This is an optimization exercise on Yosys and OpenROAD, whose aim is small area, a short achievable clock period and few clock cycles per item, not a production implementation. The RTL was checked by simulation tests, not by an equivalence proof against the original design. The series may have gaps, and a smaller design here may also do less where the tests do not look.

**constraint.sdc**
```tcl
create_clock -name core_clock -period 10.0 [get_ports {clk_i}]
set_input_delay 2.0000 -clock core_clock [delete_from_list [all_inputs] [get_ports {clk_i}]]
set_output_delay 2.0000 -clock core_clock [all_outputs]
set_load 0.01 [all_outputs]
```
**design.v**
```verilog
`timescale 1ns / 1ps
module fix_point_multiplier
    #(
        parameter FRACTIONAL_BITS = 13,    
        parameter N = 16 
    )
    (
        input   [N-1:0] a,
        input   [N-1:0] b,
        input          clk, 
        input          rstn,
        input          poke,
        output  [N-1:0] prod,
        output reg peek   
    );
reg [2*N-1:0] r_full_product;
reg r_sign;
always @ (posedge clk or negedge rstn) begin : Multiplication
    if(!rstn) begin 
    r_full_product <= 'b0;
    r_sign <= 1'b0;
    peek <= 1'b0;
    end
    else begin 
    peek <= poke;
    if(poke) begin 
    r_full_product <= a[N-2:0] * b[N-2:0];
    r_sign <= a[N-1] ^ b[N-1];  
    end
    end
end
assign prod[N-2:0] = r_full_product[N-2+FRACTIONAL_BITS:FRACTIONAL_BITS];
assign prod[N-1] = r_sign;
endmodule
`timescale 1ns / 1ps
module fix_point_adder
    #(
        parameter Q = 13,    
        parameter N = 16 
    )
    (
        input                clk,
        input                rstn,
        input        [N-1:0] a,
        input        [N-1:0] b,
        input                poke, 
        output       [N-1:0] sum, 
        output reg           peek
    );
reg [N-1:0] r_sum;
always @(posedge clk or negedge rstn) begin
    if(!rstn) begin 
        r_sum <= 'b0;
        peek  <= 'b0;
    end
    else begin
        peek <= poke;
        if(poke) begin 
            if(a[N-1] == b[N-1]) begin 
                r_sum[N-2:0] <= a[N-2:0] + b[N-2:0];  
                r_sum[N-1] <= a[N-1];
            end
            else if(a[N-1] == 0 && b[N-1] == 1) begin   
                if(a[N-2:0] > b[N-2:0]) begin 
                    r_sum[N-2:0] <= a[N-2:0] - b[N-2:0]; 
                    r_sum[N-1] <= 0;  
                end
                else begin  
                    r_sum[N-2:0] <= b[N-2:0] - a[N-2:0]; 
                    if(b[N-2:0] == a[N-2:0]) 
                        r_sum[N-1] <= 0;  
                    else
                        r_sum[N-1] <= 1;  
                end
            end
            else begin   
                if(b[N-2:0] > a[N-2:0]) begin 
                    r_sum[N-2:0] <= b[N-2:0] - a[N-2:0]; 
                    r_sum[N-1] <= 0;  
                end
                else begin  
                    r_sum[N-2:0] <= a[N-2:0] - b[N-2:0]; 
                    if(a[N-2:0] == b[N-2:0]) 
                        r_sum[N-1] <= 0;  
                    else
                        r_sum[N-1] <= 1;  
                end
            end
        end
    end   
end
assign sum = r_sum;
endmodule
`timescale 1ns / 1ps
module sigmoid
#(
    parameter Q = 13,    
    parameter N = 16, 
    parameter MEM_SIZE = 10 
)
(
    input                 clk,
    input                 rstn,
    input         [N-1:0] sigmoid_in,
    input                 poke,
    output reg    [N-1:0] sigmoid_out,
    output reg            peek
);
wire [MEM_SIZE-1:0] x_trunc; 
assign x_trunc = sigmoid_in[N-1:N-MEM_SIZE];
reg [MEM_SIZE-1:0] y;
always @(posedge clk or negedge rstn)
begin
    if(!rstn) begin 
        y <= 0; 
        peek <= 1'b0;
    end
    else begin 
        peek <= poke;
        if(poke) begin 
            if($signed(x_trunc) >= 0) begin 
                    y <= x_trunc+(2**(MEM_SIZE-1));
                end
            else begin 
                    y <= x_trunc-(2**(MEM_SIZE-1));
                end
        end
    end
end
always @(*) begin
    case (y)
        10'd0: sigmoid_out = 16'b0000000010010100;
        10'd1: sigmoid_out = 16'b0000000010010101;
        10'd2: sigmoid_out = 16'b0000000010010110;
        10'd3: sigmoid_out = 16'b0000000010010111;
        10'd4: sigmoid_out = 16'b0000000010011001;
        10'd5: sigmoid_out = 16'b0000000010011010;
        10'd6: sigmoid_out = 16'b0000000010011011;
        10'd7: sigmoid_out = 16'b0000000010011100;
        10'd8: sigmoid_out = 16'b0000000010011101;
        10'd9: sigmoid_out = 16'b0000000010011111;
        10'd10: sigmoid_out = 16'b0000000010100000;
        10'd11: sigmoid_out = 16'b0000000010100001;
        10'd12: sigmoid_out = 16'b0000000010100010;
        10'd13: sigmoid_out = 16'b0000000010100100;
        10'd14: sigmoid_out = 16'b0000000010100101;
        10'd15: sigmoid_out = 16'b0000000010100110;
        10'd16: sigmoid_out = 16'b0000000010100111;
        10'd17: sigmoid_out = 16'b0000000010101001;
        10'd18: sigmoid_out = 16'b0000000010101010;
        10'd19: sigmoid_out = 16'b0000000010101011;
        10'd20: sigmoid_out = 16'b0000000010101101;
        10'd21: sigmoid_out = 16'b0000000010101110;
        10'd22: sigmoid_out = 16'b0000000010101111;
        10'd23: sigmoid_out = 16'b0000000010110001;
        10'd24: sigmoid_out = 16'b0000000010110010;
        10'd25: sigmoid_out = 16'b0000000010110011;
        10'd26: sigmoid_out = 16'b0000000010110101;
        10'd27: sigmoid_out = 16'b0000000010110110;
        10'd28: sigmoid_out = 16'b0000000010110111;
        10'd29: sigmoid_out = 16'b0000000010111001;
        10'd30: sigmoid_out = 16'b0000000010111010;
        10'd31: sigmoid_out = 16'b0000000010111100;
        10'd32: sigmoid_out = 16'b0000000010111101;
        10'd33: sigmoid_out = 16'b0000000010111111;
        10'd34: sigmoid_out = 16'b0000000011000000;
        10'd35: sigmoid_out = 16'b0000000011000010;
        10'd36: sigmoid_out = 16'b0000000011000011;
        10'd37: sigmoid_out = 16'b0000000011000101;
        10'd38: sigmoid_out = 16'b0000000011000110;
        10'd39: sigmoid_out = 16'b0000000011001000;
        10'd40: sigmoid_out = 16'b0000000011001001;
        10'd41: sigmoid_out = 16'b0000000011001011;
        10'd42: sigmoid_out = 16'b0000000011001100;
        10'd43: sigmoid_out = 16'b0000000011001110;
        10'd44: sigmoid_out = 16'b0000000011001111;
        10'd45: sigmoid_out = 16'b0000000011010001;
        10'd46: sigmoid_out = 16'b0000000011010011;
        10'd47: sigmoid_out = 16'b0000000011010100;
        10'd48: sigmoid_out = 16'b0000000011010110;
        10'd49: sigmoid_out = 16'b0000000011010111;
        10'd50: sigmoid_out = 16'b0000000011011001;
        10'd51: sigmoid_out = 16'b0000000011011011;
        10'd52: sigmoid_out = 16'b0000000011011100;
        10'd53: sigmoid_out = 16'b0000000011011110;
        10'd54: sigmoid_out = 16'b0000000011100000;
        10'd55: sigmoid_out = 16'b0000000011100001;
        10'd56: sigmoid_out = 16'b0000000011100011;
        10'd57: sigmoid_out = 16'b0000000011100101;
        10'd58: sigmoid_out = 16'b0000000011100111;
        10'd59: sigmoid_out = 16'b0000000011101000;
        10'd60: sigmoid_out = 16'b0000000011101010;
        10'd61: sigmoid_out = 16'b0000000011101100;
        10'd62: sigmoid_out = 16'b0000000011101110;
        10'd63: sigmoid_out = 16'b0000000011110000;
        10'd64: sigmoid_out = 16'b0000000011110001;
        10'd65: sigmoid_out = 16'b0000000011110011;
        10'd66: sigmoid_out = 16'b0000000011110101;
        10'd67: sigmoid_out = 16'b0000000011110111;
        10'd68: sigmoid_out = 16'b0000000011111001;
        10'd69: sigmoid_out = 16'b0000000011111011;
        10'd70: sigmoid_out = 16'b0000000011111101;
        10'd71: sigmoid_out = 16'b0000000011111111;
        10'd72: sigmoid_out = 16'b0000000100000001;
        10'd73: sigmoid_out = 16'b0000000100000011;
        10'd74: sigmoid_out = 16'b0000000100000100;
        10'd75: sigmoid_out = 16'b0000000100000110;
        10'd76: sigmoid_out = 16'b0000000100001000;
        10'd77: sigmoid_out = 16'b0000000100001010;
        10'd78: sigmoid_out = 16'b0000000100001101;
        10'd79: sigmoid_out = 16'b0000000100001111;
        10'd80: sigmoid_out = 16'b0000000100010001;
        10'd81: sigmoid_out = 16'b0000000100010011;
        10'd82: sigmoid_out = 16'b0000000100010101;
        10'd83: sigmoid_out = 16'b0000000100010111;
        10'd84: sigmoid_out = 16'b0000000100011001;
        10'd85: sigmoid_out = 16'b0000000100011011;
        10'd86: sigmoid_out = 16'b0000000100011101;
        10'd87: sigmoid_out = 16'b0000000100011111;
        10'd88: sigmoid_out = 16'b0000000100100010;
        10'd89: sigmoid_out = 16'b0000000100100100;
        10'd90: sigmoid_out = 16'b0000000100100110;
        10'd91: sigmoid_out = 16'b0000000100101000;
        10'd92: sigmoid_out = 16'b0000000100101010;
        10'd93: sigmoid_out = 16'b0000000100101101;
        10'd94: sigmoid_out = 16'b0000000100101111;
        10'd95: sigmoid_out = 16'b0000000100110001;
        10'd96: sigmoid_out = 16'b0000000100110100;
        10'd97: sigmoid_out = 16'b0000000100110110;
        10'd98: sigmoid_out = 16'b0000000100111000;
        10'd99: sigmoid_out = 16'b0000000100111011;
        10'd100: sigmoid_out = 16'b0000000100111101;
        10'd101: sigmoid_out = 16'b0000000100111111;
        10'd102: sigmoid_out = 16'b0000000101000010;
        10'd103: sigmoid_out = 16'b0000000101000100;
        10'd104: sigmoid_out = 16'b0000000101000111;
        10'd105: sigmoid_out = 16'b0000000101001001;
        10'd106: sigmoid_out = 16'b0000000101001100;
        10'd107: sigmoid_out = 16'b0000000101001110;
        10'd108: sigmoid_out = 16'b0000000101010001;
        10'd109: sigmoid_out = 16'b0000000101010011;
        10'd110: sigmoid_out = 16'b0000000101010110;
        10'd111: sigmoid_out = 16'b0000000101011000;
        10'd112: sigmoid_out = 16'b0000000101011011;
        10'd113: sigmoid_out = 16'b0000000101011101;
        10'd114: sigmoid_out = 16'b0000000101100000;
        10'd115: sigmoid_out = 16'b0000000101100011;
        10'd116: sigmoid_out = 16'b0000000101100101;
        10'd117: sigmoid_out = 16'b0000000101101000;
        10'd118: sigmoid_out = 16'b0000000101101011;
        10'd119: sigmoid_out = 16'b0000000101101110;
        10'd120: sigmoid_out = 16'b0000000101110000;
        10'd121: sigmoid_out = 16'b0000000101110011;
        10'd122: sigmoid_out = 16'b0000000101110110;
        10'd123: sigmoid_out = 16'b0000000101111001;
        10'd124: sigmoid_out = 16'b0000000101111011;
        10'd125: sigmoid_out = 16'b0000000101111110;
        10'd126: sigmoid_out = 16'b0000000110000001;
        10'd127: sigmoid_out = 16'b0000000110000100;
        10'd128: sigmoid_out = 16'b0000000110000111;
        10'd129: sigmoid_out = 16'b0000000110001010;
        10'd130: sigmoid_out = 16'b0000000110001101;
        10'd131: sigmoid_out = 16'b0000000110010000;
        10'd132: sigmoid_out = 16'b0000000110010011;
        10'd133: sigmoid_out = 16'b0000000110010110;
        10'd134: sigmoid_out = 16'b0000000110011001;
        10'd135: sigmoid_out = 16'b0000000110011100;
        10'd136: sigmoid_out = 16'b0000000110011111;
        10'd137: sigmoid_out = 16'b0000000110100010;
        10'd138: sigmoid_out = 16'b0000000110100101;
        10'd139: sigmoid_out = 16'b0000000110101000;
        10'd140: sigmoid_out = 16'b0000000110101011;
        10'd141: sigmoid_out = 16'b0000000110101111;
        10'd142: sigmoid_out = 16'b0000000110110010;
        10'd143: sigmoid_out = 16'b0000000110110101;
        10'd144: sigmoid_out = 16'b0000000110111000;
        10'd145: sigmoid_out = 16'b0000000110111011;
        10'd146: sigmoid_out = 16'b0000000110111111;
        10'd147: sigmoid_out = 16'b0000000111000010;
        10'd148: sigmoid_out = 16'b0000000111000101;
        10'd149: sigmoid_out = 16'b0000000111001001;
        10'd150: sigmoid_out = 16'b0000000111001100;
        10'd151: sigmoid_out = 16'b0000000111010000;
        10'd152: sigmoid_out = 16'b0000000111010011;
        10'd153: sigmoid_out = 16'b0000000111010110;
        10'd154: sigmoid_out = 16'b0000000111011010;
        10'd155: sigmoid_out = 16'b0000000111011101;
        10'd156: sigmoid_out = 16'b0000000111100001;
        10'd157: sigmoid_out = 16'b0000000111100101;
        10'd158: sigmoid_out = 16'b0000000111101000;
        10'd159: sigmoid_out = 16'b0000000111101100;
        10'd160: sigmoid_out = 16'b0000000111101111;
        10'd161: sigmoid_out = 16'b0000000111110011;
        10'd162: sigmoid_out = 16'b0000000111110111;
        10'd163: sigmoid_out = 16'b0000000111111010;
        10'd164: sigmoid_out = 16'b0000000111111110;
        10'd165: sigmoid_out = 16'b0000001000000010;
        10'd166: sigmoid_out = 16'b0000001000000110;
        10'd167: sigmoid_out = 16'b0000001000001001;
        10'd168: sigmoid_out = 16'b0000001000001101;
        10'd169: sigmoid_out = 16'b0000001000010001;
        10'd170: sigmoid_out = 16'b0000001000010101;
        10'd171: sigmoid_out = 16'b0000001000011001;
        10'd172: sigmoid_out = 16'b0000001000011101;
        10'd173: sigmoid_out = 16'b0000001000100001;
        10'd174: sigmoid_out = 16'b0000001000100101;
        10'd175: sigmoid_out = 16'b0000001000101001;
        10'd176: sigmoid_out = 16'b0000001000101101;
        10'd177: sigmoid_out = 16'b0000001000110001;
        10'd178: sigmoid_out = 16'b0000001000110101;
        10'd179: sigmoid_out = 16'b0000001000111001;
        10'd180: sigmoid_out = 16'b0000001000111101;
        10'd181: sigmoid_out = 16'b0000001001000010;
        10'd182: sigmoid_out = 16'b0000001001000110;
        10'd183: sigmoid_out = 16'b0000001001001010;
        10'd184: sigmoid_out = 16'b0000001001001110;
        10'd185: sigmoid_out = 16'b0000001001010011;
        10'd186: sigmoid_out = 16'b0000001001010111;
        10'd187: sigmoid_out = 16'b0000001001011011;
        10'd188: sigmoid_out = 16'b0000001001100000;
        10'd189: sigmoid_out = 16'b0000001001100100;
        10'd190: sigmoid_out = 16'b0000001001101000;
        10'd191: sigmoid_out = 16'b0000001001101101;
        10'd192: sigmoid_out = 16'b0000001001110001;
        10'd193: sigmoid_out = 16'b0000001001110110;
        10'd194: sigmoid_out = 16'b0000001001111011;
        10'd195: sigmoid_out = 16'b0000001001111111;
        10'd196: sigmoid_out = 16'b0000001010000100;
        10'd197: sigmoid_out = 16'b0000001010001000;
        10'd198: sigmoid_out = 16'b0000001010001101;
        10'd199: sigmoid_out = 16'b0000001010010010;
        10'd200: sigmoid_out = 16'b0000001010010111;
        10'd201: sigmoid_out = 16'b0000001010011011;
        10'd202: sigmoid_out = 16'b0000001010100000;
        10'd203: sigmoid_out = 16'b0000001010100101;
        10'd204: sigmoid_out = 16'b0000001010101010;
        10'd205: sigmoid_out = 16'b0000001010101111;
        10'd206: sigmoid_out = 16'b0000001010110100;
        10'd207: sigmoid_out = 16'b0000001010111001;
        10'd208: sigmoid_out = 16'b0000001010111110;
        10'd209: sigmoid_out = 16'b0000001011000011;
        10'd210: sigmoid_out = 16'b0000001011001000;
        10'd211: sigmoid_out = 16'b0000001011001101;
        10'd212: sigmoid_out = 16'b0000001011010010;
        10'd213: sigmoid_out = 16'b0000001011010111;
        10'd214: sigmoid_out = 16'b0000001011011100;
        10'd215: sigmoid_out = 16'b0000001011100010;
        10'd216: sigmoid_out = 16'b0000001011100111;
        10'd217: sigmoid_out = 16'b0000001011101100;
        10'd218: sigmoid_out = 16'b0000001011110001;
        10'd219: sigmoid_out = 16'b0000001011110111;
        10'd220: sigmoid_out = 16'b0000001011111100;
        10'd221: sigmoid_out = 16'b0000001100000010;
        10'd222: sigmoid_out = 16'b0000001100000111;
        10'd223: sigmoid_out = 16'b0000001100001101;
        10'd224: sigmoid_out = 16'b0000001100010010;
        10'd225: sigmoid_out = 16'b0000001100011000;
        10'd226: sigmoid_out = 16'b0000001100011101;
        10'd227: sigmoid_out = 16'b0000001100100011;
        10'd228: sigmoid_out = 16'b0000001100101001;
        10'd229: sigmoid_out = 16'b0000001100101110;
        10'd230: sigmoid_out = 16'b0000001100110100;
        10'd231: sigmoid_out = 16'b0000001100111010;
        10'd232: sigmoid_out = 16'b0000001101000000;
        10'd233: sigmoid_out = 16'b0000001101000110;
        10'd234: sigmoid_out = 16'b0000001101001011;
        10'd235: sigmoid_out = 16'b0000001101010001;
        10'd236: sigmoid_out = 16'b0000001101010111;
        10'd237: sigmoid_out = 16'b0000001101011101;
        10'd238: sigmoid_out = 16'b0000001101100011;
        10'd239: sigmoid_out = 16'b0000001101101010;
        10'd240: sigmoid_out = 16'b0000001101110000;
        10'd241: sigmoid_out = 16'b0000001101110110;
        10'd242: sigmoid_out = 16'b0000001101111100;
        10'd243: sigmoid_out = 16'b0000001110000010;
        10'd244: sigmoid_out = 16'b0000001110001000;
        10'd245: sigmoid_out = 16'b0000001110001111;
        10'd246: sigmoid_out = 16'b0000001110010101;
        10'd247: sigmoid_out = 16'b0000001110011100;
        10'd248: sigmoid_out = 16'b0000001110100010;
        10'd249: sigmoid_out = 16'b0000001110101000;
        10'd250: sigmoid_out = 16'b0000001110101111;
        10'd251: sigmoid_out = 16'b0000001110110101;
        10'd252: sigmoid_out = 16'b0000001110111100;
        10'd253: sigmoid_out = 16'b0000001111000011;
        10'd254: sigmoid_out = 16'b0000001111001001;
        10'd255: sigmoid_out = 16'b0000001111010000;
        10'd256: sigmoid_out = 16'b0000001111010111;
        10'd257: sigmoid_out = 16'b0000001111011110;
        10'd258: sigmoid_out = 16'b0000001111100100;
        10'd259: sigmoid_out = 16'b0000001111101011;
        10'd260: sigmoid_out = 16'b0000001111110010;
        10'd261: sigmoid_out = 16'b0000001111111001;
        10'd262: sigmoid_out = 16'b0000010000000000;
        10'd263: sigmoid_out = 16'b0000010000000111;
        10'd264: sigmoid_out = 16'b0000010000001110;
        10'd265: sigmoid_out = 16'b0000010000010101;
        10'd266: sigmoid_out = 16'b0000010000011100;
        10'd267: sigmoid_out = 16'b0000010000100100;
        10'd268: sigmoid_out = 16'b0000010000101011;
        10'd269: sigmoid_out = 16'b0000010000110010;
        10'd270: sigmoid_out = 16'b0000010000111001;
        10'd271: sigmoid_out = 16'b0000010001000001;
        10'd272: sigmoid_out = 16'b0000010001001000;
        10'd273: sigmoid_out = 16'b0000010001010000;
        10'd274: sigmoid_out = 16'b0000010001010111;
        10'd275: sigmoid_out = 16'b0000010001011111;
        10'd276: sigmoid_out = 16'b0000010001100110;
        10'd277: sigmoid_out = 16'b0000010001101110;
        10'd278: sigmoid_out = 16'b0000010001110101;
        10'd279: sigmoid_out = 16'b0000010001111101;
        10'd280: sigmoid_out = 16'b0000010010000101;
        10'd281: sigmoid_out = 16'b0000010010001101;
        10'd282: sigmoid_out = 16'b0000010010010100;
        10'd283: sigmoid_out = 16'b0000010010011100;
        10'd284: sigmoid_out = 16'b0000010010100100;
        10'd285: sigmoid_out = 16'b0000010010101100;
        10'd286: sigmoid_out = 16'b0000010010110100;
        10'd287: sigmoid_out = 16'b0000010010111100;
        10'd288: sigmoid_out = 16'b0000010011000100;
        10'd289: sigmoid_out = 16'b0000010011001101;
        10'd290: sigmoid_out = 16'b0000010011010101;
        10'd291: sigmoid_out = 16'b0000010011011101;
        10'd292: sigmoid_out = 16'b0000010011100101;
        10'd293: sigmoid_out = 16'b0000010011101110;
        10'd294: sigmoid_out = 16'b0000010011110110;
        10'd295: sigmoid_out = 16'b0000010011111110;
        10'd296: sigmoid_out = 16'b0000010100000111;
        10'd297: sigmoid_out = 16'b0000010100001111;
        10'd298: sigmoid_out = 16'b0000010100011000;
        10'd299: sigmoid_out = 16'b0000010100100000;
        10'd300: sigmoid_out = 16'b0000010100101001;
        10'd301: sigmoid_out = 16'b0000010100110010;
        10'd302: sigmoid_out = 16'b0000010100111010;
        10'd303: sigmoid_out = 16'b0000010101000011;
        10'd304: sigmoid_out = 16'b0000010101001100;
        10'd305: sigmoid_out = 16'b0000010101010101;
        10'd306: sigmoid_out = 16'b0000010101011110;
        10'd307: sigmoid_out = 16'b0000010101100111;
        10'd308: sigmoid_out = 16'b0000010101110000;
        10'd309: sigmoid_out = 16'b0000010101111001;
        10'd310: sigmoid_out = 16'b0000010110000010;
        10'd311: sigmoid_out = 16'b0000010110001011;
        10'd312: sigmoid_out = 16'b0000010110010100;
        10'd313: sigmoid_out = 16'b0000010110011110;
        10'd314: sigmoid_out = 16'b0000010110100111;
        10'd315: sigmoid_out = 16'b0000010110110000;
        10'd316: sigmoid_out = 16'b0000010110111010;
        10'd317: sigmoid_out = 16'b0000010111000011;
        10'd318: sigmoid_out = 16'b0000010111001100;
        10'd319: sigmoid_out = 16'b0000010111010110;
        10'd320: sigmoid_out = 16'b0000010111011111;
        10'd321: sigmoid_out = 16'b0000010111101001;
        10'd322: sigmoid_out = 16'b0000010111110011;
        10'd323: sigmoid_out = 16'b0000010111111100;
        10'd324: sigmoid_out = 16'b0000011000000110;
        10'd325: sigmoid_out = 16'b0000011000010000;
        10'd326: sigmoid_out = 16'b0000011000011010;
        10'd327: sigmoid_out = 16'b0000011000100100;
        10'd328: sigmoid_out = 16'b0000011000101110;
        10'd329: sigmoid_out = 16'b0000011000111000;
        10'd330: sigmoid_out = 16'b0000011001000010;
        10'd331: sigmoid_out = 16'b0000011001001100;
        10'd332: sigmoid_out = 16'b0000011001010110;
        10'd333: sigmoid_out = 16'b0000011001100000;
        10'd334: sigmoid_out = 16'b0000011001101010;
        10'd335: sigmoid_out = 16'b0000011001110101;
        10'd336: sigmoid_out = 16'b0000011001111111;
        10'd337: sigmoid_out = 16'b0000011010001001;
        10'd338: sigmoid_out = 16'b0000011010010100;
        10'd339: sigmoid_out = 16'b0000011010011110;
        10'd340: sigmoid_out = 16'b0000011010101001;
        10'd341: sigmoid_out = 16'b0000011010110011;
        10'd342: sigmoid_out = 16'b0000011010111110;
        10'd343: sigmoid_out = 16'b0000011011001001;
        10'd344: sigmoid_out = 16'b0000011011010011;
        10'd345: sigmoid_out = 16'b0000011011011110;
        10'd346: sigmoid_out = 16'b0000011011101001;
        10'd347: sigmoid_out = 16'b0000011011110100;
        10'd348: sigmoid_out = 16'b0000011011111111;
        10'd349: sigmoid_out = 16'b0000011100001010;
        10'd350: sigmoid_out = 16'b0000011100010101;
        10'd351: sigmoid_out = 16'b0000011100100000;
        10'd352: sigmoid_out = 16'b0000011100101011;
        10'd353: sigmoid_out = 16'b0000011100110110;
        10'd354: sigmoid_out = 16'b0000011101000001;
        10'd355: sigmoid_out = 16'b0000011101001101;
        10'd356: sigmoid_out = 16'b0000011101011000;
        10'd357: sigmoid_out = 16'b0000011101100011;
        10'd358: sigmoid_out = 16'b0000011101101111;
        10'd359: sigmoid_out = 16'b0000011101111010;
        10'd360: sigmoid_out = 16'b0000011110000110;
        10'd361: sigmoid_out = 16'b0000011110010001;
        10'd362: sigmoid_out = 16'b0000011110011101;
        10'd363: sigmoid_out = 16'b0000011110101000;
        10'd364: sigmoid_out = 16'b0000011110110100;
        10'd365: sigmoid_out = 16'b0000011111000000;
        10'd366: sigmoid_out = 16'b0000011111001011;
        10'd367: sigmoid_out = 16'b0000011111010111;
        10'd368: sigmoid_out = 16'b0000011111100011;
        10'd369: sigmoid_out = 16'b0000011111101111;
        10'd370: sigmoid_out = 16'b0000011111111011;
        10'd371: sigmoid_out = 16'b0000100000000111;
        10'd372: sigmoid_out = 16'b0000100000010011;
        10'd373: sigmoid_out = 16'b0000100000011111;
        10'd374: sigmoid_out = 16'b0000100000101011;
        10'd375: sigmoid_out = 16'b0000100000110111;
        10'd376: sigmoid_out = 16'b0000100001000100;
        10'd377: sigmoid_out = 16'b0000100001010000;
        10'd378: sigmoid_out = 16'b0000100001011100;
        10'd379: sigmoid_out = 16'b0000100001101001;
        10'd380: sigmoid_out = 16'b0000100001110101;
        10'd381: sigmoid_out = 16'b0000100010000010;
        10'd382: sigmoid_out = 16'b0000100010001110;
        10'd383: sigmoid_out = 16'b0000100010011011;
        10'd384: sigmoid_out = 16'b0000100010100111;
        10'd385: sigmoid_out = 16'b0000100010110100;
        10'd386: sigmoid_out = 16'b0000100011000001;
        10'd387: sigmoid_out = 16'b0000100011001101;
        10'd388: sigmoid_out = 16'b0000100011011010;
        10'd389: sigmoid_out = 16'b0000100011100111;
        10'd390: sigmoid_out = 16'b0000100011110100;
        10'd391: sigmoid_out = 16'b0000100100000001;
        10'd392: sigmoid_out = 16'b0000100100001110;
        10'd393: sigmoid_out = 16'b0000100100011011;
        10'd394: sigmoid_out = 16'b0000100100101000;
        10'd395: sigmoid_out = 16'b0000100100110101;
        10'd396: sigmoid_out = 16'b0000100101000010;
        10'd397: sigmoid_out = 16'b0000100101001111;
        10'd398: sigmoid_out = 16'b0000100101011100;
        10'd399: sigmoid_out = 16'b0000100101101010;
        10'd400: sigmoid_out = 16'b0000100101110111;
        10'd401: sigmoid_out = 16'b0000100110000100;
        10'd402: sigmoid_out = 16'b0000100110010010;
        10'd403: sigmoid_out = 16'b0000100110011111;
        10'd404: sigmoid_out = 16'b0000100110101101;
        10'd405: sigmoid_out = 16'b0000100110111010;
        10'd406: sigmoid_out = 16'b0000100111001000;
        10'd407: sigmoid_out = 16'b0000100111010101;
        10'd408: sigmoid_out = 16'b0000100111100011;
        10'd409: sigmoid_out = 16'b0000100111110001;
        10'd410: sigmoid_out = 16'b0000100111111110;
        10'd411: sigmoid_out = 16'b0000101000001100;
        10'd412: sigmoid_out = 16'b0000101000011010;
        10'd413: sigmoid_out = 16'b0000101000101000;
        10'd414: sigmoid_out = 16'b0000101000110110;
        10'd415: sigmoid_out = 16'b0000101001000100;
        10'd416: sigmoid_out = 16'b0000101001010010;
        10'd417: sigmoid_out = 16'b0000101001100000;
        10'd418: sigmoid_out = 16'b0000101001101110;
        10'd419: sigmoid_out = 16'b0000101001111100;
        10'd420: sigmoid_out = 16'b0000101010001010;
        10'd421: sigmoid_out = 16'b0000101010011000;
        10'd422: sigmoid_out = 16'b0000101010100110;
        10'd423: sigmoid_out = 16'b0000101010110100;
        10'd424: sigmoid_out = 16'b0000101011000011;
        10'd425: sigmoid_out = 16'b0000101011010001;
        10'd426: sigmoid_out = 16'b0000101011011111;
        10'd427: sigmoid_out = 16'b0000101011101110;
        10'd428: sigmoid_out = 16'b0000101011111100;
        10'd429: sigmoid_out = 16'b0000101100001011;
        10'd430: sigmoid_out = 16'b0000101100011001;
        10'd431: sigmoid_out = 16'b0000101100101000;
        10'd432: sigmoid_out = 16'b0000101100110110;
        10'd433: sigmoid_out = 16'b0000101101000101;
        10'd434: sigmoid_out = 16'b0000101101010011;
        10'd435: sigmoid_out = 16'b0000101101100010;
        10'd436: sigmoid_out = 16'b0000101101110001;
        10'd437: sigmoid_out = 16'b0000101101111111;
        10'd438: sigmoid_out = 16'b0000101110001110;
        10'd439: sigmoid_out = 16'b0000101110011101;
        10'd440: sigmoid_out = 16'b0000101110101100;
        10'd441: sigmoid_out = 16'b0000101110111011;
        10'd442: sigmoid_out = 16'b0000101111001001;
        10'd443: sigmoid_out = 16'b0000101111011000;
        10'd444: sigmoid_out = 16'b0000101111100111;
        10'd445: sigmoid_out = 16'b0000101111110110;
        10'd446: sigmoid_out = 16'b0000110000000101;
        10'd447: sigmoid_out = 16'b0000110000010100;
        10'd448: sigmoid_out = 16'b0000110000100011;
        10'd449: sigmoid_out = 16'b0000110000110010;
        10'd450: sigmoid_out = 16'b0000110001000010;
        10'd451: sigmoid_out = 16'b0000110001010001;
        10'd452: sigmoid_out = 16'b0000110001100000;
        10'd453: sigmoid_out = 16'b0000110001101111;
        10'd454: sigmoid_out = 16'b0000110001111110;
        10'd455: sigmoid_out = 16'b0000110010001110;
        10'd456: sigmoid_out = 16'b0000110010011101;
        10'd457: sigmoid_out = 16'b0000110010101100;
        10'd458: sigmoid_out = 16'b0000110010111011;
        10'd459: sigmoid_out = 16'b0000110011001011;
        10'd460: sigmoid_out = 16'b0000110011011010;
        10'd461: sigmoid_out = 16'b0000110011101010;
        10'd462: sigmoid_out = 16'b0000110011111001;
        10'd463: sigmoid_out = 16'b0000110100001000;
        10'd464: sigmoid_out = 16'b0000110100011000;
        10'd465: sigmoid_out = 16'b0000110100100111;
        10'd466: sigmoid_out = 16'b0000110100110111;
        10'd467: sigmoid_out = 16'b0000110101000110;
        10'd468: sigmoid_out = 16'b0000110101010110;
        10'd469: sigmoid_out = 16'b0000110101100101;
        10'd470: sigmoid_out = 16'b0000110101110101;
        10'd471: sigmoid_out = 16'b0000110110000101;
        10'd472: sigmoid_out = 16'b0000110110010100;
        10'd473: sigmoid_out = 16'b0000110110100100;
        10'd474: sigmoid_out = 16'b0000110110110100;
        10'd475: sigmoid_out = 16'b0000110111000011;
        10'd476: sigmoid_out = 16'b0000110111010011;
        10'd477: sigmoid_out = 16'b0000110111100011;
        10'd478: sigmoid_out = 16'b0000110111110010;
        10'd479: sigmoid_out = 16'b0000111000000010;
        10'd480: sigmoid_out = 16'b0000111000010010;
        10'd481: sigmoid_out = 16'b0000111000100010;
        10'd482: sigmoid_out = 16'b0000111000110001;
        10'd483: sigmoid_out = 16'b0000111001000001;
        10'd484: sigmoid_out = 16'b0000111001010001;
        10'd485: sigmoid_out = 16'b0000111001100001;
        10'd486: sigmoid_out = 16'b0000111001110001;
        10'd487: sigmoid_out = 16'b0000111010000001;
        10'd488: sigmoid_out = 16'b0000111010010000;
        10'd489: sigmoid_out = 16'b0000111010100000;
        10'd490: sigmoid_out = 16'b0000111010110000;
        10'd491: sigmoid_out = 16'b0000111011000000;
        10'd492: sigmoid_out = 16'b0000111011010000;
        10'd493: sigmoid_out = 16'b0000111011100000;
        10'd494: sigmoid_out = 16'b0000111011110000;
        10'd495: sigmoid_out = 16'b0000111100000000;
        10'd496: sigmoid_out = 16'b0000111100010000;
        10'd497: sigmoid_out = 16'b0000111100100000;
        10'd498: sigmoid_out = 16'b0000111100110000;
        10'd499: sigmoid_out = 16'b0000111101000000;
        10'd500: sigmoid_out = 16'b0000111101010000;
        10'd501: sigmoid_out = 16'b0000111101100000;
        10'd502: sigmoid_out = 16'b0000111101110000;
        10'd503: sigmoid_out = 16'b0000111110000000;
        10'd504: sigmoid_out = 16'b0000111110010000;
        10'd505: sigmoid_out = 16'b0000111110100000;
        10'd506: sigmoid_out = 16'b0000111110110000;
        10'd507: sigmoid_out = 16'b0000111111000000;
        10'd508: sigmoid_out = 16'b0000111111010000;
        10'd509: sigmoid_out = 16'b0000111111100000;
        10'd510: sigmoid_out = 16'b0000111111110000;
        10'd511: sigmoid_out = 16'b0001000000000000;
        10'd512: sigmoid_out = 16'b0001000000001111;
        10'd513: sigmoid_out = 16'b0001000000011111;
        10'd514: sigmoid_out = 16'b0001000000101111;
        10'd515: sigmoid_out = 16'b0001000000111111;
        10'd516: sigmoid_out = 16'b0001000001001111;
        10'd517: sigmoid_out = 16'b0001000001011111;
        10'd518: sigmoid_out = 16'b0001000001101111;
        10'd519: sigmoid_out = 16'b0001000001111111;
        10'd520: sigmoid_out = 16'b0001000010001111;
        10'd521: sigmoid_out = 16'b0001000010011111;
        10'd522: sigmoid_out = 16'b0001000010101111;
        10'd523: sigmoid_out = 16'b0001000010111111;
        10'd524: sigmoid_out = 16'b0001000011001111;
        10'd525: sigmoid_out = 16'b0001000011011111;
        10'd526: sigmoid_out = 16'b0001000011101111;
        10'd527: sigmoid_out = 16'b0001000011111111;
        10'd528: sigmoid_out = 16'b0001000100001111;
        10'd529: sigmoid_out = 16'b0001000100011111;
        10'd530: sigmoid_out = 16'b0001000100101111;
        10'd531: sigmoid_out = 16'b0001000100111111;
        10'd532: sigmoid_out = 16'b0001000101001111;
        10'd533: sigmoid_out = 16'b0001000101011111;
        10'd534: sigmoid_out = 16'b0001000101101111;
        10'd535: sigmoid_out = 16'b0001000101111110;
        10'd536: sigmoid_out = 16'b0001000110001110;
        10'd537: sigmoid_out = 16'b0001000110011110;
        10'd538: sigmoid_out = 16'b0001000110101110;
        10'd539: sigmoid_out = 16'b0001000110111110;
        10'd540: sigmoid_out = 16'b0001000111001110;
        10'd541: sigmoid_out = 16'b0001000111011101;
        10'd542: sigmoid_out = 16'b0001000111101101;
        10'd543: sigmoid_out = 16'b0001000111111101;
        10'd544: sigmoid_out = 16'b0001001000001101;
        10'd545: sigmoid_out = 16'b0001001000011100;
        10'd546: sigmoid_out = 16'b0001001000101100;
        10'd547: sigmoid_out = 16'b0001001000111100;
        10'd548: sigmoid_out = 16'b0001001001001011;
        10'd549: sigmoid_out = 16'b0001001001011011;
        10'd550: sigmoid_out = 16'b0001001001101011;
        10'd551: sigmoid_out = 16'b0001001001111010;
        10'd552: sigmoid_out = 16'b0001001010001010;
        10'd553: sigmoid_out = 16'b0001001010011010;
        10'd554: sigmoid_out = 16'b0001001010101001;
        10'd555: sigmoid_out = 16'b0001001010111001;
        10'd556: sigmoid_out = 16'b0001001011001000;
        10'd557: sigmoid_out = 16'b0001001011011000;
        10'd558: sigmoid_out = 16'b0001001011100111;
        10'd559: sigmoid_out = 16'b0001001011110111;
        10'd560: sigmoid_out = 16'b0001001100000110;
        10'd561: sigmoid_out = 16'b0001001100010101;
        10'd562: sigmoid_out = 16'b0001001100100101;
        10'd563: sigmoid_out = 16'b0001001100110100;
        10'd564: sigmoid_out = 16'b0001001101000100;
        10'd565: sigmoid_out = 16'b0001001101010011;
        10'd566: sigmoid_out = 16'b0001001101100010;
        10'd567: sigmoid_out = 16'b0001001101110001;
        10'd568: sigmoid_out = 16'b0001001110000001;
        10'd569: sigmoid_out = 16'b0001001110010000;
        10'd570: sigmoid_out = 16'b0001001110011111;
        10'd571: sigmoid_out = 16'b0001001110101110;
        10'd572: sigmoid_out = 16'b0001001110111101;
        10'd573: sigmoid_out = 16'b0001001111001101;
        10'd574: sigmoid_out = 16'b0001001111011100;
        10'd575: sigmoid_out = 16'b0001001111101011;
        10'd576: sigmoid_out = 16'b0001001111111010;
        10'd577: sigmoid_out = 16'b0001010000001001;
        10'd578: sigmoid_out = 16'b0001010000011000;
        10'd579: sigmoid_out = 16'b0001010000100111;
        10'd580: sigmoid_out = 16'b0001010000110110;
        10'd581: sigmoid_out = 16'b0001010001000100;
        10'd582: sigmoid_out = 16'b0001010001010011;
        10'd583: sigmoid_out = 16'b0001010001100010;
        10'd584: sigmoid_out = 16'b0001010001110001;
        10'd585: sigmoid_out = 16'b0001010010000000;
        10'd586: sigmoid_out = 16'b0001010010001110;
        10'd587: sigmoid_out = 16'b0001010010011101;
        10'd588: sigmoid_out = 16'b0001010010101100;
        10'd589: sigmoid_out = 16'b0001010010111010;
        10'd590: sigmoid_out = 16'b0001010011001001;
        10'd591: sigmoid_out = 16'b0001010011010111;
        10'd592: sigmoid_out = 16'b0001010011100110;
        10'd593: sigmoid_out = 16'b0001010011110100;
        10'd594: sigmoid_out = 16'b0001010100000011;
        10'd595: sigmoid_out = 16'b0001010100010001;
        10'd596: sigmoid_out = 16'b0001010100100000;
        10'd597: sigmoid_out = 16'b0001010100101110;
        10'd598: sigmoid_out = 16'b0001010100111100;
        10'd599: sigmoid_out = 16'b0001010101001011;
        10'd600: sigmoid_out = 16'b0001010101011001;
        10'd601: sigmoid_out = 16'b0001010101100111;
        10'd602: sigmoid_out = 16'b0001010101110101;
        10'd603: sigmoid_out = 16'b0001010110000011;
        10'd604: sigmoid_out = 16'b0001010110010001;
        10'd605: sigmoid_out = 16'b0001010110011111;
        10'd606: sigmoid_out = 16'b0001010110101101;
        10'd607: sigmoid_out = 16'b0001010110111011;
        10'd608: sigmoid_out = 16'b0001010111001001;
        10'd609: sigmoid_out = 16'b0001010111010111;
        10'd610: sigmoid_out = 16'b0001010111100101;
        10'd611: sigmoid_out = 16'b0001010111110011;
        10'd612: sigmoid_out = 16'b0001011000000001;
        10'd613: sigmoid_out = 16'b0001011000001110;
        10'd614: sigmoid_out = 16'b0001011000011100;
        10'd615: sigmoid_out = 16'b0001011000101010;
        10'd616: sigmoid_out = 16'b0001011000110111;
        10'd617: sigmoid_out = 16'b0001011001000101;
        10'd618: sigmoid_out = 16'b0001011001010010;
        10'd619: sigmoid_out = 16'b0001011001100000;
        10'd620: sigmoid_out = 16'b0001011001101101;
        10'd621: sigmoid_out = 16'b0001011001111011;
        10'd622: sigmoid_out = 16'b0001011010001000;
        10'd623: sigmoid_out = 16'b0001011010010101;
        10'd624: sigmoid_out = 16'b0001011010100011;
        10'd625: sigmoid_out = 16'b0001011010110000;
        10'd626: sigmoid_out = 16'b0001011010111101;
        10'd627: sigmoid_out = 16'b0001011011001010;
        10'd628: sigmoid_out = 16'b0001011011010111;
        10'd629: sigmoid_out = 16'b0001011011100100;
        10'd630: sigmoid_out = 16'b0001011011110001;
        10'd631: sigmoid_out = 16'b0001011011111110;
        10'd632: sigmoid_out = 16'b0001011100001011;
        10'd633: sigmoid_out = 16'b0001011100011000;
        10'd634: sigmoid_out = 16'b0001011100100101;
        10'd635: sigmoid_out = 16'b0001011100110010;
        10'd636: sigmoid_out = 16'b0001011100111110;
        10'd637: sigmoid_out = 16'b0001011101001011;
        10'd638: sigmoid_out = 16'b0001011101011000;
        10'd639: sigmoid_out = 16'b0001011101100100;
        10'd640: sigmoid_out = 16'b0001011101110001;
        10'd641: sigmoid_out = 16'b0001011101111101;
        10'd642: sigmoid_out = 16'b0001011110001010;
        10'd643: sigmoid_out = 16'b0001011110010110;
        10'd644: sigmoid_out = 16'b0001011110100011;
        10'd645: sigmoid_out = 16'b0001011110101111;
        10'd646: sigmoid_out = 16'b0001011110111011;
        10'd647: sigmoid_out = 16'b0001011111001000;
        10'd648: sigmoid_out = 16'b0001011111010100;
        10'd649: sigmoid_out = 16'b0001011111100000;
        10'd650: sigmoid_out = 16'b0001011111101100;
        10'd651: sigmoid_out = 16'b0001011111111000;
        10'd652: sigmoid_out = 16'b0001100000000100;
        10'd653: sigmoid_out = 16'b0001100000010000;
        10'd654: sigmoid_out = 16'b0001100000011100;
        10'd655: sigmoid_out = 16'b0001100000101000;
        10'd656: sigmoid_out = 16'b0001100000110100;
        10'd657: sigmoid_out = 16'b0001100000111111;
        10'd658: sigmoid_out = 16'b0001100001001011;
        10'd659: sigmoid_out = 16'b0001100001010111;
        10'd660: sigmoid_out = 16'b0001100001100010;
        10'd661: sigmoid_out = 16'b0001100001101110;
        10'd662: sigmoid_out = 16'b0001100001111001;
        10'd663: sigmoid_out = 16'b0001100010000101;
        10'd664: sigmoid_out = 16'b0001100010010000;
        10'd665: sigmoid_out = 16'b0001100010011100;
        10'd666: sigmoid_out = 16'b0001100010100111;
        10'd667: sigmoid_out = 16'b0001100010110010;
        10'd668: sigmoid_out = 16'b0001100010111110;
        10'd669: sigmoid_out = 16'b0001100011001001;
        10'd670: sigmoid_out = 16'b0001100011010100;
        10'd671: sigmoid_out = 16'b0001100011011111;
        10'd672: sigmoid_out = 16'b0001100011101010;
        10'd673: sigmoid_out = 16'b0001100011110101;
        10'd674: sigmoid_out = 16'b0001100100000000;
        10'd675: sigmoid_out = 16'b0001100100001011;
        10'd676: sigmoid_out = 16'b0001100100010110;
        10'd677: sigmoid_out = 16'b0001100100100001;
        10'd678: sigmoid_out = 16'b0001100100101100;
        10'd679: sigmoid_out = 16'b0001100100110110;
        10'd680: sigmoid_out = 16'b0001100101000001;
        10'd681: sigmoid_out = 16'b0001100101001100;
        10'd682: sigmoid_out = 16'b0001100101010110;
        10'd683: sigmoid_out = 16'b0001100101100001;
        10'd684: sigmoid_out = 16'b0001100101101011;
        10'd685: sigmoid_out = 16'b0001100101110110;
        10'd686: sigmoid_out = 16'b0001100110000000;
        10'd687: sigmoid_out = 16'b0001100110001010;
        10'd688: sigmoid_out = 16'b0001100110010101;
        10'd689: sigmoid_out = 16'b0001100110011111;
        10'd690: sigmoid_out = 16'b0001100110101001;
        10'd691: sigmoid_out = 16'b0001100110110011;
        10'd692: sigmoid_out = 16'b0001100110111101;
        10'd693: sigmoid_out = 16'b0001100111000111;
        10'd694: sigmoid_out = 16'b0001100111010001;
        10'd695: sigmoid_out = 16'b0001100111011011;
        10'd696: sigmoid_out = 16'b0001100111100101;
        10'd697: sigmoid_out = 16'b0001100111101111;
        10'd698: sigmoid_out = 16'b0001100111111001;
        10'd699: sigmoid_out = 16'b0001101000000011;
        10'd700: sigmoid_out = 16'b0001101000001100;
        10'd701: sigmoid_out = 16'b0001101000010110;
        10'd702: sigmoid_out = 16'b0001101000100000;
        10'd703: sigmoid_out = 16'b0001101000101001;
        10'd704: sigmoid_out = 16'b0001101000110011;
        10'd705: sigmoid_out = 16'b0001101000111100;
        10'd706: sigmoid_out = 16'b0001101001000101;
        10'd707: sigmoid_out = 16'b0001101001001111;
        10'd708: sigmoid_out = 16'b0001101001011000;
        10'd709: sigmoid_out = 16'b0001101001100001;
        10'd710: sigmoid_out = 16'b0001101001101011;
        10'd711: sigmoid_out = 16'b0001101001110100;
        10'd712: sigmoid_out = 16'b0001101001111101;
        10'd713: sigmoid_out = 16'b0001101010000110;
        10'd714: sigmoid_out = 16'b0001101010001111;
        10'd715: sigmoid_out = 16'b0001101010011000;
        10'd716: sigmoid_out = 16'b0001101010100001;
        10'd717: sigmoid_out = 16'b0001101010101010;
        10'd718: sigmoid_out = 16'b0001101010110011;
        10'd719: sigmoid_out = 16'b0001101010111100;
        10'd720: sigmoid_out = 16'b0001101011000101;
        10'd721: sigmoid_out = 16'b0001101011001101;
        10'd722: sigmoid_out = 16'b0001101011010110;
        10'd723: sigmoid_out = 16'b0001101011011111;
        10'd724: sigmoid_out = 16'b0001101011100111;
        10'd725: sigmoid_out = 16'b0001101011110000;
        10'd726: sigmoid_out = 16'b0001101011111000;
        10'd727: sigmoid_out = 16'b0001101100000001;
        10'd728: sigmoid_out = 16'b0001101100001001;
        10'd729: sigmoid_out = 16'b0001101100010001;
        10'd730: sigmoid_out = 16'b0001101100011010;
        10'd731: sigmoid_out = 16'b0001101100100010;
        10'd732: sigmoid_out = 16'b0001101100101010;
        10'd733: sigmoid_out = 16'b0001101100110010;
        10'd734: sigmoid_out = 16'b0001101100111011;
        10'd735: sigmoid_out = 16'b0001101101000011;
        10'd736: sigmoid_out = 16'b0001101101001011;
        10'd737: sigmoid_out = 16'b0001101101010011;
        10'd738: sigmoid_out = 16'b0001101101011011;
        10'd739: sigmoid_out = 16'b0001101101100011;
        10'd740: sigmoid_out = 16'b0001101101101011;
        10'd741: sigmoid_out = 16'b0001101101110010;
        10'd742: sigmoid_out = 16'b0001101101111010;
        10'd743: sigmoid_out = 16'b0001101110000010;
        10'd744: sigmoid_out = 16'b0001101110001010;
        10'd745: sigmoid_out = 16'b0001101110010001;
        10'd746: sigmoid_out = 16'b0001101110011001;
        10'd747: sigmoid_out = 16'b0001101110100000;
        10'd748: sigmoid_out = 16'b0001101110101000;
        10'd749: sigmoid_out = 16'b0001101110101111;
        10'd750: sigmoid_out = 16'b0001101110110111;
        10'd751: sigmoid_out = 16'b0001101110111110;
        10'd752: sigmoid_out = 16'b0001101111000110;
        10'd753: sigmoid_out = 16'b0001101111001101;
        10'd754: sigmoid_out = 16'b0001101111010100;
        10'd755: sigmoid_out = 16'b0001101111011011;
        10'd756: sigmoid_out = 16'b0001101111100011;
        10'd757: sigmoid_out = 16'b0001101111101010;
        10'd758: sigmoid_out = 16'b0001101111110001;
        10'd759: sigmoid_out = 16'b0001101111111000;
        10'd760: sigmoid_out = 16'b0001101111111111;
        10'd761: sigmoid_out = 16'b0001110000000110;
        10'd762: sigmoid_out = 16'b0001110000001101;
        10'd763: sigmoid_out = 16'b0001110000010100;
        10'd764: sigmoid_out = 16'b0001110000011011;
        10'd765: sigmoid_out = 16'b0001110000100001;
        10'd766: sigmoid_out = 16'b0001110000101000;
        10'd767: sigmoid_out = 16'b0001110000101111;
        10'd768: sigmoid_out = 16'b0001110000110110;
        10'd769: sigmoid_out = 16'b0001110000111100;
        10'd770: sigmoid_out = 16'b0001110001000011;
        10'd771: sigmoid_out = 16'b0001110001001010;
        10'd772: sigmoid_out = 16'b0001110001010000;
        10'd773: sigmoid_out = 16'b0001110001010111;
        10'd774: sigmoid_out = 16'b0001110001011101;
        10'd775: sigmoid_out = 16'b0001110001100011;
        10'd776: sigmoid_out = 16'b0001110001101010;
        10'd777: sigmoid_out = 16'b0001110001110000;
        10'd778: sigmoid_out = 16'b0001110001110111;
        10'd779: sigmoid_out = 16'b0001110001111101;
        10'd780: sigmoid_out = 16'b0001110010000011;
        10'd781: sigmoid_out = 16'b0001110010001001;
        10'd782: sigmoid_out = 16'b0001110010001111;
        10'd783: sigmoid_out = 16'b0001110010010101;
        10'd784: sigmoid_out = 16'b0001110010011100;
        10'd785: sigmoid_out = 16'b0001110010100010;
        10'd786: sigmoid_out = 16'b0001110010101000;
        10'd787: sigmoid_out = 16'b0001110010101110;
        10'd788: sigmoid_out = 16'b0001110010110100;
        10'd789: sigmoid_out = 16'b0001110010111001;
        10'd790: sigmoid_out = 16'b0001110010111111;
        10'd791: sigmoid_out = 16'b0001110011000101;
        10'd792: sigmoid_out = 16'b0001110011001011;
        10'd793: sigmoid_out = 16'b0001110011010001;
        10'd794: sigmoid_out = 16'b0001110011010110;
        10'd795: sigmoid_out = 16'b0001110011011100;
        10'd796: sigmoid_out = 16'b0001110011100010;
        10'd797: sigmoid_out = 16'b0001110011100111;
        10'd798: sigmoid_out = 16'b0001110011101101;
        10'd799: sigmoid_out = 16'b0001110011110010;
        10'd800: sigmoid_out = 16'b0001110011111000;
        10'd801: sigmoid_out = 16'b0001110011111101;
        10'd802: sigmoid_out = 16'b0001110100000011;
        10'd803: sigmoid_out = 16'b0001110100001000;
        10'd804: sigmoid_out = 16'b0001110100001110;
        10'd805: sigmoid_out = 16'b0001110100010011;
        10'd806: sigmoid_out = 16'b0001110100011000;
        10'd807: sigmoid_out = 16'b0001110100011101;
        10'd808: sigmoid_out = 16'b0001110100100011;
        10'd809: sigmoid_out = 16'b0001110100101000;
        10'd810: sigmoid_out = 16'b0001110100101101;
        10'd811: sigmoid_out = 16'b0001110100110010;
        10'd812: sigmoid_out = 16'b0001110100110111;
        10'd813: sigmoid_out = 16'b0001110100111100;
        10'd814: sigmoid_out = 16'b0001110101000001;
        10'd815: sigmoid_out = 16'b0001110101000110;
        10'd816: sigmoid_out = 16'b0001110101001011;
        10'd817: sigmoid_out = 16'b0001110101010000;
        10'd818: sigmoid_out = 16'b0001110101010101;
        10'd819: sigmoid_out = 16'b0001110101011010;
        10'd820: sigmoid_out = 16'b0001110101011111;
        10'd821: sigmoid_out = 16'b0001110101100100;
        10'd822: sigmoid_out = 16'b0001110101101000;
        10'd823: sigmoid_out = 16'b0001110101101101;
        10'd824: sigmoid_out = 16'b0001110101110010;
        10'd825: sigmoid_out = 16'b0001110101110111;
        10'd826: sigmoid_out = 16'b0001110101111011;
        10'd827: sigmoid_out = 16'b0001110110000000;
        10'd828: sigmoid_out = 16'b0001110110000100;
        10'd829: sigmoid_out = 16'b0001110110001001;
        10'd830: sigmoid_out = 16'b0001110110001110;
        10'd831: sigmoid_out = 16'b0001110110010010;
        10'd832: sigmoid_out = 16'b0001110110010111;
        10'd833: sigmoid_out = 16'b0001110110011011;
        10'd834: sigmoid_out = 16'b0001110110011111;
        10'd835: sigmoid_out = 16'b0001110110100100;
        10'd836: sigmoid_out = 16'b0001110110101000;
        10'd837: sigmoid_out = 16'b0001110110101100;
        10'd838: sigmoid_out = 16'b0001110110110001;
        10'd839: sigmoid_out = 16'b0001110110110101;
        10'd840: sigmoid_out = 16'b0001110110111001;
        10'd841: sigmoid_out = 16'b0001110110111101;
        10'd842: sigmoid_out = 16'b0001110111000010;
        10'd843: sigmoid_out = 16'b0001110111000110;
        10'd844: sigmoid_out = 16'b0001110111001010;
        10'd845: sigmoid_out = 16'b0001110111001110;
        10'd846: sigmoid_out = 16'b0001110111010010;
        10'd847: sigmoid_out = 16'b0001110111010110;
        10'd848: sigmoid_out = 16'b0001110111011010;
        10'd849: sigmoid_out = 16'b0001110111011110;
        10'd850: sigmoid_out = 16'b0001110111100010;
        10'd851: sigmoid_out = 16'b0001110111100110;
        10'd852: sigmoid_out = 16'b0001110111101010;
        10'd853: sigmoid_out = 16'b0001110111101110;
        10'd854: sigmoid_out = 16'b0001110111110010;
        10'd855: sigmoid_out = 16'b0001110111110110;
        10'd856: sigmoid_out = 16'b0001110111111001;
        10'd857: sigmoid_out = 16'b0001110111111101;
        10'd858: sigmoid_out = 16'b0001111000000001;
        10'd859: sigmoid_out = 16'b0001111000000101;
        10'd860: sigmoid_out = 16'b0001111000001000;
        10'd861: sigmoid_out = 16'b0001111000001100;
        10'd862: sigmoid_out = 16'b0001111000010000;
        10'd863: sigmoid_out = 16'b0001111000010011;
        10'd864: sigmoid_out = 16'b0001111000010111;
        10'd865: sigmoid_out = 16'b0001111000011010;
        10'd866: sigmoid_out = 16'b0001111000011110;
        10'd867: sigmoid_out = 16'b0001111000100010;
        10'd868: sigmoid_out = 16'b0001111000100101;
        10'd869: sigmoid_out = 16'b0001111000101001;
        10'd870: sigmoid_out = 16'b0001111000101100;
        10'd871: sigmoid_out = 16'b0001111000101111;
        10'd872: sigmoid_out = 16'b0001111000110011;
        10'd873: sigmoid_out = 16'b0001111000110110;
        10'd874: sigmoid_out = 16'b0001111000111010;
        10'd875: sigmoid_out = 16'b0001111000111101;
        10'd876: sigmoid_out = 16'b0001111001000000;
        10'd877: sigmoid_out = 16'b0001111001000100;
        10'd878: sigmoid_out = 16'b0001111001000111;
        10'd879: sigmoid_out = 16'b0001111001001010;
        10'd880: sigmoid_out = 16'b0001111001001101;
        10'd881: sigmoid_out = 16'b0001111001010000;
        10'd882: sigmoid_out = 16'b0001111001010100;
        10'd883: sigmoid_out = 16'b0001111001010111;
        10'd884: sigmoid_out = 16'b0001111001011010;
        10'd885: sigmoid_out = 16'b0001111001011101;
        10'd886: sigmoid_out = 16'b0001111001100000;
        10'd887: sigmoid_out = 16'b0001111001100011;
        10'd888: sigmoid_out = 16'b0001111001100110;
        10'd889: sigmoid_out = 16'b0001111001101001;
        10'd890: sigmoid_out = 16'b0001111001101100;
        10'd891: sigmoid_out = 16'b0001111001101111;
        10'd892: sigmoid_out = 16'b0001111001110010;
        10'd893: sigmoid_out = 16'b0001111001110101;
        10'd894: sigmoid_out = 16'b0001111001111000;
        10'd895: sigmoid_out = 16'b0001111001111011;
        10'd896: sigmoid_out = 16'b0001111001111110;
        10'd897: sigmoid_out = 16'b0001111010000001;
        10'd898: sigmoid_out = 16'b0001111010000100;
        10'd899: sigmoid_out = 16'b0001111010000110;
        10'd900: sigmoid_out = 16'b0001111010001001;
        10'd901: sigmoid_out = 16'b0001111010001100;
        10'd902: sigmoid_out = 16'b0001111010001111;
        10'd903: sigmoid_out = 16'b0001111010010001;
        10'd904: sigmoid_out = 16'b0001111010010100;
        10'd905: sigmoid_out = 16'b0001111010010111;
        10'd906: sigmoid_out = 16'b0001111010011010;
        10'd907: sigmoid_out = 16'b0001111010011100;
        10'd908: sigmoid_out = 16'b0001111010011111;
        10'd909: sigmoid_out = 16'b0001111010100010;
        10'd910: sigmoid_out = 16'b0001111010100100;
        10'd911: sigmoid_out = 16'b0001111010100111;
        10'd912: sigmoid_out = 16'b0001111010101001;
        10'd913: sigmoid_out = 16'b0001111010101100;
        10'd914: sigmoid_out = 16'b0001111010101110;
        10'd915: sigmoid_out = 16'b0001111010110001;
        10'd916: sigmoid_out = 16'b0001111010110011;
        10'd917: sigmoid_out = 16'b0001111010110110;
        10'd918: sigmoid_out = 16'b0001111010111000;
        10'd919: sigmoid_out = 16'b0001111010111011;
        10'd920: sigmoid_out = 16'b0001111010111101;
        10'd921: sigmoid_out = 16'b0001111011000000;
        10'd922: sigmoid_out = 16'b0001111011000010;
        10'd923: sigmoid_out = 16'b0001111011000100;
        10'd924: sigmoid_out = 16'b0001111011000111;
        10'd925: sigmoid_out = 16'b0001111011001001;
        10'd926: sigmoid_out = 16'b0001111011001011;
        10'd927: sigmoid_out = 16'b0001111011001110;
        10'd928: sigmoid_out = 16'b0001111011010000;
        10'd929: sigmoid_out = 16'b0001111011010010;
        10'd930: sigmoid_out = 16'b0001111011010101;
        10'd931: sigmoid_out = 16'b0001111011010111;
        10'd932: sigmoid_out = 16'b0001111011011001;
        10'd933: sigmoid_out = 16'b0001111011011011;
        10'd934: sigmoid_out = 16'b0001111011011101;
        10'd935: sigmoid_out = 16'b0001111011100000;
        10'd936: sigmoid_out = 16'b0001111011100010;
        10'd937: sigmoid_out = 16'b0001111011100100;
        10'd938: sigmoid_out = 16'b0001111011100110;
        10'd939: sigmoid_out = 16'b0001111011101000;
        10'd940: sigmoid_out = 16'b0001111011101010;
        10'd941: sigmoid_out = 16'b0001111011101100;
        10'd942: sigmoid_out = 16'b0001111011101110;
        10'd943: sigmoid_out = 16'b0001111011110000;
        10'd944: sigmoid_out = 16'b0001111011110010;
        10'd945: sigmoid_out = 16'b0001111011110101;
        10'd946: sigmoid_out = 16'b0001111011110111;
        10'd947: sigmoid_out = 16'b0001111011111001;
        10'd948: sigmoid_out = 16'b0001111011111011;
        10'd949: sigmoid_out = 16'b0001111011111100;
        10'd950: sigmoid_out = 16'b0001111011111110;
        10'd951: sigmoid_out = 16'b0001111100000000;
        10'd952: sigmoid_out = 16'b0001111100000010;
        10'd953: sigmoid_out = 16'b0001111100000100;
        10'd954: sigmoid_out = 16'b0001111100000110;
        10'd955: sigmoid_out = 16'b0001111100001000;
        10'd956: sigmoid_out = 16'b0001111100001010;
        10'd957: sigmoid_out = 16'b0001111100001100;
        10'd958: sigmoid_out = 16'b0001111100001110;
        10'd959: sigmoid_out = 16'b0001111100001111;
        10'd960: sigmoid_out = 16'b0001111100010001;
        10'd961: sigmoid_out = 16'b0001111100010011;
        10'd962: sigmoid_out = 16'b0001111100010101;
        10'd963: sigmoid_out = 16'b0001111100010111;
        10'd964: sigmoid_out = 16'b0001111100011000;
        10'd965: sigmoid_out = 16'b0001111100011010;
        10'd966: sigmoid_out = 16'b0001111100011100;
        10'd967: sigmoid_out = 16'b0001111100011110;
        10'd968: sigmoid_out = 16'b0001111100011111;
        10'd969: sigmoid_out = 16'b0001111100100001;
        10'd970: sigmoid_out = 16'b0001111100100011;
        10'd971: sigmoid_out = 16'b0001111100100100;
        10'd972: sigmoid_out = 16'b0001111100100110;
        10'd973: sigmoid_out = 16'b0001111100101000;
        10'd974: sigmoid_out = 16'b0001111100101001;
        10'd975: sigmoid_out = 16'b0001111100101011;
        10'd976: sigmoid_out = 16'b0001111100101100;
        10'd977: sigmoid_out = 16'b0001111100101110;
        10'd978: sigmoid_out = 16'b0001111100110000;
        10'd979: sigmoid_out = 16'b0001111100110001;
        10'd980: sigmoid_out = 16'b0001111100110011;
        10'd981: sigmoid_out = 16'b0001111100110100;
        10'd982: sigmoid_out = 16'b0001111100110110;
        10'd983: sigmoid_out = 16'b0001111100110111;
        10'd984: sigmoid_out = 16'b0001111100111001;
        10'd985: sigmoid_out = 16'b0001111100111010;
        10'd986: sigmoid_out = 16'b0001111100111100;
        10'd987: sigmoid_out = 16'b0001111100111101;
        10'd988: sigmoid_out = 16'b0001111100111111;
        10'd989: sigmoid_out = 16'b0001111101000000;
        10'd990: sigmoid_out = 16'b0001111101000010;
        10'd991: sigmoid_out = 16'b0001111101000011;
        10'd992: sigmoid_out = 16'b0001111101000101;
        10'd993: sigmoid_out = 16'b0001111101000110;
        10'd994: sigmoid_out = 16'b0001111101001000;
        10'd995: sigmoid_out = 16'b0001111101001001;
        10'd996: sigmoid_out = 16'b0001111101001010;
        10'd997: sigmoid_out = 16'b0001111101001100;
        10'd998: sigmoid_out = 16'b0001111101001101;
        10'd999: sigmoid_out = 16'b0001111101001110;
        10'd1000: sigmoid_out = 16'b0001111101010000;
        10'd1001: sigmoid_out = 16'b0001111101010001;
        10'd1002: sigmoid_out = 16'b0001111101010010;
        10'd1003: sigmoid_out = 16'b0001111101010100;
        10'd1004: sigmoid_out = 16'b0001111101010101;
        10'd1005: sigmoid_out = 16'b0001111101010110;
        10'd1006: sigmoid_out = 16'b0001111101011000;
        10'd1007: sigmoid_out = 16'b0001111101011001;
        10'd1008: sigmoid_out = 16'b0001111101011010;
        10'd1009: sigmoid_out = 16'b0001111101011011;
        10'd1010: sigmoid_out = 16'b0001111101011101;
        10'd1011: sigmoid_out = 16'b0001111101011110;
        10'd1012: sigmoid_out = 16'b0001111101011111;
        10'd1013: sigmoid_out = 16'b0001111101100000;
        10'd1014: sigmoid_out = 16'b0001111101100010;
        10'd1015: sigmoid_out = 16'b0001111101100011;
        10'd1016: sigmoid_out = 16'b0001111101100100;
        10'd1017: sigmoid_out = 16'b0001111101100101;
        10'd1018: sigmoid_out = 16'b0001111101100110;
        10'd1019: sigmoid_out = 16'b0001111101101000;
        10'd1020: sigmoid_out = 16'b0001111101101001;
        10'd1021: sigmoid_out = 16'b0001111101101010;
        10'd1022: sigmoid_out = 16'b0001111101101011;
        10'd1023: sigmoid_out = 16'b0000000000000001;
        default: sigmoid_out = 16'b0;
    endcase
end
endmodule
module input_hidden_layer
#(
    parameter Q = 13,    
    parameter N = 16, 
    parameter NUM_OF_INPUTS = 4,
    parameter NUM_OF_OUTPUTS = 2 
)
(
    input          clk,
    input          rstn,
    input    [NUM_OF_INPUTS*N-1:0] data_in,    
    input           fire,
    output   [NUM_OF_OUTPUTS*N-1:0] data_out,  
    output              done
);
wire done_int [0:NUM_OF_OUTPUTS-1];
wire [N-1:0] data_out_int [0:NUM_OF_OUTPUTS-1];
wire [N-1:0] WeightMem [0:NUM_OF_INPUTS-1][0:NUM_OF_OUTPUTS-1];
wire [N-1:0] BiasMem [0:NUM_OF_OUTPUTS-1];
assign WeightMem[0][0] = 16'b1110010000111100; 
assign WeightMem[1][0] = 16'b0111100010001000; 
assign WeightMem[2][0] = 16'b0111100010001000; 
assign WeightMem[3][0] = 16'b0111100010001000; 
assign WeightMem[0][1] = 16'b1111011011000010; 
assign WeightMem[1][1] = 16'b0110111001100111; 
assign WeightMem[2][1] = 16'b0110111001100111; 
assign WeightMem[3][1] = 16'b0110111001100111; 
assign BiasMem[0] = 16'b1111011110010110;
assign BiasMem[1] = 16'b1111010010111110; 
wire mult_done [0:NUM_OF_INPUTS-1][0:NUM_OF_OUTPUTS-1];
wire [N-1:0] prod_result [0:NUM_OF_INPUTS-1][0:NUM_OF_OUTPUTS-1];
genvar i; 
generate 
    for(i = 0; i < NUM_OF_INPUTS ; i = i + 1) begin : g_n1
        fix_point_multiplier fp_mult_n1
        (
            .a(data_in[i*N +: N]),
            .b(WeightMem[i][0]),
            .clk(clk), 
            .rstn(rstn),
            .poke(fire),
            .prod(prod_result[i][0]),
            .peek(mult_done[i][0])   
        );
    end
endgenerate
wire [N-1:0] adder1_l1_n1, adder2_l1_n1;
wire adder1_l1_n1_done, adder2_l1_n1_done;
fix_point_adder layer1_add1_n1
    (
    .clk(clk),
    .rstn(rstn),
    .a(prod_result[0][0]),
    .b(prod_result[1][0]),
    .poke(mult_done[0][0]), 
    .sum(adder1_l1_n1), 
    .peek(adder1_l1_n1_done)
    );
fix_point_adder layer1_add2_n1
    (
    .clk(clk),
    .rstn(rstn),
    .a(prod_result[2][0]),
    .b(prod_result[3][0]),
    .poke(mult_done[2][0]), 
    .sum(adder2_l1_n1), 
    .peek(adder2_l1_n1_done)
    );
wire [N-1:0] adder3_l2_n1;
wire adder3_l2_n1_done;
fix_point_adder layer2_add3_n1 
    (
    .clk(clk),
    .rstn(rstn),
    .a(adder1_l1_n1),
    .b(adder2_l1_n1),
    .poke(adder1_l1_n1_done), 
    .sum(adder3_l2_n1), 
    .peek(adder3_l2_n1_done)
    );
fix_point_adder layer3_add4_n1 
    (
    .clk(clk),
    .rstn(rstn),
    .a(adder3_l2_n1),
    .b(BiasMem[0]),
    .poke(adder3_l2_n1_done), 
    .sum(data_out_int[0]), 
    .peek(done_int[0])
    );
genvar j; 
generate 
    for(j = 0; j < NUM_OF_INPUTS ; j = j + 1) begin : g_n2
        fix_point_multiplier fp_mult_n2
        (
            .a(data_in[j*N +: N]),
            .b(WeightMem[j][1]),
            .clk(clk), 
            .rstn(rstn),
            .poke(fire),
            .prod(prod_result[j][1]),
            .peek(mult_done[j][1])   
        );
    end
endgenerate
wire [N-1:0] adder1_l1_n2, adder2_l1_n2;
wire adder1_l1_n2_done, adder2_l1_n2_done;
fix_point_adder layer1_add1_n2
    (
    .clk(clk),
    .rstn(rstn),
    .a(prod_result[0][1]),
    .b(prod_result[1][1]),
    .poke(mult_done[0][1]), 
    .sum(adder1_l1_n2), 
    .peek(adder1_l1_n2_done)
    );
fix_point_adder layer1_add2_n2
    (
    .clk(clk),
    .rstn(rstn),
    .a(prod_result[2][1]),
    .b(prod_result[3][1]),
    .poke(mult_done[2][1]), 
    .sum(adder2_l1_n2), 
    .peek(adder2_l1_n2_done)
    );
wire [N-1:0] adder3_l2_n2;
wire adder3_l2_n2_done;
fix_point_adder layer2_add3_n2 
    (
    .clk(clk),
    .rstn(rstn),
    .a(adder1_l1_n2),
    .b(adder2_l1_n2),
    .poke(adder1_l1_n2_done), 
    .sum(adder3_l2_n2), 
    .peek(adder3_l2_n2_done)
    );
fix_point_adder layer3_add4_n2 
    (
    .clk(clk),
    .rstn(rstn),
    .a(adder3_l2_n2),
    .b(BiasMem[0]),
    .poke(adder3_l2_n2_done), 
    .sum(data_out_int[1]), 
    .peek(done_int[1])
    );
wire sigmoid_done [0:NUM_OF_OUTPUTS-1];
sigmoid n1
    (
      .clk(clk),
      .rstn(rstn),
      .sigmoid_in(data_out_int[0]),
      .poke(done_int[0]),
      .sigmoid_out(data_out[0 +: N]),
      .peek(sigmoid_done[0])
    );
sigmoid n2
    (
      .clk(clk),
      .rstn(rstn),
      .sigmoid_in(data_out_int[1]),
      .poke(done_int[1]),
      .sigmoid_out(data_out[N +: N]),
      .peek(sigmoid_done[1])
    );
assign done = sigmoid_done[0] & sigmoid_done[1];
endmodule
module hidden_output_layer
#(
    parameter Q = 13,    
    parameter N = 16, 
    parameter NUM_OF_INPUTS = 2,
    parameter NUM_OF_OUTPUTS = 1 
)
(
    input          clk,
    input          rstn,
    input    [NUM_OF_INPUTS*N-1:0] data_in,    
    input           fire,
    output   [N-1:0] data_out,
    output              done
);
wire done_int;
wire [N-1:0] data_out_int;
wire [N-1:0] WeightMem [0:NUM_OF_INPUTS-1];
wire [N-1:0] BiasMem;
assign WeightMem[0] = 16'b1111100011101110; 
assign WeightMem[1] = 16'b0111100011101100; 
assign BiasMem = 16'b1010110001100011;
wire mult_done [0:NUM_OF_INPUTS-1];
wire [N-1:0] prod_result [0:NUM_OF_INPUTS-1];
genvar i; 
generate 
    for(i = 0; i < NUM_OF_INPUTS ; i = i + 1) begin : g_n1
        fix_point_multiplier fp_mult_n1
        (
            .a(data_in[i*N +: N]),
            .b(WeightMem[i]),
            .clk(clk), 
            .rstn(rstn),
            .poke(fire),
            .prod(prod_result[i]),
            .peek(mult_done[i])   
        );
    end
endgenerate
wire [N-1:0] adder1_l1_n1;
wire adder1_l1_n1_done;
fix_point_adder layer1_add1_n1
    (
    .clk(clk),
    .rstn(rstn),
    .a(prod_result[0]),
    .b(prod_result[1]),
    .poke(mult_done[0]), 
    .sum(adder1_l1_n1), 
    .peek(adder1_l1_n1_done)
    );
fix_point_adder layer2_add3_n1 
    (
    .clk(clk),
    .rstn(rstn),
    .a(adder1_l1_n1),
    .b(BiasMem),
    .poke(adder1_l1_n1_done), 
    .sum(data_out_int), 
    .peek(done_int)
    );
wire sigmoid_done;
sigmoid n1
    (
      .clk(clk),
      .rstn(rstn),
      .sigmoid_in(data_out_int),
      .poke(done_int),
      .sigmoid_out(data_out),
      .peek(sigmoid_done)
    );
assign done = sigmoid_done;
endmodule
module neural_network 
#(
    parameter Q = 13,    
    parameter N = 16, 
    parameter NUM_OF_INPUTS = 4,
    parameter NUM_OF_OUTPUTS = 1 
)
(
    input          clk_i,
    input          rstn_i,
    input    [NUM_OF_INPUTS*N-1:0] data_in_i,    
    input           fire_i,
    output    [N-1:0]   prediction_o,
    output              done_o
);
wire layer_12_done, layer_23_done;
wire [2*N-1:0] hidden_layer_out;
input_hidden_layer layer_12
( 
.clk(clk_i),
.rstn(rstn_i),
.data_in(data_in_i),
.fire(fire_i),
.data_out(hidden_layer_out),
.done(layer_12_done)
);
wire [N-1:0] output_layer_out;
hidden_output_layer layer_23
(
.clk(clk_i),
.rstn(rstn_i),
.data_in(hidden_layer_out),
.fire(layer_12_done),
.data_out(output_layer_out),
.done(layer_23_done)
);
assign prediction_o = output_layer_out; 
assign done_o = layer_23_done;
endmodule
```
**config.mk**
```make
export PLATFORM = sky130hd
export DESIGN_NAME = neural_network
export DESIGN_NICKNAME = neural_network
export VERILOG_FILES = /design/flow/design.v
export SDC_FILE = /design/flow/constraint.sdc
export NUM_CORES = 4
export LEC_CHECK = 0
export CAP_MARGIN = 20
export CORE_MARGIN = 2
export CORE_UTILIZATION = 35
export SLEW_MARGIN = 20
export SYNTH_MEMORY_MAX_BITS = 65536
```
**run.sh**
```bash
#!/bin/bash
# synth_recipe.tcl (not shown) runs the flow's synth.tcl, then flattens the netlist and writes it again
# the make line also repeats each setting of config.mk as NAME=value (left out here)
make -C /OpenROAD-flow-scripts/flow DESIGN_CONFIG=/design/flow/config.mk WORK_HOME=/design/flow/orfs CLKGATE_MAP_FILE= SYNTH_SCRIPT=/design/flow/synth_recipe.tcl finish
```
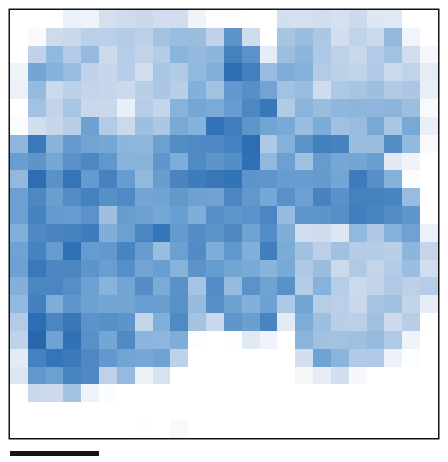
run_1/util_map.png
Bar = 100 um. 24 x 24 tiles, from white (low) to dark blue (high), 0 to 100% covered.
- nearly empty tiles: 19%
- fullest tile: 78%
- tiles over 75% full: 0.90%
- mean over tiles: 35%
Util after Layout: 38.0%
Starting Density: 35.3%
core area: 225000 sq um

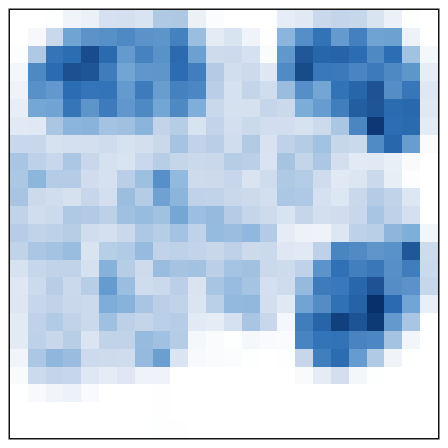
run_1/route_heat.png
24 x 24 tiles, from white (low) to dark blue (high), scaled to the fullest tile. Values are wire area over tile area, all layers added.
- tiles over half the peak: 22%
- densest ninth of the die: top right
- mean over tiles: 0.24
via count: 78700
wire length per cell: 25.3 um
DRT Wirelength: 328000 um
GRT Util Overall: 27.6%

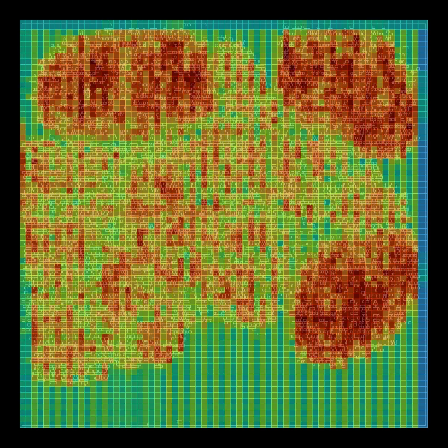
run_1/congestion_map.png
grt met3 use: 4.92%
GR peak layer: met2

==> impl_metrics.toml, run 1 <==
[run_status]
status = "complete, no violations"

[final_layout]
final_cell_mix = "ha_1 (1238), inv_1 (1131), a21oi_1 (903)"
fillCellCount = 23600
layout_commonest_cell = "ha_1"
multi_input_area_sq_um = 64100
nets = 11800

[logic_synthesis]
ys_types = 112
syn_inst = 10200
avgSynthCellArea_sq_um = 7.81
ys_seq_area_share_pct = 10.6
synth_top_area_cell = "ha_1"
yosys_register_bits = 336

[timing]
finalCritPeriodShare_pct = 93.7
layout_setup_ws_ns = 0.628
tightest_slew_ns = 1.23
relSlewSlack_pct = 17.7
rsz0062_at_grt = "false"
fin_crit_ns = 9.37
hold_violations = 0
setup_violations = 0

[setup_path]
start_kind = "flip-flop"
critPathTopFamily = "compound AO/OA/AOI/OAI gates"
crit_required_ns = 10.47
crit_buf_inv = 6
worstPathArrival_ns = 9.84
cp_max_fo = 26
cpMostUsedCell = "fa_1"

[detailed_routing]
vias_per_cell = 6.06
drc = 0
drtAntennaViolNets = 0
met1_length_um = 139000
highest_layer = "met5"

[global_route]
grt_pass1_wl_um = 496000
grt-ovfl-total = 0

[floorplan]
die-area_sq_um = 231000
chipHeight_um = 480
fp.dieW_um = 480

[placement]
dp_hpwl_um = 252000
place_ws_ns = 0.797
place_area_sq_um = 83900

[cts]
cts_max_path_buffers = 3
path_clk_slew_ns = 0.06
cts_hold_buf = 0
ctsResizeCount = 0
htree_levels = 2
cts.sinks = 336
insertion_delay_ns = 0.62

[hold_path]
worstHoldPathType = "reg2reg"

[flow_run]
cap_viol_max_count = 0
Testbench counts for the RTL of run 1, summed over its fixed seeds: cycles 18,432, items 2,048.
==> run 1: Yosys cell counts, drive strengths merged, types with 179 or more instances <==
master  instances
xnor2         204
buf           206
nor2          786
a21oi         907
inv          1140
a211oi        179
dfrtp         336
clkbuf        458
ha           1238
o21ai         855
nand2         879
fa            584
nand3         184
==> run 1: cell type report <==
cell class / instances / area share, %
multi-input combinational: 8023 / 75.0
sequential: 336 / 9.91
inverter: 1155 / 5.07
tap: 2992 / 4.38
timing repair buffer: 385 / 3.83
clock buffer: 61 / 1.48
clock inverter: 19 / 0.296
antenna: 15 / 0.0439
==> run 1: cell families after synthesis <==
group                    share of synthesized area, %
AO/OA/AOI/OAI                                    25.7
AND/OR/NAND/NOR                                  13.5
adder cells (fa/ha/maj)                          34.2
buffers and inverters                            8.76
flip-flops                                       10.6
XOR/XNOR                                         3.19
multiplexers                                     4.05
other                                         0.00472
==> run 1: sequential cells by signal, summed over array words and instances, names as in the netlist, 16 cells and up <==
| register | cells |
|---|---|
| layer_12.layer1_add1_n2.r_sum | 16 |
| layer_12.g_n2.fp_mult_n2.r_full_product | 60 |
| layer_12.layer2_add3_n2.r_sum | 16 |
| layer_12.layer1_add2_n2.r_sum | 16 |
| layer_23.layer1_add1_n1.r_sum | 16 |
| layer_12.g_n1.fp_mult_n1.r_full_product | 60 |
| layer_12.layer1_add2_n1.r_sum | 16 |
| layer_23.g_n1.fp_mult_n1.r_full_product | 30 |
| layer_12.layer2_add3_n1.r_sum | 16 |
| layer_12.layer1_add1_n1.r_sum | 16 |
==> run 1: final timing paths <==
kind                       slack (ns)  depth (start not counted)                                                    endpoint                                     startpoint
setup / recovery                 0.63                         32  layer_23.g_n1[1].fp_mult_n1.r_full_product[27]$_DFFE_PN0P_                   layer_12.n2.y[2]$_DFFE_PN0P_
hold / removal                   0.45                          1                                layer_23.n1.y[9]$_DFFE_PN0P_  layer_23.layer2_add3_n1.r_sum[15]$_DFFE_PN0P_
setup reg to reg                 0.63                         32  layer_23.g_n1[1].fp_mult_n1.r_full_product[27]$_DFFE_PN0P_                   layer_12.n2.y[2]$_DFFE_PN0P_
hold reg to reg                  0.45                          1                                layer_23.n1.y[9]$_DFFE_PN0P_  layer_23.layer2_add3_n1.r_sum[15]$_DFFE_PN0P_
max in group asynchronous        7.07                          2                                layer_23.n1.y[2]$_DFFE_PN0P_                                         rstn_i
min in group asynchronous        1.41                          1  layer_12.g_n1[2].fp_mult_n1.r_full_product[19]$_DFFE_PN0P_                                         rstn_i
==> run 1: layer usage <==
layer | vias up | global-route usage [%]
met5 | - | 0
met2 | 4320 | 42.0
met4 | 6 | 12.6
met3 | 979 | 4.92
li1 | 35400 | -
met1 | 38000 | 37.9
run_1/class_map.png
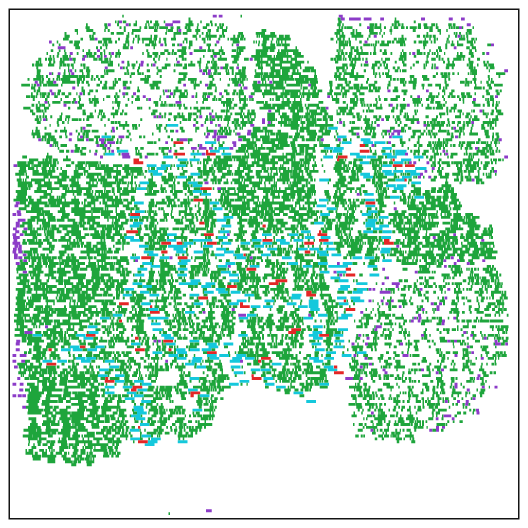

## Run 2: files that changed since run 1, shown whole
removed: run.sh
==> design.v <==
module neural_network
(
    input          clk_i,
    input          rstn_i,
    input   [63:0] data_in_i,
    input          fire_i,
    output  [15:0] prediction_o,
    output         done_o
);
wire [15:0] x0 = data_in_i[15:0];
wire [15:0] x1 = data_in_i[31:16];
wire [15:0] x2 = data_in_i[47:32];
wire [15:0] x3 = data_in_i[63:48];
wire [14:0] m00, m10, m20, m30, m01, m11, m21, m31;
nn_m643c u_m00 (.a(x0[14:0]), .p(m00));
nn_m7888 u_m10 (.a(x1[14:0]), .p(m10));
nn_m7888 u_m20 (.a(x2[14:0]), .p(m20));
nn_m7888 u_m30 (.a(x3[14:0]), .p(m30));
nn_m76c2 u_m01 (.a(x0[14:0]), .p(m01));
nn_m6e67 u_m11 (.a(x1[14:0]), .p(m11));
nn_m6e67 u_m21 (.a(x2[14:0]), .p(m21));
nn_m6e67 u_m31 (.a(x3[14:0]), .p(m31));
reg [14:0] m00_q, m10_q, m20_q, m30_q, m01_q, m11_q, m21_q, m31_q;
reg [3:0]  xs_q;
reg        v1_q, done_q;
always @(posedge clk_i) begin
    m00_q <= m00;
    m10_q <= m10;
    m20_q <= m20;
    m30_q <= m30;
    m01_q <= m01;
    m11_q <= m11;
    m21_q <= m21;
    m31_q <= m31;
    xs_q  <= {x3[15], x2[15], x1[15], x0[15]};
end
always @(posedge clk_i or negedge rstn_i) begin
    if (!rstn_i) begin
        v1_q   <= 1'b0;
        done_q <= 1'b0;
    end else begin
        v1_q   <= fire_i;
        done_q <= v1_q;
    end
end
wire [15:0] pa0, pb0, pa1, pb1;
nn_pair u_pa0 (.sa(~xs_q[0]), .ma(m00_q), .sb(xs_q[1]), .mb(m10_q), .s(pa0));
nn_pair u_pb0 (.sa( xs_q[2]), .ma(m20_q), .sb(xs_q[3]), .mb(m30_q), .s(pb0));
nn_pair u_pa1 (.sa(~xs_q[0]), .ma(m01_q), .sb(xs_q[1]), .mb(m11_q), .s(pa1));
nn_pair u_pb1 (.sa( xs_q[2]), .ma(m21_q), .sb(xs_q[3]), .mb(m31_q), .s(pb1));
wire       h0_pos, h1_pos;
wire [5:0] h0_p, h1_p;
wire [8:0] h0_n, h1_n;
nn_hidx u_h0 (.a(pa0), .b(pb0), .pos(h0_pos), .p(h0_p), .n(h0_n));
nn_hidx u_h1 (.a(pa1), .b(pb1), .pos(h1_pos), .p(h1_p), .n(h1_n));
wire [15:0] a0p, a0n;
wire [14:0] t1p, t1n;
nn_tab_a0p u_a0p (.i(h0_p), .o(a0p));
nn_tab_a0n u_a0n (.i(h0_n), .o(a0n));
nn_tab_t1p u_t1p (.i(h1_p), .o(t1p));
nn_tab_t1n u_t1n (.i(h1_n), .o(t1n));
wire [15:0] a0 = h0_pos ? a0p : a0n;
wire [14:0] t1 = h1_pos ? t1p : t1n;
reg [15:0] a0_q;
reg [14:0] t1_q;
always @(posedge clk_i) begin
    if (v1_q) begin
        a0_q <= a0;
        t1_q <= t1;
    end
end
wire       o_pos;
wire [8:0] o_p, o_n;
wire [15:0] sigp, sign;
nn_oidx u_o (.a0(a0_q), .t1(t1_q), .pos(o_pos), .p(o_p), .n(o_n));
nn_tab_sigp u_sigp (.i(o_p), .o(sigp));
nn_tab_sign u_sign (.i(o_n), .o(sign));
assign prediction_o = o_pos ? sigp : sign;
assign done_o = done_q;
endmodule
module nn_m643c (input [14:0] a, output [14:0] p);
wire [27:0] x = {13'd0, a};
wire [27:0] s = (x << 15) - (x << 13) + (x << 10) + (x << 6) - (x << 2);
assign p = s[27:13];
endmodule
module nn_m7888 (input [14:0] a, output [14:0] p);
wire [27:0] x = {13'd0, a};
wire [27:0] s = (x << 15) - (x << 11) + (x << 7) + (x << 3);
assign p = s[27:13];
endmodule
module nn_m76c2 (input [14:0] a, output [14:0] p);
wire [27:0] x = {13'd0, a};
wire [27:0] s = (x << 15) - (x << 11) - (x << 8) - (x << 6) + (x << 1);
assign p = s[27:13];
endmodule
module nn_m6e67 (input [14:0] a, output [14:0] p);
wire [27:0] x = {13'd0, a};
wire [27:0] s = (x << 15) - (x << 12) - (x << 9) + (x << 7) - (x << 5) + (x << 3) - x;
assign p = s[27:13];
endmodule
module nn_pair (input sa, input [14:0] ma, input sb, input [14:0] mb, output [15:0] s);
wire [16:0] v = ({17{sa}} ^ {2'b0, ma}) + ({17{sb}} ^ {2'b0, mb}) + {16'd0, sa} + {16'd0, sb};
assign s = {v[16] & (|v[14:0]), v[14:0]};
endmodule
module nn_hidx (input [15:0] a, input [15:0] b, output pos, output [5:0] p, output [8:0] n);
wire [16:0] t = {a[15], a} + {b[15], b};
wire [16:0] u = {a[15], a} + {b[15], b} - 17'h07796;
wire [16:0] m = 17'h07796 - {a[15], a} - {b[15], b};
wire neg_s = t[16] & (|t[14:0]);
wire ge = (u[14:0] < 15'h086A);         
assign pos = ~neg_s & ge;               
assign p = u[11:6];
assign n = m[14:6];
endmodule
module nn_oidx (input [15:0] a0, input [14:0] t1, output pos, output [8:0] p, output [8:0] n);
wire [16:0] d = {2'b0, t1} - {1'b0, a0};
wire [16:0] e = {1'b0, a0} - {2'b0, t1};
assign pos = ~d[16];
assign p = d[14:6];
assign n = e[14:6];
endmodule
module nn_tab_a0n
(
    input      [8:0] i,
    output reg [15:0] o
);
always @(*) begin
    case (i)
        9'd0: o = 16'd11922;
        9'd1: o = 16'd11926;
        9'd2: o = 16'd11929;
        9'd3: o = 16'd11933;
        9'd4: o = 16'd11941;
        9'd5: o = 16'd11944;
        9'd6: o = 16'd11948;
        9'd7: o = 16'd11952;
        9'd8: o = 16'd11956;
        9'd9: o = 16'd11963;
        9'd10: o = 16'd11967;
        9'd11: o = 16'd11971;
        9'd12: o = 16'd11975;
        9'd13: o = 16'd11982;
        9'd14: o = 16'd11986;
        9'd15: o = 16'd11990;
        9'd16: o = 16'd11994;
        9'd17: o = 16'd12001;
        9'd18: o = 16'd12005;
        9'd19: o = 16'd12009;
        9'd20: o = 16'd12016;
        9'd21: o = 16'd12020;
        9'd22: o = 16'd12024;
        9'd23: o = 16'd12031;
        9'd24: o = 16'd12035;
        9'd25: o = 16'd12039;
        9'd26: o = 16'd12047;
        9'd27: o = 16'd12050;
        9'd28: o = 16'd12054;
        9'd29: o = 16'd12062;
        9'd30: o = 16'd12065;
        9'd31: o = 16'd12073;
        9'd32: o = 16'd12077;
        9'd33: o = 16'd12084;
        9'd34: o = 16'd12088;
        9'd35: o = 16'd12096;
        9'd36: o = 16'd12099;
        9'd37: o = 16'd12107;
        9'd38: o = 16'd12111;
        9'd39: o = 16'd12118;
        9'd40: o = 16'd12122;
        9'd41: o = 16'd12130;
        9'd42: o = 16'd12133;
        9'd43: o = 16'd12141;
        9'd44: o = 16'd12145;
        9'd45: o = 16'd12152;
        9'd46: o = 16'd12160;
        9'd47: o = 16'd12164;
        9'd48: o = 16'd12171;
        9'd49: o = 16'd12175;
        9'd50: o = 16'd12183;
        9'd51: o = 16'd12190;
        9'd52: o = 16'd12194;
        9'd53: o = 16'd12201;
        9'd54: o = 16'd12209;
        9'd55: o = 16'd12213;
        9'd56: o = 16'd12220;
        9'd57: o = 16'd12228;
        9'd58: o = 16'd12235;
        9'd59: o = 16'd12239;
        9'd60: o = 16'd12247;
        9'd61: o = 16'd12254;
        9'd62: o = 16'd12262;
        9'd63: o = 16'd12269;
        9'd64: o = 16'd12273;
        9'd65: o = 16'd12281;
        9'd66: o = 16'd12288;
        9'd67: o = 16'd12296;
        9'd68: o = 16'd12303;
        9'd69: o = 16'd12311;
        9'd70: o = 16'd12319;
        9'd71: o = 16'd12326;
        9'd72: o = 16'd12334;
        9'd73: o = 16'd12341;
        9'd74: o = 16'd12345;
        9'd75: o = 16'd12353;
        9'd76: o = 16'd12360;
        9'd77: o = 16'd12368;
        9'd78: o = 16'd12379;
        9'd79: o = 16'd12387;
        9'd80: o = 16'd12394;
        9'd81: o = 16'd12402;
        9'd82: o = 16'd12409;
        9'd83: o = 16'd12417;
        9'd84: o = 16'd12424;
        9'd85: o = 16'd12432;
        9'd86: o = 16'd12440;
        9'd87: o = 16'd12447;
        9'd88: o = 16'd12458;
        9'd89: o = 16'd12466;
        9'd90: o = 16'd12474;
        9'd91: o = 16'd12481;
        9'd92: o = 16'd12489;
        9'd93: o = 16'd12500;
        9'd94: o = 16'd12508;
        9'd95: o = 16'd12515;
        9'd96: o = 16'd12526;
        9'd97: o = 16'd12534;
        9'd98: o = 16'd12542;
        9'd99: o = 16'd12553;
        9'd100: o = 16'd12560;
        9'd101: o = 16'd12568;
        9'd102: o = 16'd12579;
        9'd103: o = 16'd12587;
        9'd104: o = 16'd12598;
        9'd105: o = 16'd12606;
        9'd106: o = 16'd12617;
        9'd107: o = 16'd12625;
        9'd108: o = 16'd12636;
        9'd109: o = 16'd12644;
        9'd110: o = 16'd12655;
        9'd111: o = 16'd12662;
        9'd112: o = 16'd12674;
        9'd113: o = 16'd12681;
        9'd114: o = 16'd12693;
        9'd115: o = 16'd12704;
        9'd116: o = 16'd12712;
        9'd117: o = 16'd12723;
        9'd118: o = 16'd12734;
        9'd119: o = 16'd12746;
        9'd120: o = 16'd12753;
        9'd121: o = 16'd12765;
        9'd122: o = 16'd12776;
        9'd123: o = 16'd12787;
        9'd124: o = 16'd12795;
        9'd125: o = 16'd12806;
        9'd126: o = 16'd12817;
        9'd127: o = 16'd12829;
        9'd128: o = 16'd12840;
        9'd129: o = 16'd12851;
        9'd130: o = 16'd12863;
        9'd131: o = 16'd12874;
        9'd132: o = 16'd12885;
        9'd133: o = 16'd12897;
        9'd134: o = 16'd12908;
        9'd135: o = 16'd12919;
        9'd136: o = 16'd12931;
        9'd137: o = 16'd12942;
        9'd138: o = 16'd12953;
        9'd139: o = 16'd12965;
        9'd140: o = 16'd12976;
        9'd141: o = 16'd12991;
        9'd142: o = 16'd13003;
        9'd143: o = 16'd13014;
        9'd144: o = 16'd13025;
        9'd145: o = 16'd13037;
        9'd146: o = 16'd13052;
        9'd147: o = 16'd13063;
        9'd148: o = 16'd13074;
        9'd149: o = 16'd13090;
        9'd150: o = 16'd13101;
        9'd151: o = 16'd13116;
        9'd152: o = 16'd13127;
        9'd153: o = 16'd13139;
        9'd154: o = 16'd13154;
        9'd155: o = 16'd13165;
        9'd156: o = 16'd13180;
        9'd157: o = 16'd13195;
        9'd158: o = 16'd13207;
        9'd159: o = 16'd13222;
        9'd160: o = 16'd13233;
        9'd161: o = 16'd13248;
        9'd162: o = 16'd13263;
        9'd163: o = 16'd13275;
        9'd164: o = 16'd13290;
        9'd165: o = 16'd13305;
        9'd166: o = 16'd13320;
        9'd167: o = 16'd13331;
        9'd168: o = 16'd13347;
        9'd169: o = 16'd13362;
        9'd170: o = 16'd13377;
        9'd171: o = 16'd13392;
        9'd172: o = 16'd13407;
        9'd173: o = 16'd13422;
        9'd174: o = 16'd13437;
        9'd175: o = 16'd13452;
        9'd176: o = 16'd13467;
        9'd177: o = 16'd13483;
        9'd178: o = 16'd13498;
        9'd179: o = 16'd13513;
        9'd180: o = 16'd13528;
        9'd181: o = 16'd13547;
        9'd182: o = 16'd13562;
        9'd183: o = 16'd13577;
        9'd184: o = 16'd13592;
        9'd185: o = 16'd13611;
        9'd186: o = 16'd13626;
        9'd187: o = 16'd13641;
        9'd188: o = 16'd13660;
        9'd189: o = 16'd13675;
        9'd190: o = 16'd13690;
        9'd191: o = 16'd13709;
        9'd192: o = 16'd13724;
        9'd193: o = 16'd13743;
        9'd194: o = 16'd13762;
        9'd195: o = 16'd13777;
        9'd196: o = 16'd13796;
        9'd197: o = 16'd13811;
        9'd198: o = 16'd13830;
        9'd199: o = 16'd13849;
        9'd200: o = 16'd13868;
        9'd201: o = 16'd13883;
        9'd202: o = 16'd13902;
        9'd203: o = 16'd13921;
        9'd204: o = 16'd13940;
        9'd205: o = 16'd13959;
        9'd206: o = 16'd13978;
        9'd207: o = 16'd13996;
        9'd208: o = 16'd14015;
        9'd209: o = 16'd14034;
        9'd210: o = 16'd14053;
        9'd211: o = 16'd14072;
        9'd212: o = 16'd14091;
        9'd213: o = 16'd14110;
        9'd214: o = 16'd14129;
        9'd215: o = 16'd14151;
        9'd216: o = 16'd14170;
        9'd217: o = 16'd14189;
        9'd218: o = 16'd14208;
        9'd219: o = 16'd14231;
        9'd220: o = 16'd14250;
        9'd221: o = 16'd14272;
        9'd222: o = 16'd14291;
        9'd223: o = 16'd14314;
        9'd224: o = 16'd14333;
        9'd225: o = 16'd14356;
        9'd226: o = 16'd14374;
        9'd227: o = 16'd14397;
        9'd228: o = 16'd14420;
        9'd229: o = 16'd14439;
        9'd230: o = 16'd14461;
        9'd231: o = 16'd14484;
        9'd232: o = 16'd14507;
        9'd233: o = 16'd14529;
        9'd234: o = 16'd14548;
        9'd235: o = 16'd14571;
        9'd236: o = 16'd14594;
        9'd237: o = 16'd14616;
        9'd238: o = 16'd14639;
        9'd239: o = 16'd14665;
        9'd240: o = 16'd14688;
        9'd241: o = 16'd14711;
        9'd242: o = 16'd14733;
        9'd243: o = 16'd14756;
        9'd244: o = 16'd14779;
        9'd245: o = 16'd14805;
        9'd246: o = 16'd14828;
        9'd247: o = 16'd14854;
        9'd248: o = 16'd14877;
        9'd249: o = 16'd14900;
        9'd250: o = 16'd14926;
        9'd251: o = 16'd14949;
        9'd252: o = 16'd14975;
        9'd253: o = 16'd15002;
        9'd254: o = 16'd15024;
        9'd255: o = 16'd15051;
        9'd256: o = 16'd15077;
        9'd257: o = 16'd15104;
        9'd258: o = 16'd15126;
        9'd259: o = 16'd15153;
        9'd260: o = 16'd15179;
        9'd261: o = 16'd15206;
        9'd262: o = 16'd15232;
        9'd263: o = 16'd15259;
        9'd264: o = 16'd15285;
        9'd265: o = 16'd15312;
        9'd266: o = 16'd15338;
        9'd267: o = 16'd15368;
        9'd268: o = 16'd15395;
        9'd269: o = 16'd15421;
        9'd270: o = 16'd15448;
        9'd271: o = 16'd15478;
        9'd272: o = 16'd15504;
        9'd273: o = 16'd15535;
        9'd274: o = 16'd15561;
        9'd275: o = 16'd15591;
        9'd276: o = 16'd15618;
        9'd277: o = 16'd15648;
        9'd278: o = 16'd15674;
        9'd279: o = 16'd15705;
        9'd280: o = 16'd15735;
        9'd281: o = 16'd15765;
        9'd282: o = 16'd15792;
        9'd283: o = 16'd15822;
        9'd284: o = 16'd15852;
        9'd285: o = 16'd15882;
        9'd286: o = 16'd15912;
        9'd287: o = 16'd15943;
        9'd288: o = 16'd15973;
        9'd289: o = 16'd16007;
        9'd290: o = 16'd16037;
        9'd291: o = 16'd16067;
        9'd292: o = 16'd16098;
        9'd293: o = 16'd16132;
        9'd294: o = 16'd16162;
        9'd295: o = 16'd16192;
        9'd296: o = 16'd16226;
        9'd297: o = 16'd16256;
        9'd298: o = 16'd16290;
        9'd299: o = 16'd16321;
        9'd300: o = 16'd16355;
        9'd301: o = 16'd16389;
        9'd302: o = 16'd16419;
        9'd303: o = 16'd16453;
        9'd304: o = 16'd16487;
        9'd305: o = 16'd16521;
        9'd306: o = 16'd16555;
        9'd307: o = 16'd16589;
        9'd308: o = 16'd16623;
        9'd309: o = 16'd16657;
        9'd310: o = 16'd16691;
        9'd311: o = 16'd16725;
        9'd312: o = 16'd16759;
        9'd313: o = 16'd16797;
        9'd314: o = 16'd16831;
        9'd315: o = 16'd16865;
        9'd316: o = 16'd16903;
        9'd317: o = 16'd16937;
        9'd318: o = 16'd16971;
        9'd319: o = 16'd17008;
        9'd320: o = 16'd17042;
        9'd321: o = 16'd17080;
        9'd322: o = 16'd17118;
        9'd323: o = 16'd17152;
        9'd324: o = 16'd17190;
        9'd325: o = 16'd17228;
        9'd326: o = 16'd17265;
        9'd327: o = 16'd17303;
        9'd328: o = 16'd17341;
        9'd329: o = 16'd17379;
        9'd330: o = 16'd17417;
        9'd331: o = 16'd17454;
        9'd332: o = 16'd17492;
        9'd333: o = 16'd17530;
        9'd334: o = 16'd17568;
        9'd335: o = 16'd17609;
        9'd336: o = 16'd17647;
        9'd337: o = 16'd17685;
        9'd338: o = 16'd17726;
        9'd339: o = 16'd17764;
        9'd340: o = 16'd17806;
        9'd341: o = 16'd17844;
        9'd342: o = 16'd17885;
        9'd343: o = 16'd17927;
        9'd344: o = 16'd17965;
        9'd345: o = 16'd18006;
        9'd346: o = 16'd18048;
        9'd347: o = 16'd18089;
        9'd348: o = 16'd18131;
        9'd349: o = 16'd18172;
        9'd350: o = 16'd18214;
        9'd351: o = 16'd18255;
        9'd352: o = 16'd18297;
        9'd353: o = 16'd18339;
        9'd354: o = 16'd18380;
        9'd355: o = 16'd18426;
        9'd356: o = 16'd18467;
        9'd357: o = 16'd18509;
        9'd358: o = 16'd18554;
        9'd359: o = 16'd18596;
        9'd360: o = 16'd18641;
        9'd361: o = 16'd18683;
        9'd362: o = 16'd18728;
        9'd363: o = 16'd18769;
        9'd364: o = 16'd18815;
        9'd365: o = 16'd18860;
        9'd366: o = 16'd18902;
        9'd367: o = 16'd18947;
        9'd368: o = 16'd18992;
        9'd369: o = 16'd19038;
        9'd370: o = 16'd19083;
        9'd371: o = 16'd19128;
        9'd372: o = 16'd19174;
        9'd373: o = 16'd19219;
        9'd374: o = 16'd19264;
        9'd375: o = 16'd19310;
        9'd376: o = 16'd19359;
        9'd377: o = 16'd19404;
        9'd378: o = 16'd19450;
        9'd379: o = 16'd19499;
        9'd380: o = 16'd19544;
        9'd381: o = 16'd19593;
        9'd382: o = 16'd19639;
        9'd383: o = 16'd19688;
        9'd384: o = 16'd19733;
        9'd385: o = 16'd19782;
        9'd386: o = 16'd19831;
        9'd387: o = 16'd19877;
        9'd388: o = 16'd19926;
        9'd389: o = 16'd19975;
        9'd390: o = 16'd20024;
        9'd391: o = 16'd20073;
        9'd392: o = 16'd20122;
        9'd393: o = 16'd20171;
        9'd394: o = 16'd20221;
        9'd395: o = 16'd20270;
        9'd396: o = 16'd20319;
        9'd397: o = 16'd20368;
        9'd398: o = 16'd20417;
        9'd399: o = 16'd20470;
        9'd400: o = 16'd20519;
        9'd401: o = 16'd20568;
        9'd402: o = 16'd20621;
        9'd403: o = 16'd20670;
        9'd404: o = 16'd20723;
        9'd405: o = 16'd20772;
        9'd406: o = 16'd20825;
        9'd407: o = 16'd20874;
        9'd408: o = 16'd20927;
        9'd409: o = 16'd20980;
        9'd410: o = 16'd21029;
        9'd411: o = 16'd21082;
        9'd412: o = 16'd21135;
        9'd413: o = 16'd21188;
        9'd414: o = 16'd21241;
        9'd415: o = 16'd21294;
        9'd416: o = 16'd21347;
        9'd417: o = 16'd21400;
        9'd418: o = 16'd21453;
        9'd419: o = 16'd21505;
        9'd420: o = 16'd21558;
        9'd421: o = 16'd21611;
        9'd422: o = 16'd21664;
        9'd423: o = 16'd21717;
        9'd424: o = 16'd21774;
        9'd425: o = 16'd21827;
        9'd426: o = 16'd21880;
        9'd427: o = 16'd21936;
        9'd428: o = 16'd21989;
        9'd429: o = 16'd22046;
        9'd430: o = 16'd22099;
        9'd431: o = 16'd22155;
        9'd432: o = 16'd22208;
        9'd433: o = 16'd22265;
        9'd434: o = 16'd22318;
        9'd435: o = 16'd22375;
        9'd436: o = 16'd22431;
        9'd437: o = 16'd22484;
        9'd438: o = 16'd22541;
        9'd439: o = 16'd22598;
        9'd440: o = 16'd22654;
        9'd441: o = 16'd22711;
        9'd442: o = 16'd22764;
        9'd443: o = 16'd22821;
        9'd444: o = 16'd22877;
        9'd445: o = 16'd22934;
        9'd446: o = 16'd22991;
        9'd447: o = 16'd23047;
        9'd448: o = 16'd23104;
        9'd449: o = 16'd23161;
        9'd450: o = 16'd23221;
        9'd451: o = 16'd23278;
        9'd452: o = 16'd23335;
        9'd453: o = 16'd23391;
        9'd454: o = 16'd23448;
        9'd455: o = 16'd23508;
        9'd456: o = 16'd23565;
        9'd457: o = 16'd23622;
        9'd458: o = 16'd23678;
        9'd459: o = 16'd23739;
        9'd460: o = 16'd23796;
        9'd461: o = 16'd23856;
        9'd462: o = 16'd23913;
        9'd463: o = 16'd23969;
        9'd464: o = 16'd24030;
        9'd465: o = 16'd24087;
        9'd466: o = 16'd24147;
        9'd467: o = 16'd24204;
        9'd468: o = 16'd24264;
        9'd469: o = 16'd24321;
        9'd470: o = 16'd24381;
        9'd471: o = 16'd24442;
        9'd472: o = 16'd24498;
        9'd473: o = 16'd24559;
        9'd474: o = 16'd24619;
        9'd475: o = 16'd24676;
        9'd476: o = 16'd24737;
        9'd477: o = 16'd24797;
        9'd478: o = 16'd24854;
        9'd479: o = 16'd24914;
        9'd480: o = 16'd24975;
        9'd481: o = 16'd25035;
        9'd482: o = 16'd25092;
        9'd483: o = 16'd25152;
        9'd484: o = 16'd25213;
        9'd485: o = 16'd25273;
        9'd486: o = 16'd25334;
        9'd487: o = 16'd25394;
        9'd488: o = 16'd25451;
        9'd489: o = 16'd25511;
        9'd490: o = 16'd25572;
        9'd491: o = 16'd25632;
        9'd492: o = 16'd25693;
        9'd493: o = 16'd25753;
        9'd494: o = 16'd25814;
        9'd495: o = 16'd25874;
        9'd496: o = 16'd25935;
        9'd497: o = 16'd25995;
        9'd498: o = 16'd26055;
        9'd499: o = 16'd26116;
        9'd500: o = 16'd26176;
        9'd501: o = 16'd26237;
        9'd502: o = 16'd26297;
        9'd503: o = 16'd26358;
        9'd504: o = 16'd26418;
        9'd505: o = 16'd26479;
        9'd506: o = 16'd26539;
        9'd507: o = 16'd26600;
        9'd508: o = 16'd26660;
        9'd509: o = 16'd26721;
        9'd510: o = 16'd26781;
        9'd511: o = 16'd26842;
        default: o = 16'd0;
    endcase
end
endmodule
module nn_tab_a0p
(
    input      [5:0] i,
    output reg [15:0] o
);
always @(*) begin
    case (i)
        6'd0: o = 16'd26898;
        6'd1: o = 16'd26959;
        6'd2: o = 16'd27019;
        6'd3: o = 16'd27080;
        6'd4: o = 16'd27140;
        6'd5: o = 16'd27201;
        6'd6: o = 16'd27261;
        6'd7: o = 16'd27321;
        6'd8: o = 16'd27382;
        6'd9: o = 16'd27442;
        6'd10: o = 16'd27503;
        6'd11: o = 16'd27563;
        6'd12: o = 16'd27624;
        6'd13: o = 16'd27684;
        6'd14: o = 16'd27745;
        6'd15: o = 16'd27805;
        6'd16: o = 16'd27866;
        6'd17: o = 16'd27926;
        6'd18: o = 16'd27987;
        6'd19: o = 16'd28047;
        6'd20: o = 16'd28107;
        6'd21: o = 16'd28168;
        6'd22: o = 16'd28228;
        6'd23: o = 16'd28285;
        6'd24: o = 16'd28346;
        6'd25: o = 16'd28406;
        6'd26: o = 16'd28466;
        6'd27: o = 16'd28527;
        6'd28: o = 16'd28587;
        6'd29: o = 16'd28644;
        6'd30: o = 16'd28705;
        6'd31: o = 16'd28765;
        6'd32: o = 16'd28826;
        6'd33: o = 16'd28882;
        6'd34: o = 16'd28882;
        6'd35: o = 16'd28882;
        6'd36: o = 16'd28882;
        6'd37: o = 16'd28882;
        6'd38: o = 16'd28882;
        6'd39: o = 16'd28882;
        6'd40: o = 16'd28882;
        6'd41: o = 16'd28882;
        6'd42: o = 16'd28882;
        6'd43: o = 16'd28882;
        6'd44: o = 16'd28882;
        6'd45: o = 16'd28882;
        6'd46: o = 16'd28882;
        6'd47: o = 16'd28882;
        6'd48: o = 16'd28882;
        6'd49: o = 16'd28882;
        6'd50: o = 16'd28882;
        6'd51: o = 16'd28882;
        6'd52: o = 16'd28882;
        6'd53: o = 16'd28882;
        6'd54: o = 16'd28882;
        6'd55: o = 16'd28882;
        6'd56: o = 16'd28882;
        6'd57: o = 16'd28882;
        6'd58: o = 16'd28882;
        6'd59: o = 16'd28882;
        6'd60: o = 16'd28882;
        6'd61: o = 16'd28882;
        6'd62: o = 16'd28882;
        6'd63: o = 16'd28882;
        default: o = 16'd0;
    endcase
end
endmodule
module nn_tab_t1n
(
    input      [8:0] i,
    output reg [14:0] o
);
always @(*) begin
    case (i)
        9'd0: o = 15'd559;
        9'd1: o = 15'd563;
        9'd2: o = 15'd566;
        9'd3: o = 15'd570;
        9'd4: o = 15'd578;
        9'd5: o = 15'd581;
        9'd6: o = 15'd585;
        9'd7: o = 15'd589;
        9'd8: o = 15'd593;
        9'd9: o = 15'd600;
        9'd10: o = 15'd604;
        9'd11: o = 15'd608;
        9'd12: o = 15'd612;
        9'd13: o = 15'd619;
        9'd14: o = 15'd623;
        9'd15: o = 15'd627;
        9'd16: o = 15'd631;
        9'd17: o = 15'd638;
        9'd18: o = 15'd642;
        9'd19: o = 15'd646;
        9'd20: o = 15'd653;
        9'd21: o = 15'd657;
        9'd22: o = 15'd661;
        9'd23: o = 15'd668;
        9'd24: o = 15'd672;
        9'd25: o = 15'd676;
        9'd26: o = 15'd683;
        9'd27: o = 15'd687;
        9'd28: o = 15'd691;
        9'd29: o = 15'd699;
        9'd30: o = 15'd702;
        9'd31: o = 15'd710;
        9'd32: o = 15'd714;
        9'd33: o = 15'd721;
        9'd34: o = 15'd725;
        9'd35: o = 15'd733;
        9'd36: o = 15'd736;
        9'd37: o = 15'd744;
        9'd38: o = 15'd748;
        9'd39: o = 15'd755;
        9'd40: o = 15'd759;
        9'd41: o = 15'd767;
        9'd42: o = 15'd770;
        9'd43: o = 15'd778;
        9'd44: o = 15'd782;
        9'd45: o = 15'd789;
        9'd46: o = 15'd797;
        9'd47: o = 15'd801;
        9'd48: o = 15'd808;
        9'd49: o = 15'd812;
        9'd50: o = 15'd820;
        9'd51: o = 15'd827;
        9'd52: o = 15'd831;
        9'd53: o = 15'd838;
        9'd54: o = 15'd846;
        9'd55: o = 15'd850;
        9'd56: o = 15'd857;
        9'd57: o = 15'd865;
        9'd58: o = 15'd872;
        9'd59: o = 15'd876;
        9'd60: o = 15'd884;
        9'd61: o = 15'd891;
        9'd62: o = 15'd899;
        9'd63: o = 15'd906;
        9'd64: o = 15'd910;
        9'd65: o = 15'd918;
        9'd66: o = 15'd925;
        9'd67: o = 15'd933;
        9'd68: o = 15'd940;
        9'd69: o = 15'd948;
        9'd70: o = 15'd956;
        9'd71: o = 15'd963;
        9'd72: o = 15'd971;
        9'd73: o = 15'd978;
        9'd74: o = 15'd982;
        9'd75: o = 15'd990;
        9'd76: o = 15'd997;
        9'd77: o = 15'd1005;
        9'd78: o = 15'd1016;
        9'd79: o = 15'd1024;
        9'd80: o = 15'd1031;
        9'd81: o = 15'd1039;
        9'd82: o = 15'd1046;
        9'd83: o = 15'd1054;
        9'd84: o = 15'd1061;
        9'd85: o = 15'd1069;
        9'd86: o = 15'd1076;
        9'd87: o = 15'd1084;
        9'd88: o = 15'd1095;
        9'd89: o = 15'd1103;
        9'd90: o = 15'd1110;
        9'd91: o = 15'd1118;
        9'd92: o = 15'd1126;
        9'd93: o = 15'd1137;
        9'd94: o = 15'd1144;
        9'd95: o = 15'd1152;
        9'd96: o = 15'd1163;
        9'd97: o = 15'd1171;
        9'd98: o = 15'd1178;
        9'd99: o = 15'd1190;
        9'd100: o = 15'd1197;
        9'd101: o = 15'd1205;
        9'd102: o = 15'd1216;
        9'd103: o = 15'd1224;
        9'd104: o = 15'd1235;
        9'd105: o = 15'd1243;
        9'd106: o = 15'd1254;
        9'd107: o = 15'd1262;
        9'd108: o = 15'd1273;
        9'd109: o = 15'd1281;
        9'd110: o = 15'd1292;
        9'd111: o = 15'd1299;
        9'd112: o = 15'd1311;
        9'd113: o = 15'd1318;
        9'd114: o = 15'd1330;
        9'd115: o = 15'd1341;
        9'd116: o = 15'd1349;
        9'd117: o = 15'd1360;
        9'd118: o = 15'd1371;
        9'd119: o = 15'd1383;
        9'd120: o = 15'd1390;
        9'd121: o = 15'd1401;
        9'd122: o = 15'd1413;
        9'd123: o = 15'd1424;
        9'd124: o = 15'd1432;
        9'd125: o = 15'd1443;
        9'd126: o = 15'd1454;
        9'd127: o = 15'd1466;
        9'd128: o = 15'd1477;
        9'd129: o = 15'd1488;
        9'd130: o = 15'd1500;
        9'd131: o = 15'd1511;
        9'd132: o = 15'd1522;
        9'd133: o = 15'd1534;
        9'd134: o = 15'd1545;
        9'd135: o = 15'd1556;
        9'd136: o = 15'd1568;
        9'd137: o = 15'd1579;
        9'd138: o = 15'd1590;
        9'd139: o = 15'd1602;
        9'd140: o = 15'd1613;
        9'd141: o = 15'd1628;
        9'd142: o = 15'd1640;
        9'd143: o = 15'd1651;
        9'd144: o = 15'd1662;
        9'd145: o = 15'd1674;
        9'd146: o = 15'd1689;
        9'd147: o = 15'd1700;
        9'd148: o = 15'd1711;
        9'd149: o = 15'd1726;
        9'd150: o = 15'd1738;
        9'd151: o = 15'd1753;
        9'd152: o = 15'd1764;
        9'd153: o = 15'd1776;
        9'd154: o = 15'd1791;
        9'd155: o = 15'd1802;
        9'd156: o = 15'd1817;
        9'd157: o = 15'd1832;
        9'd158: o = 15'd1844;
        9'd159: o = 15'd1859;
        9'd160: o = 15'd1870;
        9'd161: o = 15'd1885;
        9'd162: o = 15'd1900;
        9'd163: o = 15'd1912;
        9'd164: o = 15'd1927;
        9'd165: o = 15'd1942;
        9'd166: o = 15'd1957;
        9'd167: o = 15'd1968;
        9'd168: o = 15'd1983;
        9'd169: o = 15'd1998;
        9'd170: o = 15'd2014;
        9'd171: o = 15'd2029;
        9'd172: o = 15'd2044;
        9'd173: o = 15'd2059;
        9'd174: o = 15'd2074;
        9'd175: o = 15'd2089;
        9'd176: o = 15'd2104;
        9'd177: o = 15'd2119;
        9'd178: o = 15'd2135;
        9'd179: o = 15'd2150;
        9'd180: o = 15'd2165;
        9'd181: o = 15'd2184;
        9'd182: o = 15'd2199;
        9'd183: o = 15'd2214;
        9'd184: o = 15'd2229;
        9'd185: o = 15'd2248;
        9'd186: o = 15'd2263;
        9'd187: o = 15'd2278;
        9'd188: o = 15'd2297;
        9'd189: o = 15'd2312;
        9'd190: o = 15'd2327;
        9'd191: o = 15'd2346;
        9'd192: o = 15'd2361;
        9'd193: o = 15'd2380;
        9'd194: o = 15'd2399;
        9'd195: o = 15'd2414;
        9'd196: o = 15'd2433;
        9'd197: o = 15'd2448;
        9'd198: o = 15'd2467;
        9'd199: o = 15'd2486;
        9'd200: o = 15'd2505;
        9'd201: o = 15'd2520;
        9'd202: o = 15'd2539;
        9'd203: o = 15'd2558;
        9'd204: o = 15'd2577;
        9'd205: o = 15'd2596;
        9'd206: o = 15'd2614;
        9'd207: o = 15'd2633;
        9'd208: o = 15'd2652;
        9'd209: o = 15'd2671;
        9'd210: o = 15'd2690;
        9'd211: o = 15'd2709;
        9'd212: o = 15'd2728;
        9'd213: o = 15'd2747;
        9'd214: o = 15'd2766;
        9'd215: o = 15'd2788;
        9'd216: o = 15'd2807;
        9'd217: o = 15'd2826;
        9'd218: o = 15'd2845;
        9'd219: o = 15'd2868;
        9'd220: o = 15'd2887;
        9'd221: o = 15'd2909;
        9'd222: o = 15'd2928;
        9'd223: o = 15'd2951;
        9'd224: o = 15'd2970;
        9'd225: o = 15'd2992;
        9'd226: o = 15'd3011;
        9'd227: o = 15'd3034;
        9'd228: o = 15'd3057;
        9'd229: o = 15'd3075;
        9'd230: o = 15'd3098;
        9'd231: o = 15'd3121;
        9'd232: o = 15'd3143;
        9'd233: o = 15'd3166;
        9'd234: o = 15'd3185;
        9'd235: o = 15'd3208;
        9'd236: o = 15'd3230;
        9'd237: o = 15'd3253;
        9'd238: o = 15'd3276;
        9'd239: o = 15'd3302;
        9'd240: o = 15'd3325;
        9'd241: o = 15'd3348;
        9'd242: o = 15'd3370;
        9'd243: o = 15'd3393;
        9'd244: o = 15'd3416;
        9'd245: o = 15'd3442;
        9'd246: o = 15'd3465;
        9'd247: o = 15'd3491;
        9'd248: o = 15'd3514;
        9'd249: o = 15'd3536;
        9'd250: o = 15'd3563;
        9'd251: o = 15'd3586;
        9'd252: o = 15'd3612;
        9'd253: o = 15'd3638;
        9'd254: o = 15'd3661;
        9'd255: o = 15'd3688;
        9'd256: o = 15'd3714;
        9'd257: o = 15'd3741;
        9'd258: o = 15'd3763;
        9'd259: o = 15'd3790;
        9'd260: o = 15'd3816;
        9'd261: o = 15'd3843;
        9'd262: o = 15'd3869;
        9'd263: o = 15'd3895;
        9'd264: o = 15'd3922;
        9'd265: o = 15'd3948;
        9'd266: o = 15'd3975;
        9'd267: o = 15'd4005;
        9'd268: o = 15'd4031;
        9'd269: o = 15'd4058;
        9'd270: o = 15'd4084;
        9'd271: o = 15'd4115;
        9'd272: o = 15'd4141;
        9'd273: o = 15'd4171;
        9'd274: o = 15'd4198;
        9'd275: o = 15'd4228;
        9'd276: o = 15'd4254;
        9'd277: o = 15'd4285;
        9'd278: o = 15'd4311;
        9'd279: o = 15'd4341;
        9'd280: o = 15'd4372;
        9'd281: o = 15'd4402;
        9'd282: o = 15'd4428;
        9'd283: o = 15'd4458;
        9'd284: o = 15'd4489;
        9'd285: o = 15'd4519;
        9'd286: o = 15'd4549;
        9'd287: o = 15'd4579;
        9'd288: o = 15'd4610;
        9'd289: o = 15'd4644;
        9'd290: o = 15'd4674;
        9'd291: o = 15'd4704;
        9'd292: o = 15'd4734;
        9'd293: o = 15'd4768;
        9'd294: o = 15'd4799;
        9'd295: o = 15'd4829;
        9'd296: o = 15'd4863;
        9'd297: o = 15'd4893;
        9'd298: o = 15'd4927;
        9'd299: o = 15'd4957;
        9'd300: o = 15'd4991;
        9'd301: o = 15'd5025;
        9'd302: o = 15'd5056;
        9'd303: o = 15'd5090;
        9'd304: o = 15'd5124;
        9'd305: o = 15'd5158;
        9'd306: o = 15'd5192;
        9'd307: o = 15'd5226;
        9'd308: o = 15'd5260;
        9'd309: o = 15'd5294;
        9'd310: o = 15'd5328;
        9'd311: o = 15'd5362;
        9'd312: o = 15'd5396;
        9'd313: o = 15'd5433;
        9'd314: o = 15'd5467;
        9'd315: o = 15'd5501;
        9'd316: o = 15'd5539;
        9'd317: o = 15'd5573;
        9'd318: o = 15'd5607;
        9'd319: o = 15'd5645;
        9'd320: o = 15'd5679;
        9'd321: o = 15'd5717;
        9'd322: o = 15'd5755;
        9'd323: o = 15'd5789;
        9'd324: o = 15'd5826;
        9'd325: o = 15'd5864;
        9'd326: o = 15'd5902;
        9'd327: o = 15'd5940;
        9'd328: o = 15'd5978;
        9'd329: o = 15'd6015;
        9'd330: o = 15'd6053;
        9'd331: o = 15'd6091;
        9'd332: o = 15'd6129;
        9'd333: o = 15'd6167;
        9'd334: o = 15'd6204;
        9'd335: o = 15'd6246;
        9'd336: o = 15'd6284;
        9'd337: o = 15'd6321;
        9'd338: o = 15'd6363;
        9'd339: o = 15'd6401;
        9'd340: o = 15'd6442;
        9'd341: o = 15'd6480;
        9'd342: o = 15'd6522;
        9'd343: o = 15'd6563;
        9'd344: o = 15'd6601;
        9'd345: o = 15'd6643;
        9'd346: o = 15'd6684;
        9'd347: o = 15'd6726;
        9'd348: o = 15'd6767;
        9'd349: o = 15'd6809;
        9'd350: o = 15'd6850;
        9'd351: o = 15'd6892;
        9'd352: o = 15'd6934;
        9'd353: o = 15'd6975;
        9'd354: o = 15'd7017;
        9'd355: o = 15'd7062;
        9'd356: o = 15'd7104;
        9'd357: o = 15'd7145;
        9'd358: o = 15'd7191;
        9'd359: o = 15'd7232;
        9'd360: o = 15'd7277;
        9'd361: o = 15'd7319;
        9'd362: o = 15'd7364;
        9'd363: o = 15'd7406;
        9'd364: o = 15'd7451;
        9'd365: o = 15'd7497;
        9'd366: o = 15'd7538;
        9'd367: o = 15'd7584;
        9'd368: o = 15'd7629;
        9'd369: o = 15'd7674;
        9'd370: o = 15'd7720;
        9'd371: o = 15'd7765;
        9'd372: o = 15'd7810;
        9'd373: o = 15'd7856;
        9'd374: o = 15'd7901;
        9'd375: o = 15'd7946;
        9'd376: o = 15'd7995;
        9'd377: o = 15'd8041;
        9'd378: o = 15'd8086;
        9'd379: o = 15'd8135;
        9'd380: o = 15'd8181;
        9'd381: o = 15'd8230;
        9'd382: o = 15'd8275;
        9'd383: o = 15'd8324;
        9'd384: o = 15'd8370;
        9'd385: o = 15'd8419;
        9'd386: o = 15'd8468;
        9'd387: o = 15'd8513;
        9'd388: o = 15'd8562;
        9'd389: o = 15'd8611;
        9'd390: o = 15'd8661;
        9'd391: o = 15'd8710;
        9'd392: o = 15'd8759;
        9'd393: o = 15'd8808;
        9'd394: o = 15'd8857;
        9'd395: o = 15'd8906;
        9'd396: o = 15'd8955;
        9'd397: o = 15'd9004;
        9'd398: o = 15'd9054;
        9'd399: o = 15'd9106;
        9'd400: o = 15'd9156;
        9'd401: o = 15'd9205;
        9'd402: o = 15'd9258;
        9'd403: o = 15'd9307;
        9'd404: o = 15'd9360;
        9'd405: o = 15'd9409;
        9'd406: o = 15'd9462;
        9'd407: o = 15'd9511;
        9'd408: o = 15'd9564;
        9'd409: o = 15'd9617;
        9'd410: o = 15'd9666;
        9'd411: o = 15'd9719;
        9'd412: o = 15'd9771;
        9'd413: o = 15'd9824;
        9'd414: o = 15'd9877;
        9'd415: o = 15'd9930;
        9'd416: o = 15'd9983;
        9'd417: o = 15'd10036;
        9'd418: o = 15'd10089;
        9'd419: o = 15'd10142;
        9'd420: o = 15'd10195;
        9'd421: o = 15'd10248;
        9'd422: o = 15'd10301;
        9'd423: o = 15'd10353;
        9'd424: o = 15'd10410;
        9'd425: o = 15'd10463;
        9'd426: o = 15'd10516;
        9'd427: o = 15'd10573;
        9'd428: o = 15'd10626;
        9'd429: o = 15'd10682;
        9'd430: o = 15'd10735;
        9'd431: o = 15'd10792;
        9'd432: o = 15'd10845;
        9'd433: o = 15'd10901;
        9'd434: o = 15'd10954;
        9'd435: o = 15'd11011;
        9'd436: o = 15'd11068;
        9'd437: o = 15'd11121;
        9'd438: o = 15'd11177;
        9'd439: o = 15'd11234;
        9'd440: o = 15'd11291;
        9'd441: o = 15'd11347;
        9'd442: o = 15'd11400;
        9'd443: o = 15'd11457;
        9'd444: o = 15'd11514;
        9'd445: o = 15'd11570;
        9'd446: o = 15'd11627;
        9'd447: o = 15'd11684;
        9'd448: o = 15'd11740;
        9'd449: o = 15'd11797;
        9'd450: o = 15'd11857;
        9'd451: o = 15'd11914;
        9'd452: o = 15'd11971;
        9'd453: o = 15'd12027;
        9'd454: o = 15'd12084;
        9'd455: o = 15'd12145;
        9'd456: o = 15'd12201;
        9'd457: o = 15'd12258;
        9'd458: o = 15'd12315;
        9'd459: o = 15'd12375;
        9'd460: o = 15'd12432;
        9'd461: o = 15'd12492;
        9'd462: o = 15'd12549;
        9'd463: o = 15'd12606;
        9'd464: o = 15'd12666;
        9'd465: o = 15'd12723;
        9'd466: o = 15'd12783;
        9'd467: o = 15'd12840;
        9'd468: o = 15'd12900;
        9'd469: o = 15'd12957;
        9'd470: o = 15'd13017;
        9'd471: o = 15'd13078;
        9'd472: o = 15'd13135;
        9'd473: o = 15'd13195;
        9'd474: o = 15'd13256;
        9'd475: o = 15'd13312;
        9'd476: o = 15'd13373;
        9'd477: o = 15'd13433;
        9'd478: o = 15'd13490;
        9'd479: o = 15'd13550;
        9'd480: o = 15'd13611;
        9'd481: o = 15'd13671;
        9'd482: o = 15'd13728;
        9'd483: o = 15'd13788;
        9'd484: o = 15'd13849;
        9'd485: o = 15'd13909;
        9'd486: o = 15'd13970;
        9'd487: o = 15'd14030;
        9'd488: o = 15'd14087;
        9'd489: o = 15'd14147;
        9'd490: o = 15'd14208;
        9'd491: o = 15'd14268;
        9'd492: o = 15'd14329;
        9'd493: o = 15'd14389;
        9'd494: o = 15'd14450;
        9'd495: o = 15'd14510;
        9'd496: o = 15'd14571;
        9'd497: o = 15'd14631;
        9'd498: o = 15'd14692;
        9'd499: o = 15'd14752;
        9'd500: o = 15'd14812;
        9'd501: o = 15'd14873;
        9'd502: o = 15'd14933;
        9'd503: o = 15'd14994;
        9'd504: o = 15'd15054;
        9'd505: o = 15'd15115;
        9'd506: o = 15'd15175;
        9'd507: o = 15'd15236;
        9'd508: o = 15'd15296;
        9'd509: o = 15'd15357;
        9'd510: o = 15'd15417;
        9'd511: o = 15'd15478;
        default: o = 15'd0;
    endcase
end
endmodule
module nn_tab_t1p
(
    input      [5:0] i,
    output reg [14:0] o
);
always @(*) begin
    case (i)
        6'd0: o = 15'd15534;
        6'd1: o = 15'd15595;
        6'd2: o = 15'd15655;
        6'd3: o = 15'd15716;
        6'd4: o = 15'd15776;
        6'd5: o = 15'd15836;
        6'd6: o = 15'd15897;
        6'd7: o = 15'd15957;
        6'd8: o = 15'd16018;
        6'd9: o = 15'd16078;
        6'd10: o = 15'd16139;
        6'd11: o = 15'd16199;
        6'd12: o = 15'd16260;
        6'd13: o = 15'd16320;
        6'd14: o = 15'd16381;
        6'd15: o = 15'd16441;
        6'd16: o = 15'd16502;
        6'd17: o = 15'd16562;
        6'd18: o = 15'd16622;
        6'd19: o = 15'd16683;
        6'd20: o = 15'd16743;
        6'd21: o = 15'd16804;
        6'd22: o = 15'd16864;
        6'd23: o = 15'd16921;
        6'd24: o = 15'd16981;
        6'd25: o = 15'd17042;
        6'd26: o = 15'd17102;
        6'd27: o = 15'd17163;
        6'd28: o = 15'd17223;
        6'd29: o = 15'd17280;
        6'd30: o = 15'd17340;
        6'd31: o = 15'd17401;
        6'd32: o = 15'd17461;
        6'd33: o = 15'd17518;
        6'd34: o = 15'd17518;
        6'd35: o = 15'd17518;
        6'd36: o = 15'd17518;
        6'd37: o = 15'd17518;
        6'd38: o = 15'd17518;
        6'd39: o = 15'd17518;
        6'd40: o = 15'd17518;
        6'd41: o = 15'd17518;
        6'd42: o = 15'd17518;
        6'd43: o = 15'd17518;
        6'd44: o = 15'd17518;
        6'd45: o = 15'd17518;
        6'd46: o = 15'd17518;
        6'd47: o = 15'd17518;
        6'd48: o = 15'd17518;
        6'd49: o = 15'd17518;
        6'd50: o = 15'd17518;
        6'd51: o = 15'd17518;
        6'd52: o = 15'd17518;
        6'd53: o = 15'd17518;
        6'd54: o = 15'd17518;
        6'd55: o = 15'd17518;
        6'd56: o = 15'd17518;
        6'd57: o = 15'd17518;
        6'd58: o = 15'd17518;
        6'd59: o = 15'd17518;
        6'd60: o = 15'd17518;
        6'd61: o = 15'd17518;
        6'd62: o = 15'd17518;
        6'd63: o = 15'd17518;
        default: o = 15'd0;
    endcase
end
endmodule
module nn_tab_sign
(
    input      [8:0] i,
    output reg [15:0] o
);
always @(*) begin
    case (i)
        9'd0: o = 16'd148;
        9'd1: o = 16'd149;
        9'd2: o = 16'd150;
        9'd3: o = 16'd151;
        9'd4: o = 16'd153;
        9'd5: o = 16'd154;
        9'd6: o = 16'd155;
        9'd7: o = 16'd156;
        9'd8: o = 16'd157;
        9'd9: o = 16'd159;
        9'd10: o = 16'd160;
        9'd11: o = 16'd161;
        9'd12: o = 16'd162;
        9'd13: o = 16'd164;
        9'd14: o = 16'd165;
        9'd15: o = 16'd166;
        9'd16: o = 16'd167;
        9'd17: o = 16'd169;
        9'd18: o = 16'd170;
        9'd19: o = 16'd171;
        9'd20: o = 16'd173;
        9'd21: o = 16'd174;
        9'd22: o = 16'd175;
        9'd23: o = 16'd177;
        9'd24: o = 16'd178;
        9'd25: o = 16'd179;
        9'd26: o = 16'd181;
        9'd27: o = 16'd182;
        9'd28: o = 16'd183;
        9'd29: o = 16'd185;
        9'd30: o = 16'd186;
        9'd31: o = 16'd188;
        9'd32: o = 16'd189;
        9'd33: o = 16'd191;
        9'd34: o = 16'd192;
        9'd35: o = 16'd194;
        9'd36: o = 16'd195;
        9'd37: o = 16'd197;
        9'd38: o = 16'd198;
        9'd39: o = 16'd200;
        9'd40: o = 16'd201;
        9'd41: o = 16'd203;
        9'd42: o = 16'd204;
        9'd43: o = 16'd206;
        9'd44: o = 16'd207;
        9'd45: o = 16'd209;
        9'd46: o = 16'd211;
        9'd47: o = 16'd212;
        9'd48: o = 16'd214;
        9'd49: o = 16'd215;
        9'd50: o = 16'd217;
        9'd51: o = 16'd219;
        9'd52: o = 16'd220;
        9'd53: o = 16'd222;
        9'd54: o = 16'd224;
        9'd55: o = 16'd225;
        9'd56: o = 16'd227;
        9'd57: o = 16'd229;
        9'd58: o = 16'd231;
        9'd59: o = 16'd232;
        9'd60: o = 16'd234;
        9'd61: o = 16'd236;
        9'd62: o = 16'd238;
        9'd63: o = 16'd240;
        9'd64: o = 16'd241;
        9'd65: o = 16'd243;
        9'd66: o = 16'd245;
        9'd67: o = 16'd247;
        9'd68: o = 16'd249;
        9'd69: o = 16'd251;
        9'd70: o = 16'd253;
        9'd71: o = 16'd255;
        9'd72: o = 16'd257;
        9'd73: o = 16'd259;
        9'd74: o = 16'd260;
        9'd75: o = 16'd262;
        9'd76: o = 16'd264;
        9'd77: o = 16'd266;
        9'd78: o = 16'd269;
        9'd79: o = 16'd271;
        9'd80: o = 16'd273;
        9'd81: o = 16'd275;
        9'd82: o = 16'd277;
        9'd83: o = 16'd279;
        9'd84: o = 16'd281;
        9'd85: o = 16'd283;
        9'd86: o = 16'd285;
        9'd87: o = 16'd287;
        9'd88: o = 16'd290;
        9'd89: o = 16'd292;
        9'd90: o = 16'd294;
        9'd91: o = 16'd296;
        9'd92: o = 16'd298;
        9'd93: o = 16'd301;
        9'd94: o = 16'd303;
        9'd95: o = 16'd305;
        9'd96: o = 16'd308;
        9'd97: o = 16'd310;
        9'd98: o = 16'd312;
        9'd99: o = 16'd315;
        9'd100: o = 16'd317;
        9'd101: o = 16'd319;
        9'd102: o = 16'd322;
        9'd103: o = 16'd324;
        9'd104: o = 16'd327;
        9'd105: o = 16'd329;
        9'd106: o = 16'd332;
        9'd107: o = 16'd334;
        9'd108: o = 16'd337;
        9'd109: o = 16'd339;
        9'd110: o = 16'd342;
        9'd111: o = 16'd344;
        9'd112: o = 16'd347;
        9'd113: o = 16'd349;
        9'd114: o = 16'd352;
        9'd115: o = 16'd355;
        9'd116: o = 16'd357;
        9'd117: o = 16'd360;
        9'd118: o = 16'd363;
        9'd119: o = 16'd366;
        9'd120: o = 16'd368;
        9'd121: o = 16'd371;
        9'd122: o = 16'd374;
        9'd123: o = 16'd377;
        9'd124: o = 16'd379;
        9'd125: o = 16'd382;
        9'd126: o = 16'd385;
        9'd127: o = 16'd388;
        9'd128: o = 16'd391;
        9'd129: o = 16'd394;
        9'd130: o = 16'd397;
        9'd131: o = 16'd400;
        9'd132: o = 16'd403;
        9'd133: o = 16'd406;
        9'd134: o = 16'd409;
        9'd135: o = 16'd412;
        9'd136: o = 16'd415;
        9'd137: o = 16'd418;
        9'd138: o = 16'd421;
        9'd139: o = 16'd424;
        9'd140: o = 16'd427;
        9'd141: o = 16'd431;
        9'd142: o = 16'd434;
        9'd143: o = 16'd437;
        9'd144: o = 16'd440;
        9'd145: o = 16'd443;
        9'd146: o = 16'd447;
        9'd147: o = 16'd450;
        9'd148: o = 16'd453;
        9'd149: o = 16'd457;
        9'd150: o = 16'd460;
        9'd151: o = 16'd464;
        9'd152: o = 16'd467;
        9'd153: o = 16'd470;
        9'd154: o = 16'd474;
        9'd155: o = 16'd477;
        9'd156: o = 16'd481;
        9'd157: o = 16'd485;
        9'd158: o = 16'd488;
        9'd159: o = 16'd492;
        9'd160: o = 16'd495;
        9'd161: o = 16'd499;
        9'd162: o = 16'd503;
        9'd163: o = 16'd506;
        9'd164: o = 16'd510;
        9'd165: o = 16'd514;
        9'd166: o = 16'd518;
        9'd167: o = 16'd521;
        9'd168: o = 16'd525;
        9'd169: o = 16'd529;
        9'd170: o = 16'd533;
        9'd171: o = 16'd537;
        9'd172: o = 16'd541;
        9'd173: o = 16'd545;
        9'd174: o = 16'd549;
        9'd175: o = 16'd553;
        9'd176: o = 16'd557;
        9'd177: o = 16'd561;
        9'd178: o = 16'd565;
        9'd179: o = 16'd569;
        9'd180: o = 16'd573;
        9'd181: o = 16'd578;
        9'd182: o = 16'd582;
        9'd183: o = 16'd586;
        9'd184: o = 16'd590;
        9'd185: o = 16'd595;
        9'd186: o = 16'd599;
        9'd187: o = 16'd603;
        9'd188: o = 16'd608;
        9'd189: o = 16'd612;
        9'd190: o = 16'd616;
        9'd191: o = 16'd621;
        9'd192: o = 16'd625;
        9'd193: o = 16'd630;
        9'd194: o = 16'd635;
        9'd195: o = 16'd639;
        9'd196: o = 16'd644;
        9'd197: o = 16'd648;
        9'd198: o = 16'd653;
        9'd199: o = 16'd658;
        9'd200: o = 16'd663;
        9'd201: o = 16'd667;
        9'd202: o = 16'd672;
        9'd203: o = 16'd677;
        9'd204: o = 16'd682;
        9'd205: o = 16'd687;
        9'd206: o = 16'd692;
        9'd207: o = 16'd697;
        9'd208: o = 16'd702;
        9'd209: o = 16'd707;
        9'd210: o = 16'd712;
        9'd211: o = 16'd717;
        9'd212: o = 16'd722;
        9'd213: o = 16'd727;
        9'd214: o = 16'd732;
        9'd215: o = 16'd738;
        9'd216: o = 16'd743;
        9'd217: o = 16'd748;
        9'd218: o = 16'd753;
        9'd219: o = 16'd759;
        9'd220: o = 16'd764;
        9'd221: o = 16'd770;
        9'd222: o = 16'd775;
        9'd223: o = 16'd781;
        9'd224: o = 16'd786;
        9'd225: o = 16'd792;
        9'd226: o = 16'd797;
        9'd227: o = 16'd803;
        9'd228: o = 16'd809;
        9'd229: o = 16'd814;
        9'd230: o = 16'd820;
        9'd231: o = 16'd826;
        9'd232: o = 16'd832;
        9'd233: o = 16'd838;
        9'd234: o = 16'd843;
        9'd235: o = 16'd849;
        9'd236: o = 16'd855;
        9'd237: o = 16'd861;
        9'd238: o = 16'd867;
        9'd239: o = 16'd874;
        9'd240: o = 16'd880;
        9'd241: o = 16'd886;
        9'd242: o = 16'd892;
        9'd243: o = 16'd898;
        9'd244: o = 16'd904;
        9'd245: o = 16'd911;
        9'd246: o = 16'd917;
        9'd247: o = 16'd924;
        9'd248: o = 16'd930;
        9'd249: o = 16'd936;
        9'd250: o = 16'd943;
        9'd251: o = 16'd949;
        9'd252: o = 16'd956;
        9'd253: o = 16'd963;
        9'd254: o = 16'd969;
        9'd255: o = 16'd976;
        9'd256: o = 16'd983;
        9'd257: o = 16'd990;
        9'd258: o = 16'd996;
        9'd259: o = 16'd1003;
        9'd260: o = 16'd1010;
        9'd261: o = 16'd1017;
        9'd262: o = 16'd1024;
        9'd263: o = 16'd1031;
        9'd264: o = 16'd1038;
        9'd265: o = 16'd1045;
        9'd266: o = 16'd1052;
        9'd267: o = 16'd1060;
        9'd268: o = 16'd1067;
        9'd269: o = 16'd1074;
        9'd270: o = 16'd1081;
        9'd271: o = 16'd1089;
        9'd272: o = 16'd1096;
        9'd273: o = 16'd1104;
        9'd274: o = 16'd1111;
        9'd275: o = 16'd1119;
        9'd276: o = 16'd1126;
        9'd277: o = 16'd1134;
        9'd278: o = 16'd1141;
        9'd279: o = 16'd1149;
        9'd280: o = 16'd1157;
        9'd281: o = 16'd1165;
        9'd282: o = 16'd1172;
        9'd283: o = 16'd1180;
        9'd284: o = 16'd1188;
        9'd285: o = 16'd1196;
        9'd286: o = 16'd1204;
        9'd287: o = 16'd1212;
        9'd288: o = 16'd1220;
        9'd289: o = 16'd1229;
        9'd290: o = 16'd1237;
        9'd291: o = 16'd1245;
        9'd292: o = 16'd1253;
        9'd293: o = 16'd1262;
        9'd294: o = 16'd1270;
        9'd295: o = 16'd1278;
        9'd296: o = 16'd1287;
        9'd297: o = 16'd1295;
        9'd298: o = 16'd1304;
        9'd299: o = 16'd1312;
        9'd300: o = 16'd1321;
        9'd301: o = 16'd1330;
        9'd302: o = 16'd1338;
        9'd303: o = 16'd1347;
        9'd304: o = 16'd1356;
        9'd305: o = 16'd1365;
        9'd306: o = 16'd1374;
        9'd307: o = 16'd1383;
        9'd308: o = 16'd1392;
        9'd309: o = 16'd1401;
        9'd310: o = 16'd1410;
        9'd311: o = 16'd1419;
        9'd312: o = 16'd1428;
        9'd313: o = 16'd1438;
        9'd314: o = 16'd1447;
        9'd315: o = 16'd1456;
        9'd316: o = 16'd1466;
        9'd317: o = 16'd1475;
        9'd318: o = 16'd1484;
        9'd319: o = 16'd1494;
        9'd320: o = 16'd1503;
        9'd321: o = 16'd1513;
        9'd322: o = 16'd1523;
        9'd323: o = 16'd1532;
        9'd324: o = 16'd1542;
        9'd325: o = 16'd1552;
        9'd326: o = 16'd1562;
        9'd327: o = 16'd1572;
        9'd328: o = 16'd1582;
        9'd329: o = 16'd1592;
        9'd330: o = 16'd1602;
        9'd331: o = 16'd1612;
        9'd332: o = 16'd1622;
        9'd333: o = 16'd1632;
        9'd334: o = 16'd1642;
        9'd335: o = 16'd1653;
        9'd336: o = 16'd1663;
        9'd337: o = 16'd1673;
        9'd338: o = 16'd1684;
        9'd339: o = 16'd1694;
        9'd340: o = 16'd1705;
        9'd341: o = 16'd1715;
        9'd342: o = 16'd1726;
        9'd343: o = 16'd1737;
        9'd344: o = 16'd1747;
        9'd345: o = 16'd1758;
        9'd346: o = 16'd1769;
        9'd347: o = 16'd1780;
        9'd348: o = 16'd1791;
        9'd349: o = 16'd1802;
        9'd350: o = 16'd1813;
        9'd351: o = 16'd1824;
        9'd352: o = 16'd1835;
        9'd353: o = 16'd1846;
        9'd354: o = 16'd1857;
        9'd355: o = 16'd1869;
        9'd356: o = 16'd1880;
        9'd357: o = 16'd1891;
        9'd358: o = 16'd1903;
        9'd359: o = 16'd1914;
        9'd360: o = 16'd1926;
        9'd361: o = 16'd1937;
        9'd362: o = 16'd1949;
        9'd363: o = 16'd1960;
        9'd364: o = 16'd1972;
        9'd365: o = 16'd1984;
        9'd366: o = 16'd1995;
        9'd367: o = 16'd2007;
        9'd368: o = 16'd2019;
        9'd369: o = 16'd2031;
        9'd370: o = 16'd2043;
        9'd371: o = 16'd2055;
        9'd372: o = 16'd2067;
        9'd373: o = 16'd2079;
        9'd374: o = 16'd2091;
        9'd375: o = 16'd2103;
        9'd376: o = 16'd2116;
        9'd377: o = 16'd2128;
        9'd378: o = 16'd2140;
        9'd379: o = 16'd2153;
        9'd380: o = 16'd2165;
        9'd381: o = 16'd2178;
        9'd382: o = 16'd2190;
        9'd383: o = 16'd2203;
        9'd384: o = 16'd2215;
        9'd385: o = 16'd2228;
        9'd386: o = 16'd2241;
        9'd387: o = 16'd2253;
        9'd388: o = 16'd2266;
        9'd389: o = 16'd2279;
        9'd390: o = 16'd2292;
        9'd391: o = 16'd2305;
        9'd392: o = 16'd2318;
        9'd393: o = 16'd2331;
        9'd394: o = 16'd2344;
        9'd395: o = 16'd2357;
        9'd396: o = 16'd2370;
        9'd397: o = 16'd2383;
        9'd398: o = 16'd2396;
        9'd399: o = 16'd2410;
        9'd400: o = 16'd2423;
        9'd401: o = 16'd2436;
        9'd402: o = 16'd2450;
        9'd403: o = 16'd2463;
        9'd404: o = 16'd2477;
        9'd405: o = 16'd2490;
        9'd406: o = 16'd2504;
        9'd407: o = 16'd2517;
        9'd408: o = 16'd2531;
        9'd409: o = 16'd2545;
        9'd410: o = 16'd2558;
        9'd411: o = 16'd2572;
        9'd412: o = 16'd2586;
        9'd413: o = 16'd2600;
        9'd414: o = 16'd2614;
        9'd415: o = 16'd2628;
        9'd416: o = 16'd2642;
        9'd417: o = 16'd2656;
        9'd418: o = 16'd2670;
        9'd419: o = 16'd2684;
        9'd420: o = 16'd2698;
        9'd421: o = 16'd2712;
        9'd422: o = 16'd2726;
        9'd423: o = 16'd2740;
        9'd424: o = 16'd2755;
        9'd425: o = 16'd2769;
        9'd426: o = 16'd2783;
        9'd427: o = 16'd2798;
        9'd428: o = 16'd2812;
        9'd429: o = 16'd2827;
        9'd430: o = 16'd2841;
        9'd431: o = 16'd2856;
        9'd432: o = 16'd2870;
        9'd433: o = 16'd2885;
        9'd434: o = 16'd2899;
        9'd435: o = 16'd2914;
        9'd436: o = 16'd2929;
        9'd437: o = 16'd2943;
        9'd438: o = 16'd2958;
        9'd439: o = 16'd2973;
        9'd440: o = 16'd2988;
        9'd441: o = 16'd3003;
        9'd442: o = 16'd3017;
        9'd443: o = 16'd3032;
        9'd444: o = 16'd3047;
        9'd445: o = 16'd3062;
        9'd446: o = 16'd3077;
        9'd447: o = 16'd3092;
        9'd448: o = 16'd3107;
        9'd449: o = 16'd3122;
        9'd450: o = 16'd3138;
        9'd451: o = 16'd3153;
        9'd452: o = 16'd3168;
        9'd453: o = 16'd3183;
        9'd454: o = 16'd3198;
        9'd455: o = 16'd3214;
        9'd456: o = 16'd3229;
        9'd457: o = 16'd3244;
        9'd458: o = 16'd3259;
        9'd459: o = 16'd3275;
        9'd460: o = 16'd3290;
        9'd461: o = 16'd3306;
        9'd462: o = 16'd3321;
        9'd463: o = 16'd3336;
        9'd464: o = 16'd3352;
        9'd465: o = 16'd3367;
        9'd466: o = 16'd3383;
        9'd467: o = 16'd3398;
        9'd468: o = 16'd3414;
        9'd469: o = 16'd3429;
        9'd470: o = 16'd3445;
        9'd471: o = 16'd3461;
        9'd472: o = 16'd3476;
        9'd473: o = 16'd3492;
        9'd474: o = 16'd3508;
        9'd475: o = 16'd3523;
        9'd476: o = 16'd3539;
        9'd477: o = 16'd3555;
        9'd478: o = 16'd3570;
        9'd479: o = 16'd3586;
        9'd480: o = 16'd3602;
        9'd481: o = 16'd3618;
        9'd482: o = 16'd3633;
        9'd483: o = 16'd3649;
        9'd484: o = 16'd3665;
        9'd485: o = 16'd3681;
        9'd486: o = 16'd3697;
        9'd487: o = 16'd3713;
        9'd488: o = 16'd3728;
        9'd489: o = 16'd3744;
        9'd490: o = 16'd3760;
        9'd491: o = 16'd3776;
        9'd492: o = 16'd3792;
        9'd493: o = 16'd3808;
        9'd494: o = 16'd3824;
        9'd495: o = 16'd3840;
        9'd496: o = 16'd3856;
        9'd497: o = 16'd3872;
        9'd498: o = 16'd3888;
        9'd499: o = 16'd3904;
        9'd500: o = 16'd3920;
        9'd501: o = 16'd3936;
        9'd502: o = 16'd3952;
        9'd503: o = 16'd3968;
        9'd504: o = 16'd3984;
        9'd505: o = 16'd4000;
        9'd506: o = 16'd4016;
        9'd507: o = 16'd4032;
        9'd508: o = 16'd4048;
        9'd509: o = 16'd4064;
        9'd510: o = 16'd4080;
        9'd511: o = 16'd4096;
        default: o = 16'd0;
    endcase
end
endmodule
module nn_tab_sigp
(
    input      [8:0] i,
    output reg [15:0] o
);
always @(*) begin
    case (i)
        9'd0: o = 16'd4111;
        9'd1: o = 16'd4127;
        9'd2: o = 16'd4143;
        9'd3: o = 16'd4159;
        9'd4: o = 16'd4175;
        9'd5: o = 16'd4191;
        9'd6: o = 16'd4207;
        9'd7: o = 16'd4223;
        9'd8: o = 16'd4239;
        9'd9: o = 16'd4255;
        9'd10: o = 16'd4271;
        9'd11: o = 16'd4287;
        9'd12: o = 16'd4303;
        9'd13: o = 16'd4319;
        9'd14: o = 16'd4335;
        9'd15: o = 16'd4351;
        9'd16: o = 16'd4367;
        9'd17: o = 16'd4383;
        9'd18: o = 16'd4399;
        9'd19: o = 16'd4415;
        9'd20: o = 16'd4431;
        9'd21: o = 16'd4447;
        9'd22: o = 16'd4463;
        9'd23: o = 16'd4478;
        9'd24: o = 16'd4494;
        9'd25: o = 16'd4510;
        9'd26: o = 16'd4526;
        9'd27: o = 16'd4542;
        9'd28: o = 16'd4558;
        9'd29: o = 16'd4573;
        9'd30: o = 16'd4589;
        9'd31: o = 16'd4605;
        9'd32: o = 16'd4621;
        9'd33: o = 16'd4636;
        9'd34: o = 16'd4652;
        9'd35: o = 16'd4668;
        9'd36: o = 16'd4683;
        9'd37: o = 16'd4699;
        9'd38: o = 16'd4715;
        9'd39: o = 16'd4730;
        9'd40: o = 16'd4746;
        9'd41: o = 16'd4762;
        9'd42: o = 16'd4777;
        9'd43: o = 16'd4793;
        9'd44: o = 16'd4808;
        9'd45: o = 16'd4824;
        9'd46: o = 16'd4839;
        9'd47: o = 16'd4855;
        9'd48: o = 16'd4870;
        9'd49: o = 16'd4885;
        9'd50: o = 16'd4901;
        9'd51: o = 16'd4916;
        9'd52: o = 16'd4932;
        9'd53: o = 16'd4947;
        9'd54: o = 16'd4962;
        9'd55: o = 16'd4977;
        9'd56: o = 16'd4993;
        9'd57: o = 16'd5008;
        9'd58: o = 16'd5023;
        9'd59: o = 16'd5038;
        9'd60: o = 16'd5053;
        9'd61: o = 16'd5069;
        9'd62: o = 16'd5084;
        9'd63: o = 16'd5099;
        9'd64: o = 16'd5114;
        9'd65: o = 16'd5129;
        9'd66: o = 16'd5144;
        9'd67: o = 16'd5159;
        9'd68: o = 16'd5174;
        9'd69: o = 16'd5188;
        9'd70: o = 16'd5203;
        9'd71: o = 16'd5218;
        9'd72: o = 16'd5233;
        9'd73: o = 16'd5248;
        9'd74: o = 16'd5262;
        9'd75: o = 16'd5277;
        9'd76: o = 16'd5292;
        9'd77: o = 16'd5306;
        9'd78: o = 16'd5321;
        9'd79: o = 16'd5335;
        9'd80: o = 16'd5350;
        9'd81: o = 16'd5364;
        9'd82: o = 16'd5379;
        9'd83: o = 16'd5393;
        9'd84: o = 16'd5408;
        9'd85: o = 16'd5422;
        9'd86: o = 16'd5436;
        9'd87: o = 16'd5451;
        9'd88: o = 16'd5465;
        9'd89: o = 16'd5479;
        9'd90: o = 16'd5493;
        9'd91: o = 16'd5507;
        9'd92: o = 16'd5521;
        9'd93: o = 16'd5535;
        9'd94: o = 16'd5549;
        9'd95: o = 16'd5563;
        9'd96: o = 16'd5577;
        9'd97: o = 16'd5591;
        9'd98: o = 16'd5605;
        9'd99: o = 16'd5619;
        9'd100: o = 16'd5633;
        9'd101: o = 16'd5646;
        9'd102: o = 16'd5660;
        9'd103: o = 16'd5674;
        9'd104: o = 16'd5687;
        9'd105: o = 16'd5701;
        9'd106: o = 16'd5714;
        9'd107: o = 16'd5728;
        9'd108: o = 16'd5741;
        9'd109: o = 16'd5755;
        9'd110: o = 16'd5768;
        9'd111: o = 16'd5781;
        9'd112: o = 16'd5795;
        9'd113: o = 16'd5808;
        9'd114: o = 16'd5821;
        9'd115: o = 16'd5834;
        9'd116: o = 16'd5847;
        9'd117: o = 16'd5860;
        9'd118: o = 16'd5873;
        9'd119: o = 16'd5886;
        9'd120: o = 16'd5899;
        9'd121: o = 16'd5912;
        9'd122: o = 16'd5925;
        9'd123: o = 16'd5938;
        9'd124: o = 16'd5950;
        9'd125: o = 16'd5963;
        9'd126: o = 16'd5976;
        9'd127: o = 16'd5988;
        9'd128: o = 16'd6001;
        9'd129: o = 16'd6013;
        9'd130: o = 16'd6026;
        9'd131: o = 16'd6038;
        9'd132: o = 16'd6051;
        9'd133: o = 16'd6063;
        9'd134: o = 16'd6075;
        9'd135: o = 16'd6088;
        9'd136: o = 16'd6100;
        9'd137: o = 16'd6112;
        9'd138: o = 16'd6124;
        9'd139: o = 16'd6136;
        9'd140: o = 16'd6148;
        9'd141: o = 16'd6160;
        9'd142: o = 16'd6172;
        9'd143: o = 16'd6184;
        9'd144: o = 16'd6196;
        9'd145: o = 16'd6207;
        9'd146: o = 16'd6219;
        9'd147: o = 16'd6231;
        9'd148: o = 16'd6242;
        9'd149: o = 16'd6254;
        9'd150: o = 16'd6265;
        9'd151: o = 16'd6277;
        9'd152: o = 16'd6288;
        9'd153: o = 16'd6300;
        9'd154: o = 16'd6311;
        9'd155: o = 16'd6322;
        9'd156: o = 16'd6334;
        9'd157: o = 16'd6345;
        9'd158: o = 16'd6356;
        9'd159: o = 16'd6367;
        9'd160: o = 16'd6378;
        9'd161: o = 16'd6389;
        9'd162: o = 16'd6400;
        9'd163: o = 16'd6411;
        9'd164: o = 16'd6422;
        9'd165: o = 16'd6433;
        9'd166: o = 16'd6444;
        9'd167: o = 16'd6454;
        9'd168: o = 16'd6465;
        9'd169: o = 16'd6476;
        9'd170: o = 16'd6486;
        9'd171: o = 16'd6497;
        9'd172: o = 16'd6507;
        9'd173: o = 16'd6518;
        9'd174: o = 16'd6528;
        9'd175: o = 16'd6538;
        9'd176: o = 16'd6549;
        9'd177: o = 16'd6559;
        9'd178: o = 16'd6569;
        9'd179: o = 16'd6579;
        9'd180: o = 16'd6589;
        9'd181: o = 16'd6599;
        9'd182: o = 16'd6609;
        9'd183: o = 16'd6619;
        9'd184: o = 16'd6629;
        9'd185: o = 16'd6639;
        9'd186: o = 16'd6649;
        9'd187: o = 16'd6659;
        9'd188: o = 16'd6668;
        9'd189: o = 16'd6678;
        9'd190: o = 16'd6688;
        9'd191: o = 16'd6697;
        9'd192: o = 16'd6707;
        9'd193: o = 16'd6716;
        9'd194: o = 16'd6725;
        9'd195: o = 16'd6735;
        9'd196: o = 16'd6744;
        9'd197: o = 16'd6753;
        9'd198: o = 16'd6763;
        9'd199: o = 16'd6772;
        9'd200: o = 16'd6781;
        9'd201: o = 16'd6790;
        9'd202: o = 16'd6799;
        9'd203: o = 16'd6808;
        9'd204: o = 16'd6817;
        9'd205: o = 16'd6826;
        9'd206: o = 16'd6835;
        9'd207: o = 16'd6844;
        9'd208: o = 16'd6853;
        9'd209: o = 16'd6861;
        9'd210: o = 16'd6870;
        9'd211: o = 16'd6879;
        9'd212: o = 16'd6887;
        9'd213: o = 16'd6896;
        9'd214: o = 16'd6904;
        9'd215: o = 16'd6913;
        9'd216: o = 16'd6921;
        9'd217: o = 16'd6929;
        9'd218: o = 16'd6938;
        9'd219: o = 16'd6946;
        9'd220: o = 16'd6954;
        9'd221: o = 16'd6962;
        9'd222: o = 16'd6971;
        9'd223: o = 16'd6979;
        9'd224: o = 16'd6987;
        9'd225: o = 16'd6995;
        9'd226: o = 16'd7003;
        9'd227: o = 16'd7011;
        9'd228: o = 16'd7019;
        9'd229: o = 16'd7026;
        9'd230: o = 16'd7034;
        9'd231: o = 16'd7042;
        9'd232: o = 16'd7050;
        9'd233: o = 16'd7057;
        9'd234: o = 16'd7065;
        9'd235: o = 16'd7072;
        9'd236: o = 16'd7080;
        9'd237: o = 16'd7087;
        9'd238: o = 16'd7095;
        9'd239: o = 16'd7102;
        9'd240: o = 16'd7110;
        9'd241: o = 16'd7117;
        9'd242: o = 16'd7124;
        9'd243: o = 16'd7131;
        9'd244: o = 16'd7139;
        9'd245: o = 16'd7146;
        9'd246: o = 16'd7153;
        9'd247: o = 16'd7160;
        9'd248: o = 16'd7167;
        9'd249: o = 16'd7174;
        9'd250: o = 16'd7181;
        9'd251: o = 16'd7188;
        9'd252: o = 16'd7195;
        9'd253: o = 16'd7201;
        9'd254: o = 16'd7208;
        9'd255: o = 16'd7215;
        9'd256: o = 16'd7222;
        9'd257: o = 16'd7228;
        9'd258: o = 16'd7235;
        9'd259: o = 16'd7242;
        9'd260: o = 16'd7248;
        9'd261: o = 16'd7255;
        9'd262: o = 16'd7261;
        9'd263: o = 16'd7267;
        9'd264: o = 16'd7274;
        9'd265: o = 16'd7280;
        9'd266: o = 16'd7287;
        9'd267: o = 16'd7293;
        9'd268: o = 16'd7299;
        9'd269: o = 16'd7305;
        9'd270: o = 16'd7311;
        9'd271: o = 16'd7317;
        9'd272: o = 16'd7324;
        9'd273: o = 16'd7330;
        9'd274: o = 16'd7336;
        9'd275: o = 16'd7342;
        9'd276: o = 16'd7348;
        9'd277: o = 16'd7353;
        9'd278: o = 16'd7359;
        9'd279: o = 16'd7365;
        9'd280: o = 16'd7371;
        9'd281: o = 16'd7377;
        9'd282: o = 16'd7382;
        9'd283: o = 16'd7388;
        9'd284: o = 16'd7394;
        9'd285: o = 16'd7399;
        9'd286: o = 16'd7405;
        9'd287: o = 16'd7410;
        9'd288: o = 16'd7416;
        9'd289: o = 16'd7421;
        9'd290: o = 16'd7427;
        9'd291: o = 16'd7432;
        9'd292: o = 16'd7438;
        9'd293: o = 16'd7443;
        9'd294: o = 16'd7448;
        9'd295: o = 16'd7453;
        9'd296: o = 16'd7459;
        9'd297: o = 16'd7464;
        9'd298: o = 16'd7464;
        9'd299: o = 16'd7464;
        9'd300: o = 16'd7464;
        9'd301: o = 16'd7464;
        9'd302: o = 16'd7464;
        9'd303: o = 16'd7464;
        9'd304: o = 16'd7464;
        9'd305: o = 16'd7464;
        9'd306: o = 16'd7464;
        9'd307: o = 16'd7464;
        9'd308: o = 16'd7464;
        9'd309: o = 16'd7464;
        9'd310: o = 16'd7464;
        9'd311: o = 16'd7464;
        9'd312: o = 16'd7464;
        9'd313: o = 16'd7464;
        9'd314: o = 16'd7464;
        9'd315: o = 16'd7464;
        9'd316: o = 16'd7464;
        9'd317: o = 16'd7464;
        9'd318: o = 16'd7464;
        9'd319: o = 16'd7464;
        9'd320: o = 16'd7464;
        9'd321: o = 16'd7464;
        9'd322: o = 16'd7464;
        9'd323: o = 16'd7464;
        9'd324: o = 16'd7464;
        9'd325: o = 16'd7464;
        9'd326: o = 16'd7464;
        9'd327: o = 16'd7464;
        9'd328: o = 16'd7464;
        9'd329: o = 16'd7464;
        9'd330: o = 16'd7464;
        9'd331: o = 16'd7464;
        9'd332: o = 16'd7464;
        9'd333: o = 16'd7464;
        9'd334: o = 16'd7464;
        9'd335: o = 16'd7464;
        9'd336: o = 16'd7464;
        9'd337: o = 16'd7464;
        9'd338: o = 16'd7464;
        9'd339: o = 16'd7464;
        9'd340: o = 16'd7464;
        9'd341: o = 16'd7464;
        9'd342: o = 16'd7464;
        9'd343: o = 16'd7464;
        9'd344: o = 16'd7464;
        9'd345: o = 16'd7464;
        9'd346: o = 16'd7464;
        9'd347: o = 16'd7464;
        9'd348: o = 16'd7464;
        9'd349: o = 16'd7464;
        9'd350: o = 16'd7464;
        9'd351: o = 16'd7464;
        9'd352: o = 16'd7464;
        9'd353: o = 16'd7464;
        9'd354: o = 16'd7464;
        9'd355: o = 16'd7464;
        9'd356: o = 16'd7464;
        9'd357: o = 16'd7464;
        9'd358: o = 16'd7464;
        9'd359: o = 16'd7464;
        9'd360: o = 16'd7464;
        9'd361: o = 16'd7464;
        9'd362: o = 16'd7464;
        9'd363: o = 16'd7464;
        9'd364: o = 16'd7464;
        9'd365: o = 16'd7464;
        9'd366: o = 16'd7464;
        9'd367: o = 16'd7464;
        9'd368: o = 16'd7464;
        9'd369: o = 16'd7464;
        9'd370: o = 16'd7464;
        9'd371: o = 16'd7464;
        9'd372: o = 16'd7464;
        9'd373: o = 16'd7464;
        9'd374: o = 16'd7464;
        9'd375: o = 16'd7464;
        9'd376: o = 16'd7464;
        9'd377: o = 16'd7464;
        9'd378: o = 16'd7464;
        9'd379: o = 16'd7464;
        9'd380: o = 16'd7464;
        9'd381: o = 16'd7464;
        9'd382: o = 16'd7464;
        9'd383: o = 16'd7464;
        9'd384: o = 16'd7464;
        9'd385: o = 16'd7464;
        9'd386: o = 16'd7464;
        9'd387: o = 16'd7464;
        9'd388: o = 16'd7464;
        9'd389: o = 16'd7464;
        9'd390: o = 16'd7464;
        9'd391: o = 16'd7464;
        9'd392: o = 16'd7464;
        9'd393: o = 16'd7464;
        9'd394: o = 16'd7464;
        9'd395: o = 16'd7464;
        9'd396: o = 16'd7464;
        9'd397: o = 16'd7464;
        9'd398: o = 16'd7464;
        9'd399: o = 16'd7464;
        9'd400: o = 16'd7464;
        9'd401: o = 16'd7464;
        9'd402: o = 16'd7464;
        9'd403: o = 16'd7464;
        9'd404: o = 16'd7464;
        9'd405: o = 16'd7464;
        9'd406: o = 16'd7464;
        9'd407: o = 16'd7464;
        9'd408: o = 16'd7464;
        9'd409: o = 16'd7464;
        9'd410: o = 16'd7464;
        9'd411: o = 16'd7464;
        9'd412: o = 16'd7464;
        9'd413: o = 16'd7464;
        9'd414: o = 16'd7464;
        9'd415: o = 16'd7464;
        9'd416: o = 16'd7464;
        9'd417: o = 16'd7464;
        9'd418: o = 16'd7464;
        9'd419: o = 16'd7464;
        9'd420: o = 16'd7464;
        9'd421: o = 16'd7464;
        9'd422: o = 16'd7464;
        9'd423: o = 16'd7464;
        9'd424: o = 16'd7464;
        9'd425: o = 16'd7464;
        9'd426: o = 16'd7464;
        9'd427: o = 16'd7464;
        9'd428: o = 16'd7464;
        9'd429: o = 16'd7464;
        9'd430: o = 16'd7464;
        9'd431: o = 16'd7464;
        9'd432: o = 16'd7464;
        9'd433: o = 16'd7464;
        9'd434: o = 16'd7464;
        9'd435: o = 16'd7464;
        9'd436: o = 16'd7464;
        9'd437: o = 16'd7464;
        9'd438: o = 16'd7464;
        9'd439: o = 16'd7464;
        9'd440: o = 16'd7464;
        9'd441: o = 16'd7464;
        9'd442: o = 16'd7464;
        9'd443: o = 16'd7464;
        9'd444: o = 16'd7464;
        9'd445: o = 16'd7464;
        9'd446: o = 16'd7464;
        9'd447: o = 16'd7464;
        9'd448: o = 16'd7464;
        9'd449: o = 16'd7464;
        9'd450: o = 16'd7464;
        9'd451: o = 16'd7464;
        9'd452: o = 16'd7464;
        9'd453: o = 16'd7464;
        9'd454: o = 16'd7464;
        9'd455: o = 16'd7464;
        9'd456: o = 16'd7464;
        9'd457: o = 16'd7464;
        9'd458: o = 16'd7464;
        9'd459: o = 16'd7464;
        9'd460: o = 16'd7464;
        9'd461: o = 16'd7464;
        9'd462: o = 16'd7464;
        9'd463: o = 16'd7464;
        9'd464: o = 16'd7464;
        9'd465: o = 16'd7464;
        9'd466: o = 16'd7464;
        9'd467: o = 16'd7464;
        9'd468: o = 16'd7464;
        9'd469: o = 16'd7464;
        9'd470: o = 16'd7464;
        9'd471: o = 16'd7464;
        9'd472: o = 16'd7464;
        9'd473: o = 16'd7464;
        9'd474: o = 16'd7464;
        9'd475: o = 16'd7464;
        9'd476: o = 16'd7464;
        9'd477: o = 16'd7464;
        9'd478: o = 16'd7464;
        9'd479: o = 16'd7464;
        9'd480: o = 16'd7464;
        9'd481: o = 16'd7464;
        9'd482: o = 16'd7464;
        9'd483: o = 16'd7464;
        9'd484: o = 16'd7464;
        9'd485: o = 16'd7464;
        9'd486: o = 16'd7464;
        9'd487: o = 16'd7464;
        9'd488: o = 16'd7464;
        9'd489: o = 16'd7464;
        9'd490: o = 16'd7464;
        9'd491: o = 16'd7464;
        9'd492: o = 16'd7464;
        9'd493: o = 16'd7464;
        9'd494: o = 16'd7464;
        9'd495: o = 16'd7464;
        9'd496: o = 16'd7464;
        9'd497: o = 16'd7464;
        9'd498: o = 16'd7464;
        9'd499: o = 16'd7464;
        9'd500: o = 16'd7464;
        9'd501: o = 16'd7464;
        9'd502: o = 16'd7464;
        9'd503: o = 16'd7464;
        9'd504: o = 16'd7464;
        9'd505: o = 16'd7464;
        9'd506: o = 16'd7464;
        9'd507: o = 16'd7464;
        9'd508: o = 16'd7464;
        9'd509: o = 16'd7464;
        9'd510: o = 16'd7464;
        9'd511: o = 16'd7464;
        default: o = 16'd0;
    endcase
end
endmodule
==> flow/run.sh <==
#!/bin/bash
# The standard layout with two changes after the standard synthesis:
#  - the platform's delay cells (clkdlybuf4s*, dlygate4sd*, dlymetal6s*) are
#    added to its don't-use list, so the port buffers that placement inserts
#    are plain buffers rather than delay cells;
#  - sizing may swap a cell for one of another footprint
#    (MATCH_CELL_FOOTPRINT=0; the platform sets 1).
# Each step's output goes to its own log.
set -e
bash standard.sh synth > synth.log 2>&1
DU=$(sed -n '/^export DONT_USE_CELLS/,/^$/p' "$FLOW_HOME/platforms/sky130hd/config.mk" \
     | tr -d '\\' | tr -s ' \n' ' ' | sed 's/export DONT_USE_CELLS += //; s/#.*//')
for c in clkdlybuf4s15_1 clkdlybuf4s15_2 clkdlybuf4s18_1 clkdlybuf4s18_2 \
         clkdlybuf4s25_1 clkdlybuf4s25_2 clkdlybuf4s50_1 clkdlybuf4s50_2 \
         dlygate4sd1_1 dlygate4sd2_1 dlygate4sd3_1 \
         dlymetal6s2s_1 dlymetal6s4s_1 dlymetal6s6s_1; do
    DU="$DU sky130_fd_sc_hd__$c"
done
echo "DONT_USE_CELLS=$DU" > dont_use.log
bash standard.sh "DONT_USE_CELLS=$DU" MATCH_CELL_FOOTPRINT=0 finish > layout.log 2>&1
==> standard.sh <==
#!/bin/bash
# synth_recipe.tcl (not shown) runs the flow's synth.tcl, then flattens the netlist and writes it again
# the make line also repeats each setting of config.mk as NAME=value (left out here)
make -C /OpenROAD-flow-scripts/flow DESIGN_CONFIG=/design/flow/config.mk WORK_HOME=/design/flow/orfs CLKGATE_MAP_FILE= SYNTH_SCRIPT=/design/flow/synth_recipe.tcl "${@:-finish}"
==> config.mk <==
export PLATFORM = sky130hd
export DESIGN_NAME = neural_network
export DESIGN_NICKNAME = neural_network
export VERILOG_FILES = /design/flow/design.v
export SDC_FILE = /design/flow/constraint.sdc
export NUM_CORES = 4
export LEC_CHECK = 0
export ABC_AREA = 1
export CAP_MARGIN = 20
export CORE_MARGIN = 2
export CORE_UTILIZATION = 45
export SETUP_SLACK_MARGIN = 3
export SLEW_MARGIN = 20
export SYNTH_MEMORY_MAX_BITS = 65536
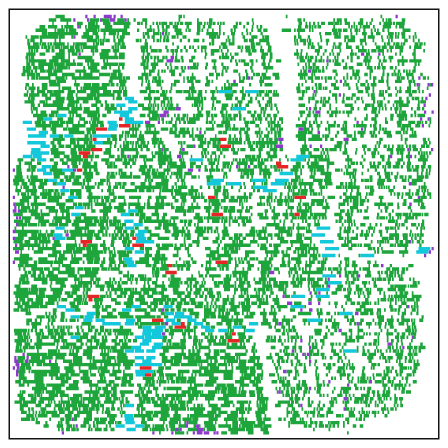
run_2/class_map.png
- remaining buffers and delay cells: purple (cells 179)
- remaining logic cells: green (cells 7736)
- registers: cyan (cells 156)
- clock drivers and dummy loads: red (cells 32)

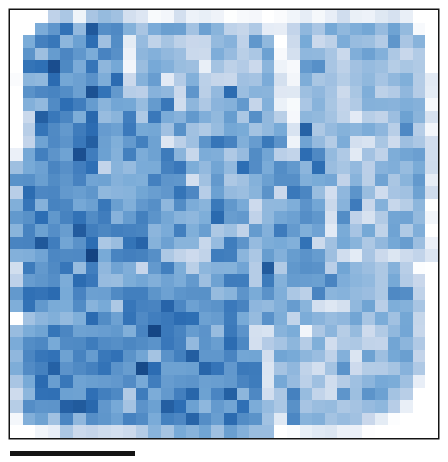
run_2/util_map.png
Bar = 100 um. 34 x 34 tiles, from white (low) to dark blue (high), 0 to 100% covered.
- fullest tile: 92%
- mean over tiles: 45%
- nearly empty tiles: 4.6%
- tiles over 75% full: 4.1%

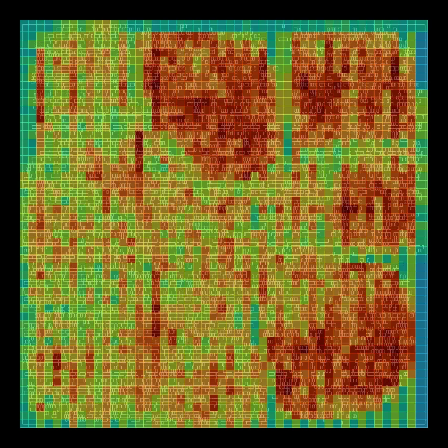
run_2/congestion_map.png
GRT Util Overall: 32.9%
Util after Layout: 47.7%

==> run 2 against run 1 <==
  * Maximum frequency increased by 37%
  * Routed wire length decreased by 40%
  * Design area decreased by 37%
  * Critical path type is now reg2out
  * Sequential cell count decreased by 180
  * Via count decreased by 29%
  * Global-route usage increased by 5.3 points
  * Clock-buffer cell count decreased by 43
==> impl_metrics.toml, run 2 <==
[timing]
slew_violations = 0
fin_crit_ns = 6.86
tightest_slew_ns = 0.967
relSlewSlack_pct = 35.5
hold_ws_ns = 0.962
setup_violations = 0
finalCritPeriodShare_pct = 68.6
rsz0062_at_grt = "true"
setup_tns_ns = 0
clock_skew_ns = 0.0314
hold_violations = 0
layout_setup_ws_ns = 3.14
fmax_ghz = 0.146

[flow_run]
cap_viol_max_count = 0

[detailed_routing]
firstDrtPassIters = 12
wl_per_cell_um = 20.6
drc = 0
drtIter0Drc = 6338
via_count = 55800
routed_wl_um = 198000
vias_per_cell = 5.81
drtAntennaViolNets = 0

[run_status]
status = "complete, no violations"

[placement]
dp.cells = 9521
place_ws_ns = 1.93
gp_congestion = 1.05
dp_hpwl_um = 151000
io_buffers = 80

[global_route]
grt_start_max_net_pins = 71
grt_pass1_vias = 53100
grt-ovfl-total = 0
grt_pass1_wl_um = 305000
antenna_found_initial = 0

[logic_synthesis]
yosys.area.top_type_share_pct = 20.0
async_flop_share_pct = 1.28
synth_warnings = 7
synth_top_area_cell = "ha_1"
syn_inst = 8142
synth.most_common_cell = "nand2_1"
synth_commonest_cells = "nand2_1 (2552), inv_1 (988), nand3_1 (965), ha_1 (818), a21oi_1 (488)"
yosys_register_bits = 156
ys_types = 69
synth_ff_type = "dfxtp_1"
netlist_area_sq_um = 51200
ys_seq_area_share_pct = 6.71
synth_area_leaders = "ha_1 (20%), nand2_1 (19%), fa_1 (11%)"
avgSynthCellArea_sq_um = 6.28
synth-edff-count = 30

[setup_path]
cp_slowest_cell = "ha_1"
worstPathArrival_ns = 4.86
r2r-start = "xs_q[0]$_DFF_P_"
crit_required_ns = 8.00
critPathTopFamily = "simple AND/OR/NAND/NOR gates"
startpoint = "a0_q[8]$_DFFE_PP_"
cp_max_fo = 27
cpMostUsedCell = "nand2_1"
crit_buf_inv = 5
end_kind = "primary output"
r2r_setup_slack_ns = 3.34
critPathKind = "reg2out"
slowest_delay_ns = 0.51
path_cells = "inv_1 -> ha_1 -> inv_2 -> o21ai_1 -> nand2_1 -> nand2_1 -> nor2_1 -> nand2_1 -> nand2_1 -> nand2_4 -> inv_4 -> nand2_1 -> clkinvlp_4 -> a21oi_1 -> nand2_1 -> nor2_1 -> nor2_1 -> nor2_1 -> nor2_1 -> buf_1"
start_kind = "flip-flop"

[cts]
cts_hold_buf = 0
cts_max_path_buffers = 2
path_clk_slew_ns = 0.10
htree_levels = 4
insertion_delay_ns = 0.51
numCtsBuffers = 17
cts_tree = "yes"
cts.sinks = 156
cts_root_buf = "clkbuf_16"

[floorplan]
rows = 123
die-area_sq_um = 116000
fp.dieW_um = 341
core_area_sq_um = 113000
initial_utilization_pct = 45.4
ios = 84
chipHeight_um = 341

[final_layout]
layout_commonest_cell = "nand2_1"
nets = 9244
diodes = 0
final_cells = 9603
final_cell_mix = "nand2_1 (2518), inv_1 (981), nand3_1 (961)"
syn2layout_area_growth_pct = 4.95
fillCellCount = 12100
drive_above_1_share_pct = 4.38

[hold_path]
worstHoldPathType = "reg2reg"
hp-start = "v1_q$_DFF_PN0_"
Testbench counts for the RTL of run 2, summed over its fixed seeds: cycles 4,096, items 2,048.
run 2: cell types whose count changed after synthesis, moves of 150 or more:
cell	previous run	this run
nand2_1	878	2552
nand3_1	183	965
o21ai_0	818	274
ha_1	1238	818
clkbuf_1	458	41
a21oi_1	903	488
nor2_1	784	399
dfrtp_1	336	2
fa_1	584	269
a211oi_1	177	9
mux2i_1	163	0
xor2_1	85	235
run 2: final cells by class:
class	count	area, sq um	share of cell area [%]
clock buffers	18	439	0.818
clock inverters	14	149	0.277
inverters	1024	3910	7.28
multi-input cells	6711	43000	80.0
flip-flops and latches	156	3450	6.43
well taps	1500	1880	3.50
repair buffers	179	891	1.66
repair inverters	1	5.00	0.00932
run 2: metal layers:
| metal | wire [um] | up-vias | GRT usage (%) |
|---|---|---|---|
| li1 | - | 26500 | - |
| met3 | 16300 | 627 | 4.08 |
| met1 | 83800 | 25800 | 43.9 |
| met4 | 9320 | 2 | 14.0 |
| met2 | 88700 | 2924 | 53.4 |
| met5 | 5 | - | 0.204 |
run 2: stage by stage:
step | cell area, sq um | utilization, %
floorplan | 51200 | -
global placement | 52300 | 46.4
detailed placement | 52300 | 46.4
CTS | 53000 | 47.1
global route | 53700 | 47.7
finish | 53700 | 47.7
run 2: timing repair:
action / CTS / global route
gates resized for setup: 37 / 120
buffers inserted: 7 / 34
endpoints found under the setup margin: 33 / 40
gates cloned: 1 / 8
pin swaps: 1 / 12
run 2: final timing paths:
| check | end | depth (start not counted) |
|---|---|---|
| max in group asynchronous | v1_q$_DFF_PN0_ | 1 |
| worst min-delay path | done_q$_DFF_PN0_ | 0 |
| worst max-delay path | prediction_o[1] | 20 |
| worst max register to register | a0_q[3]$_DFFE_PP_ | 34 |
| min in group asynchronous | done_q$_DFF_PN0_ | 1 |
| worst min register to register | done_q$_DFF_PN0_ | 0 |
run 2: logic make-up after synthesis:
| logic type | Yosys count | share of synthesized area [%] |
|---|---|---|
| fa+ha+maj | 1087 | 30.5 |
| xor+xnor | 333 | 5.90 |
| other cells | 1 | 0.00733 |
| flops | 156 | 6.71 |
| compound gates | 1023 | 11.1 |
| buf+inv | 1285 | 10.2 |
| simple gates | 4257 | 35.6 |
run_2/route_heat.png
34 x 34 tiles, from white (low) to dark blue (high), scaled to the fullest tile. Values are wire area over tile area, all layers added.
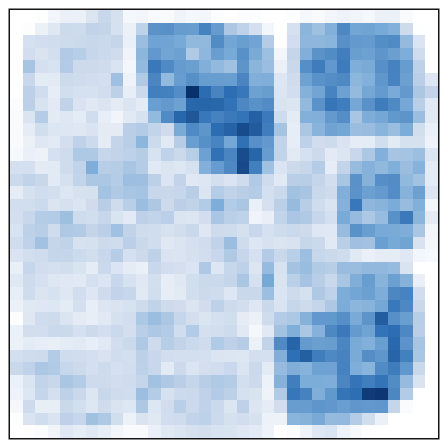

--- run 3 (diff from run 2) ---
==> run.sh (new file) <==
#!/bin/bash
# synth_recipe.tcl (not shown) runs the flow's synth.tcl, then flattens the netlist and writes it again
# the make line also repeats each setting of config.mk as NAME=value (left out here)
make -C /OpenROAD-flow-scripts/flow DESIGN_CONFIG=/design/flow/config.mk WORK_HOME=/design/flow/orfs CLKGATE_MAP_FILE= SYNTH_SCRIPT=/design/flow/synth_recipe.tcl finish
removed: flow/run.sh
removed: standard.sh
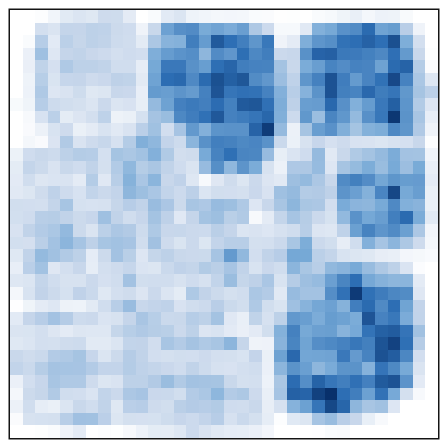
run_3/route_heat.png
34 x 34 tiles, from white (low) to dark blue (high), scaled to the fullest tile. Values are wire area over tile area, all layers added.
- emptiest ninth of the die: top left
- tiles over half the peak: 23%
- nearly empty tiles: 5.3%
wire length per cell: 20.3 um
GRT Util Overall: 32.3%
via count: 55500

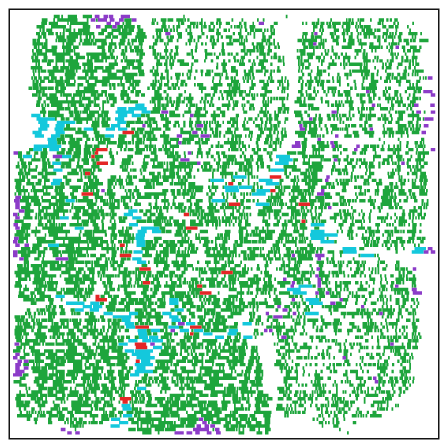
run_3/class_map.png
- remaining buffers and delay cells: purple (cells 157)
- clock drivers and dummy loads: red (cells 32)
- registers: cyan (cells 156)
- remaining logic cells: green (cells 7735)
row count: 123
Seq/total area: 6.32%
Util after Layout: 48.4%

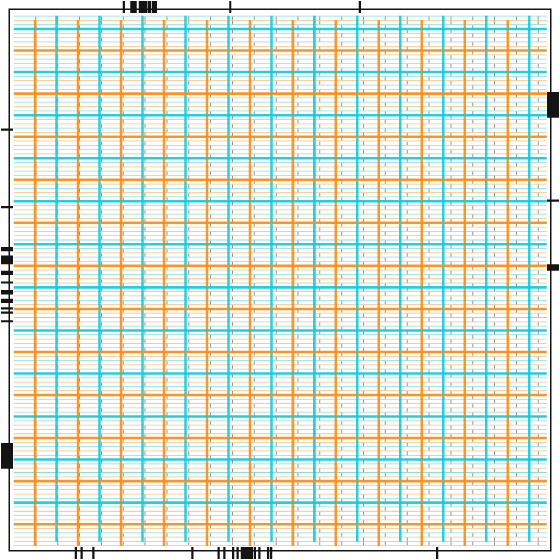
run_3/floorplan.png
Pins as bars on the die edge. Tap cells in gray.
- VSS: orange
- VDD: cyan
- met1 rails: 124
- rows: 123
Die W: 341 um
core area: 113000 sq um
DIE HEIGHT: 341 um

==> run 3 against run 2 <==
  * Sequential share of layout area fell by 0.11 points
  * Synthesized cell count stayed put
  * Routed wire length is 1.9% lower
  * Design area rose by 1.6%
  * Worst setup slack improved by 0.024 ns
  * Register-to-register slack got worse by 0.07 ns
  * Die area unchanged
  * Final cell count decreased by 0.24%
  * Maximum frequency grew 0.36%
  * Global-route usage fell by 0.58 points
==> impl_metrics.toml, run 3 <==
[run_status]
status = "complete, no violations"

[timing]
tightest_slew_ns = 0.859
rsz0062_at_grt = "true"
setup_violations = 0
slew_violations = 0
clock_skew_ns = 0.0170
layout_setup_ws_ns = 3.16
relSlewSlack_pct = 42.5
fmax_ghz = 0.146
hold_violations = 0
setup_tns_ns = 0
finalCritPeriodShare_pct = 68.4
fin_crit_ns = 6.84

[final_layout]
diodes = 0
syn2layout_area_growth_pct = 6.65
nets = 9221
final_cells = 9580
drive_above_1_share_pct = 4.79
layout_commonest_cell = "nand2_1"

[global_route]
grt_start_max_net_pins = 84
antenna_found_initial = 1
grt_pass1_vias = 53400
grt_use_met2_pct = 52.8
met3_usage_pct = 4.16
grt-ovfl-total = 0
grt_pass1_wl_um = 302000
top_usage_layer = "met2"
met1_usage_pct = 42.8

[detailed_routing]
firstDrtPassIters = 14
drc = 0
routed_wl_um = 194000
drtIter0Drc = 6102
drtAntennaViolNets = 0
vias_per_cell = 5.80

[cts]
numCtsBuffers = 17
insertion_delay_ns = 0.48
cts_root_buf = "clkbuf_16"
path_clk_slew_ns = 0.08
cts.sinks = 156
cts_tree = "yes"
htree_levels = 4
cts_max_path_buffers = 2

[hold_path]
worstHoldPathType = "reg2reg"
hold-path-endpoint = "done_q$_DFF_PN0_"
hp-start = "v1_q$_DFF_PN0_"
whs_path_depth = 0

[floorplan]
die-area_sq_um = 116000
initial_utilization_pct = 45.4
ios = 84

[setup_path]
worstPathArrival_ns = 4.84
critPathKind = "reg2out"
slowest_delay_ns = 0.54
r2r_setup_slack_ns = 3.27
r2r_cells = 31
cpMostUsedCell = "nand2_1"
crit_required_ns = 8.00
path_cells = "inv_1 -> ha_1 -> nand2_2 -> inv_1 -> a21oi_1 -> nand2_1 -> nand2_1 -> nand2_8 -> inv_6 -> ha_1 -> inv_2 -> nand2_2 -> nand2_1 -> inv_2 -> nand2_1 -> a21oi_1 -> o21ai_0 -> nand2_1 -> nand2_1 -> nand3_1 -> nand2_1 -> nand2_1 -> clkdlybuf4s50_1"
r2r_end = "a0_q[3]$_DFFE_PP_"
cp_max_fo = 14
cp_slowest_cell = "clkdlybuf4s50_1"
end_kind = "primary output"

[logic_synthesis]
synth_commonest_cells = "nand2_1 (2552), inv_1 (988), nand3_1 (965), ha_1 (818), a21oi_1 (488)"
synth_ff_type = "dfxtp_1"
avgSynthCellArea_sq_um = 6.28
async_flop_share_pct = 1.28
netlist_area_sq_um = 51200
ys_types = 69
yosys.area.top_type_share_pct = 20.0
synth_area_leaders = "ha_1 (20%), nand2_1 (19%), fa_1 (11%)"
yosys_register_bits = 156
synth-edff-count = 30
syn_inst = 8142
synth_top_area_cell = "ha_1"
synth_warnings = 7
synth.most_common_cell = "nand2_1"

[placement]
dp.cells = 9507
place_ws_ns = 2.29
dp_hpwl_um = 147000
gp_congestion = 1.02

[flow_run]
cap_viol_max_count = 0
-- run 3: cell count changes in the layout (fill, tap and decap cells not counted), moves of 5 or more --
cell	delta
buf_1	-110
clkdlybuf4s50_1	+73
buf_4	+45
buf_2	-26
clkbuf_2	-14
nand2_1	-14
nand2_2	+9
buf_12	+7
dlymetal6s2s_1	+7
clkbuf_4	-6
ha_1	-6
nand3_1	-6
nand3_2	+6
nor2_2	-5
-- run 3: layer usage --
| metal | routed length, um | up-vias |
|---|---|---|
| met2 | 87300 | 2742 |
| met3 | 15800 | 604 |
| met4 | 9280 | 2 |
| li1 | - | 26400 |
| met1 | 82000 | 25800 |
| met5 | 14 | - |
-- run 3: per-stage QoR --
step | hold WS (ns) | cell area [sq um]
after floorplan | 0.911 | 51200
after global placement | 0.874 | 52800
after detailed placement | 0.875 | 52800
after CTS | 0.888 | 53700
after global routing | 0.913 | 54600
final | 0.871 | 54600
-- run 3: worst max-delay path by stage --
stage                              endpoint  cells past startpoint  slack (ns)              start
after global routing      a0_q[3]$_DFFE_PP_                     37        2.97    xs_q[0]$_DFF_P_
after global placement    a0_q[6]$_DFFE_PP_                     34        2.45    xs_q[0]$_DFF_P_
after CTS                   prediction_o[3]                     23        2.93  a0_q[6]$_DFFE_PP_
after detailed placement  a0_q[6]$_DFFE_PP_                     30        2.29    xs_q[0]$_DFF_P_
final                       prediction_o[5]                     23        3.16  a0_q[6]$_DFFE_PP_
after floorplan           t1_q[7]$_DFFE_PP_                     31        4.03    xs_q[1]$_DFF_P_
-- run 3: final cells by class --
cell class,instances,area (sq um)
Timing Repair Buffer,157,1570
Inverter,1024,3930
Clock inverter,15,174
Multi-Input combinational cell,6711,43100
Tap cell,1500,1880
Clock buffer,17,425
Sequential cell,156,3450
Fill cell,12100,58100
-- run 3: repair_timing --
action / 4_1_cts / 5_1_grt
hold buffers: 0 / 0
cloned: 2 / 6
resized for setup: 49 / 158
setup buffers: 9 / 24
pin swaps: 2 / 11
endpoints found under the setup margin: 39 / 47
-- run 3: critical path, delay by kind of cell, from the launching register on --
kind	cells	cell delay (ns)
AOI/OAI and AO/OA	3	0.53
adders and majority gates	2	0.61
and+or+nand+nor	12	1.66
buffers and inverters	6	1.10
DFF	1	0.43
-- run 3: logic make-up (layout without fill, tap and decap cells) --
kind of cell,count (synthesis),after routing,share of synthesized area [%]
flops,156,156,6.71
other cells,1,3,0.00733
compound gates,1023,1023,11.1
xor+xnor,333,333,5.90
buf+inv,1285,1213,10.2
fa+ha+maj,1087,1087,30.5
simple gates,4257,4265,35.6
run_3/util_map.png
Bar = 100 um. 34 x 34 tiles, from white (low) to dark blue (high), 0 to 100% covered.
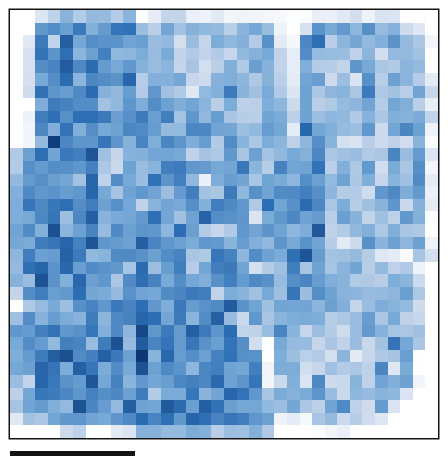

--- run 4 (diff from run 3) ---
--- a/design.v
+++ b/design.v
@@ -20,39 +20,30 @@
 nn_m6e67 u_m11 (.a(x1[14:0]), .p(m11));
 nn_m6e67 u_m21 (.a(x2[14:0]), .p(m21));
 nn_m6e67 u_m31 (.a(x3[14:0]), .p(m31));
-reg [14:0] m00_q, m10_q, m20_q, m30_q, m01_q, m11_q, m21_q, m31_q;
-reg [3:0]  xs_q;
-reg        v1_q, done_q;
+wire [15:0] pa0, pb0, pa1, pb1;
+nn_pair u_pa0 (.sa(~x0[15]), .ma(m00), .sb(x1[15]), .mb(m10), .s(pa0));
+nn_pair u_pb0 (.sa( x2[15]), .ma(m20), .sb(x3[15]), .mb(m30), .s(pb0));
+nn_pair u_pa1 (.sa(~x0[15]), .ma(m01), .sb(x1[15]), .mb(m11), .s(pa1));
+nn_pair u_pb1 (.sa( x2[15]), .ma(m21), .sb(x3[15]), .mb(m31), .s(pb1));
+reg [15:0] pa0_q, pb0_q, pa1_q, pb1_q;
+reg        done_q;
 always @(posedge clk_i) begin
-    m00_q <= m00;
-    m10_q <= m10;
-    m20_q <= m20;
-    m30_q <= m30;
-    m01_q <= m01;
-    m11_q <= m11;
-    m21_q <= m21;
-    m31_q <= m31;
-    xs_q  <= {x3[15], x2[15], x1[15], x0[15]};
+    if (fire_i) begin
+        pa0_q <= pa0;
+        pb0_q <= pb0;
+        pa1_q <= pa1;
+        pb1_q <= pb1;
+    end
 end
 always @(posedge clk_i or negedge rstn_i) begin
-    if (!rstn_i) begin
-        v1_q   <= 1'b0;
-        done_q <= 1'b0;
-    end else begin
-        v1_q   <= fire_i;
-        done_q <= v1_q;
-    end
+    if (!rstn_i) done_q <= 1'b0;
+    else         done_q <= fire_i;
 end
-wire [15:0] pa0, pb0, pa1, pb1;
-nn_pair u_pa0 (.sa(~xs_q[0]), .ma(m00_q), .sb(xs_q[1]), .mb(m10_q), .s(pa0));
-nn_pair u_pb0 (.sa( xs_q[2]), .ma(m20_q), .sb(xs_q[3]), .mb(m30_q), .s(pb0));
-nn_pair u_pa1 (.sa(~xs_q[0]), .ma(m01_q), .sb(xs_q[1]), .mb(m11_q), .s(pa1));
-nn_pair u_pb1 (.sa( xs_q[2]), .ma(m21_q), .sb(xs_q[3]), .mb(m31_q), .s(pb1));
 wire       h0_pos, h1_pos;
 wire [5:0] h0_p, h1_p;
 wire [8:0] h0_n, h1_n;
-nn_hidx u_h0 (.a(pa0), .b(pb0), .pos(h0_pos), .p(h0_p), .n(h0_n));
-nn_hidx u_h1 (.a(pa1), .b(pb1), .pos(h1_pos), .p(h1_p), .n(h1_n));
+nn_hidx u_h0 (.a(pa0_q), .b(pb0_q), .pos(h0_pos), .p(h0_p), .n(h0_n));
+nn_hidx u_h1 (.a(pa1_q), .b(pb1_q), .pos(h1_pos), .p(h1_p), .n(h1_n));
 wire [15:0] a0p, a0n;
 wire [14:0] t1p, t1n;
 nn_tab_a0p u_a0p (.i(h0_p), .o(a0p));
@@ -61,18 +52,10 @@
 nn_tab_t1n u_t1n (.i(h1_n), .o(t1n));
 wire [15:0] a0 = h0_pos ? a0p : a0n;
 wire [14:0] t1 = h1_pos ? t1p : t1n;
-reg [15:0] a0_q;
-reg [14:0] t1_q;
-always @(posedge clk_i) begin
-    if (v1_q) begin
-        a0_q <= a0;
-        t1_q <= t1;
-    end
-end
 wire       o_pos;
 wire [8:0] o_p, o_n;
 wire [15:0] sigp, sign;
-nn_oidx u_o (.a0(a0_q), .t1(t1_q), .pos(o_pos), .p(o_p), .n(o_n));
+nn_oidx u_o (.a0(a0), .t1(t1), .pos(o_pos), .p(o_p), .n(o_n));
 nn_tab_sigp u_sigp (.i(o_p), .o(sigp));
 nn_tab_sign u_sign (.i(o_n), .o(sign));
 assign prediction_o = o_pos ? sigp : sign;
==> flow/run.sh (new file) <==
#!/bin/bash
# The standard layout with two changes after the standard synthesis:
#  - the platform's delay cells (clkdlybuf4s*, dlygate4sd*, dlymetal6s*) are
#    added to its don't-use list, so the port buffers that placement inserts
#    are plain buffers rather than delay cells;
#  - sizing may swap a cell for one of another footprint
#    (MATCH_CELL_FOOTPRINT=0; the platform sets 1).
# Each step's output goes to its own log.
set -e
bash standard.sh synth > synth.log 2>&1
DU=$(sed -n '/^export DONT_USE_CELLS/,/^$/p' "$FLOW_HOME/platforms/sky130hd/config.mk" \
     | tr -d '\\' | tr -s ' \n' ' ' | sed 's/export DONT_USE_CELLS += //; s/#.*//')
for c in clkdlybuf4s15_1 clkdlybuf4s15_2 clkdlybuf4s18_1 clkdlybuf4s18_2 \
         clkdlybuf4s25_1 clkdlybuf4s25_2 clkdlybuf4s50_1 clkdlybuf4s50_2 \
         dlygate4sd1_1 dlygate4sd2_1 dlygate4sd3_1 \
         dlymetal6s2s_1 dlymetal6s4s_1 dlymetal6s6s_1; do
    DU="$DU sky130_fd_sc_hd__$c"
done
echo "DONT_USE_CELLS=$DU" > dont_use.log
bash standard.sh "DONT_USE_CELLS=$DU" MATCH_CELL_FOOTPRINT=0 finish > layout.log 2>&1
==> standard.sh (new file) <==
#!/bin/bash
# synth_recipe.tcl (not shown) runs the flow's synth.tcl, then flattens the netlist and writes it again
# the make line also repeats each setting of config.mk as NAME=value (left out here)
make -C /OpenROAD-flow-scripts/flow DESIGN_CONFIG=/design/flow/config.mk WORK_HOME=/design/flow/orfs CLKGATE_MAP_FILE= SYNTH_SCRIPT=/design/flow/synth_recipe.tcl "${@:-finish}"
--- a/config.mk
+++ b/config.mk
@@ -9,6 +9,6 @@
 export CAP_MARGIN = 20
 export CORE_MARGIN = 2
 export CORE_UTILIZATION = 45
-export SETUP_SLACK_MARGIN = 3
+export SETUP_SLACK_MARGIN = 1
 export SLEW_MARGIN = 20
 export SYNTH_MEMORY_MAX_BITS = 65536
removed: run.sh
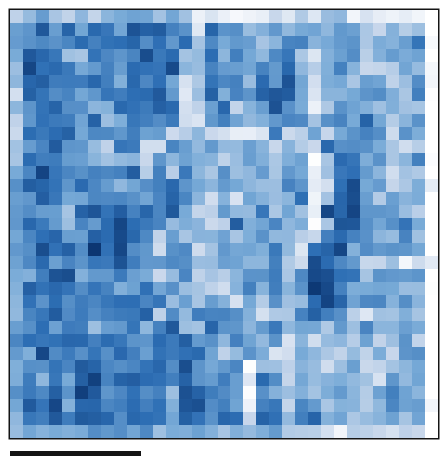
run_4/util_map.png
Bar = 100 um. 33 x 33 tiles, from white (low) to dark blue (high), 0 to 100% covered.
- mean over tiles: 53%
- nearly empty tiles: 2.8%
- tiles over 75% full: 14%

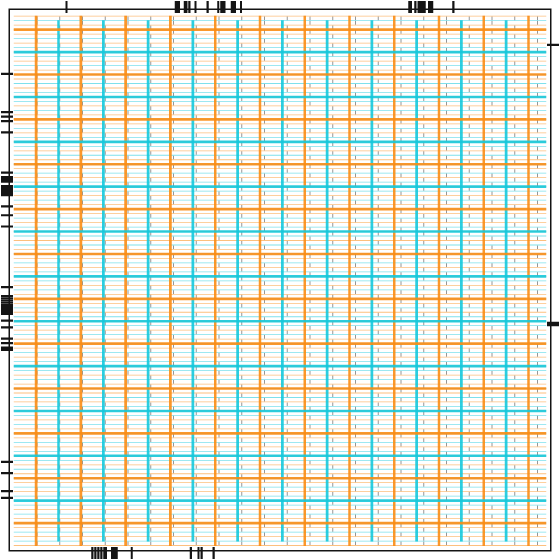
run_4/floorplan.png
Pins as bars on the die edge. Tap cells in gray.
- VSS: orange
- VDD: cyan
- met5 straps: 23
- signal pins: 84
- tap cells: 1380
- rows: 118
- met4 straps: 23
core area: 104000 sq um
Die W: 327 um

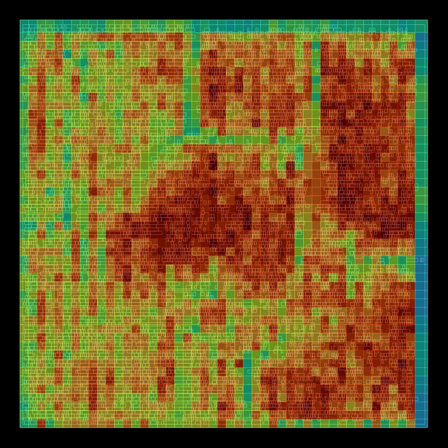
run_4/congestion_map.png
grt met1 use: 46.6%
wire length per cell: 21.1 um

==> run 4 against run 3 <==
  * Still clean
  * Final cell count rose by 0.31%
  * Sequential share of layout area down 3.0 points
  * Worst setup slack worse by 2.5 ns
  * Core utilization grew 7.6 points
  * Critical path depth rose by 23
  * Clock-buffer cell count fell by 8
  * First-iteration DRC count decreased by 12%
  * Global-route usage is 4.4 points higher
  * Critical endpoint is now prediction_o[0]
==> impl_metrics.toml, run 4 <==
[cts]
cts_hold_buf = 0
cts_root_buf = "clkbuf_16"
numCtsBuffers = 9
cts_max_path_buffers = 2
path_clk_slew_ns = 0.11

[flow_run]
cap_viol_max_count = 0

[timing]
slew_violations = 0
rsz0062_at_grt = "true"
hold_violations = 0
setup_tns_ns = 0
relSlewSlack_pct = 28.6
finalCritPeriodShare_pct = 93.3
fin_crit_ns = 9.33

[final_layout]
drive_above_1_share_pct = 18.9
layout_commonest_cell = "nand2_1"
multi_input_area_sq_um = 42600
nets = 9405
diodes = 0
fillCellCount = 10500
final_cell_mix = "nand2_1 (1540), inv_1 (983), ha_1 (774)"
syn2layout_area_growth_pct = 23.4

[floorplan]
rows = 118

[logic_synthesis]
async_flop_share_pct = 1.54
synth_commonest_cells = "nand2_1 (1713), inv_1 (1032), ha_1 (836), nand3_1 (623), a21oi_1 (543)"
syn_inst = 7189
synth_top_area_cell = "ha_1"
yosys.area.top_type_share_pct = 22.2
synth.most_common_cell = "nand2_1"

[global_route]
grt_usage_pct = 36.7
grt_start_max_net_pins = 56

[detailed_routing]
drc = 0
via_count = 55100
routed_wl_um = 203000

[setup_path]
crit_required_ns = 8.00
cpMostUsedCell = "nand2_1"
critPathKind = "reg2out"
cp_max_fo = 5

[hold_path]
worstHoldPathType = "in2async"

[run_status]
status = "complete, no violations"
Testbench counts for the RTL of run 4, summed over its fixed seeds: cycles 2,048, items 2,048.
## run 4: changes by cell type in the layout (fill, tap and decap cells not counted), moves of 73 or more
cell             previous run  this run
nand2_2                    79       198
dfxtp_1                   120         0
nand3_1                   955       573
clkdlybuf4s50_1            73         0
buf_6                      11       129
nor2_1                    392       303
buf_1                       0       505
nand2_1                  2504      1540
buf_2                       0       413
## run 4: worst paths after layout
| check | start | cells past startpoint | endpoint | slack, ns |
|---|---|---|---|---|
| setup / recovery | pa0_q[4]$_DFFE_PP_ | 46 | prediction_o[0] | 0.67 |
| hold / removal | rstn_i | 1 | done_q$_DFF_PN0_ | 1.34 |
| max in group asynchronous | rstn_i | 1 | done_q$_DFF_PN0_ | 8.57 |
| min in group core_clock | fire_i | 1 | done_q$_DFF_PN0_ | 2.12 |
## run 4: metal layers
metal | share of wire [%] | routed length [um] | GRT usage, %
met1 | 40 | 81600 | 46.6
met2 | 45 | 91600 | 60.7
met3 | 8.3 | 16900 | 5.59
met4 | 6.2 | 12600 | 17.9
met5 | 0 | 0 | 0
## run 4: final cells by class
cell class | instances | area share, %
clock buffers | 9 | 0.388
well taps | 1380 | 2.97
clock inverters | 7 | 0.129
flip-flops and latches | 65 | 3.35
multi-input cells | 5789 | 73.3
inverters | 1087 | 7.19
repair buffers | 1273 | 12.7
## run 4: what timing repair did
| action | 4_1_cts | 5_1_grt |
|---|---|---|
| endpoints found under the setup margin | 14 | 21 |
| pin swaps | 140 | 147 |
| setup buffers | 102 | 86 |
| cloned | 3 | 1 |
| hold endpoints to repair | 0 | 0 |
| gates resized for setup | 671 | 450 |
## run 4: cells by family (layout without fill, tap and decap cells)
family	Yosys count	count (layout)	share of synthesized area (%)
buffers and inverters	1337	2376	11.2
XOR/XNOR	352	352	6.89
flip-flops	65	65	4.14
other	1	3	0.00797
AO/OA/AOI/OAI	1348	1348	16.6
adder cells (fa/ha/maj)	1113	1113	34.0
AND/OR/NAND/NOR	2973	2973	27.2
## run 4: metrics by stage
| stage | area, sq um | worst slack (ns) |
|---|---|---|
| after global placement | 53400 | 0.154 |
| after floorplan | 47100 | 1.46 |
| after CTS | 56300 | 0.891 |
| after global routing | 58100 | 0.311 |
| after detailed placement | 53400 | 0.275 |
| final | 58100 | 0.673 |
## run 4: critical path, delay by kind of cell, from the launching register on
| kind | cells | cell delay (ns) |
|---|---|---|
| AND/OR/NAND/NOR | 29 | 3.48 |
| buffers and inverters | 10 | 1.31 |
| adder cells (fa/ha/maj) | 3 | 1.05 |
| AO/OA/AOI/OAI | 4 | 0.68 |
| flip-flops | 1 | 0.39 |
--- run 5 (diff from run 4) ---
--- a/config.mk
+++ b/config.mk
@@ -8,7 +8,8 @@
 export ABC_AREA = 1
 export CAP_MARGIN = 20
 export CORE_MARGIN = 2
-export CORE_UTILIZATION = 45
+export CORE_UTILIZATION = 60
+export PLACE_DENSITY = 0.75
 export SETUP_SLACK_MARGIN = 1
 export SLEW_MARGIN = 20
 export SYNTH_MEMORY_MAX_BITS = 65536
==> run 5 against run 4 <==
  * The flow now stops in global routing
  * Synthesized area unchanged
  * Synthesized cell count stayed put
==> impl_metrics.toml, run 5 <==
[run_status]
status = "stopped before the end"
lastStage = "global routing"
firstError = "[ERROR GRT-0116] Global routing finished with congestion. Check the congestion regions in the DRC Viewer."

[placement]
io_buffers = 80
gp_congestion = 1.12
dp_hpwl_um = 170000
dp.cells = 8907
place_ws_ns = 0.0838

[floorplan]
initial_utilization_pct = 60.7
ios = 84
chipHeight_um = 284
fp.dieW_um = 284
rows = 102

[logic_synthesis]
async_flop_share_pct = 1.54
synth_area_leaders = "ha_1 (22%), nand2_1 (14%), fa_1 (12%)"
syn_inst = 7189
yosys_register_bits = 65
synth_ff_type = "edfxtp_1"
netlist_area_sq_um = 47100
ys_seq_area_share_pct = 4.14
synth_top_area_cell = "ha_1"
synth_warnings = 7
synth_commonest_cells = "nand2_1 (1713), inv_1 (1032), ha_1 (836), nand3_1 (623), a21oi_1 (543)"
avgSynthCellArea_sq_um = 6.55
synth-edff-count = 64
synth.most_common_cell = "nand2_1"
yosys.area.top_type_share_pct = 22.2
ys_types = 76

[cts]
numCtsBuffers = 9
cts_hold_buf = 0
cts.sinks = 65
cts_max_path_buffers = 2
htree_levels = 3
cts_root_buf = "clkbuf_16"

[global_route]
grt_start_max_net_pins = 57
grt-ovfl-total = 38
grt_usage_pct = 67.3
grt_pass1_wl_um = 416000
grt_pass1_vias = 67500
run 5: cell counts after synthesis:
No cell type changed its count.
run 5: per-stage QoR:
stage	utilization, %	hold slack, ns	instance area (sq um)
floorplan	-	1.70	47100
global placement	67.1	1.78	52100
detailed placement	67.1	1.77	52100
CTS	70.5	1.40	54700
run 5: timing repair:
item                                    4_1_cts
buffers inserted                             92
cloned                                        2
gates resized for setup                     559
endpoints found under the setup margin       21
pin swaps                                    61
run 5: per-layer routing:
metal  GRT usage [%]  GRT overflow
met2            86.8            22
met4            64.1            15
met1            68.1             1
met5            25.2             0
met3            48.0             0
run 5: worst max path at each step:
stage	start	to	slack, ns	depth (start not counted)
after detailed placement	data_in_i[36]	pb1_q[15]$_DFFE_PP_	0.08	43
after global placement	pa1_q[6]$_DFFE_PP_	prediction_o[2]	0.43	40
after CTS	pb0_q[3]$_DFFE_PP_	prediction_o[1]	0.99	49
after floorplan	pa1_q[6]$_DFFE_PP_	prediction_o[5]	1.46	45
run 5: kinds of logic after synthesis:
logic type / count (synthesis) / share of synthesized area, %
buf+inv: 1337 / 11.2
xor+xnor: 352 / 6.89
simple gates: 2973 / 27.2
flops: 65 / 4.14
compound gates: 1348 / 16.6
other cells: 1 / 0.00797
fa+ha+maj: 1113 / 34.0
--- run 6 (diff from run 5) ---
--- a/config.mk
+++ b/config.mk
@@ -10,6 +10,6 @@
 export CORE_MARGIN = 2
 export CORE_UTILIZATION = 60
 export PLACE_DENSITY = 0.75
-export SETUP_SLACK_MARGIN = 1
+export SETUP_SLACK_MARGIN = 0.5
 export SLEW_MARGIN = 20
 export SYNTH_MEMORY_MAX_BITS = 65536
==> run 6 against run 5 <==
  * The flow again stops in global routing
  * Synthesized cell count is the same
  * Synthesized area is the same
==> impl_metrics.toml, run 6 <==
[logic_synthesis]
ys_seq_area_share_pct = 4.14
netlist_area_sq_um = 47100
synth_area_leaders = "ha_1 (22%), nand2_1 (14%), fa_1 (12%)"
synth.most_common_cell = "nand2_1"
avgSynthCellArea_sq_um = 6.55
synth_warnings = 7
yosys_register_bits = 65
synth_commonest_cells = "nand2_1 (1713), inv_1 (1032), ha_1 (836), nand3_1 (623), a21oi_1 (543)"
ys_types = 76
synth-edff-count = 64
synth_top_area_cell = "ha_1"
yosys.area.top_type_share_pct = 22.2
syn_inst = 7189
synth_ff_type = "edfxtp_1"
async_flop_share_pct = 1.54

[global_route]
grt_start_max_net_pins = 57
grt_pass1_vias = 65000
grt-ovfl-total = 1
grt_pass1_wl_um = 383000
grt_usage_pct = 61.8

[run_status]
lastStage = "global routing"
firstError = "[ERROR GRT-0116] Global routing finished with congestion. Check the congestion regions in the DRC Viewer."
status = "stopped before the end"

[floorplan]
ios = 84
chipHeight_um = 284
rows = 102
initial_utilization_pct = 60.7
fp.dieW_um = 284

[cts]
numCtsBuffers = 9
cts_root_buf = "clkbuf_16"
cts_hold_buf = 0
htree_levels = 3
cts_max_path_buffers = 2
cts.sinks = 65

[placement]
place_area_sq_um = 52100
dp_hpwl_um = 170000
place_ws_ns = 0.0838
dp.cells = 8907
gp_congestion = 1.12
io_buffers = 80
run 6: cell counts after synthesis:
Identical to the previous run, type by type.
run 6: worst min-delay path by stage:
stage,to,depth (start not counted),start
2_1_floorplan,done_q$_DFF_PN0_,0,rstn_i
3_3_place_gp,done_q$_DFF_PN0_,1,rstn_i
3_5_place_dp,done_q$_DFF_PN0_,1,rstn_i
4_1_cts,done_q$_DFF_PN0_,1,rstn_i
run 6: logic make-up after synthesis:
| logic type | Yosys count | share of synthesized area (%) |
|---|---|---|
| AO/OA/AOI/OAI | 1348 | 16.6 |
| buffers and inverters | 1337 | 11.2 |
| AND/OR/NAND/NOR | 2973 | 27.2 |
| XOR/XNOR | 352 | 6.89 |
| other | 1 | 0.00797 |
| flip-flops | 65 | 4.14 |
| adder cells (fa/ha/maj) | 1113 | 34.0 |
run 6: what timing repair did:
action                     CTS
setup endpoints to repair   15
pin swaps                    4
gates cloned                 0
setup buffers               16
resized for setup          105
run 6: layer usage:
metal	global-route usage [%]	GRT overflow
met4	58.1	1
met1	63.9	0
met3	38.3	0
met5	19.5	0
met2	83.2	0
--- run 7 (diff from run 6) ---
--- a/config.mk
+++ b/config.mk
@@ -8,8 +8,8 @@
 export ABC_AREA = 1
 export CAP_MARGIN = 20
 export CORE_MARGIN = 2
-export CORE_UTILIZATION = 60
-export PLACE_DENSITY = 0.75
-export SETUP_SLACK_MARGIN = 0.5
+export CORE_UTILIZATION = 50
+export PLACE_DENSITY = 0.68
+export SETUP_SLACK_MARGIN = 1
 export SLEW_MARGIN = 20
 export SYNTH_MEMORY_MAX_BITS = 65536
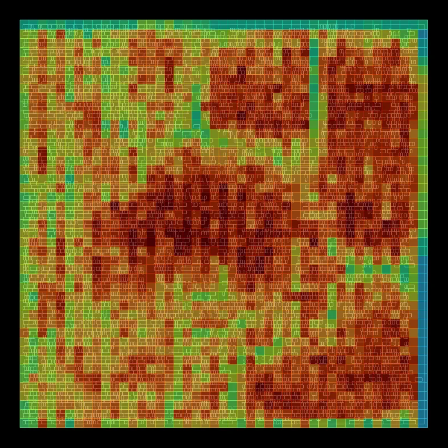
run_7/congestion_map.png
grt met3 use: 6.18%
grt met1 use: 48.2%
GRT Util Overall: 39.2%
Util after Layout: 63.6%
GRT met2 Usage: 64.8%

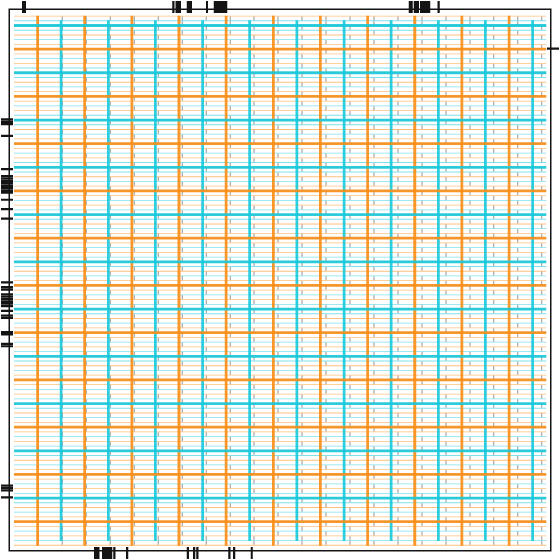
run_7/floorplan.png
Pins as bars on the die edge. Tap cells in gray.
- VDD: cyan
- VSS: orange
- met4 straps: 22
- met1 rails: 113
- rows: 112
- tap cells: 1254
- met5 straps: 22

==> run 7 against run 6 <==
  * Now clean on timing, DRC and antenna
  * Synthesized area stayed put
  * Synthesized cell count stayed put
==> impl_metrics.toml, run 7 <==
[logic_synthesis]
synth_warnings = 7
yosys.area.top_type_share_pct = 22.2
synth_area_leaders = "ha_1 (22%), nand2_1 (14%), fa_1 (12%)"
synth_ff_type = "edfxtp_1"
ys_types = 76
syn_inst = 7189
async_flop_share_pct = 1.54
synth_commonest_cells = "nand2_1 (1713), inv_1 (1032), ha_1 (836), nand3_1 (623), a21oi_1 (543)"
avgSynthCellArea_sq_um = 6.55
synth.most_common_cell = "nand2_1"
synth-edff-count = 64
yosys_register_bits = 65
ys_seq_area_share_pct = 4.14
netlist_area_sq_um = 47100
synth_top_area_cell = "ha_1"

[global_route]
grt_pass1_wl_um = 303000
grt_pass1_vias = 53600
grt-ovfl-total = 0
grt_start_max_net_pins = 47
antenna_found_initial = 3

[timing]
relSlewSlack_pct = 27.6
tightest_slew_ns = 1.09
setup_violations = 0
slew_violations = 0
finalCritPeriodShare_pct = 92.3
fin_crit_ns = 9.23
fmax_ghz = 0.108
hold_violations = 0
rsz0062_at_grt = "true"
setup_tns_ns = 0

[final_layout]
multi_input_area_sq_um = 43600
fin_area_sq_um = 59400
final_cell_mix = "nand2_1 (1528), inv_1 (954), ha_1 (756)"
register_area_sq_um = 1950
final_cells = 9511
layout_commonest_cell = "nand2_1"
nets = 9431
drive_above_1_share_pct = 20.9
syn2layout_area_growth_pct = 26.1
fillCellCount = 8743

[floorplan]
die-area_sq_um = 96600
initial_utilization_pct = 50.4
ios = 84
rows = 112
core_area_sq_um = 93300
chipHeight_um = 311
fp.dieW_um = 311

[setup_path]
crit_required_ns = 8.00
cp_max_fo = 13
worstPathArrival_ns = 7.23
cpMostUsedCell = "buf_6"
cp_slowest_cell = "fa_2"
slowest_delay_ns = 0.65
critPathKind = "reg2out"
start_kind = "flip-flop"
end_kind = "primary output"

[detailed_routing]
drtAntennaViolNets = 0
drc = 0
drtIter0Drc = 6946
vias_per_cell = 5.95
wl_per_cell_um = 21.2
via_count = 56600
routed_wl_um = 202000
firstDrtPassIters = 8

[placement]
io_buffers = 80
dp_hpwl_um = 159000
gp_congestion = 1.08
place_area_sq_um = 52500
dp.cells = 9156

[cts]
htree_levels = 3
path_clk_slew_ns = 0.06
cts_tree = "yes"
numCtsBuffers = 9
cts_max_path_buffers = 2
cts.sinks = 65
cts_root_buf = "clkbuf_16"

[hold_path]
worstHoldPathType = "in2async"

[run_status]
status = "complete, no violations"

[flow_run]
cap_viol_max_count = 0
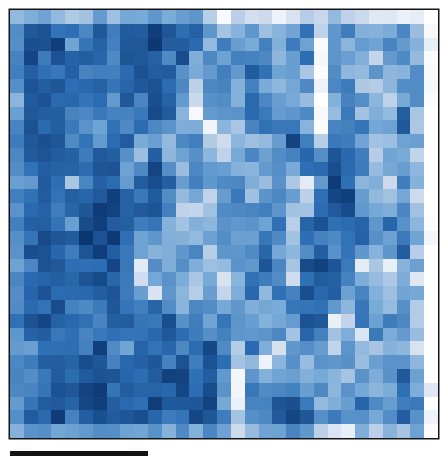
run_7/util_map.png
Bar = 100 um. 31 x 31 tiles, from white (low) to dark blue (high), 0 to 100% covered.
- fullest tile: 98%
- emptiest ninth of the die: top right
- tiles over 75% full: 28%
- mean over tiles: 60%

## run 7: cell counts after synthesis
No cell type changed its count.
## run 7: path summary, 6_finish.rpt
| check | slack, ns | from | endpoint | cells past startpoint |
|---|---|---|---|---|
| max in group asynchronous | 8.48 | rstn_i | done_q$_DFF_PN0_ | 1 |
| worst min-delay path | 1.41 | rstn_i | done_q$_DFF_PN0_ | 1 |
| min in group core_clock | 2.25 | fire_i | done_q$_DFF_PN0_ | 1 |
| worst max-delay path | 0.77 | pb1_q[8]$_DFFE_PP_ | prediction_o[2] | 42 |
## run 7: logic make-up after synthesis
kind of cell             Yosys count  synth area share [%]
flip-flops                        65                  4.14
other                              1               0.00797
buffers and inverters           1337                  11.2
AO/OA/AOI/OAI                   1348                  16.6
AND/OR/NAND/NOR                 2973                  27.2
XOR/XNOR                         352                  6.89
adder cells (fa/ha/maj)         1113                  34.0
## run 7: area by class of cell
class | instances | share of cell area, %
inverters | 1087 | 7.16
clock buffers | 9 | 0.379
repair buffers | 1296 | 12.9
repair inverters | 1 | 0.0126
well taps | 1254 | 2.64
multi-input cells | 5791 | 73.4
diodes | 1 | 0.00421
flip-flops and latches | 65 | 3.28
clock inverters | 7 | 0.198
## run 7: stage by stage
stage | utilization, % | hold slack [ns] | setup slack [ns]
final | 63.6 | 1.41 | 0.767
after global placement | 56.3 | 1.76 | 0.239
after detailed placement | 56.3 | 1.77 | 0.373
after global routing | 63.6 | 1.41 | 0.477
after CTS | 58.9 | 1.40 | 0.963
after floorplan | - | 1.70 | 1.46
## run 7: what timing repair did
item                                    CTS  global route
pin swaps                                58           224
endpoints found under the setup margin   15            21
gates cloned                              3             6
gates resized for setup                 531           936
setup buffers                            66           263
hold buffers                              0             0
## run 7: metal layers
layer	global-route usage [%]	vias to the layer above	wire, um
li1	-	26000	-
met1	48.2	26100	76000
met2	64.8	3484	91600
met3	6.18	950	19000
met4	23.1	2	14900
met5	0	-	12
## run 7: worst max-delay path: cells and delay by family, from the launching register on
family | cells | cell delay (ns)
DFF | 1 | 0.33
xor gates and xnor gates | 1 | 0.17
buffers and inverters | 13 | 1.64
AOI/OAI and AO/OA | 10 | 1.84
and+or+nand+nor | 14 | 1.71
adders and majority gates | 4 | 1.19
run_7/class_map.png
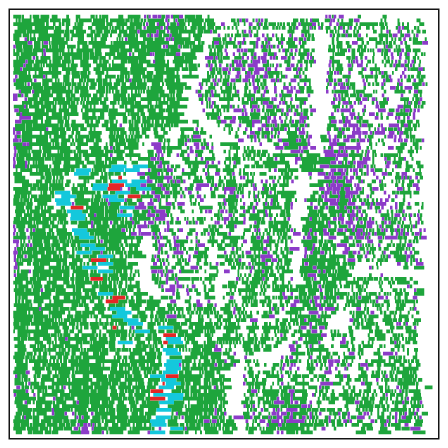

--- run 8 (diff from run 7) ---
--- a/config.mk
+++ b/config.mk
@@ -8,8 +8,7 @@
 export ABC_AREA = 1
 export CAP_MARGIN = 20
 export CORE_MARGIN = 2
-export CORE_UTILIZATION = 50
-export PLACE_DENSITY = 0.68
-export SETUP_SLACK_MARGIN = 1
+export CORE_UTILIZATION = 45
+export SETUP_SLACK_MARGIN = 0.6
 export SLEW_MARGIN = 20
 export SYNTH_MEMORY_MAX_BITS = 65536
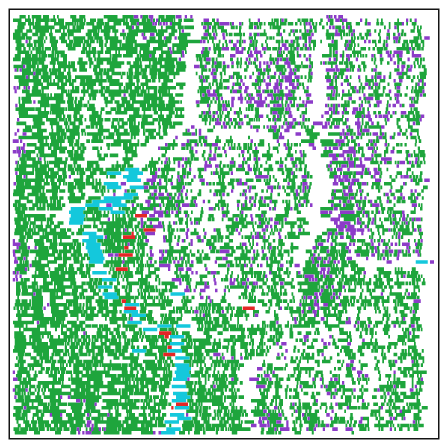
run_8/class_map.png
- remaining buffers and delay cells: purple (cells 1205)
- remaining logic cells: green (cells 6876)
- registers: cyan (cells 65)
- clock drivers and dummy loads: red (cells 16)

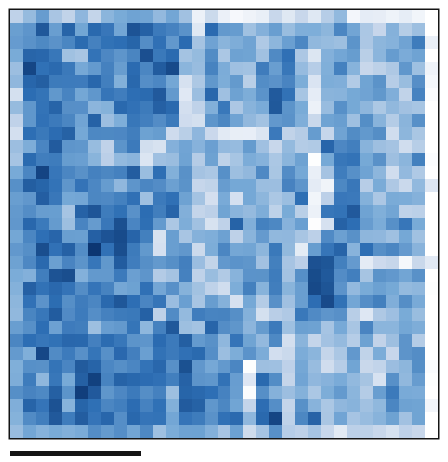
run_8/util_map.png
Bar = 100 um. 33 x 33 tiles, from white (low) to dark blue (high), 0 to 100% covered.
- mean over tiles: 52%
- nearly empty tiles: 2.6%
- fullest tile: 98%
- tiles over 75% full: 12%
Util after Layout: 55.0%
Starting Density: 45.4%

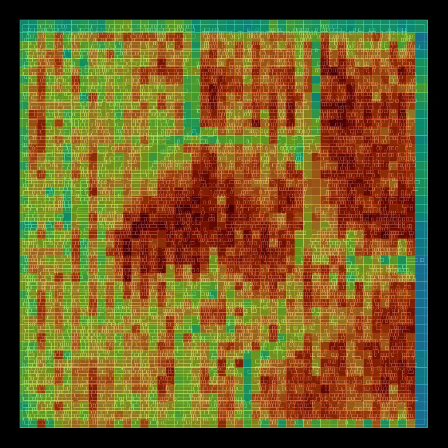
run_8/congestion_map.png
grt met1 use: 46.2%
GRT met2 Usage: 59.5%
GRT Util Overall: 36.1%

==> run 8 against run 7 <==
  * Worst hold slack worse by 0.075 ns
  * Worst setup slack got worse by 0.084 ns
  * Final cell count up 0.34%
  * Synthesized area unchanged
  * Maximum frequency is 0.90% lower
  * Sequential cell count unchanged
  * Still clean
==> impl_metrics.toml, run 8 <==
[setup_path]
cp_max_fo = 8
cpMostUsedCell = "nand2_1"
worstPathArrival_ns = 7.32
slowest_delay_ns = 0.51
crit_required_ns = 8.00
cp_slowest_cell = "fa_2"
end_kind = "primary output"
start_kind = "flip-flop"
critPathKind = "reg2out"

[detailed_routing]
wl_per_cell_um = 21.0
routed_wl_um = 201000
drtAntennaViolNets = 0
firstDrtPassIters = 10
via_count = 54700
vias_per_cell = 5.73
drtIter0Drc = 5632
drc = 0

[final_layout]
layout_commonest_cell = "nand2_1"
nets = 9337
syn2layout_area_growth_pct = 21.0
final_cell_mix = "nand2_1 (1600), inv_1 (996), ha_1 (783)"
fin_area_sq_um = 57000

[logic_synthesis]
async_flop_share_pct = 1.54
ys_types = 76
synth_warnings = 7
synth_ff_type = "edfxtp_1"
yosys.area.top_type_share_pct = 22.2
synth.most_common_cell = "nand2_1"
netlist_area_sq_um = 47100
avgSynthCellArea_sq_um = 6.55
synth_commonest_cells = "nand2_1 (1713), inv_1 (1032), ha_1 (836), nand3_1 (623), a21oi_1 (543)"
synth-edff-count = 64
yosys_register_bits = 65
synth_top_area_cell = "ha_1"
synth_area_leaders = "ha_1 (22%), nand2_1 (14%), fa_1 (12%)"
syn_inst = 7189
ys_seq_area_share_pct = 4.14

[floorplan]
die-area_sq_um = 107000
chipHeight_um = 327
fp.dieW_um = 327
core_area_sq_um = 104000
rows = 118
ios = 84

[timing]
hold_violations = 0
fmax_ghz = 0.107
setup_violations = 0
rsz0062_at_grt = "true"
fin_crit_ns = 9.32
layout_setup_ws_ns = 0.683
setup_tns_ns = 0
tightest_slew_ns = 1.09
relSlewSlack_pct = 27.4
finalCritPeriodShare_pct = 93.2
slew_violations = 0
hold_ws_ns = 1.34

[flow_run]
cap_viol_max_count = 0

[placement]
dp_hpwl_um = 165000
gp_congestion = 1.06
place_ws_ns = 0.275
io_buffers = 80
place_area_sq_um = 53400

[cts]
cts_root_buf = "clkbuf_16"
path_clk_slew_ns = 0.11
cts_max_path_buffers = 2
numCtsBuffers = 9
cts_tree = "yes"
cts_hold_buf = 0
cts.sinks = 65
htree_levels = 3

[hold_path]
worstHoldPathType = "in2async"

[global_route]
antenna_found_initial = 3
grt_pass1_vias = 52400
grt_pass1_wl_um = 305000
grt_start_max_net_pins = 56

[run_status]
status = "complete, no violations"
## run 8: cell families (layout without fill, tap and decap cells)
group           count (synthesis)  in the layout  synth area share [%]
flops                          65             65                  4.14
simple gates                 2973           2973                  27.2
buf+inv                      1337           2308                  11.2
fa+ha+maj                    1113           1113                  34.0
compound gates               1348           1348                  16.6
other cells                     1              4               0.00797
xor+xnor                      352            352                  6.89
## run 8: area by class of cell
cell class / count / area, sq um
diodes: 1 / 2.50
inverters: 1087 / 4160
repair buffers: 1205 / 6810
fillers: 10600 / 46700
multi-input cells: 5789 / 42000
clock buffers: 9 / 225
flip-flops and latches: 65 / 1950
well taps: 1380 / 1730
clock inverters: 7 / 75.1
## run 8: worst paths after layout
check	cells past startpoint	slack [ns]	end	from
min in group core_clock	1	2.12	done_q$_DFF_PN0_	fire_i
max in group asynchronous	1	8.57	done_q$_DFF_PN0_	rstn_i
max	49	0.68	prediction_o[0]	pb0_q[8]$_DFFE_PP_
min	1	1.34	done_q$_DFF_PN0_	rstn_i
## run 8: metrics by stage
step	utilization, %	std cells
2_1_floorplan	-	7191
3_3_place_gp	51.5	9402
3_5_place_dp	51.5	9402
4_1_cts	52.4	9443
5_1_grt	55.0	9542
6_report	55.0	9543
## run 8: critical path: cells and delay by family (launching register included)
kind / cells / cell delay [ns]
simple gates: 23 / 2.55
buf+inv: 16 / 2.06
fa+ha+maj: 3 / 1.00
compound gates: 7 / 0.86
flops: 1 / 0.46
## run 8: layer usage
metal  global-route usage (%)  wire [um]
met4                     17.8      12700
met5                        0          0
met1                     46.2      80600
met2                     59.5      90400
met3                     5.01      17000
## run 8: what timing repair did
item | in CTS | in global routing
pin swaps | 18 | 139
buffers inserted | 25 | 99
resized for setup | 173 | 685
setup endpoints to repair | 13 | 15
run_8/route_heat.png
33 x 33 tiles, from white (low) to dark blue (high), scaled to the fullest tile. Values are wire area over tile area, all layers added.
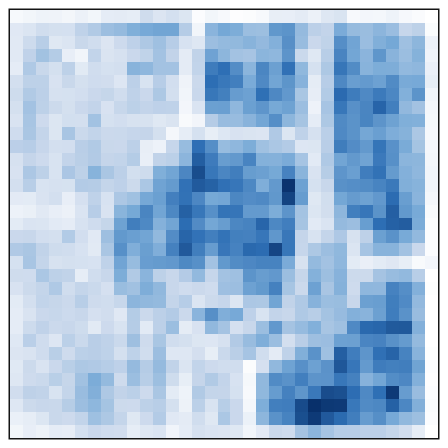

## Run 9: large edit since run 8, in outline
design.v: 2346 -> 2753 lines; modules unchanged: 10
  nn_m643c: edited, 5 -> 95 lines
  nn_m7888: edited, 5 -> 61 lines
  nn_m76c2: edited, 5 -> 110 lines
  nn_m6e67: edited, 5 -> 161 lines
==> module nn_m76c2 as of run 9 <==
module nn_m76c2 (input [14:0] a, output [14:0] p);
wire [14:0] na = ~a;
wire w0 = a[10] ^ na[0];
wire w1 = a[10] & na[0];
wire w2 = a[11] ^ na[1];
wire w3 = a[11] & na[1];
wire w4 = a[12] ^ na[2];
wire w5 = a[12] & na[2];
wire w6 = a[13] ^ na[3];
wire w7 = a[13] & na[3];
wire w8 = a[0] ^ a[14] ^ na[4];
wire w9 = (a[0] & a[14]) | (a[0] & na[4]) | (a[14] & na[4]);
wire w10 = a[1] ^ na[5];
wire w11 = a[1] & na[5];
wire w12 = a[2] ^ na[6];
wire w13 = a[2] & na[6];
wire w14 = a[3] ^ na[7];
wire w15 = a[3] & na[7];
wire w16 = a[4] ^ na[8];
wire w17 = a[4] & na[8];
wire w18 = a[5] ^ na[9];
wire w19 = a[5] & na[9];
wire w20 = a[6] ^ na[10];
wire w21 = a[6] & na[10];
wire w22 = a[7] ^ na[11];
wire w23 = a[7] & na[11];
wire w24 = a[7] ^ na[0];
wire w25 = a[7] & na[0];
wire w26 = a[8] ^ na[1];
wire w27 = a[8] & na[1];
wire w28 = a[9] ^ na[2];
wire w29 = a[9] & na[2];
wire w30 = na[3] ^ na[5] ^ w0;
wire w31 = (na[3] & na[5]) | (na[3] & w0) | (na[5] & w0);
wire w32 = na[4] ^ na[6] ^ w1;
wire w33 = (na[4] & na[6]) | (na[4] & w1) | (na[6] & w1);
wire w34 = na[5] ^ na[7] ^ w3;
wire w35 = (na[5] & na[7]) | (na[5] & w3) | (na[7] & w3);
wire w36 = na[6] ^ na[8] ^ w5;
wire w37 = (na[6] & na[8]) | (na[6] & w5) | (na[8] & w5);
wire w38 = na[7] ^ na[9] ^ w7;
wire w39 = (na[7] & na[9]) | (na[7] & w7) | (na[9] & w7);
wire w40 = na[8] ^ na[10] ^ w10;
wire w41 = (na[8] & na[10]) | (na[8] & w10) | (na[10] & w10);
wire w42 = na[9] ^ na[11] ^ w11;
wire w43 = (na[9] & na[11]) | (na[9] & w11) | (na[11] & w11);
wire w44 = na[10] ^ na[12] ^ w13;
wire w45 = (na[10] & na[12]) | (na[10] & w13) | (na[12] & w13);
wire w46 = na[11] ^ na[13] ^ w15;
wire w47 = (na[11] & na[13]) | (na[11] & w15) | (na[13] & w15);
wire w48 = na[12] ^ na[14] ^ w17;
wire w49 = (na[12] & na[14]) | (na[12] & w17) | (na[14] & w17);
wire w50 = na[13] ^ w19 ^ w20;
wire w51 = (na[13] & w19) | (na[13] & w20) | (w19 & w20);
wire w52 = na[14] ^ w21 ^ w22;
wire w53 = (na[14] & w21) | (na[14] & w22) | (w21 & w22);
wire w54 = a[8] ^ na[12];
wire w55 = a[8] & na[12];
wire w56 = a[9] ^ na[13];
wire w57 = a[9] & na[13];
wire w58 = a[10] ^ na[14];
wire w59 = a[10] & na[14];
wire w60 = a[5] ^ na[0];
wire w61 = a[5] & na[0];
wire w62 = a[6] ^ na[1];
wire w63 = a[6] & na[1];
wire w64 = ~(na[2] ^ w24);
wire w65 = na[2] | w24;
wire w66 = na[3] ^ w25 ^ w26;
wire w67 = (na[3] & w25) | (na[3] & w26) | (w25 & w26);
wire w68 = na[4] ^ w27 ^ w28;
wire w69 = (na[4] & w27) | (na[4] & w28) | (w27 & w28);
wire w70 = ~(w29 ^ w30);
wire w71 = w29 | w30;
wire w72 = w2 ^ w31 ^ w32;
wire w73 = (w2 & w31) | (w2 & w32) | (w31 & w32);
wire w74 = w4 ^ w33 ^ w34;
wire w75 = (w4 & w33) | (w4 & w34) | (w33 & w34);
wire w76 = w6 ^ w35 ^ w36;
wire w77 = (w6 & w35) | (w6 & w36) | (w35 & w36);
wire w78 = w8 ^ w37 ^ w38;
wire w79 = (w8 & w37) | (w8 & w38) | (w37 & w38);
wire w80 = w9 ^ w39 ^ w40;
wire w81 = (w9 & w39) | (w9 & w40) | (w39 & w40);
wire w82 = w12 ^ w41 ^ w42;
wire w83 = (w12 & w41) | (w12 & w42) | (w41 & w42);
wire w84 = w14 ^ w43 ^ w44;
wire w85 = (w14 & w43) | (w14 & w44) | (w43 & w44);
wire w86 = w16 ^ w45 ^ w46;
wire w87 = (w16 & w45) | (w16 & w46) | (w45 & w46);
wire w88 = w18 ^ w47 ^ w48;
wire w89 = (w18 & w47) | (w18 & w48) | (w47 & w48);
wire w90 = ~(w49 ^ w50);
wire w91 = w49 | w50;
wire w92 = ~(w51 ^ w52);
wire w93 = w51 | w52;
wire w94 = w54 ^ w23 ^ w53;
wire w95 = (w54 & w23) | (w54 & w53) | (w23 & w53);
wire w96 = ~(w55 ^ w56);
wire w97 = w55 | w56;
wire w98 = ~(w57 ^ w58);
wire w99 = w57 | w58;
wire w100 = a[11] ^ w59;
wire w101 = a[11] & w59;
wire w102 = ~a[12];
wire [27:0] ra = {w101, w99, w97, w95, w93, w91, w89, w87, w85, w83, w81, w79, w77, w75, w73, w71, w69, w67, w65, w63, w61, w60, a[4], a[3], a[2], a[1], a[0], 1'b0};
wire [27:0] rb = {w102, w100, w98, w96, w94, w92, w90, w88, w86, w84, w82, w80, w78, w76, w74, w72, w70, w68, w66, w64, w62, 1'b1, 1'b0, 1'b0, 1'b0, 1'b0, 1'b0, 1'b0};
wire [13:0] lo = {1'b0, ra[12:0]} + {1'b0, rb[12:0]};
assign p = ra[27:13] + rb[27:13] + {14'd0, lo[13]};
endmodule
==> module nn_m7888 as of run 9 <==
module nn_m7888 (input [14:0] a, output [14:0] p);
wire [14:0] na = ~a;
wire w0 = a[4] ^ a[8];
wire w1 = a[4] & a[8];
wire w2 = a[5] ^ a[9];
wire w3 = a[5] & a[9];
wire w4 = a[6] ^ a[10];
wire w5 = a[6] & a[10];
wire w6 = a[7] ^ a[11];
wire w7 = a[7] & a[11];
wire w8 = a[0] ^ a[8] ^ a[12];
wire w9 = (a[0] & a[8]) | (a[0] & a[12]) | (a[8] & a[12]);
wire w10 = a[1] ^ a[9] ^ a[13];
wire w11 = (a[1] & a[9]) | (a[1] & a[13]) | (a[9] & a[13]);
wire w12 = a[2] ^ a[10] ^ a[14];
wire w13 = (a[2] & a[10]) | (a[2] & a[14]) | (a[10] & a[14]);
wire w14 = a[3] ^ a[11];
wire w15 = a[3] & a[11];
wire w16 = a[4] ^ a[12];
wire w17 = a[4] & a[12];
wire w18 = a[5] ^ a[13];
wire w19 = a[5] & a[13];
wire w20 = a[6] ^ a[14];
wire w21 = a[6] & a[14];
wire w22 = na[0] ^ w0;
wire w23 = na[0] & w0;
wire w24 = na[1] ^ w1 ^ w2;
wire w25 = (na[1] & w1) | (na[1] & w2) | (w1 & w2);
wire w26 = na[2] ^ w3 ^ w4;
wire w27 = (na[2] & w3) | (na[2] & w4) | (w3 & w4);
wire w28 = na[3] ^ w5 ^ w6;
wire w29 = (na[3] & w5) | (na[3] & w6) | (w5 & w6);
wire w30 = na[4] ^ w7 ^ w8;
wire w31 = (na[4] & w7) | (na[4] & w8) | (w7 & w8);
wire w32 = na[5] ^ w9 ^ w10;
wire w33 = (na[5] & w9) | (na[5] & w10) | (w9 & w10);
wire w34 = na[6] ^ w11 ^ w12;
wire w35 = (na[6] & w11) | (na[6] & w12) | (w11 & w12);
wire w36 = na[7] ^ w14 ^ w13;
wire w37 = (na[7] & w14) | (na[7] & w13) | (w14 & w13);
wire w38 = na[8] ^ w15 ^ w16;
wire w39 = (na[8] & w15) | (na[8] & w16) | (w15 & w16);
wire w40 = na[9] ^ w17 ^ w18;
wire w41 = (na[9] & w17) | (na[9] & w18) | (w17 & w18);
wire w42 = na[10] ^ w19 ^ w20;
wire w43 = (na[10] & w19) | (na[10] & w20) | (w19 & w20);
wire w44 = a[7] ^ na[11] ^ w21;
wire w45 = (a[7] & na[11]) | (a[7] & w21) | (na[11] & w21);
wire w46 = a[8] ^ na[12];
wire w47 = a[8] & na[12];
wire w48 = a[9] ^ na[13];
wire w49 = a[9] & na[13];
wire w50 = a[10] ^ na[14];
wire w51 = a[10] & na[14];
wire w52 = ~a[11];
wire w53 = ~a[12];
wire [27:0] ra = {a[11], w51, w49, w47, w45, w43, w41, w39, w37, w35, w33, w31, w29, w27, w25, w23, w22, a[3], a[2], a[1], a[0], a[3], a[2], a[1], a[0], 1'b0, 1'b0, 1'b0};
wire [27:0] rb = {w53, w52, w50, w48, w46, w44, w42, w40, w38, w36, w34, w32, w30, w28, w26, w24, 1'b1, a[7], a[6], a[5], a[4], 1'b0, 1'b0, 1'b0, 1'b0, 1'b0, 1'b0, 1'b0};
wire [13:0] lo = {1'b0, ra[12:0]} + {1'b0, rb[12:0]};
assign p = ra[27:13] + rb[27:13] + {14'd0, lo[13]};
endmodule
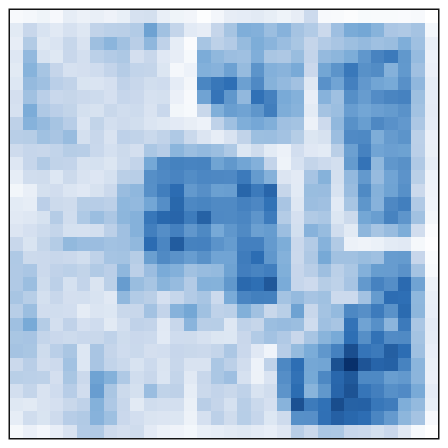
run_9/route_heat.png
32 x 32 tiles, from white (low) to dark blue (high), scaled to the fullest tile. Values are wire area over tile area, all layers added.
- nearly empty tiles: 0.50%
- tiles over half the peak: 25%
- mean over tiles: 0.33
- fullest tile: 0.93
via count: 52100
GRT Util Overall: 37.4%
DRT Wirelength: 195000 um
wire length per cell: 21.6 um

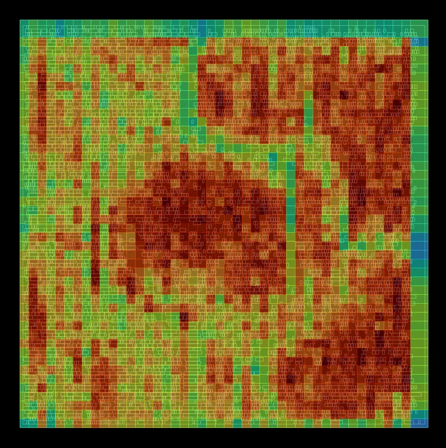
run_9/congestion_map.png
Util after Layout: 55.1%
grt met3 use: 6.33%
GRT met2 Usage: 61.9%

==> run 9 against run 8 <==
  * Worst hold slack better by 0.063 ns
  * Maximum frequency up 0.67%
  * Routed wire length down 2.8%
  * Core utilization up 0.13 points
  * Clock-buffer cell count up 1
  * Sequential share of layout area up 0.23 points
  * Global-route usage up 1.3 points
==> impl_metrics.toml, run 9 <==
[run_status]
status = "complete, no violations"

[setup_path]
end_kind = "primary output"
critPathKind = "reg2out"
cp_slowest_cell = "edfxtp_1"
start_kind = "flip-flop"
cp_max_fo = 7
slowest_delay_ns = 0.41
cpMostUsedCell = "nand2_1"
worstPathArrival_ns = 7.26
crit_required_ns = 8.00

[final_layout]
fin_area_sq_um = 53300
layout_commonest_cell = "nand2_1"
nets = 8786
syn2layout_area_growth_pct = 20.9
drive_above_1_share_pct = 16.7
final_cell_mix = "nand2_1 (1540), inv_1 (1055), ha_1 (624)"

[cts]
cts_max_path_buffers = 2
htree_levels = 3
path_clk_slew_ns = 0.06
cts_root_buf = "clkbuf_16"
cts_tree = "yes"
cts.sinks = 65
numCtsBuffers = 9

[global_route]
grt_pass1_vias = 49800
antenna_found_initial = 4
grt-ovfl-total = 0
grt_pass1_wl_um = 291000
grt_start_max_net_pins = 44

[timing]
setup_tns_ns = 0
finalCritPeriodShare_pct = 92.6
setup_violations = 0
slew_violations = 0
fin_crit_ns = 9.26
rsz0062_at_grt = "true"
hold_violations = 0
fmax_ghz = 0.108
relSlewSlack_pct = 31.6
tightest_slew_ns = 1.03

[hold_path]
worstHoldPathType = "in2async"

[detailed_routing]
drtIter0Drc = 6087
vias_per_cell = 5.76
drc = 0
firstDrtPassIters = 9
drtAntennaViolNets = 0

[floorplan]
rows = 114
fp.dieW_um = 317
ios = 84
die-area_sq_um = 101000
chipHeight_um = 317

[placement]
place_area_sq_um = 49700
io_buffers = 80
dp_hpwl_um = 159000
gp_congestion = 1.07

[logic_synthesis]
ys_seq_area_share_pct = 4.41
avgSynthCellArea_sq_um = 6.40
syn_inst = 6895
synth_area_leaders = "ha_1 (19%), nand2_1 (14%), fa_1 (12%)"
synth_ff_type = "edfxtp_1"
synth_commonest_cells = "nand2_1 (1658), inv_1 (1106), ha_1 (683), nand3_1 (549), a21oi_1 (487)"
yosys.area.top_type_share_pct = 19.4
netlist_area_sq_um = 44100
synth_warnings = 7
synth_top_area_cell = "ha_1"
synth-edff-count = 64
async_flop_share_pct = 1.54
ys_types = 69
synth.most_common_cell = "nand2_1"
yosys_register_bits = 65

[flow_run]
cap_viol_max_count = 0
Testbench counts for the RTL of run 9, summed over its fixed seeds: cycles 2,048, items 2,048.
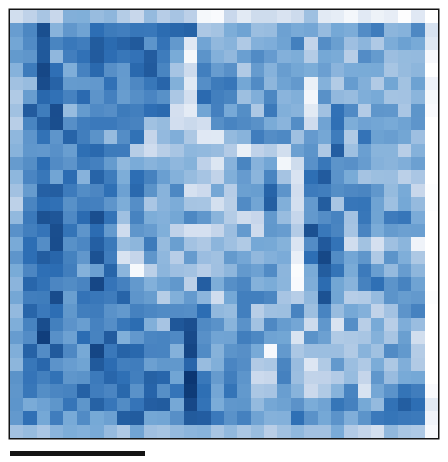
run_9/util_map.png
Bar = 100 um. 32 x 32 tiles, from white (low) to dark blue (high), 0 to 100% covered.
- nearly empty tiles: 2.2%
- tiles over 75% full: 11%
- mean over tiles: 52%
- fullest tile: 98%
core area: 96900 sq um
Starting Density: 45.5%

[run 9: cell types whose count changed after synthesis, moves of 14 or more]
| cell | previous run | this run |
|---|---|---|
| a21oi_1 | 543 | 487 |
| nand3_2 | 22 | 5 |
| o21bai_1 | 22 | 39 |
| a21o_1 | 7 | 21 |
| inv_2 | 50 | 26 |
| ha_1 | 836 | 683 |
| inv_1 | 1032 | 1106 |
| nor2_1 | 368 | 402 |
| xnor2_1 | 96 | 80 |
| nand2_1 | 1713 | 1658 |
| nand3_1 | 623 | 549 |
[run 9: logic make-up after synthesis]
logic type	Yosys count	synth area share (%)
xor+xnor	333	6.92
fa+ha+maj	952	31.6
mux	1	0.0255
flops	65	4.41
other cells	1	0.00850
compound gates	1308	17.4
buf+inv	1375	12.2
simple gates	2860	27.5
[run 9: layout make-up]
cell class,count,area (sq um)
well taps,1276,1600
flip-flops and latches,65,1950
clock buffers,10,229
fillers,9952,43500
diodes,1,2.50
clock inverters,6,106
multi-input cells,5459,39000
repair buffers,1092,6160
inverters,1140,4330
[run 9: metrics by stage]
step           hold WS, ns  utilization, %  cells  worst slack (ns)
4_1_cts               1.39            52.4   8932             0.580
3_5_place_dp          1.77            51.3   8899             0.392
6_report              1.40            55.1   9049             0.745
5_1_grt               1.39            55.1   9048             0.419
3_3_place_gp          1.77            51.3   8899             0.311
2_1_floorplan         1.70               -   6897              1.44
[run 9: worst max path at each step]
| stage | from | to | slack, ns | cells past startpoint |
|---|---|---|---|---|
| 6_report | pb1_q[3]$_DFFE_PP_ | prediction_o[1] | 0.74 | 44 |
| 5_1_grt | pa1_q[8]$_DFFE_PP_ | prediction_o[4] | 0.42 | 45 |
| 4_1_cts | pb1_q[5]$_DFFE_PP_ | prediction_o[4] | 0.58 | 49 |
| 3_5_place_dp | pb0_q[3]$_DFFE_PP_ | prediction_o[3] | 0.39 | 45 |
| 3_3_place_gp | pa0_q[3]$_DFFE_PP_ | prediction_o[0] | 0.31 | 46 |
| 2_1_floorplan | pa0_q[6]$_DFFE_PP_ | prediction_o[3] | 1.44 | 45 |
[run 9: layer usage]
| metal | vias to the layer above | share of wire (%) | track usage (%) |
|---|---|---|---|
| met5 | - | 0.0067 | 0 |
| met4 | 2 | 6.8 | 21.1 |
| met3 | 792 | 8.4 | 6.33 |
| met2 | 2854 | 46 | 61.9 |
| met1 | 24100 | 39 | 46.2 |
| li1 | 24300 | - | - |
[run 9: worst max-delay path, delay by kind of cell, from the launching register on]
family                     cells  cell delay, ns
adders and majority gates      3            0.92
DFF                            1            0.41
AOI/OAI and AO/OA              7            1.24
and+or+nand+nor               22            2.49
buffers and inverters         12            1.81
[run 9: repair_timing]
action	in CTS	in global routing
cloned	1	6
pin swaps	10	104
setup buffers	16	110
gates resized for setup	178	626
endpoints found under the setup margin	13	15
hold buffers	0	0
run_9/class_map.png
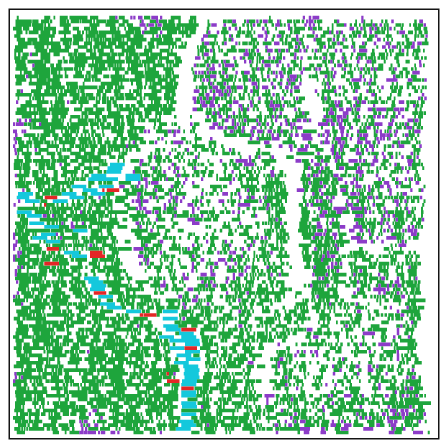

--- run 10 (diff from run 9) ---
--- a/config.mk
+++ b/config.mk
@@ -9,6 +9,6 @@
 export CAP_MARGIN = 20
 export CORE_MARGIN = 2
 export CORE_UTILIZATION = 45
-export SETUP_SLACK_MARGIN = 0.6
+export SETUP_SLACK_MARGIN = 0.3
 export SLEW_MARGIN = 20
 export SYNTH_MEMORY_MAX_BITS = 65536
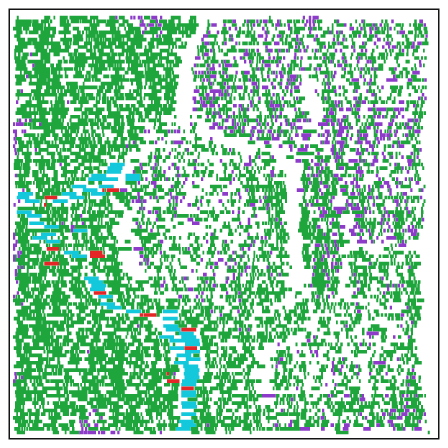
run_10/class_map.png
- remaining logic cells: green (cells 6598)
- clock drivers and dummy loads: red (cells 16)
- remaining buffers and delay cells: purple (cells 1011)
- registers: cyan (cells 65)
Util after Layout: 53.4%
post-route design area: 51800 sq um
Seq/total area: 3.76%
row count: 114

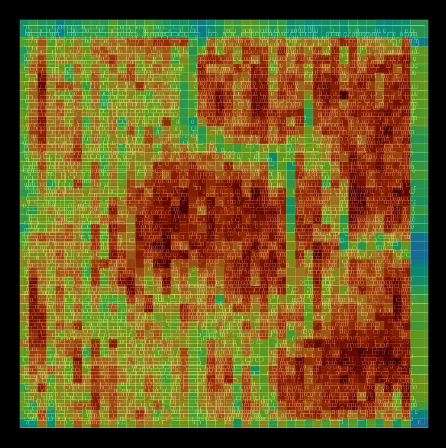
run_10/congestion_map.png
grt met1 use: 46.1%
wire length per cell: 21.5 um
grt met3 use: 5.94%

==> run 10 against run 9 <==
  * Critical path depth increased by 1
  * Final cell count decreased by 0.90%
  * Maximum frequency down 1.6%
  * Synthesized cell count stayed put
  * Global-route usage decreased by 0.23 points
  * Via count decreased by 1.1%
  * Core utilization down 1.6 points
  * Sequential share of layout area increased by 0.11 points
  * Non-clock buffer count fell by 81
  * Sequential cell count is the same
  * Design area fell by 3.0%
==> impl_metrics.toml, run 10 <==
[floorplan]
fp.dieW_um = 317
die-area_sq_um = 101000
initial_utilization_pct = 45.5
ios = 84
core_area_sq_um = 96900
chipHeight_um = 317

[logic_synthesis]
synth_top_area_cell = "ha_1"
ys_types = 69
syn_inst = 6895
synth_commonest_cells = "nand2_1 (1658), inv_1 (1106), ha_1 (683), nand3_1 (549), a21oi_1 (487)"
avgSynthCellArea_sq_um = 6.40
synth.most_common_cell = "nand2_1"
netlist_area_sq_um = 44100
yosys.area.top_type_share_pct = 19.4
async_flop_share_pct = 1.54
ys_seq_area_share_pct = 4.41
synth-edff-count = 64
synth_warnings = 7
yosys_register_bits = 65
synth_ff_type = "edfxtp_1"
synth_area_leaders = "ha_1 (19%), nand2_1 (14%), fa_1 (12%)"

[final_layout]
multi_input_area_sq_um = 38100
final_cell_mix = "nand2_1 (1596), inv_1 (1087), ha_1 (644)"
syn2layout_area_growth_pct = 17.3
register_area_sq_um = 1950
layout_commonest_cell = "nand2_1"
nets = 8704
drive_above_1_share_pct = 13.3
fillCellCount = 10100

[global_route]
grt_pass1_wl_um = 290000
grt_start_max_net_pins = 77
antenna_found_initial = 3
grt-ovfl-total = 0
grt_pass1_vias = 49500

[detailed_routing]
vias_per_cell = 5.75
drtIter0Drc = 5878
drtAntennaViolNets = 0
firstDrtPassIters = 7
drc = 0

[placement]
io_buffers = 80
gp_congestion = 1.07
dp_hpwl_um = 159000

[timing]
fin_crit_ns = 9.41
relSlewSlack_pct = 31.1
slew_violations = 0
tightest_slew_ns = 1.03
finalCritPeriodShare_pct = 94.1
rsz0062_at_grt = "true"
fmax_ghz = 0.106
setup_tns_ns = 0
hold_violations = 0
hold_ws_ns = 1.40
setup_violations = 0

[cts]
numCtsBuffers = 9
cts.sinks = 65
htree_levels = 3
cts_max_path_buffers = 2
cts_tree = "yes"
path_clk_slew_ns = 0.06
cts_root_buf = "clkbuf_16"

[flow_run]
cap_viol_max_count = 0

[setup_path]
cp_slowest_cell = "ha_2"
crit_required_ns = 8.00
critPathKind = "reg2out"
critPathTopFamily = "simple AND/OR/NAND/NOR gates"
cp_max_fo = 12
start_kind = "flip-flop"
end_kind = "primary output"
slowest_delay_ns = 0.38
worstPathArrival_ns = 7.41
cpMostUsedCell = "nand2_1"
crit_buf_inv = 9

[hold_path]
worstHoldPathType = "in2async"

[run_status]
status = "complete, no violations"
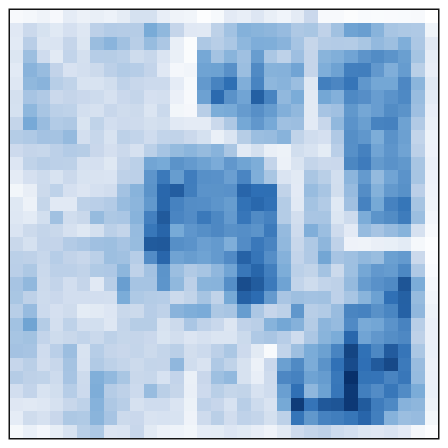
run_10/route_heat.png
32 x 32 tiles, from white (low) to dark blue (high), scaled to the fullest tile. Values are wire area over tile area, all layers added.
- nearly empty tiles: 0.60%
- mean over tiles: 0.33
- fullest tile: 0.92
- densest ninth of the die: middle
- tiles over half the peak: 25%
DRT Wirelength: 193000 um
GRT Util Overall: 37.2%
via count: 51500

## run 10: repair_timing
item	in CTS	in global routing
pin swaps	0	36
cloned	0	3
resized for setup	35	389
endpoints found under the setup margin	12	13
hold endpoints to repair	0	0
hold buffers	0	0
setup buffers	0	48
## run 10: layout make-up
cell class | instances | area share [%]
clock buffers | 10 | 0.442
flip-flops and latches | 65 | 3.76
multi-input cells | 5458 | 73.6
diodes | 2 | 0.00967
repair buffers | 1011 | 10.6
clock inverters | 6 | 0.205
well taps | 1276 | 3.08
inverters | 1140 | 8.32
## run 10: path summary, 6_finish.rpt
path                                      end                from  cells after the start  slack, ns
hold / removal               done_q$_DFF_PN0_              rstn_i                      1       1.40
setup / recovery              prediction_o[4]  pb1_q[7]$_DFFE_PP_                     45       0.59
max in group asynchronous    done_q$_DFF_PN0_              rstn_i                      1       8.50
min in group core_clock    pa1_q[0]$_DFFE_PP_              fire_i                      1       2.13
## run 10: cell families (layout without fill, tap and decap cells)
group	Yosys count	in the layout	share of synthesized area (%)
and+or+nand+nor	2860	2861	27.5
buffers and inverters	1375	2167	12.2
adders and majority gates	952	952	31.6
other	1	5	0.00850
xor gates and xnor gates	333	333	6.92
muxes	1	1	0.0255
DFF	65	65	4.41
AOI/OAI and AO/OA	1308	1308	17.4
## run 10: per-layer routing
| metal | share of wire, % | up-vias | global-route usage, % | wire length (um) |
|---|---|---|---|---|
| li1 | - | 24200 | - | - |
| met1 | 39 | 23700 | 46.1 | 75800 |
| met4 | 7.0 | 4 | 21.3 | 13500 |
| met5 | 0.014 | - | 0 | 27 |
| met2 | 45 | 2826 | 61.4 | 87100 |
| met3 | 8.4 | 803 | 5.94 | 16200 |
## run 10: stage by stage
stage | setup slack, ns | cells | utilization (%) | cell area, sq um
6_report | 0.592 | 8968 | 53.4 | 51800
3_3_place_gp | 0.311 | 8899 | 51.3 | 49700
2_1_floorplan | 1.44 | 6897 | - | 44100
5_1_grt | 0.232 | 8966 | 53.4 | 51800
4_1_cts | 0.302 | 8915 | 51.7 | 50100
3_5_place_dp | 0.392 | 8899 | 51.3 | 49700
run_10/util_map.png
Bar = 100 um. 32 x 32 tiles, from white (low) to dark blue (high), 0 to 100% covered.
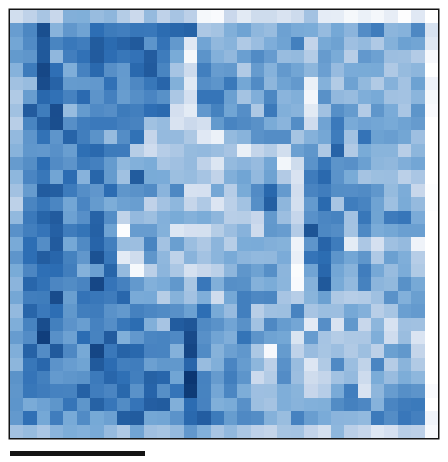

--- run 11 (diff from run 10) ---
--- a/config.mk
+++ b/config.mk
@@ -12,3 +12,4 @@
 export SETUP_SLACK_MARGIN = 0.3
 export SLEW_MARGIN = 20
 export SYNTH_MEMORY_MAX_BITS = 65536
+export TNS_END_PERCENT = 5
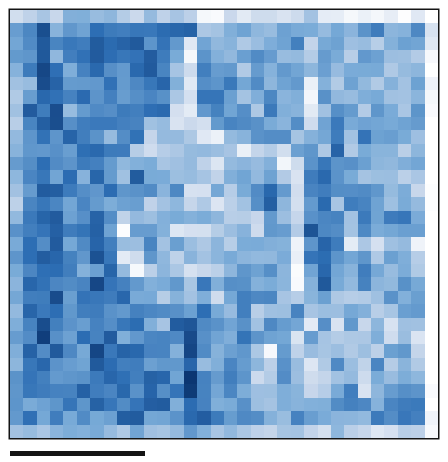
run_11/util_map.png
Bar = 100 um. 32 x 32 tiles, from white (low) to dark blue (high), 0 to 100% covered.
- mean over tiles: 50%
- nearly empty tiles: 2.4%
- tiles over 75% full: 9.9%
- fullest tile: 98%

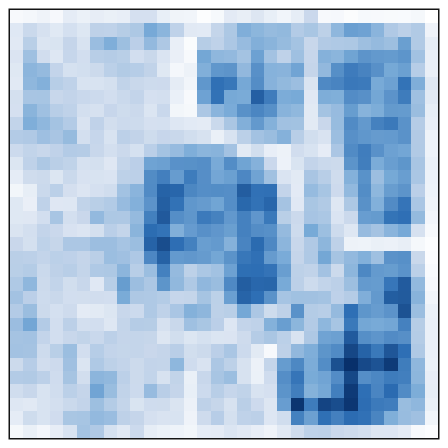
run_11/route_heat.png
32 x 32 tiles, from white (low) to dark blue (high), scaled to the fullest tile. Values are wire area over tile area, all layers added.
- fullest tile: 0.91
- mean over tiles: 0.33
- nearly empty tiles: 0.60%
wire length per cell: 21.4 um
via count: 51400
DRT Wirelength: 192000 um

==> run 11 against run 10 <==
  * Still clean
  * Worst hold slack barely moved
  * Routed wire length fell by 0.17%
  * Via count is 0.19% lower
  * First-iteration DRC count fell by 1.8%
  * Critical path type unchanged
  * Critical endpoint is now prediction_o[1]
  * Design area is essentially flat
==> impl_metrics.toml, run 11 <==
[cts]
cts.sinks = 65
cts_max_path_buffers = 2
cts_root_buf = "clkbuf_16"
numCtsBuffers = 9
htree_levels = 3
cts_tree = "yes"
path_clk_slew_ns = 0.05

[global_route]
grt-ovfl-total = 0
grt_start_max_net_pins = 77
antenna_found_initial = 3
grt_pass1_wl_um = 290000
grt_pass1_vias = 49500
grt_usage_pct = 37.2

[final_layout]
final_cell_mix = "nand2_1 (1596), inv_1 (1087), ha_1 (645)"
layout_commonest_cell = "nand2_1"
syn2layout_area_growth_pct = 17.3
fillCellCount = 10100
final_cells = 8968
drive_above_1_share_pct = 13.2

[flow_run]
cap_viol_max_count = 0

[logic_synthesis]
syn_inst = 6895
synth_warnings = 7
avgSynthCellArea_sq_um = 6.40
netlist_area_sq_um = 44100
synth-edff-count = 64
yosys_register_bits = 65
synth_ff_type = "edfxtp_1"
yosys.area.top_type_share_pct = 19.4
synth_top_area_cell = "ha_1"
synth_area_leaders = "ha_1 (19%), nand2_1 (14%), fa_1 (12%)"
ys_types = 69
ys_seq_area_share_pct = 4.41
synth.most_common_cell = "nand2_1"
synth_commonest_cells = "nand2_1 (1658), inv_1 (1106), ha_1 (683), nand3_1 (549), a21oi_1 (487)"
async_flop_share_pct = 1.54

[timing]
layout_setup_ws_ns = 0.566
rsz0062_at_grt = "true"
finalCritPeriodShare_pct = 94.3
hold_ws_ns = 1.40
relSlewSlack_pct = 31.4
setup_tns_ns = 0
fmax_ghz = 0.106
hold_violations = 0
slew_violations = 0
tightest_slew_ns = 1.03
setup_violations = 0
fin_crit_ns = 9.43

[setup_path]
cpMostUsedCell = "nand2_1"
end_kind = "primary output"
critPathKind = "reg2out"
cp_slowest_cell = "edfxtp_1"
crit_required_ns = 8.00
cp_max_fo = 7
worstPathArrival_ns = 7.43
slowest_delay_ns = 0.41
critPathTopFamily = "compound AO/OA/AOI/OAI gates"
crit_buf_inv = 15

[hold_path]
worstHoldPathType = "in2async"

[floorplan]
ios = 84
core_area_sq_um = 96900
fp.dieW_um = 317
chipHeight_um = 317
initial_utilization_pct = 45.5
rows = 114
die-area_sq_um = 101000

[run_status]
status = "complete, no violations"

[detailed_routing]
firstDrtPassIters = 9
drc = 0
vias_per_cell = 5.74
drtAntennaViolNets = 0
drtIter0Drc = 5773

[placement]
gp_congestion = 1.07
dp.cells = 8899
place_area_sq_um = 49700
place_ws_ns = 0.392
dp_hpwl_um = 159000
io_buffers = 80
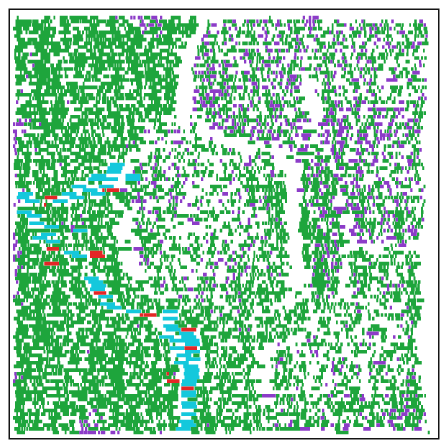
run_11/class_map.png
- remaining buffers and delay cells: purple (cells 1011)
- registers: cyan (cells 65)
- clock drivers and dummy loads: red (cells 16)
- remaining logic cells: green (cells 6598)
Seq/total area: 3.76%
Util after Layout: 53.4%
post-route design area: 51700 sq um

run 11: cell counts after synthesis:
Identical to the previous run, type by type.
run 11: cells by family after synthesis:
family / count (synthesis) / share of synthesized area, %
AOI/OAI and AO/OA: 1308 / 17.4
muxes: 1 / 0.0255
DFF: 65 / 4.41
and+or+nand+nor: 2860 / 27.5
buffers and inverters: 1375 / 12.2
adders and majority gates: 952 / 31.6
other: 1 / 0.00850
xor gates and xnor gates: 333 / 6.92
run 11: what timing repair did:
action / 4_1_cts / 5_1_grt
gates cloned: 0 / 3
resized for setup: 34 / 385
buffers inserted: 0 / 48
hold buffers: 0 / 0
pin swaps: 0 / 34
hold endpoints to repair: 0 / 0
setup endpoints to repair: 12 / 13
run 11: cell type report:
| class | instances | area, sq um | share of cell area, % |
|---|---|---|---|
| clock inverter | 6 | 106 | 0.206 |
| inverter | 1140 | 4300 | 8.32 |
| clock buffer | 10 | 229 | 0.442 |
| multi-input combinational | 5458 | 38100 | 73.6 |
| sequential | 65 | 1950 | 3.76 |
| antenna | 2 | 5.00 | 0.00967 |
| tap | 1276 | 1600 | 3.09 |
| timing repair buffer | 1011 | 5500 | 10.6 |
run 11: metal layers:
metal	GRT usage [%]	wire (um)
met2	61.4	87200
met4	21.3	13400
met3	5.94	16100
met1	46.1	75400
met5	0	27
run 11: worst paths after layout:
| path | endpoint | depth (start not counted) | start |
|---|---|---|---|
| setup / recovery | prediction_o[1] | 46 | pb0_q[7]$_DFFE_PP_ |
| hold / removal | done_q$_DFF_PN0_ | 1 | rstn_i |
| max in group asynchronous | done_q$_DFF_PN0_ | 1 | rstn_i |
| min in group core_clock | pa1_q[0]$_DFFE_PP_ | 1 | fire_i |
run_11/congestion_map.png
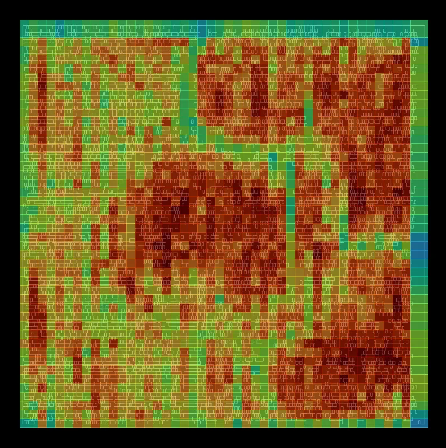

--- run 12 (diff from run 11) ---
--- a/config.mk
+++ b/config.mk
@@ -9,7 +9,7 @@
 export CAP_MARGIN = 20
 export CORE_MARGIN = 2
 export CORE_UTILIZATION = 45
+export GPL_TIMING_DRIVEN = 0
 export SETUP_SLACK_MARGIN = 0.3
 export SLEW_MARGIN = 20
 export SYNTH_MEMORY_MAX_BITS = 65536
-export TNS_END_PERCENT = 5
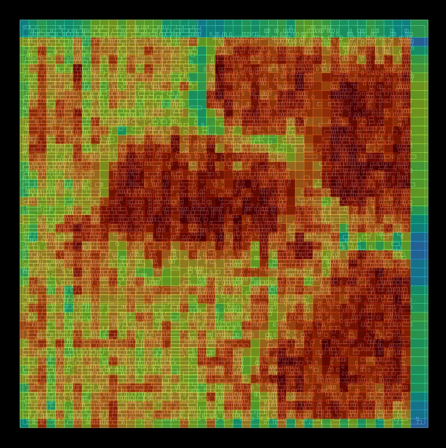
run_12/congestion_map.png
GRT Util Overall: 42.1%
wire length per cell: 25.6 um
GRT met2 Usage: 64.3%

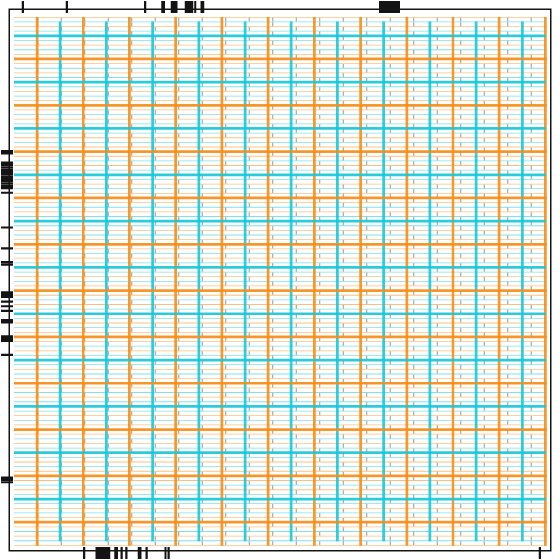
run_12/floorplan.png
Pins as bars on the die edge. Tap cells in gray.
- VDD: cyan
- VSS: orange
- met4 straps: 23
- tap cells: 1276
- rows: 114
- met1 rails: 115
- met5 straps: 22

==> run 12 against run 11 <==
  * Non-clock buffer count down 407
  * Critical path depth down 7
  * Design area up 0.50%
  * Maximum frequency down 3.3%
  * Routed wire length up 14%
  * Sequential cell count unchanged
  * Via count up 3.2%
==> impl_metrics.toml, run 12 <==
[run_status]
status = "complete, no violations"

[logic_synthesis]
ys_types = 69
synth_ff_type = "edfxtp_1"
synth_commonest_cells = "nand2_1 (1658), inv_1 (1106), ha_1 (683), nand3_1 (549), a21oi_1 (487)"
synth.most_common_cell = "nand2_1"
async_flop_share_pct = 1.54
syn_inst = 6895
avgSynthCellArea_sq_um = 6.40
synth_top_area_cell = "ha_1"
synth_warnings = 7
netlist_area_sq_um = 44100
synth-edff-count = 64
synth_area_leaders = "ha_1 (19%), nand2_1 (14%), fa_1 (12%)"
yosys_register_bits = 65
yosys.area.top_type_share_pct = 19.4
ys_seq_area_share_pct = 4.41

[timing]
layout_setup_ws_ns = 0.244
setup_violations = 0
fmax_ghz = 0.102
hold_violations = 0
hold_ws_ns = 1.41
tightest_slew_ns = 0.937
fin_crit_ns = 9.76
rsz0062_at_grt = "true"
setup_tns_ns = 0
relSlewSlack_pct = 37.3
finalCritPeriodShare_pct = 97.6
slew_violations = 0

[cts]
cts_max_path_buffers = 2
cts_tree = "yes"
htree_levels = 3
cts_hold_buf = 0
numCtsBuffers = 9
cts.sinks = 65
path_clk_slew_ns = 0.07
cts_root_buf = "clkbuf_16"

[setup_path]
slowest_delay_ns = 0.70
crit_buf_inv = 7
critPathKind = "reg2out"
cp_max_fo = 10
cp_slowest_cell = "clkbuf_1"
crit_required_ns = 8.00
startpoint = "pa0_q[7]$_DFFE_PP_"
cpMostUsedCell = "nand2_1"
critPathTopFamily = "simple AND/OR/NAND/NOR gates"
end_kind = "primary output"
worstPathArrival_ns = 7.76
start_kind = "flip-flop"

[detailed_routing]
routed_wl_um = 219000
firstDrtPassIters = 9
drc = 0
drtAntennaViolNets = 0
vias_per_cell = 6.20
via_count = 53100
drtIter0Drc = 7526

[final_layout]
drive_above_1_share_pct = 15.3
syn2layout_area_growth_pct = 17.9
multi_input_area_sq_um = 39800
fin_area_sq_um = 52000
final_cell_mix = "nand2_1 (1523), inv_1 (1052), ha_1 (628)"
layout_commonest_cell = "nand2_1"
fillCellCount = 9891
final_cells = 8562
post-route-util_pct = 53.7
nets = 8297
register_area_sq_um = 1950

[floorplan]
chipHeight_um = 317
ios = 84
rows = 114
die-area_sq_um = 101000
fp.dieW_um = 317
initial_utilization_pct = 45.5
core_area_sq_um = 96900

[placement]
gp_congestion = 1.13
place_area_sq_um = 46000
io_buffers = 79
place_ws_ns = -2.60
dp_hpwl_um = 165000
dp.cells = 8253

[hold_path]
worstHoldPathType = "in2async"

[flow_run]
cap_viol_max_count = 0

[global_route]
grt-ovfl-total = 0
grt_start_max_net_pins = 57
antenna_found_initial = 7
grt_pass1_wl_um = 317000
grt_pass1_vias = 49700
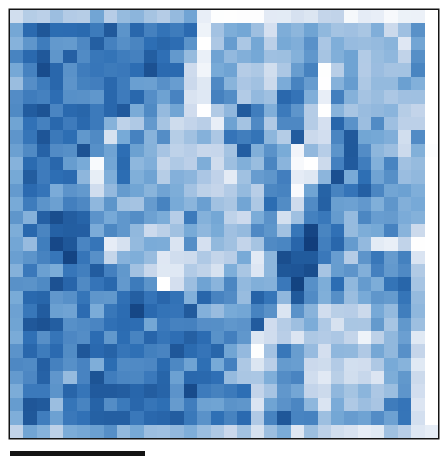
run_12/util_map.png
Bar = 100 um. 32 x 32 tiles, from white (low) to dark blue (high), 0 to 100% covered.
- mean over tiles: 50%
- nearly empty tiles: 4.3%
- tiles over 75% full: 15%
- fullest tile: 94%

[run 12: cell count changes in the layout (fill, tap and decap cells not counted), sizes merged, moves of 2 or more]
cell | previous run | this run
clkinvlp | 5 | 20
bufinv | 3 | 1
inv | 1130 | 1122
clkbuf | 55 | 148
clkinv | 8 | 4
buf | 966 | 465
[run 12: layer usage]
metal  vias to the layer above  part of all wire, %  track usage [%]
li1                      23400                    -                -
met1                     24600                   38             52.0
met2                      3895                   42             64.3
met3                      1192                   12             12.8
met4                        10                  8.1             25.0
met5                         -                0.067                0
[run 12: worst max-delay path by stage]
stage,endpoint,cells after the start
finish,prediction_o[4],39
global route,prediction_o[4],39
CTS,prediction_o[3],45
detailed placement,prediction_o[1],45
global placement,prediction_o[1],45
floorplan,prediction_o[3],45
[run 12: kinds of logic (layout without fill, tap and decap cells)]
logic type	after synthesis	count (layout)	share of synthesized area (%)
and+or+nand+nor	2860	2861	27.5
buffers and inverters	1375	1760	12.2
AOI/OAI and AO/OA	1308	1308	17.4
adders and majority gates	952	952	31.6
xor gates and xnor gates	333	333	6.92
DFF	65	65	4.41
other	1	6	0.00850
muxes	1	1	0.0255
[run 12: repair_timing]
action / CTS / global route
endpoints found under the setup margin: 13 / 16
resized for setup: 673 / 726
pin swaps: 35 / 131
buffers inserted: 77 / 208
gates cloned: 2 / 3
[run 12: final cells by class]
type	count	share of cell area, %
Clock buffer	9	0.433
Multi-Input combinational cell	5458	76.5
Timing Repair Buffer	369	3.95
Antenna cell	3	0.0144
Sequential cell	65	3.74
Tap cell	1276	3.07
Clock inverter	7	0.159
Buffer	235	3.76
Inverter	1140	8.41

afterwards: timing with drivers on the ports:
No port has a modelled driver above. Below, the same layouts with a new extraction and two added sets of constraints.
Step 1 (the two cells are an assumption about what drives the block):
set clk [get_ports {clk_i}]
set_driving_cell -lib_cell sky130_fd_sc_hd__clkbuf_16 $clk
set_driving_cell -lib_cell sky130_fd_sc_hd__buf_2 [delete_from_list [all_inputs] $clk]
Step 2 times the ports against the registers' clock, not the clock port: input delays grow and output delays shrink by t, the midpoint of the rising clock arrivals with the driver on.
a / b / c = no drivers / after step 1 / after step 2; a / b = the first two.
run | t, ns | setup WS [ns] | hold slack, ns
run 1 | 0.684 | 0.628 / 0.628 / 0.628 | 0.455 / 0.455 / 0.455
run 2 | 0.560 | 3.137 / 3.070 / 2.900 | 0.962 / 0.962 / 0.962
run 3 | 0.549 | 3.161 / 3.088 / 2.796 | 0.871 / 0.871 / 0.871
run 4 | 0.421 | 0.673 / 0.624 / 1.045 | 1.336 / 1.311 / 1.732
run 7 | 0.391 | 0.767 / 0.723 / 1.052 | 1.412 / 1.401 / 1.791
run 8 | 0.420 | 0.683 / 0.634 / 0.845 | 1.337 / 1.312 / 1.733
run 9 | 0.398 | 0.745 / 0.697 / 0.816 | 1.400 / 1.376 / 1.774
run 10 | 0.397 | 0.592 / 0.546 / 0.604 | 1.400 / 1.378 / 1.775
run 11 | 0.397 | 0.566 / 0.520 / 0.597 | 1.400 / 1.378 / 1.775
run 12 | 0.388 | 0.244 / 0.196 / 0.422 | 1.405 / 1.379 / 1.766
After both steps every run listed still meets setup and hold. For run 3, which loses most, drivers alone change the setup slack by -0.073 ns; drivers and shift together by -0.365 ns.
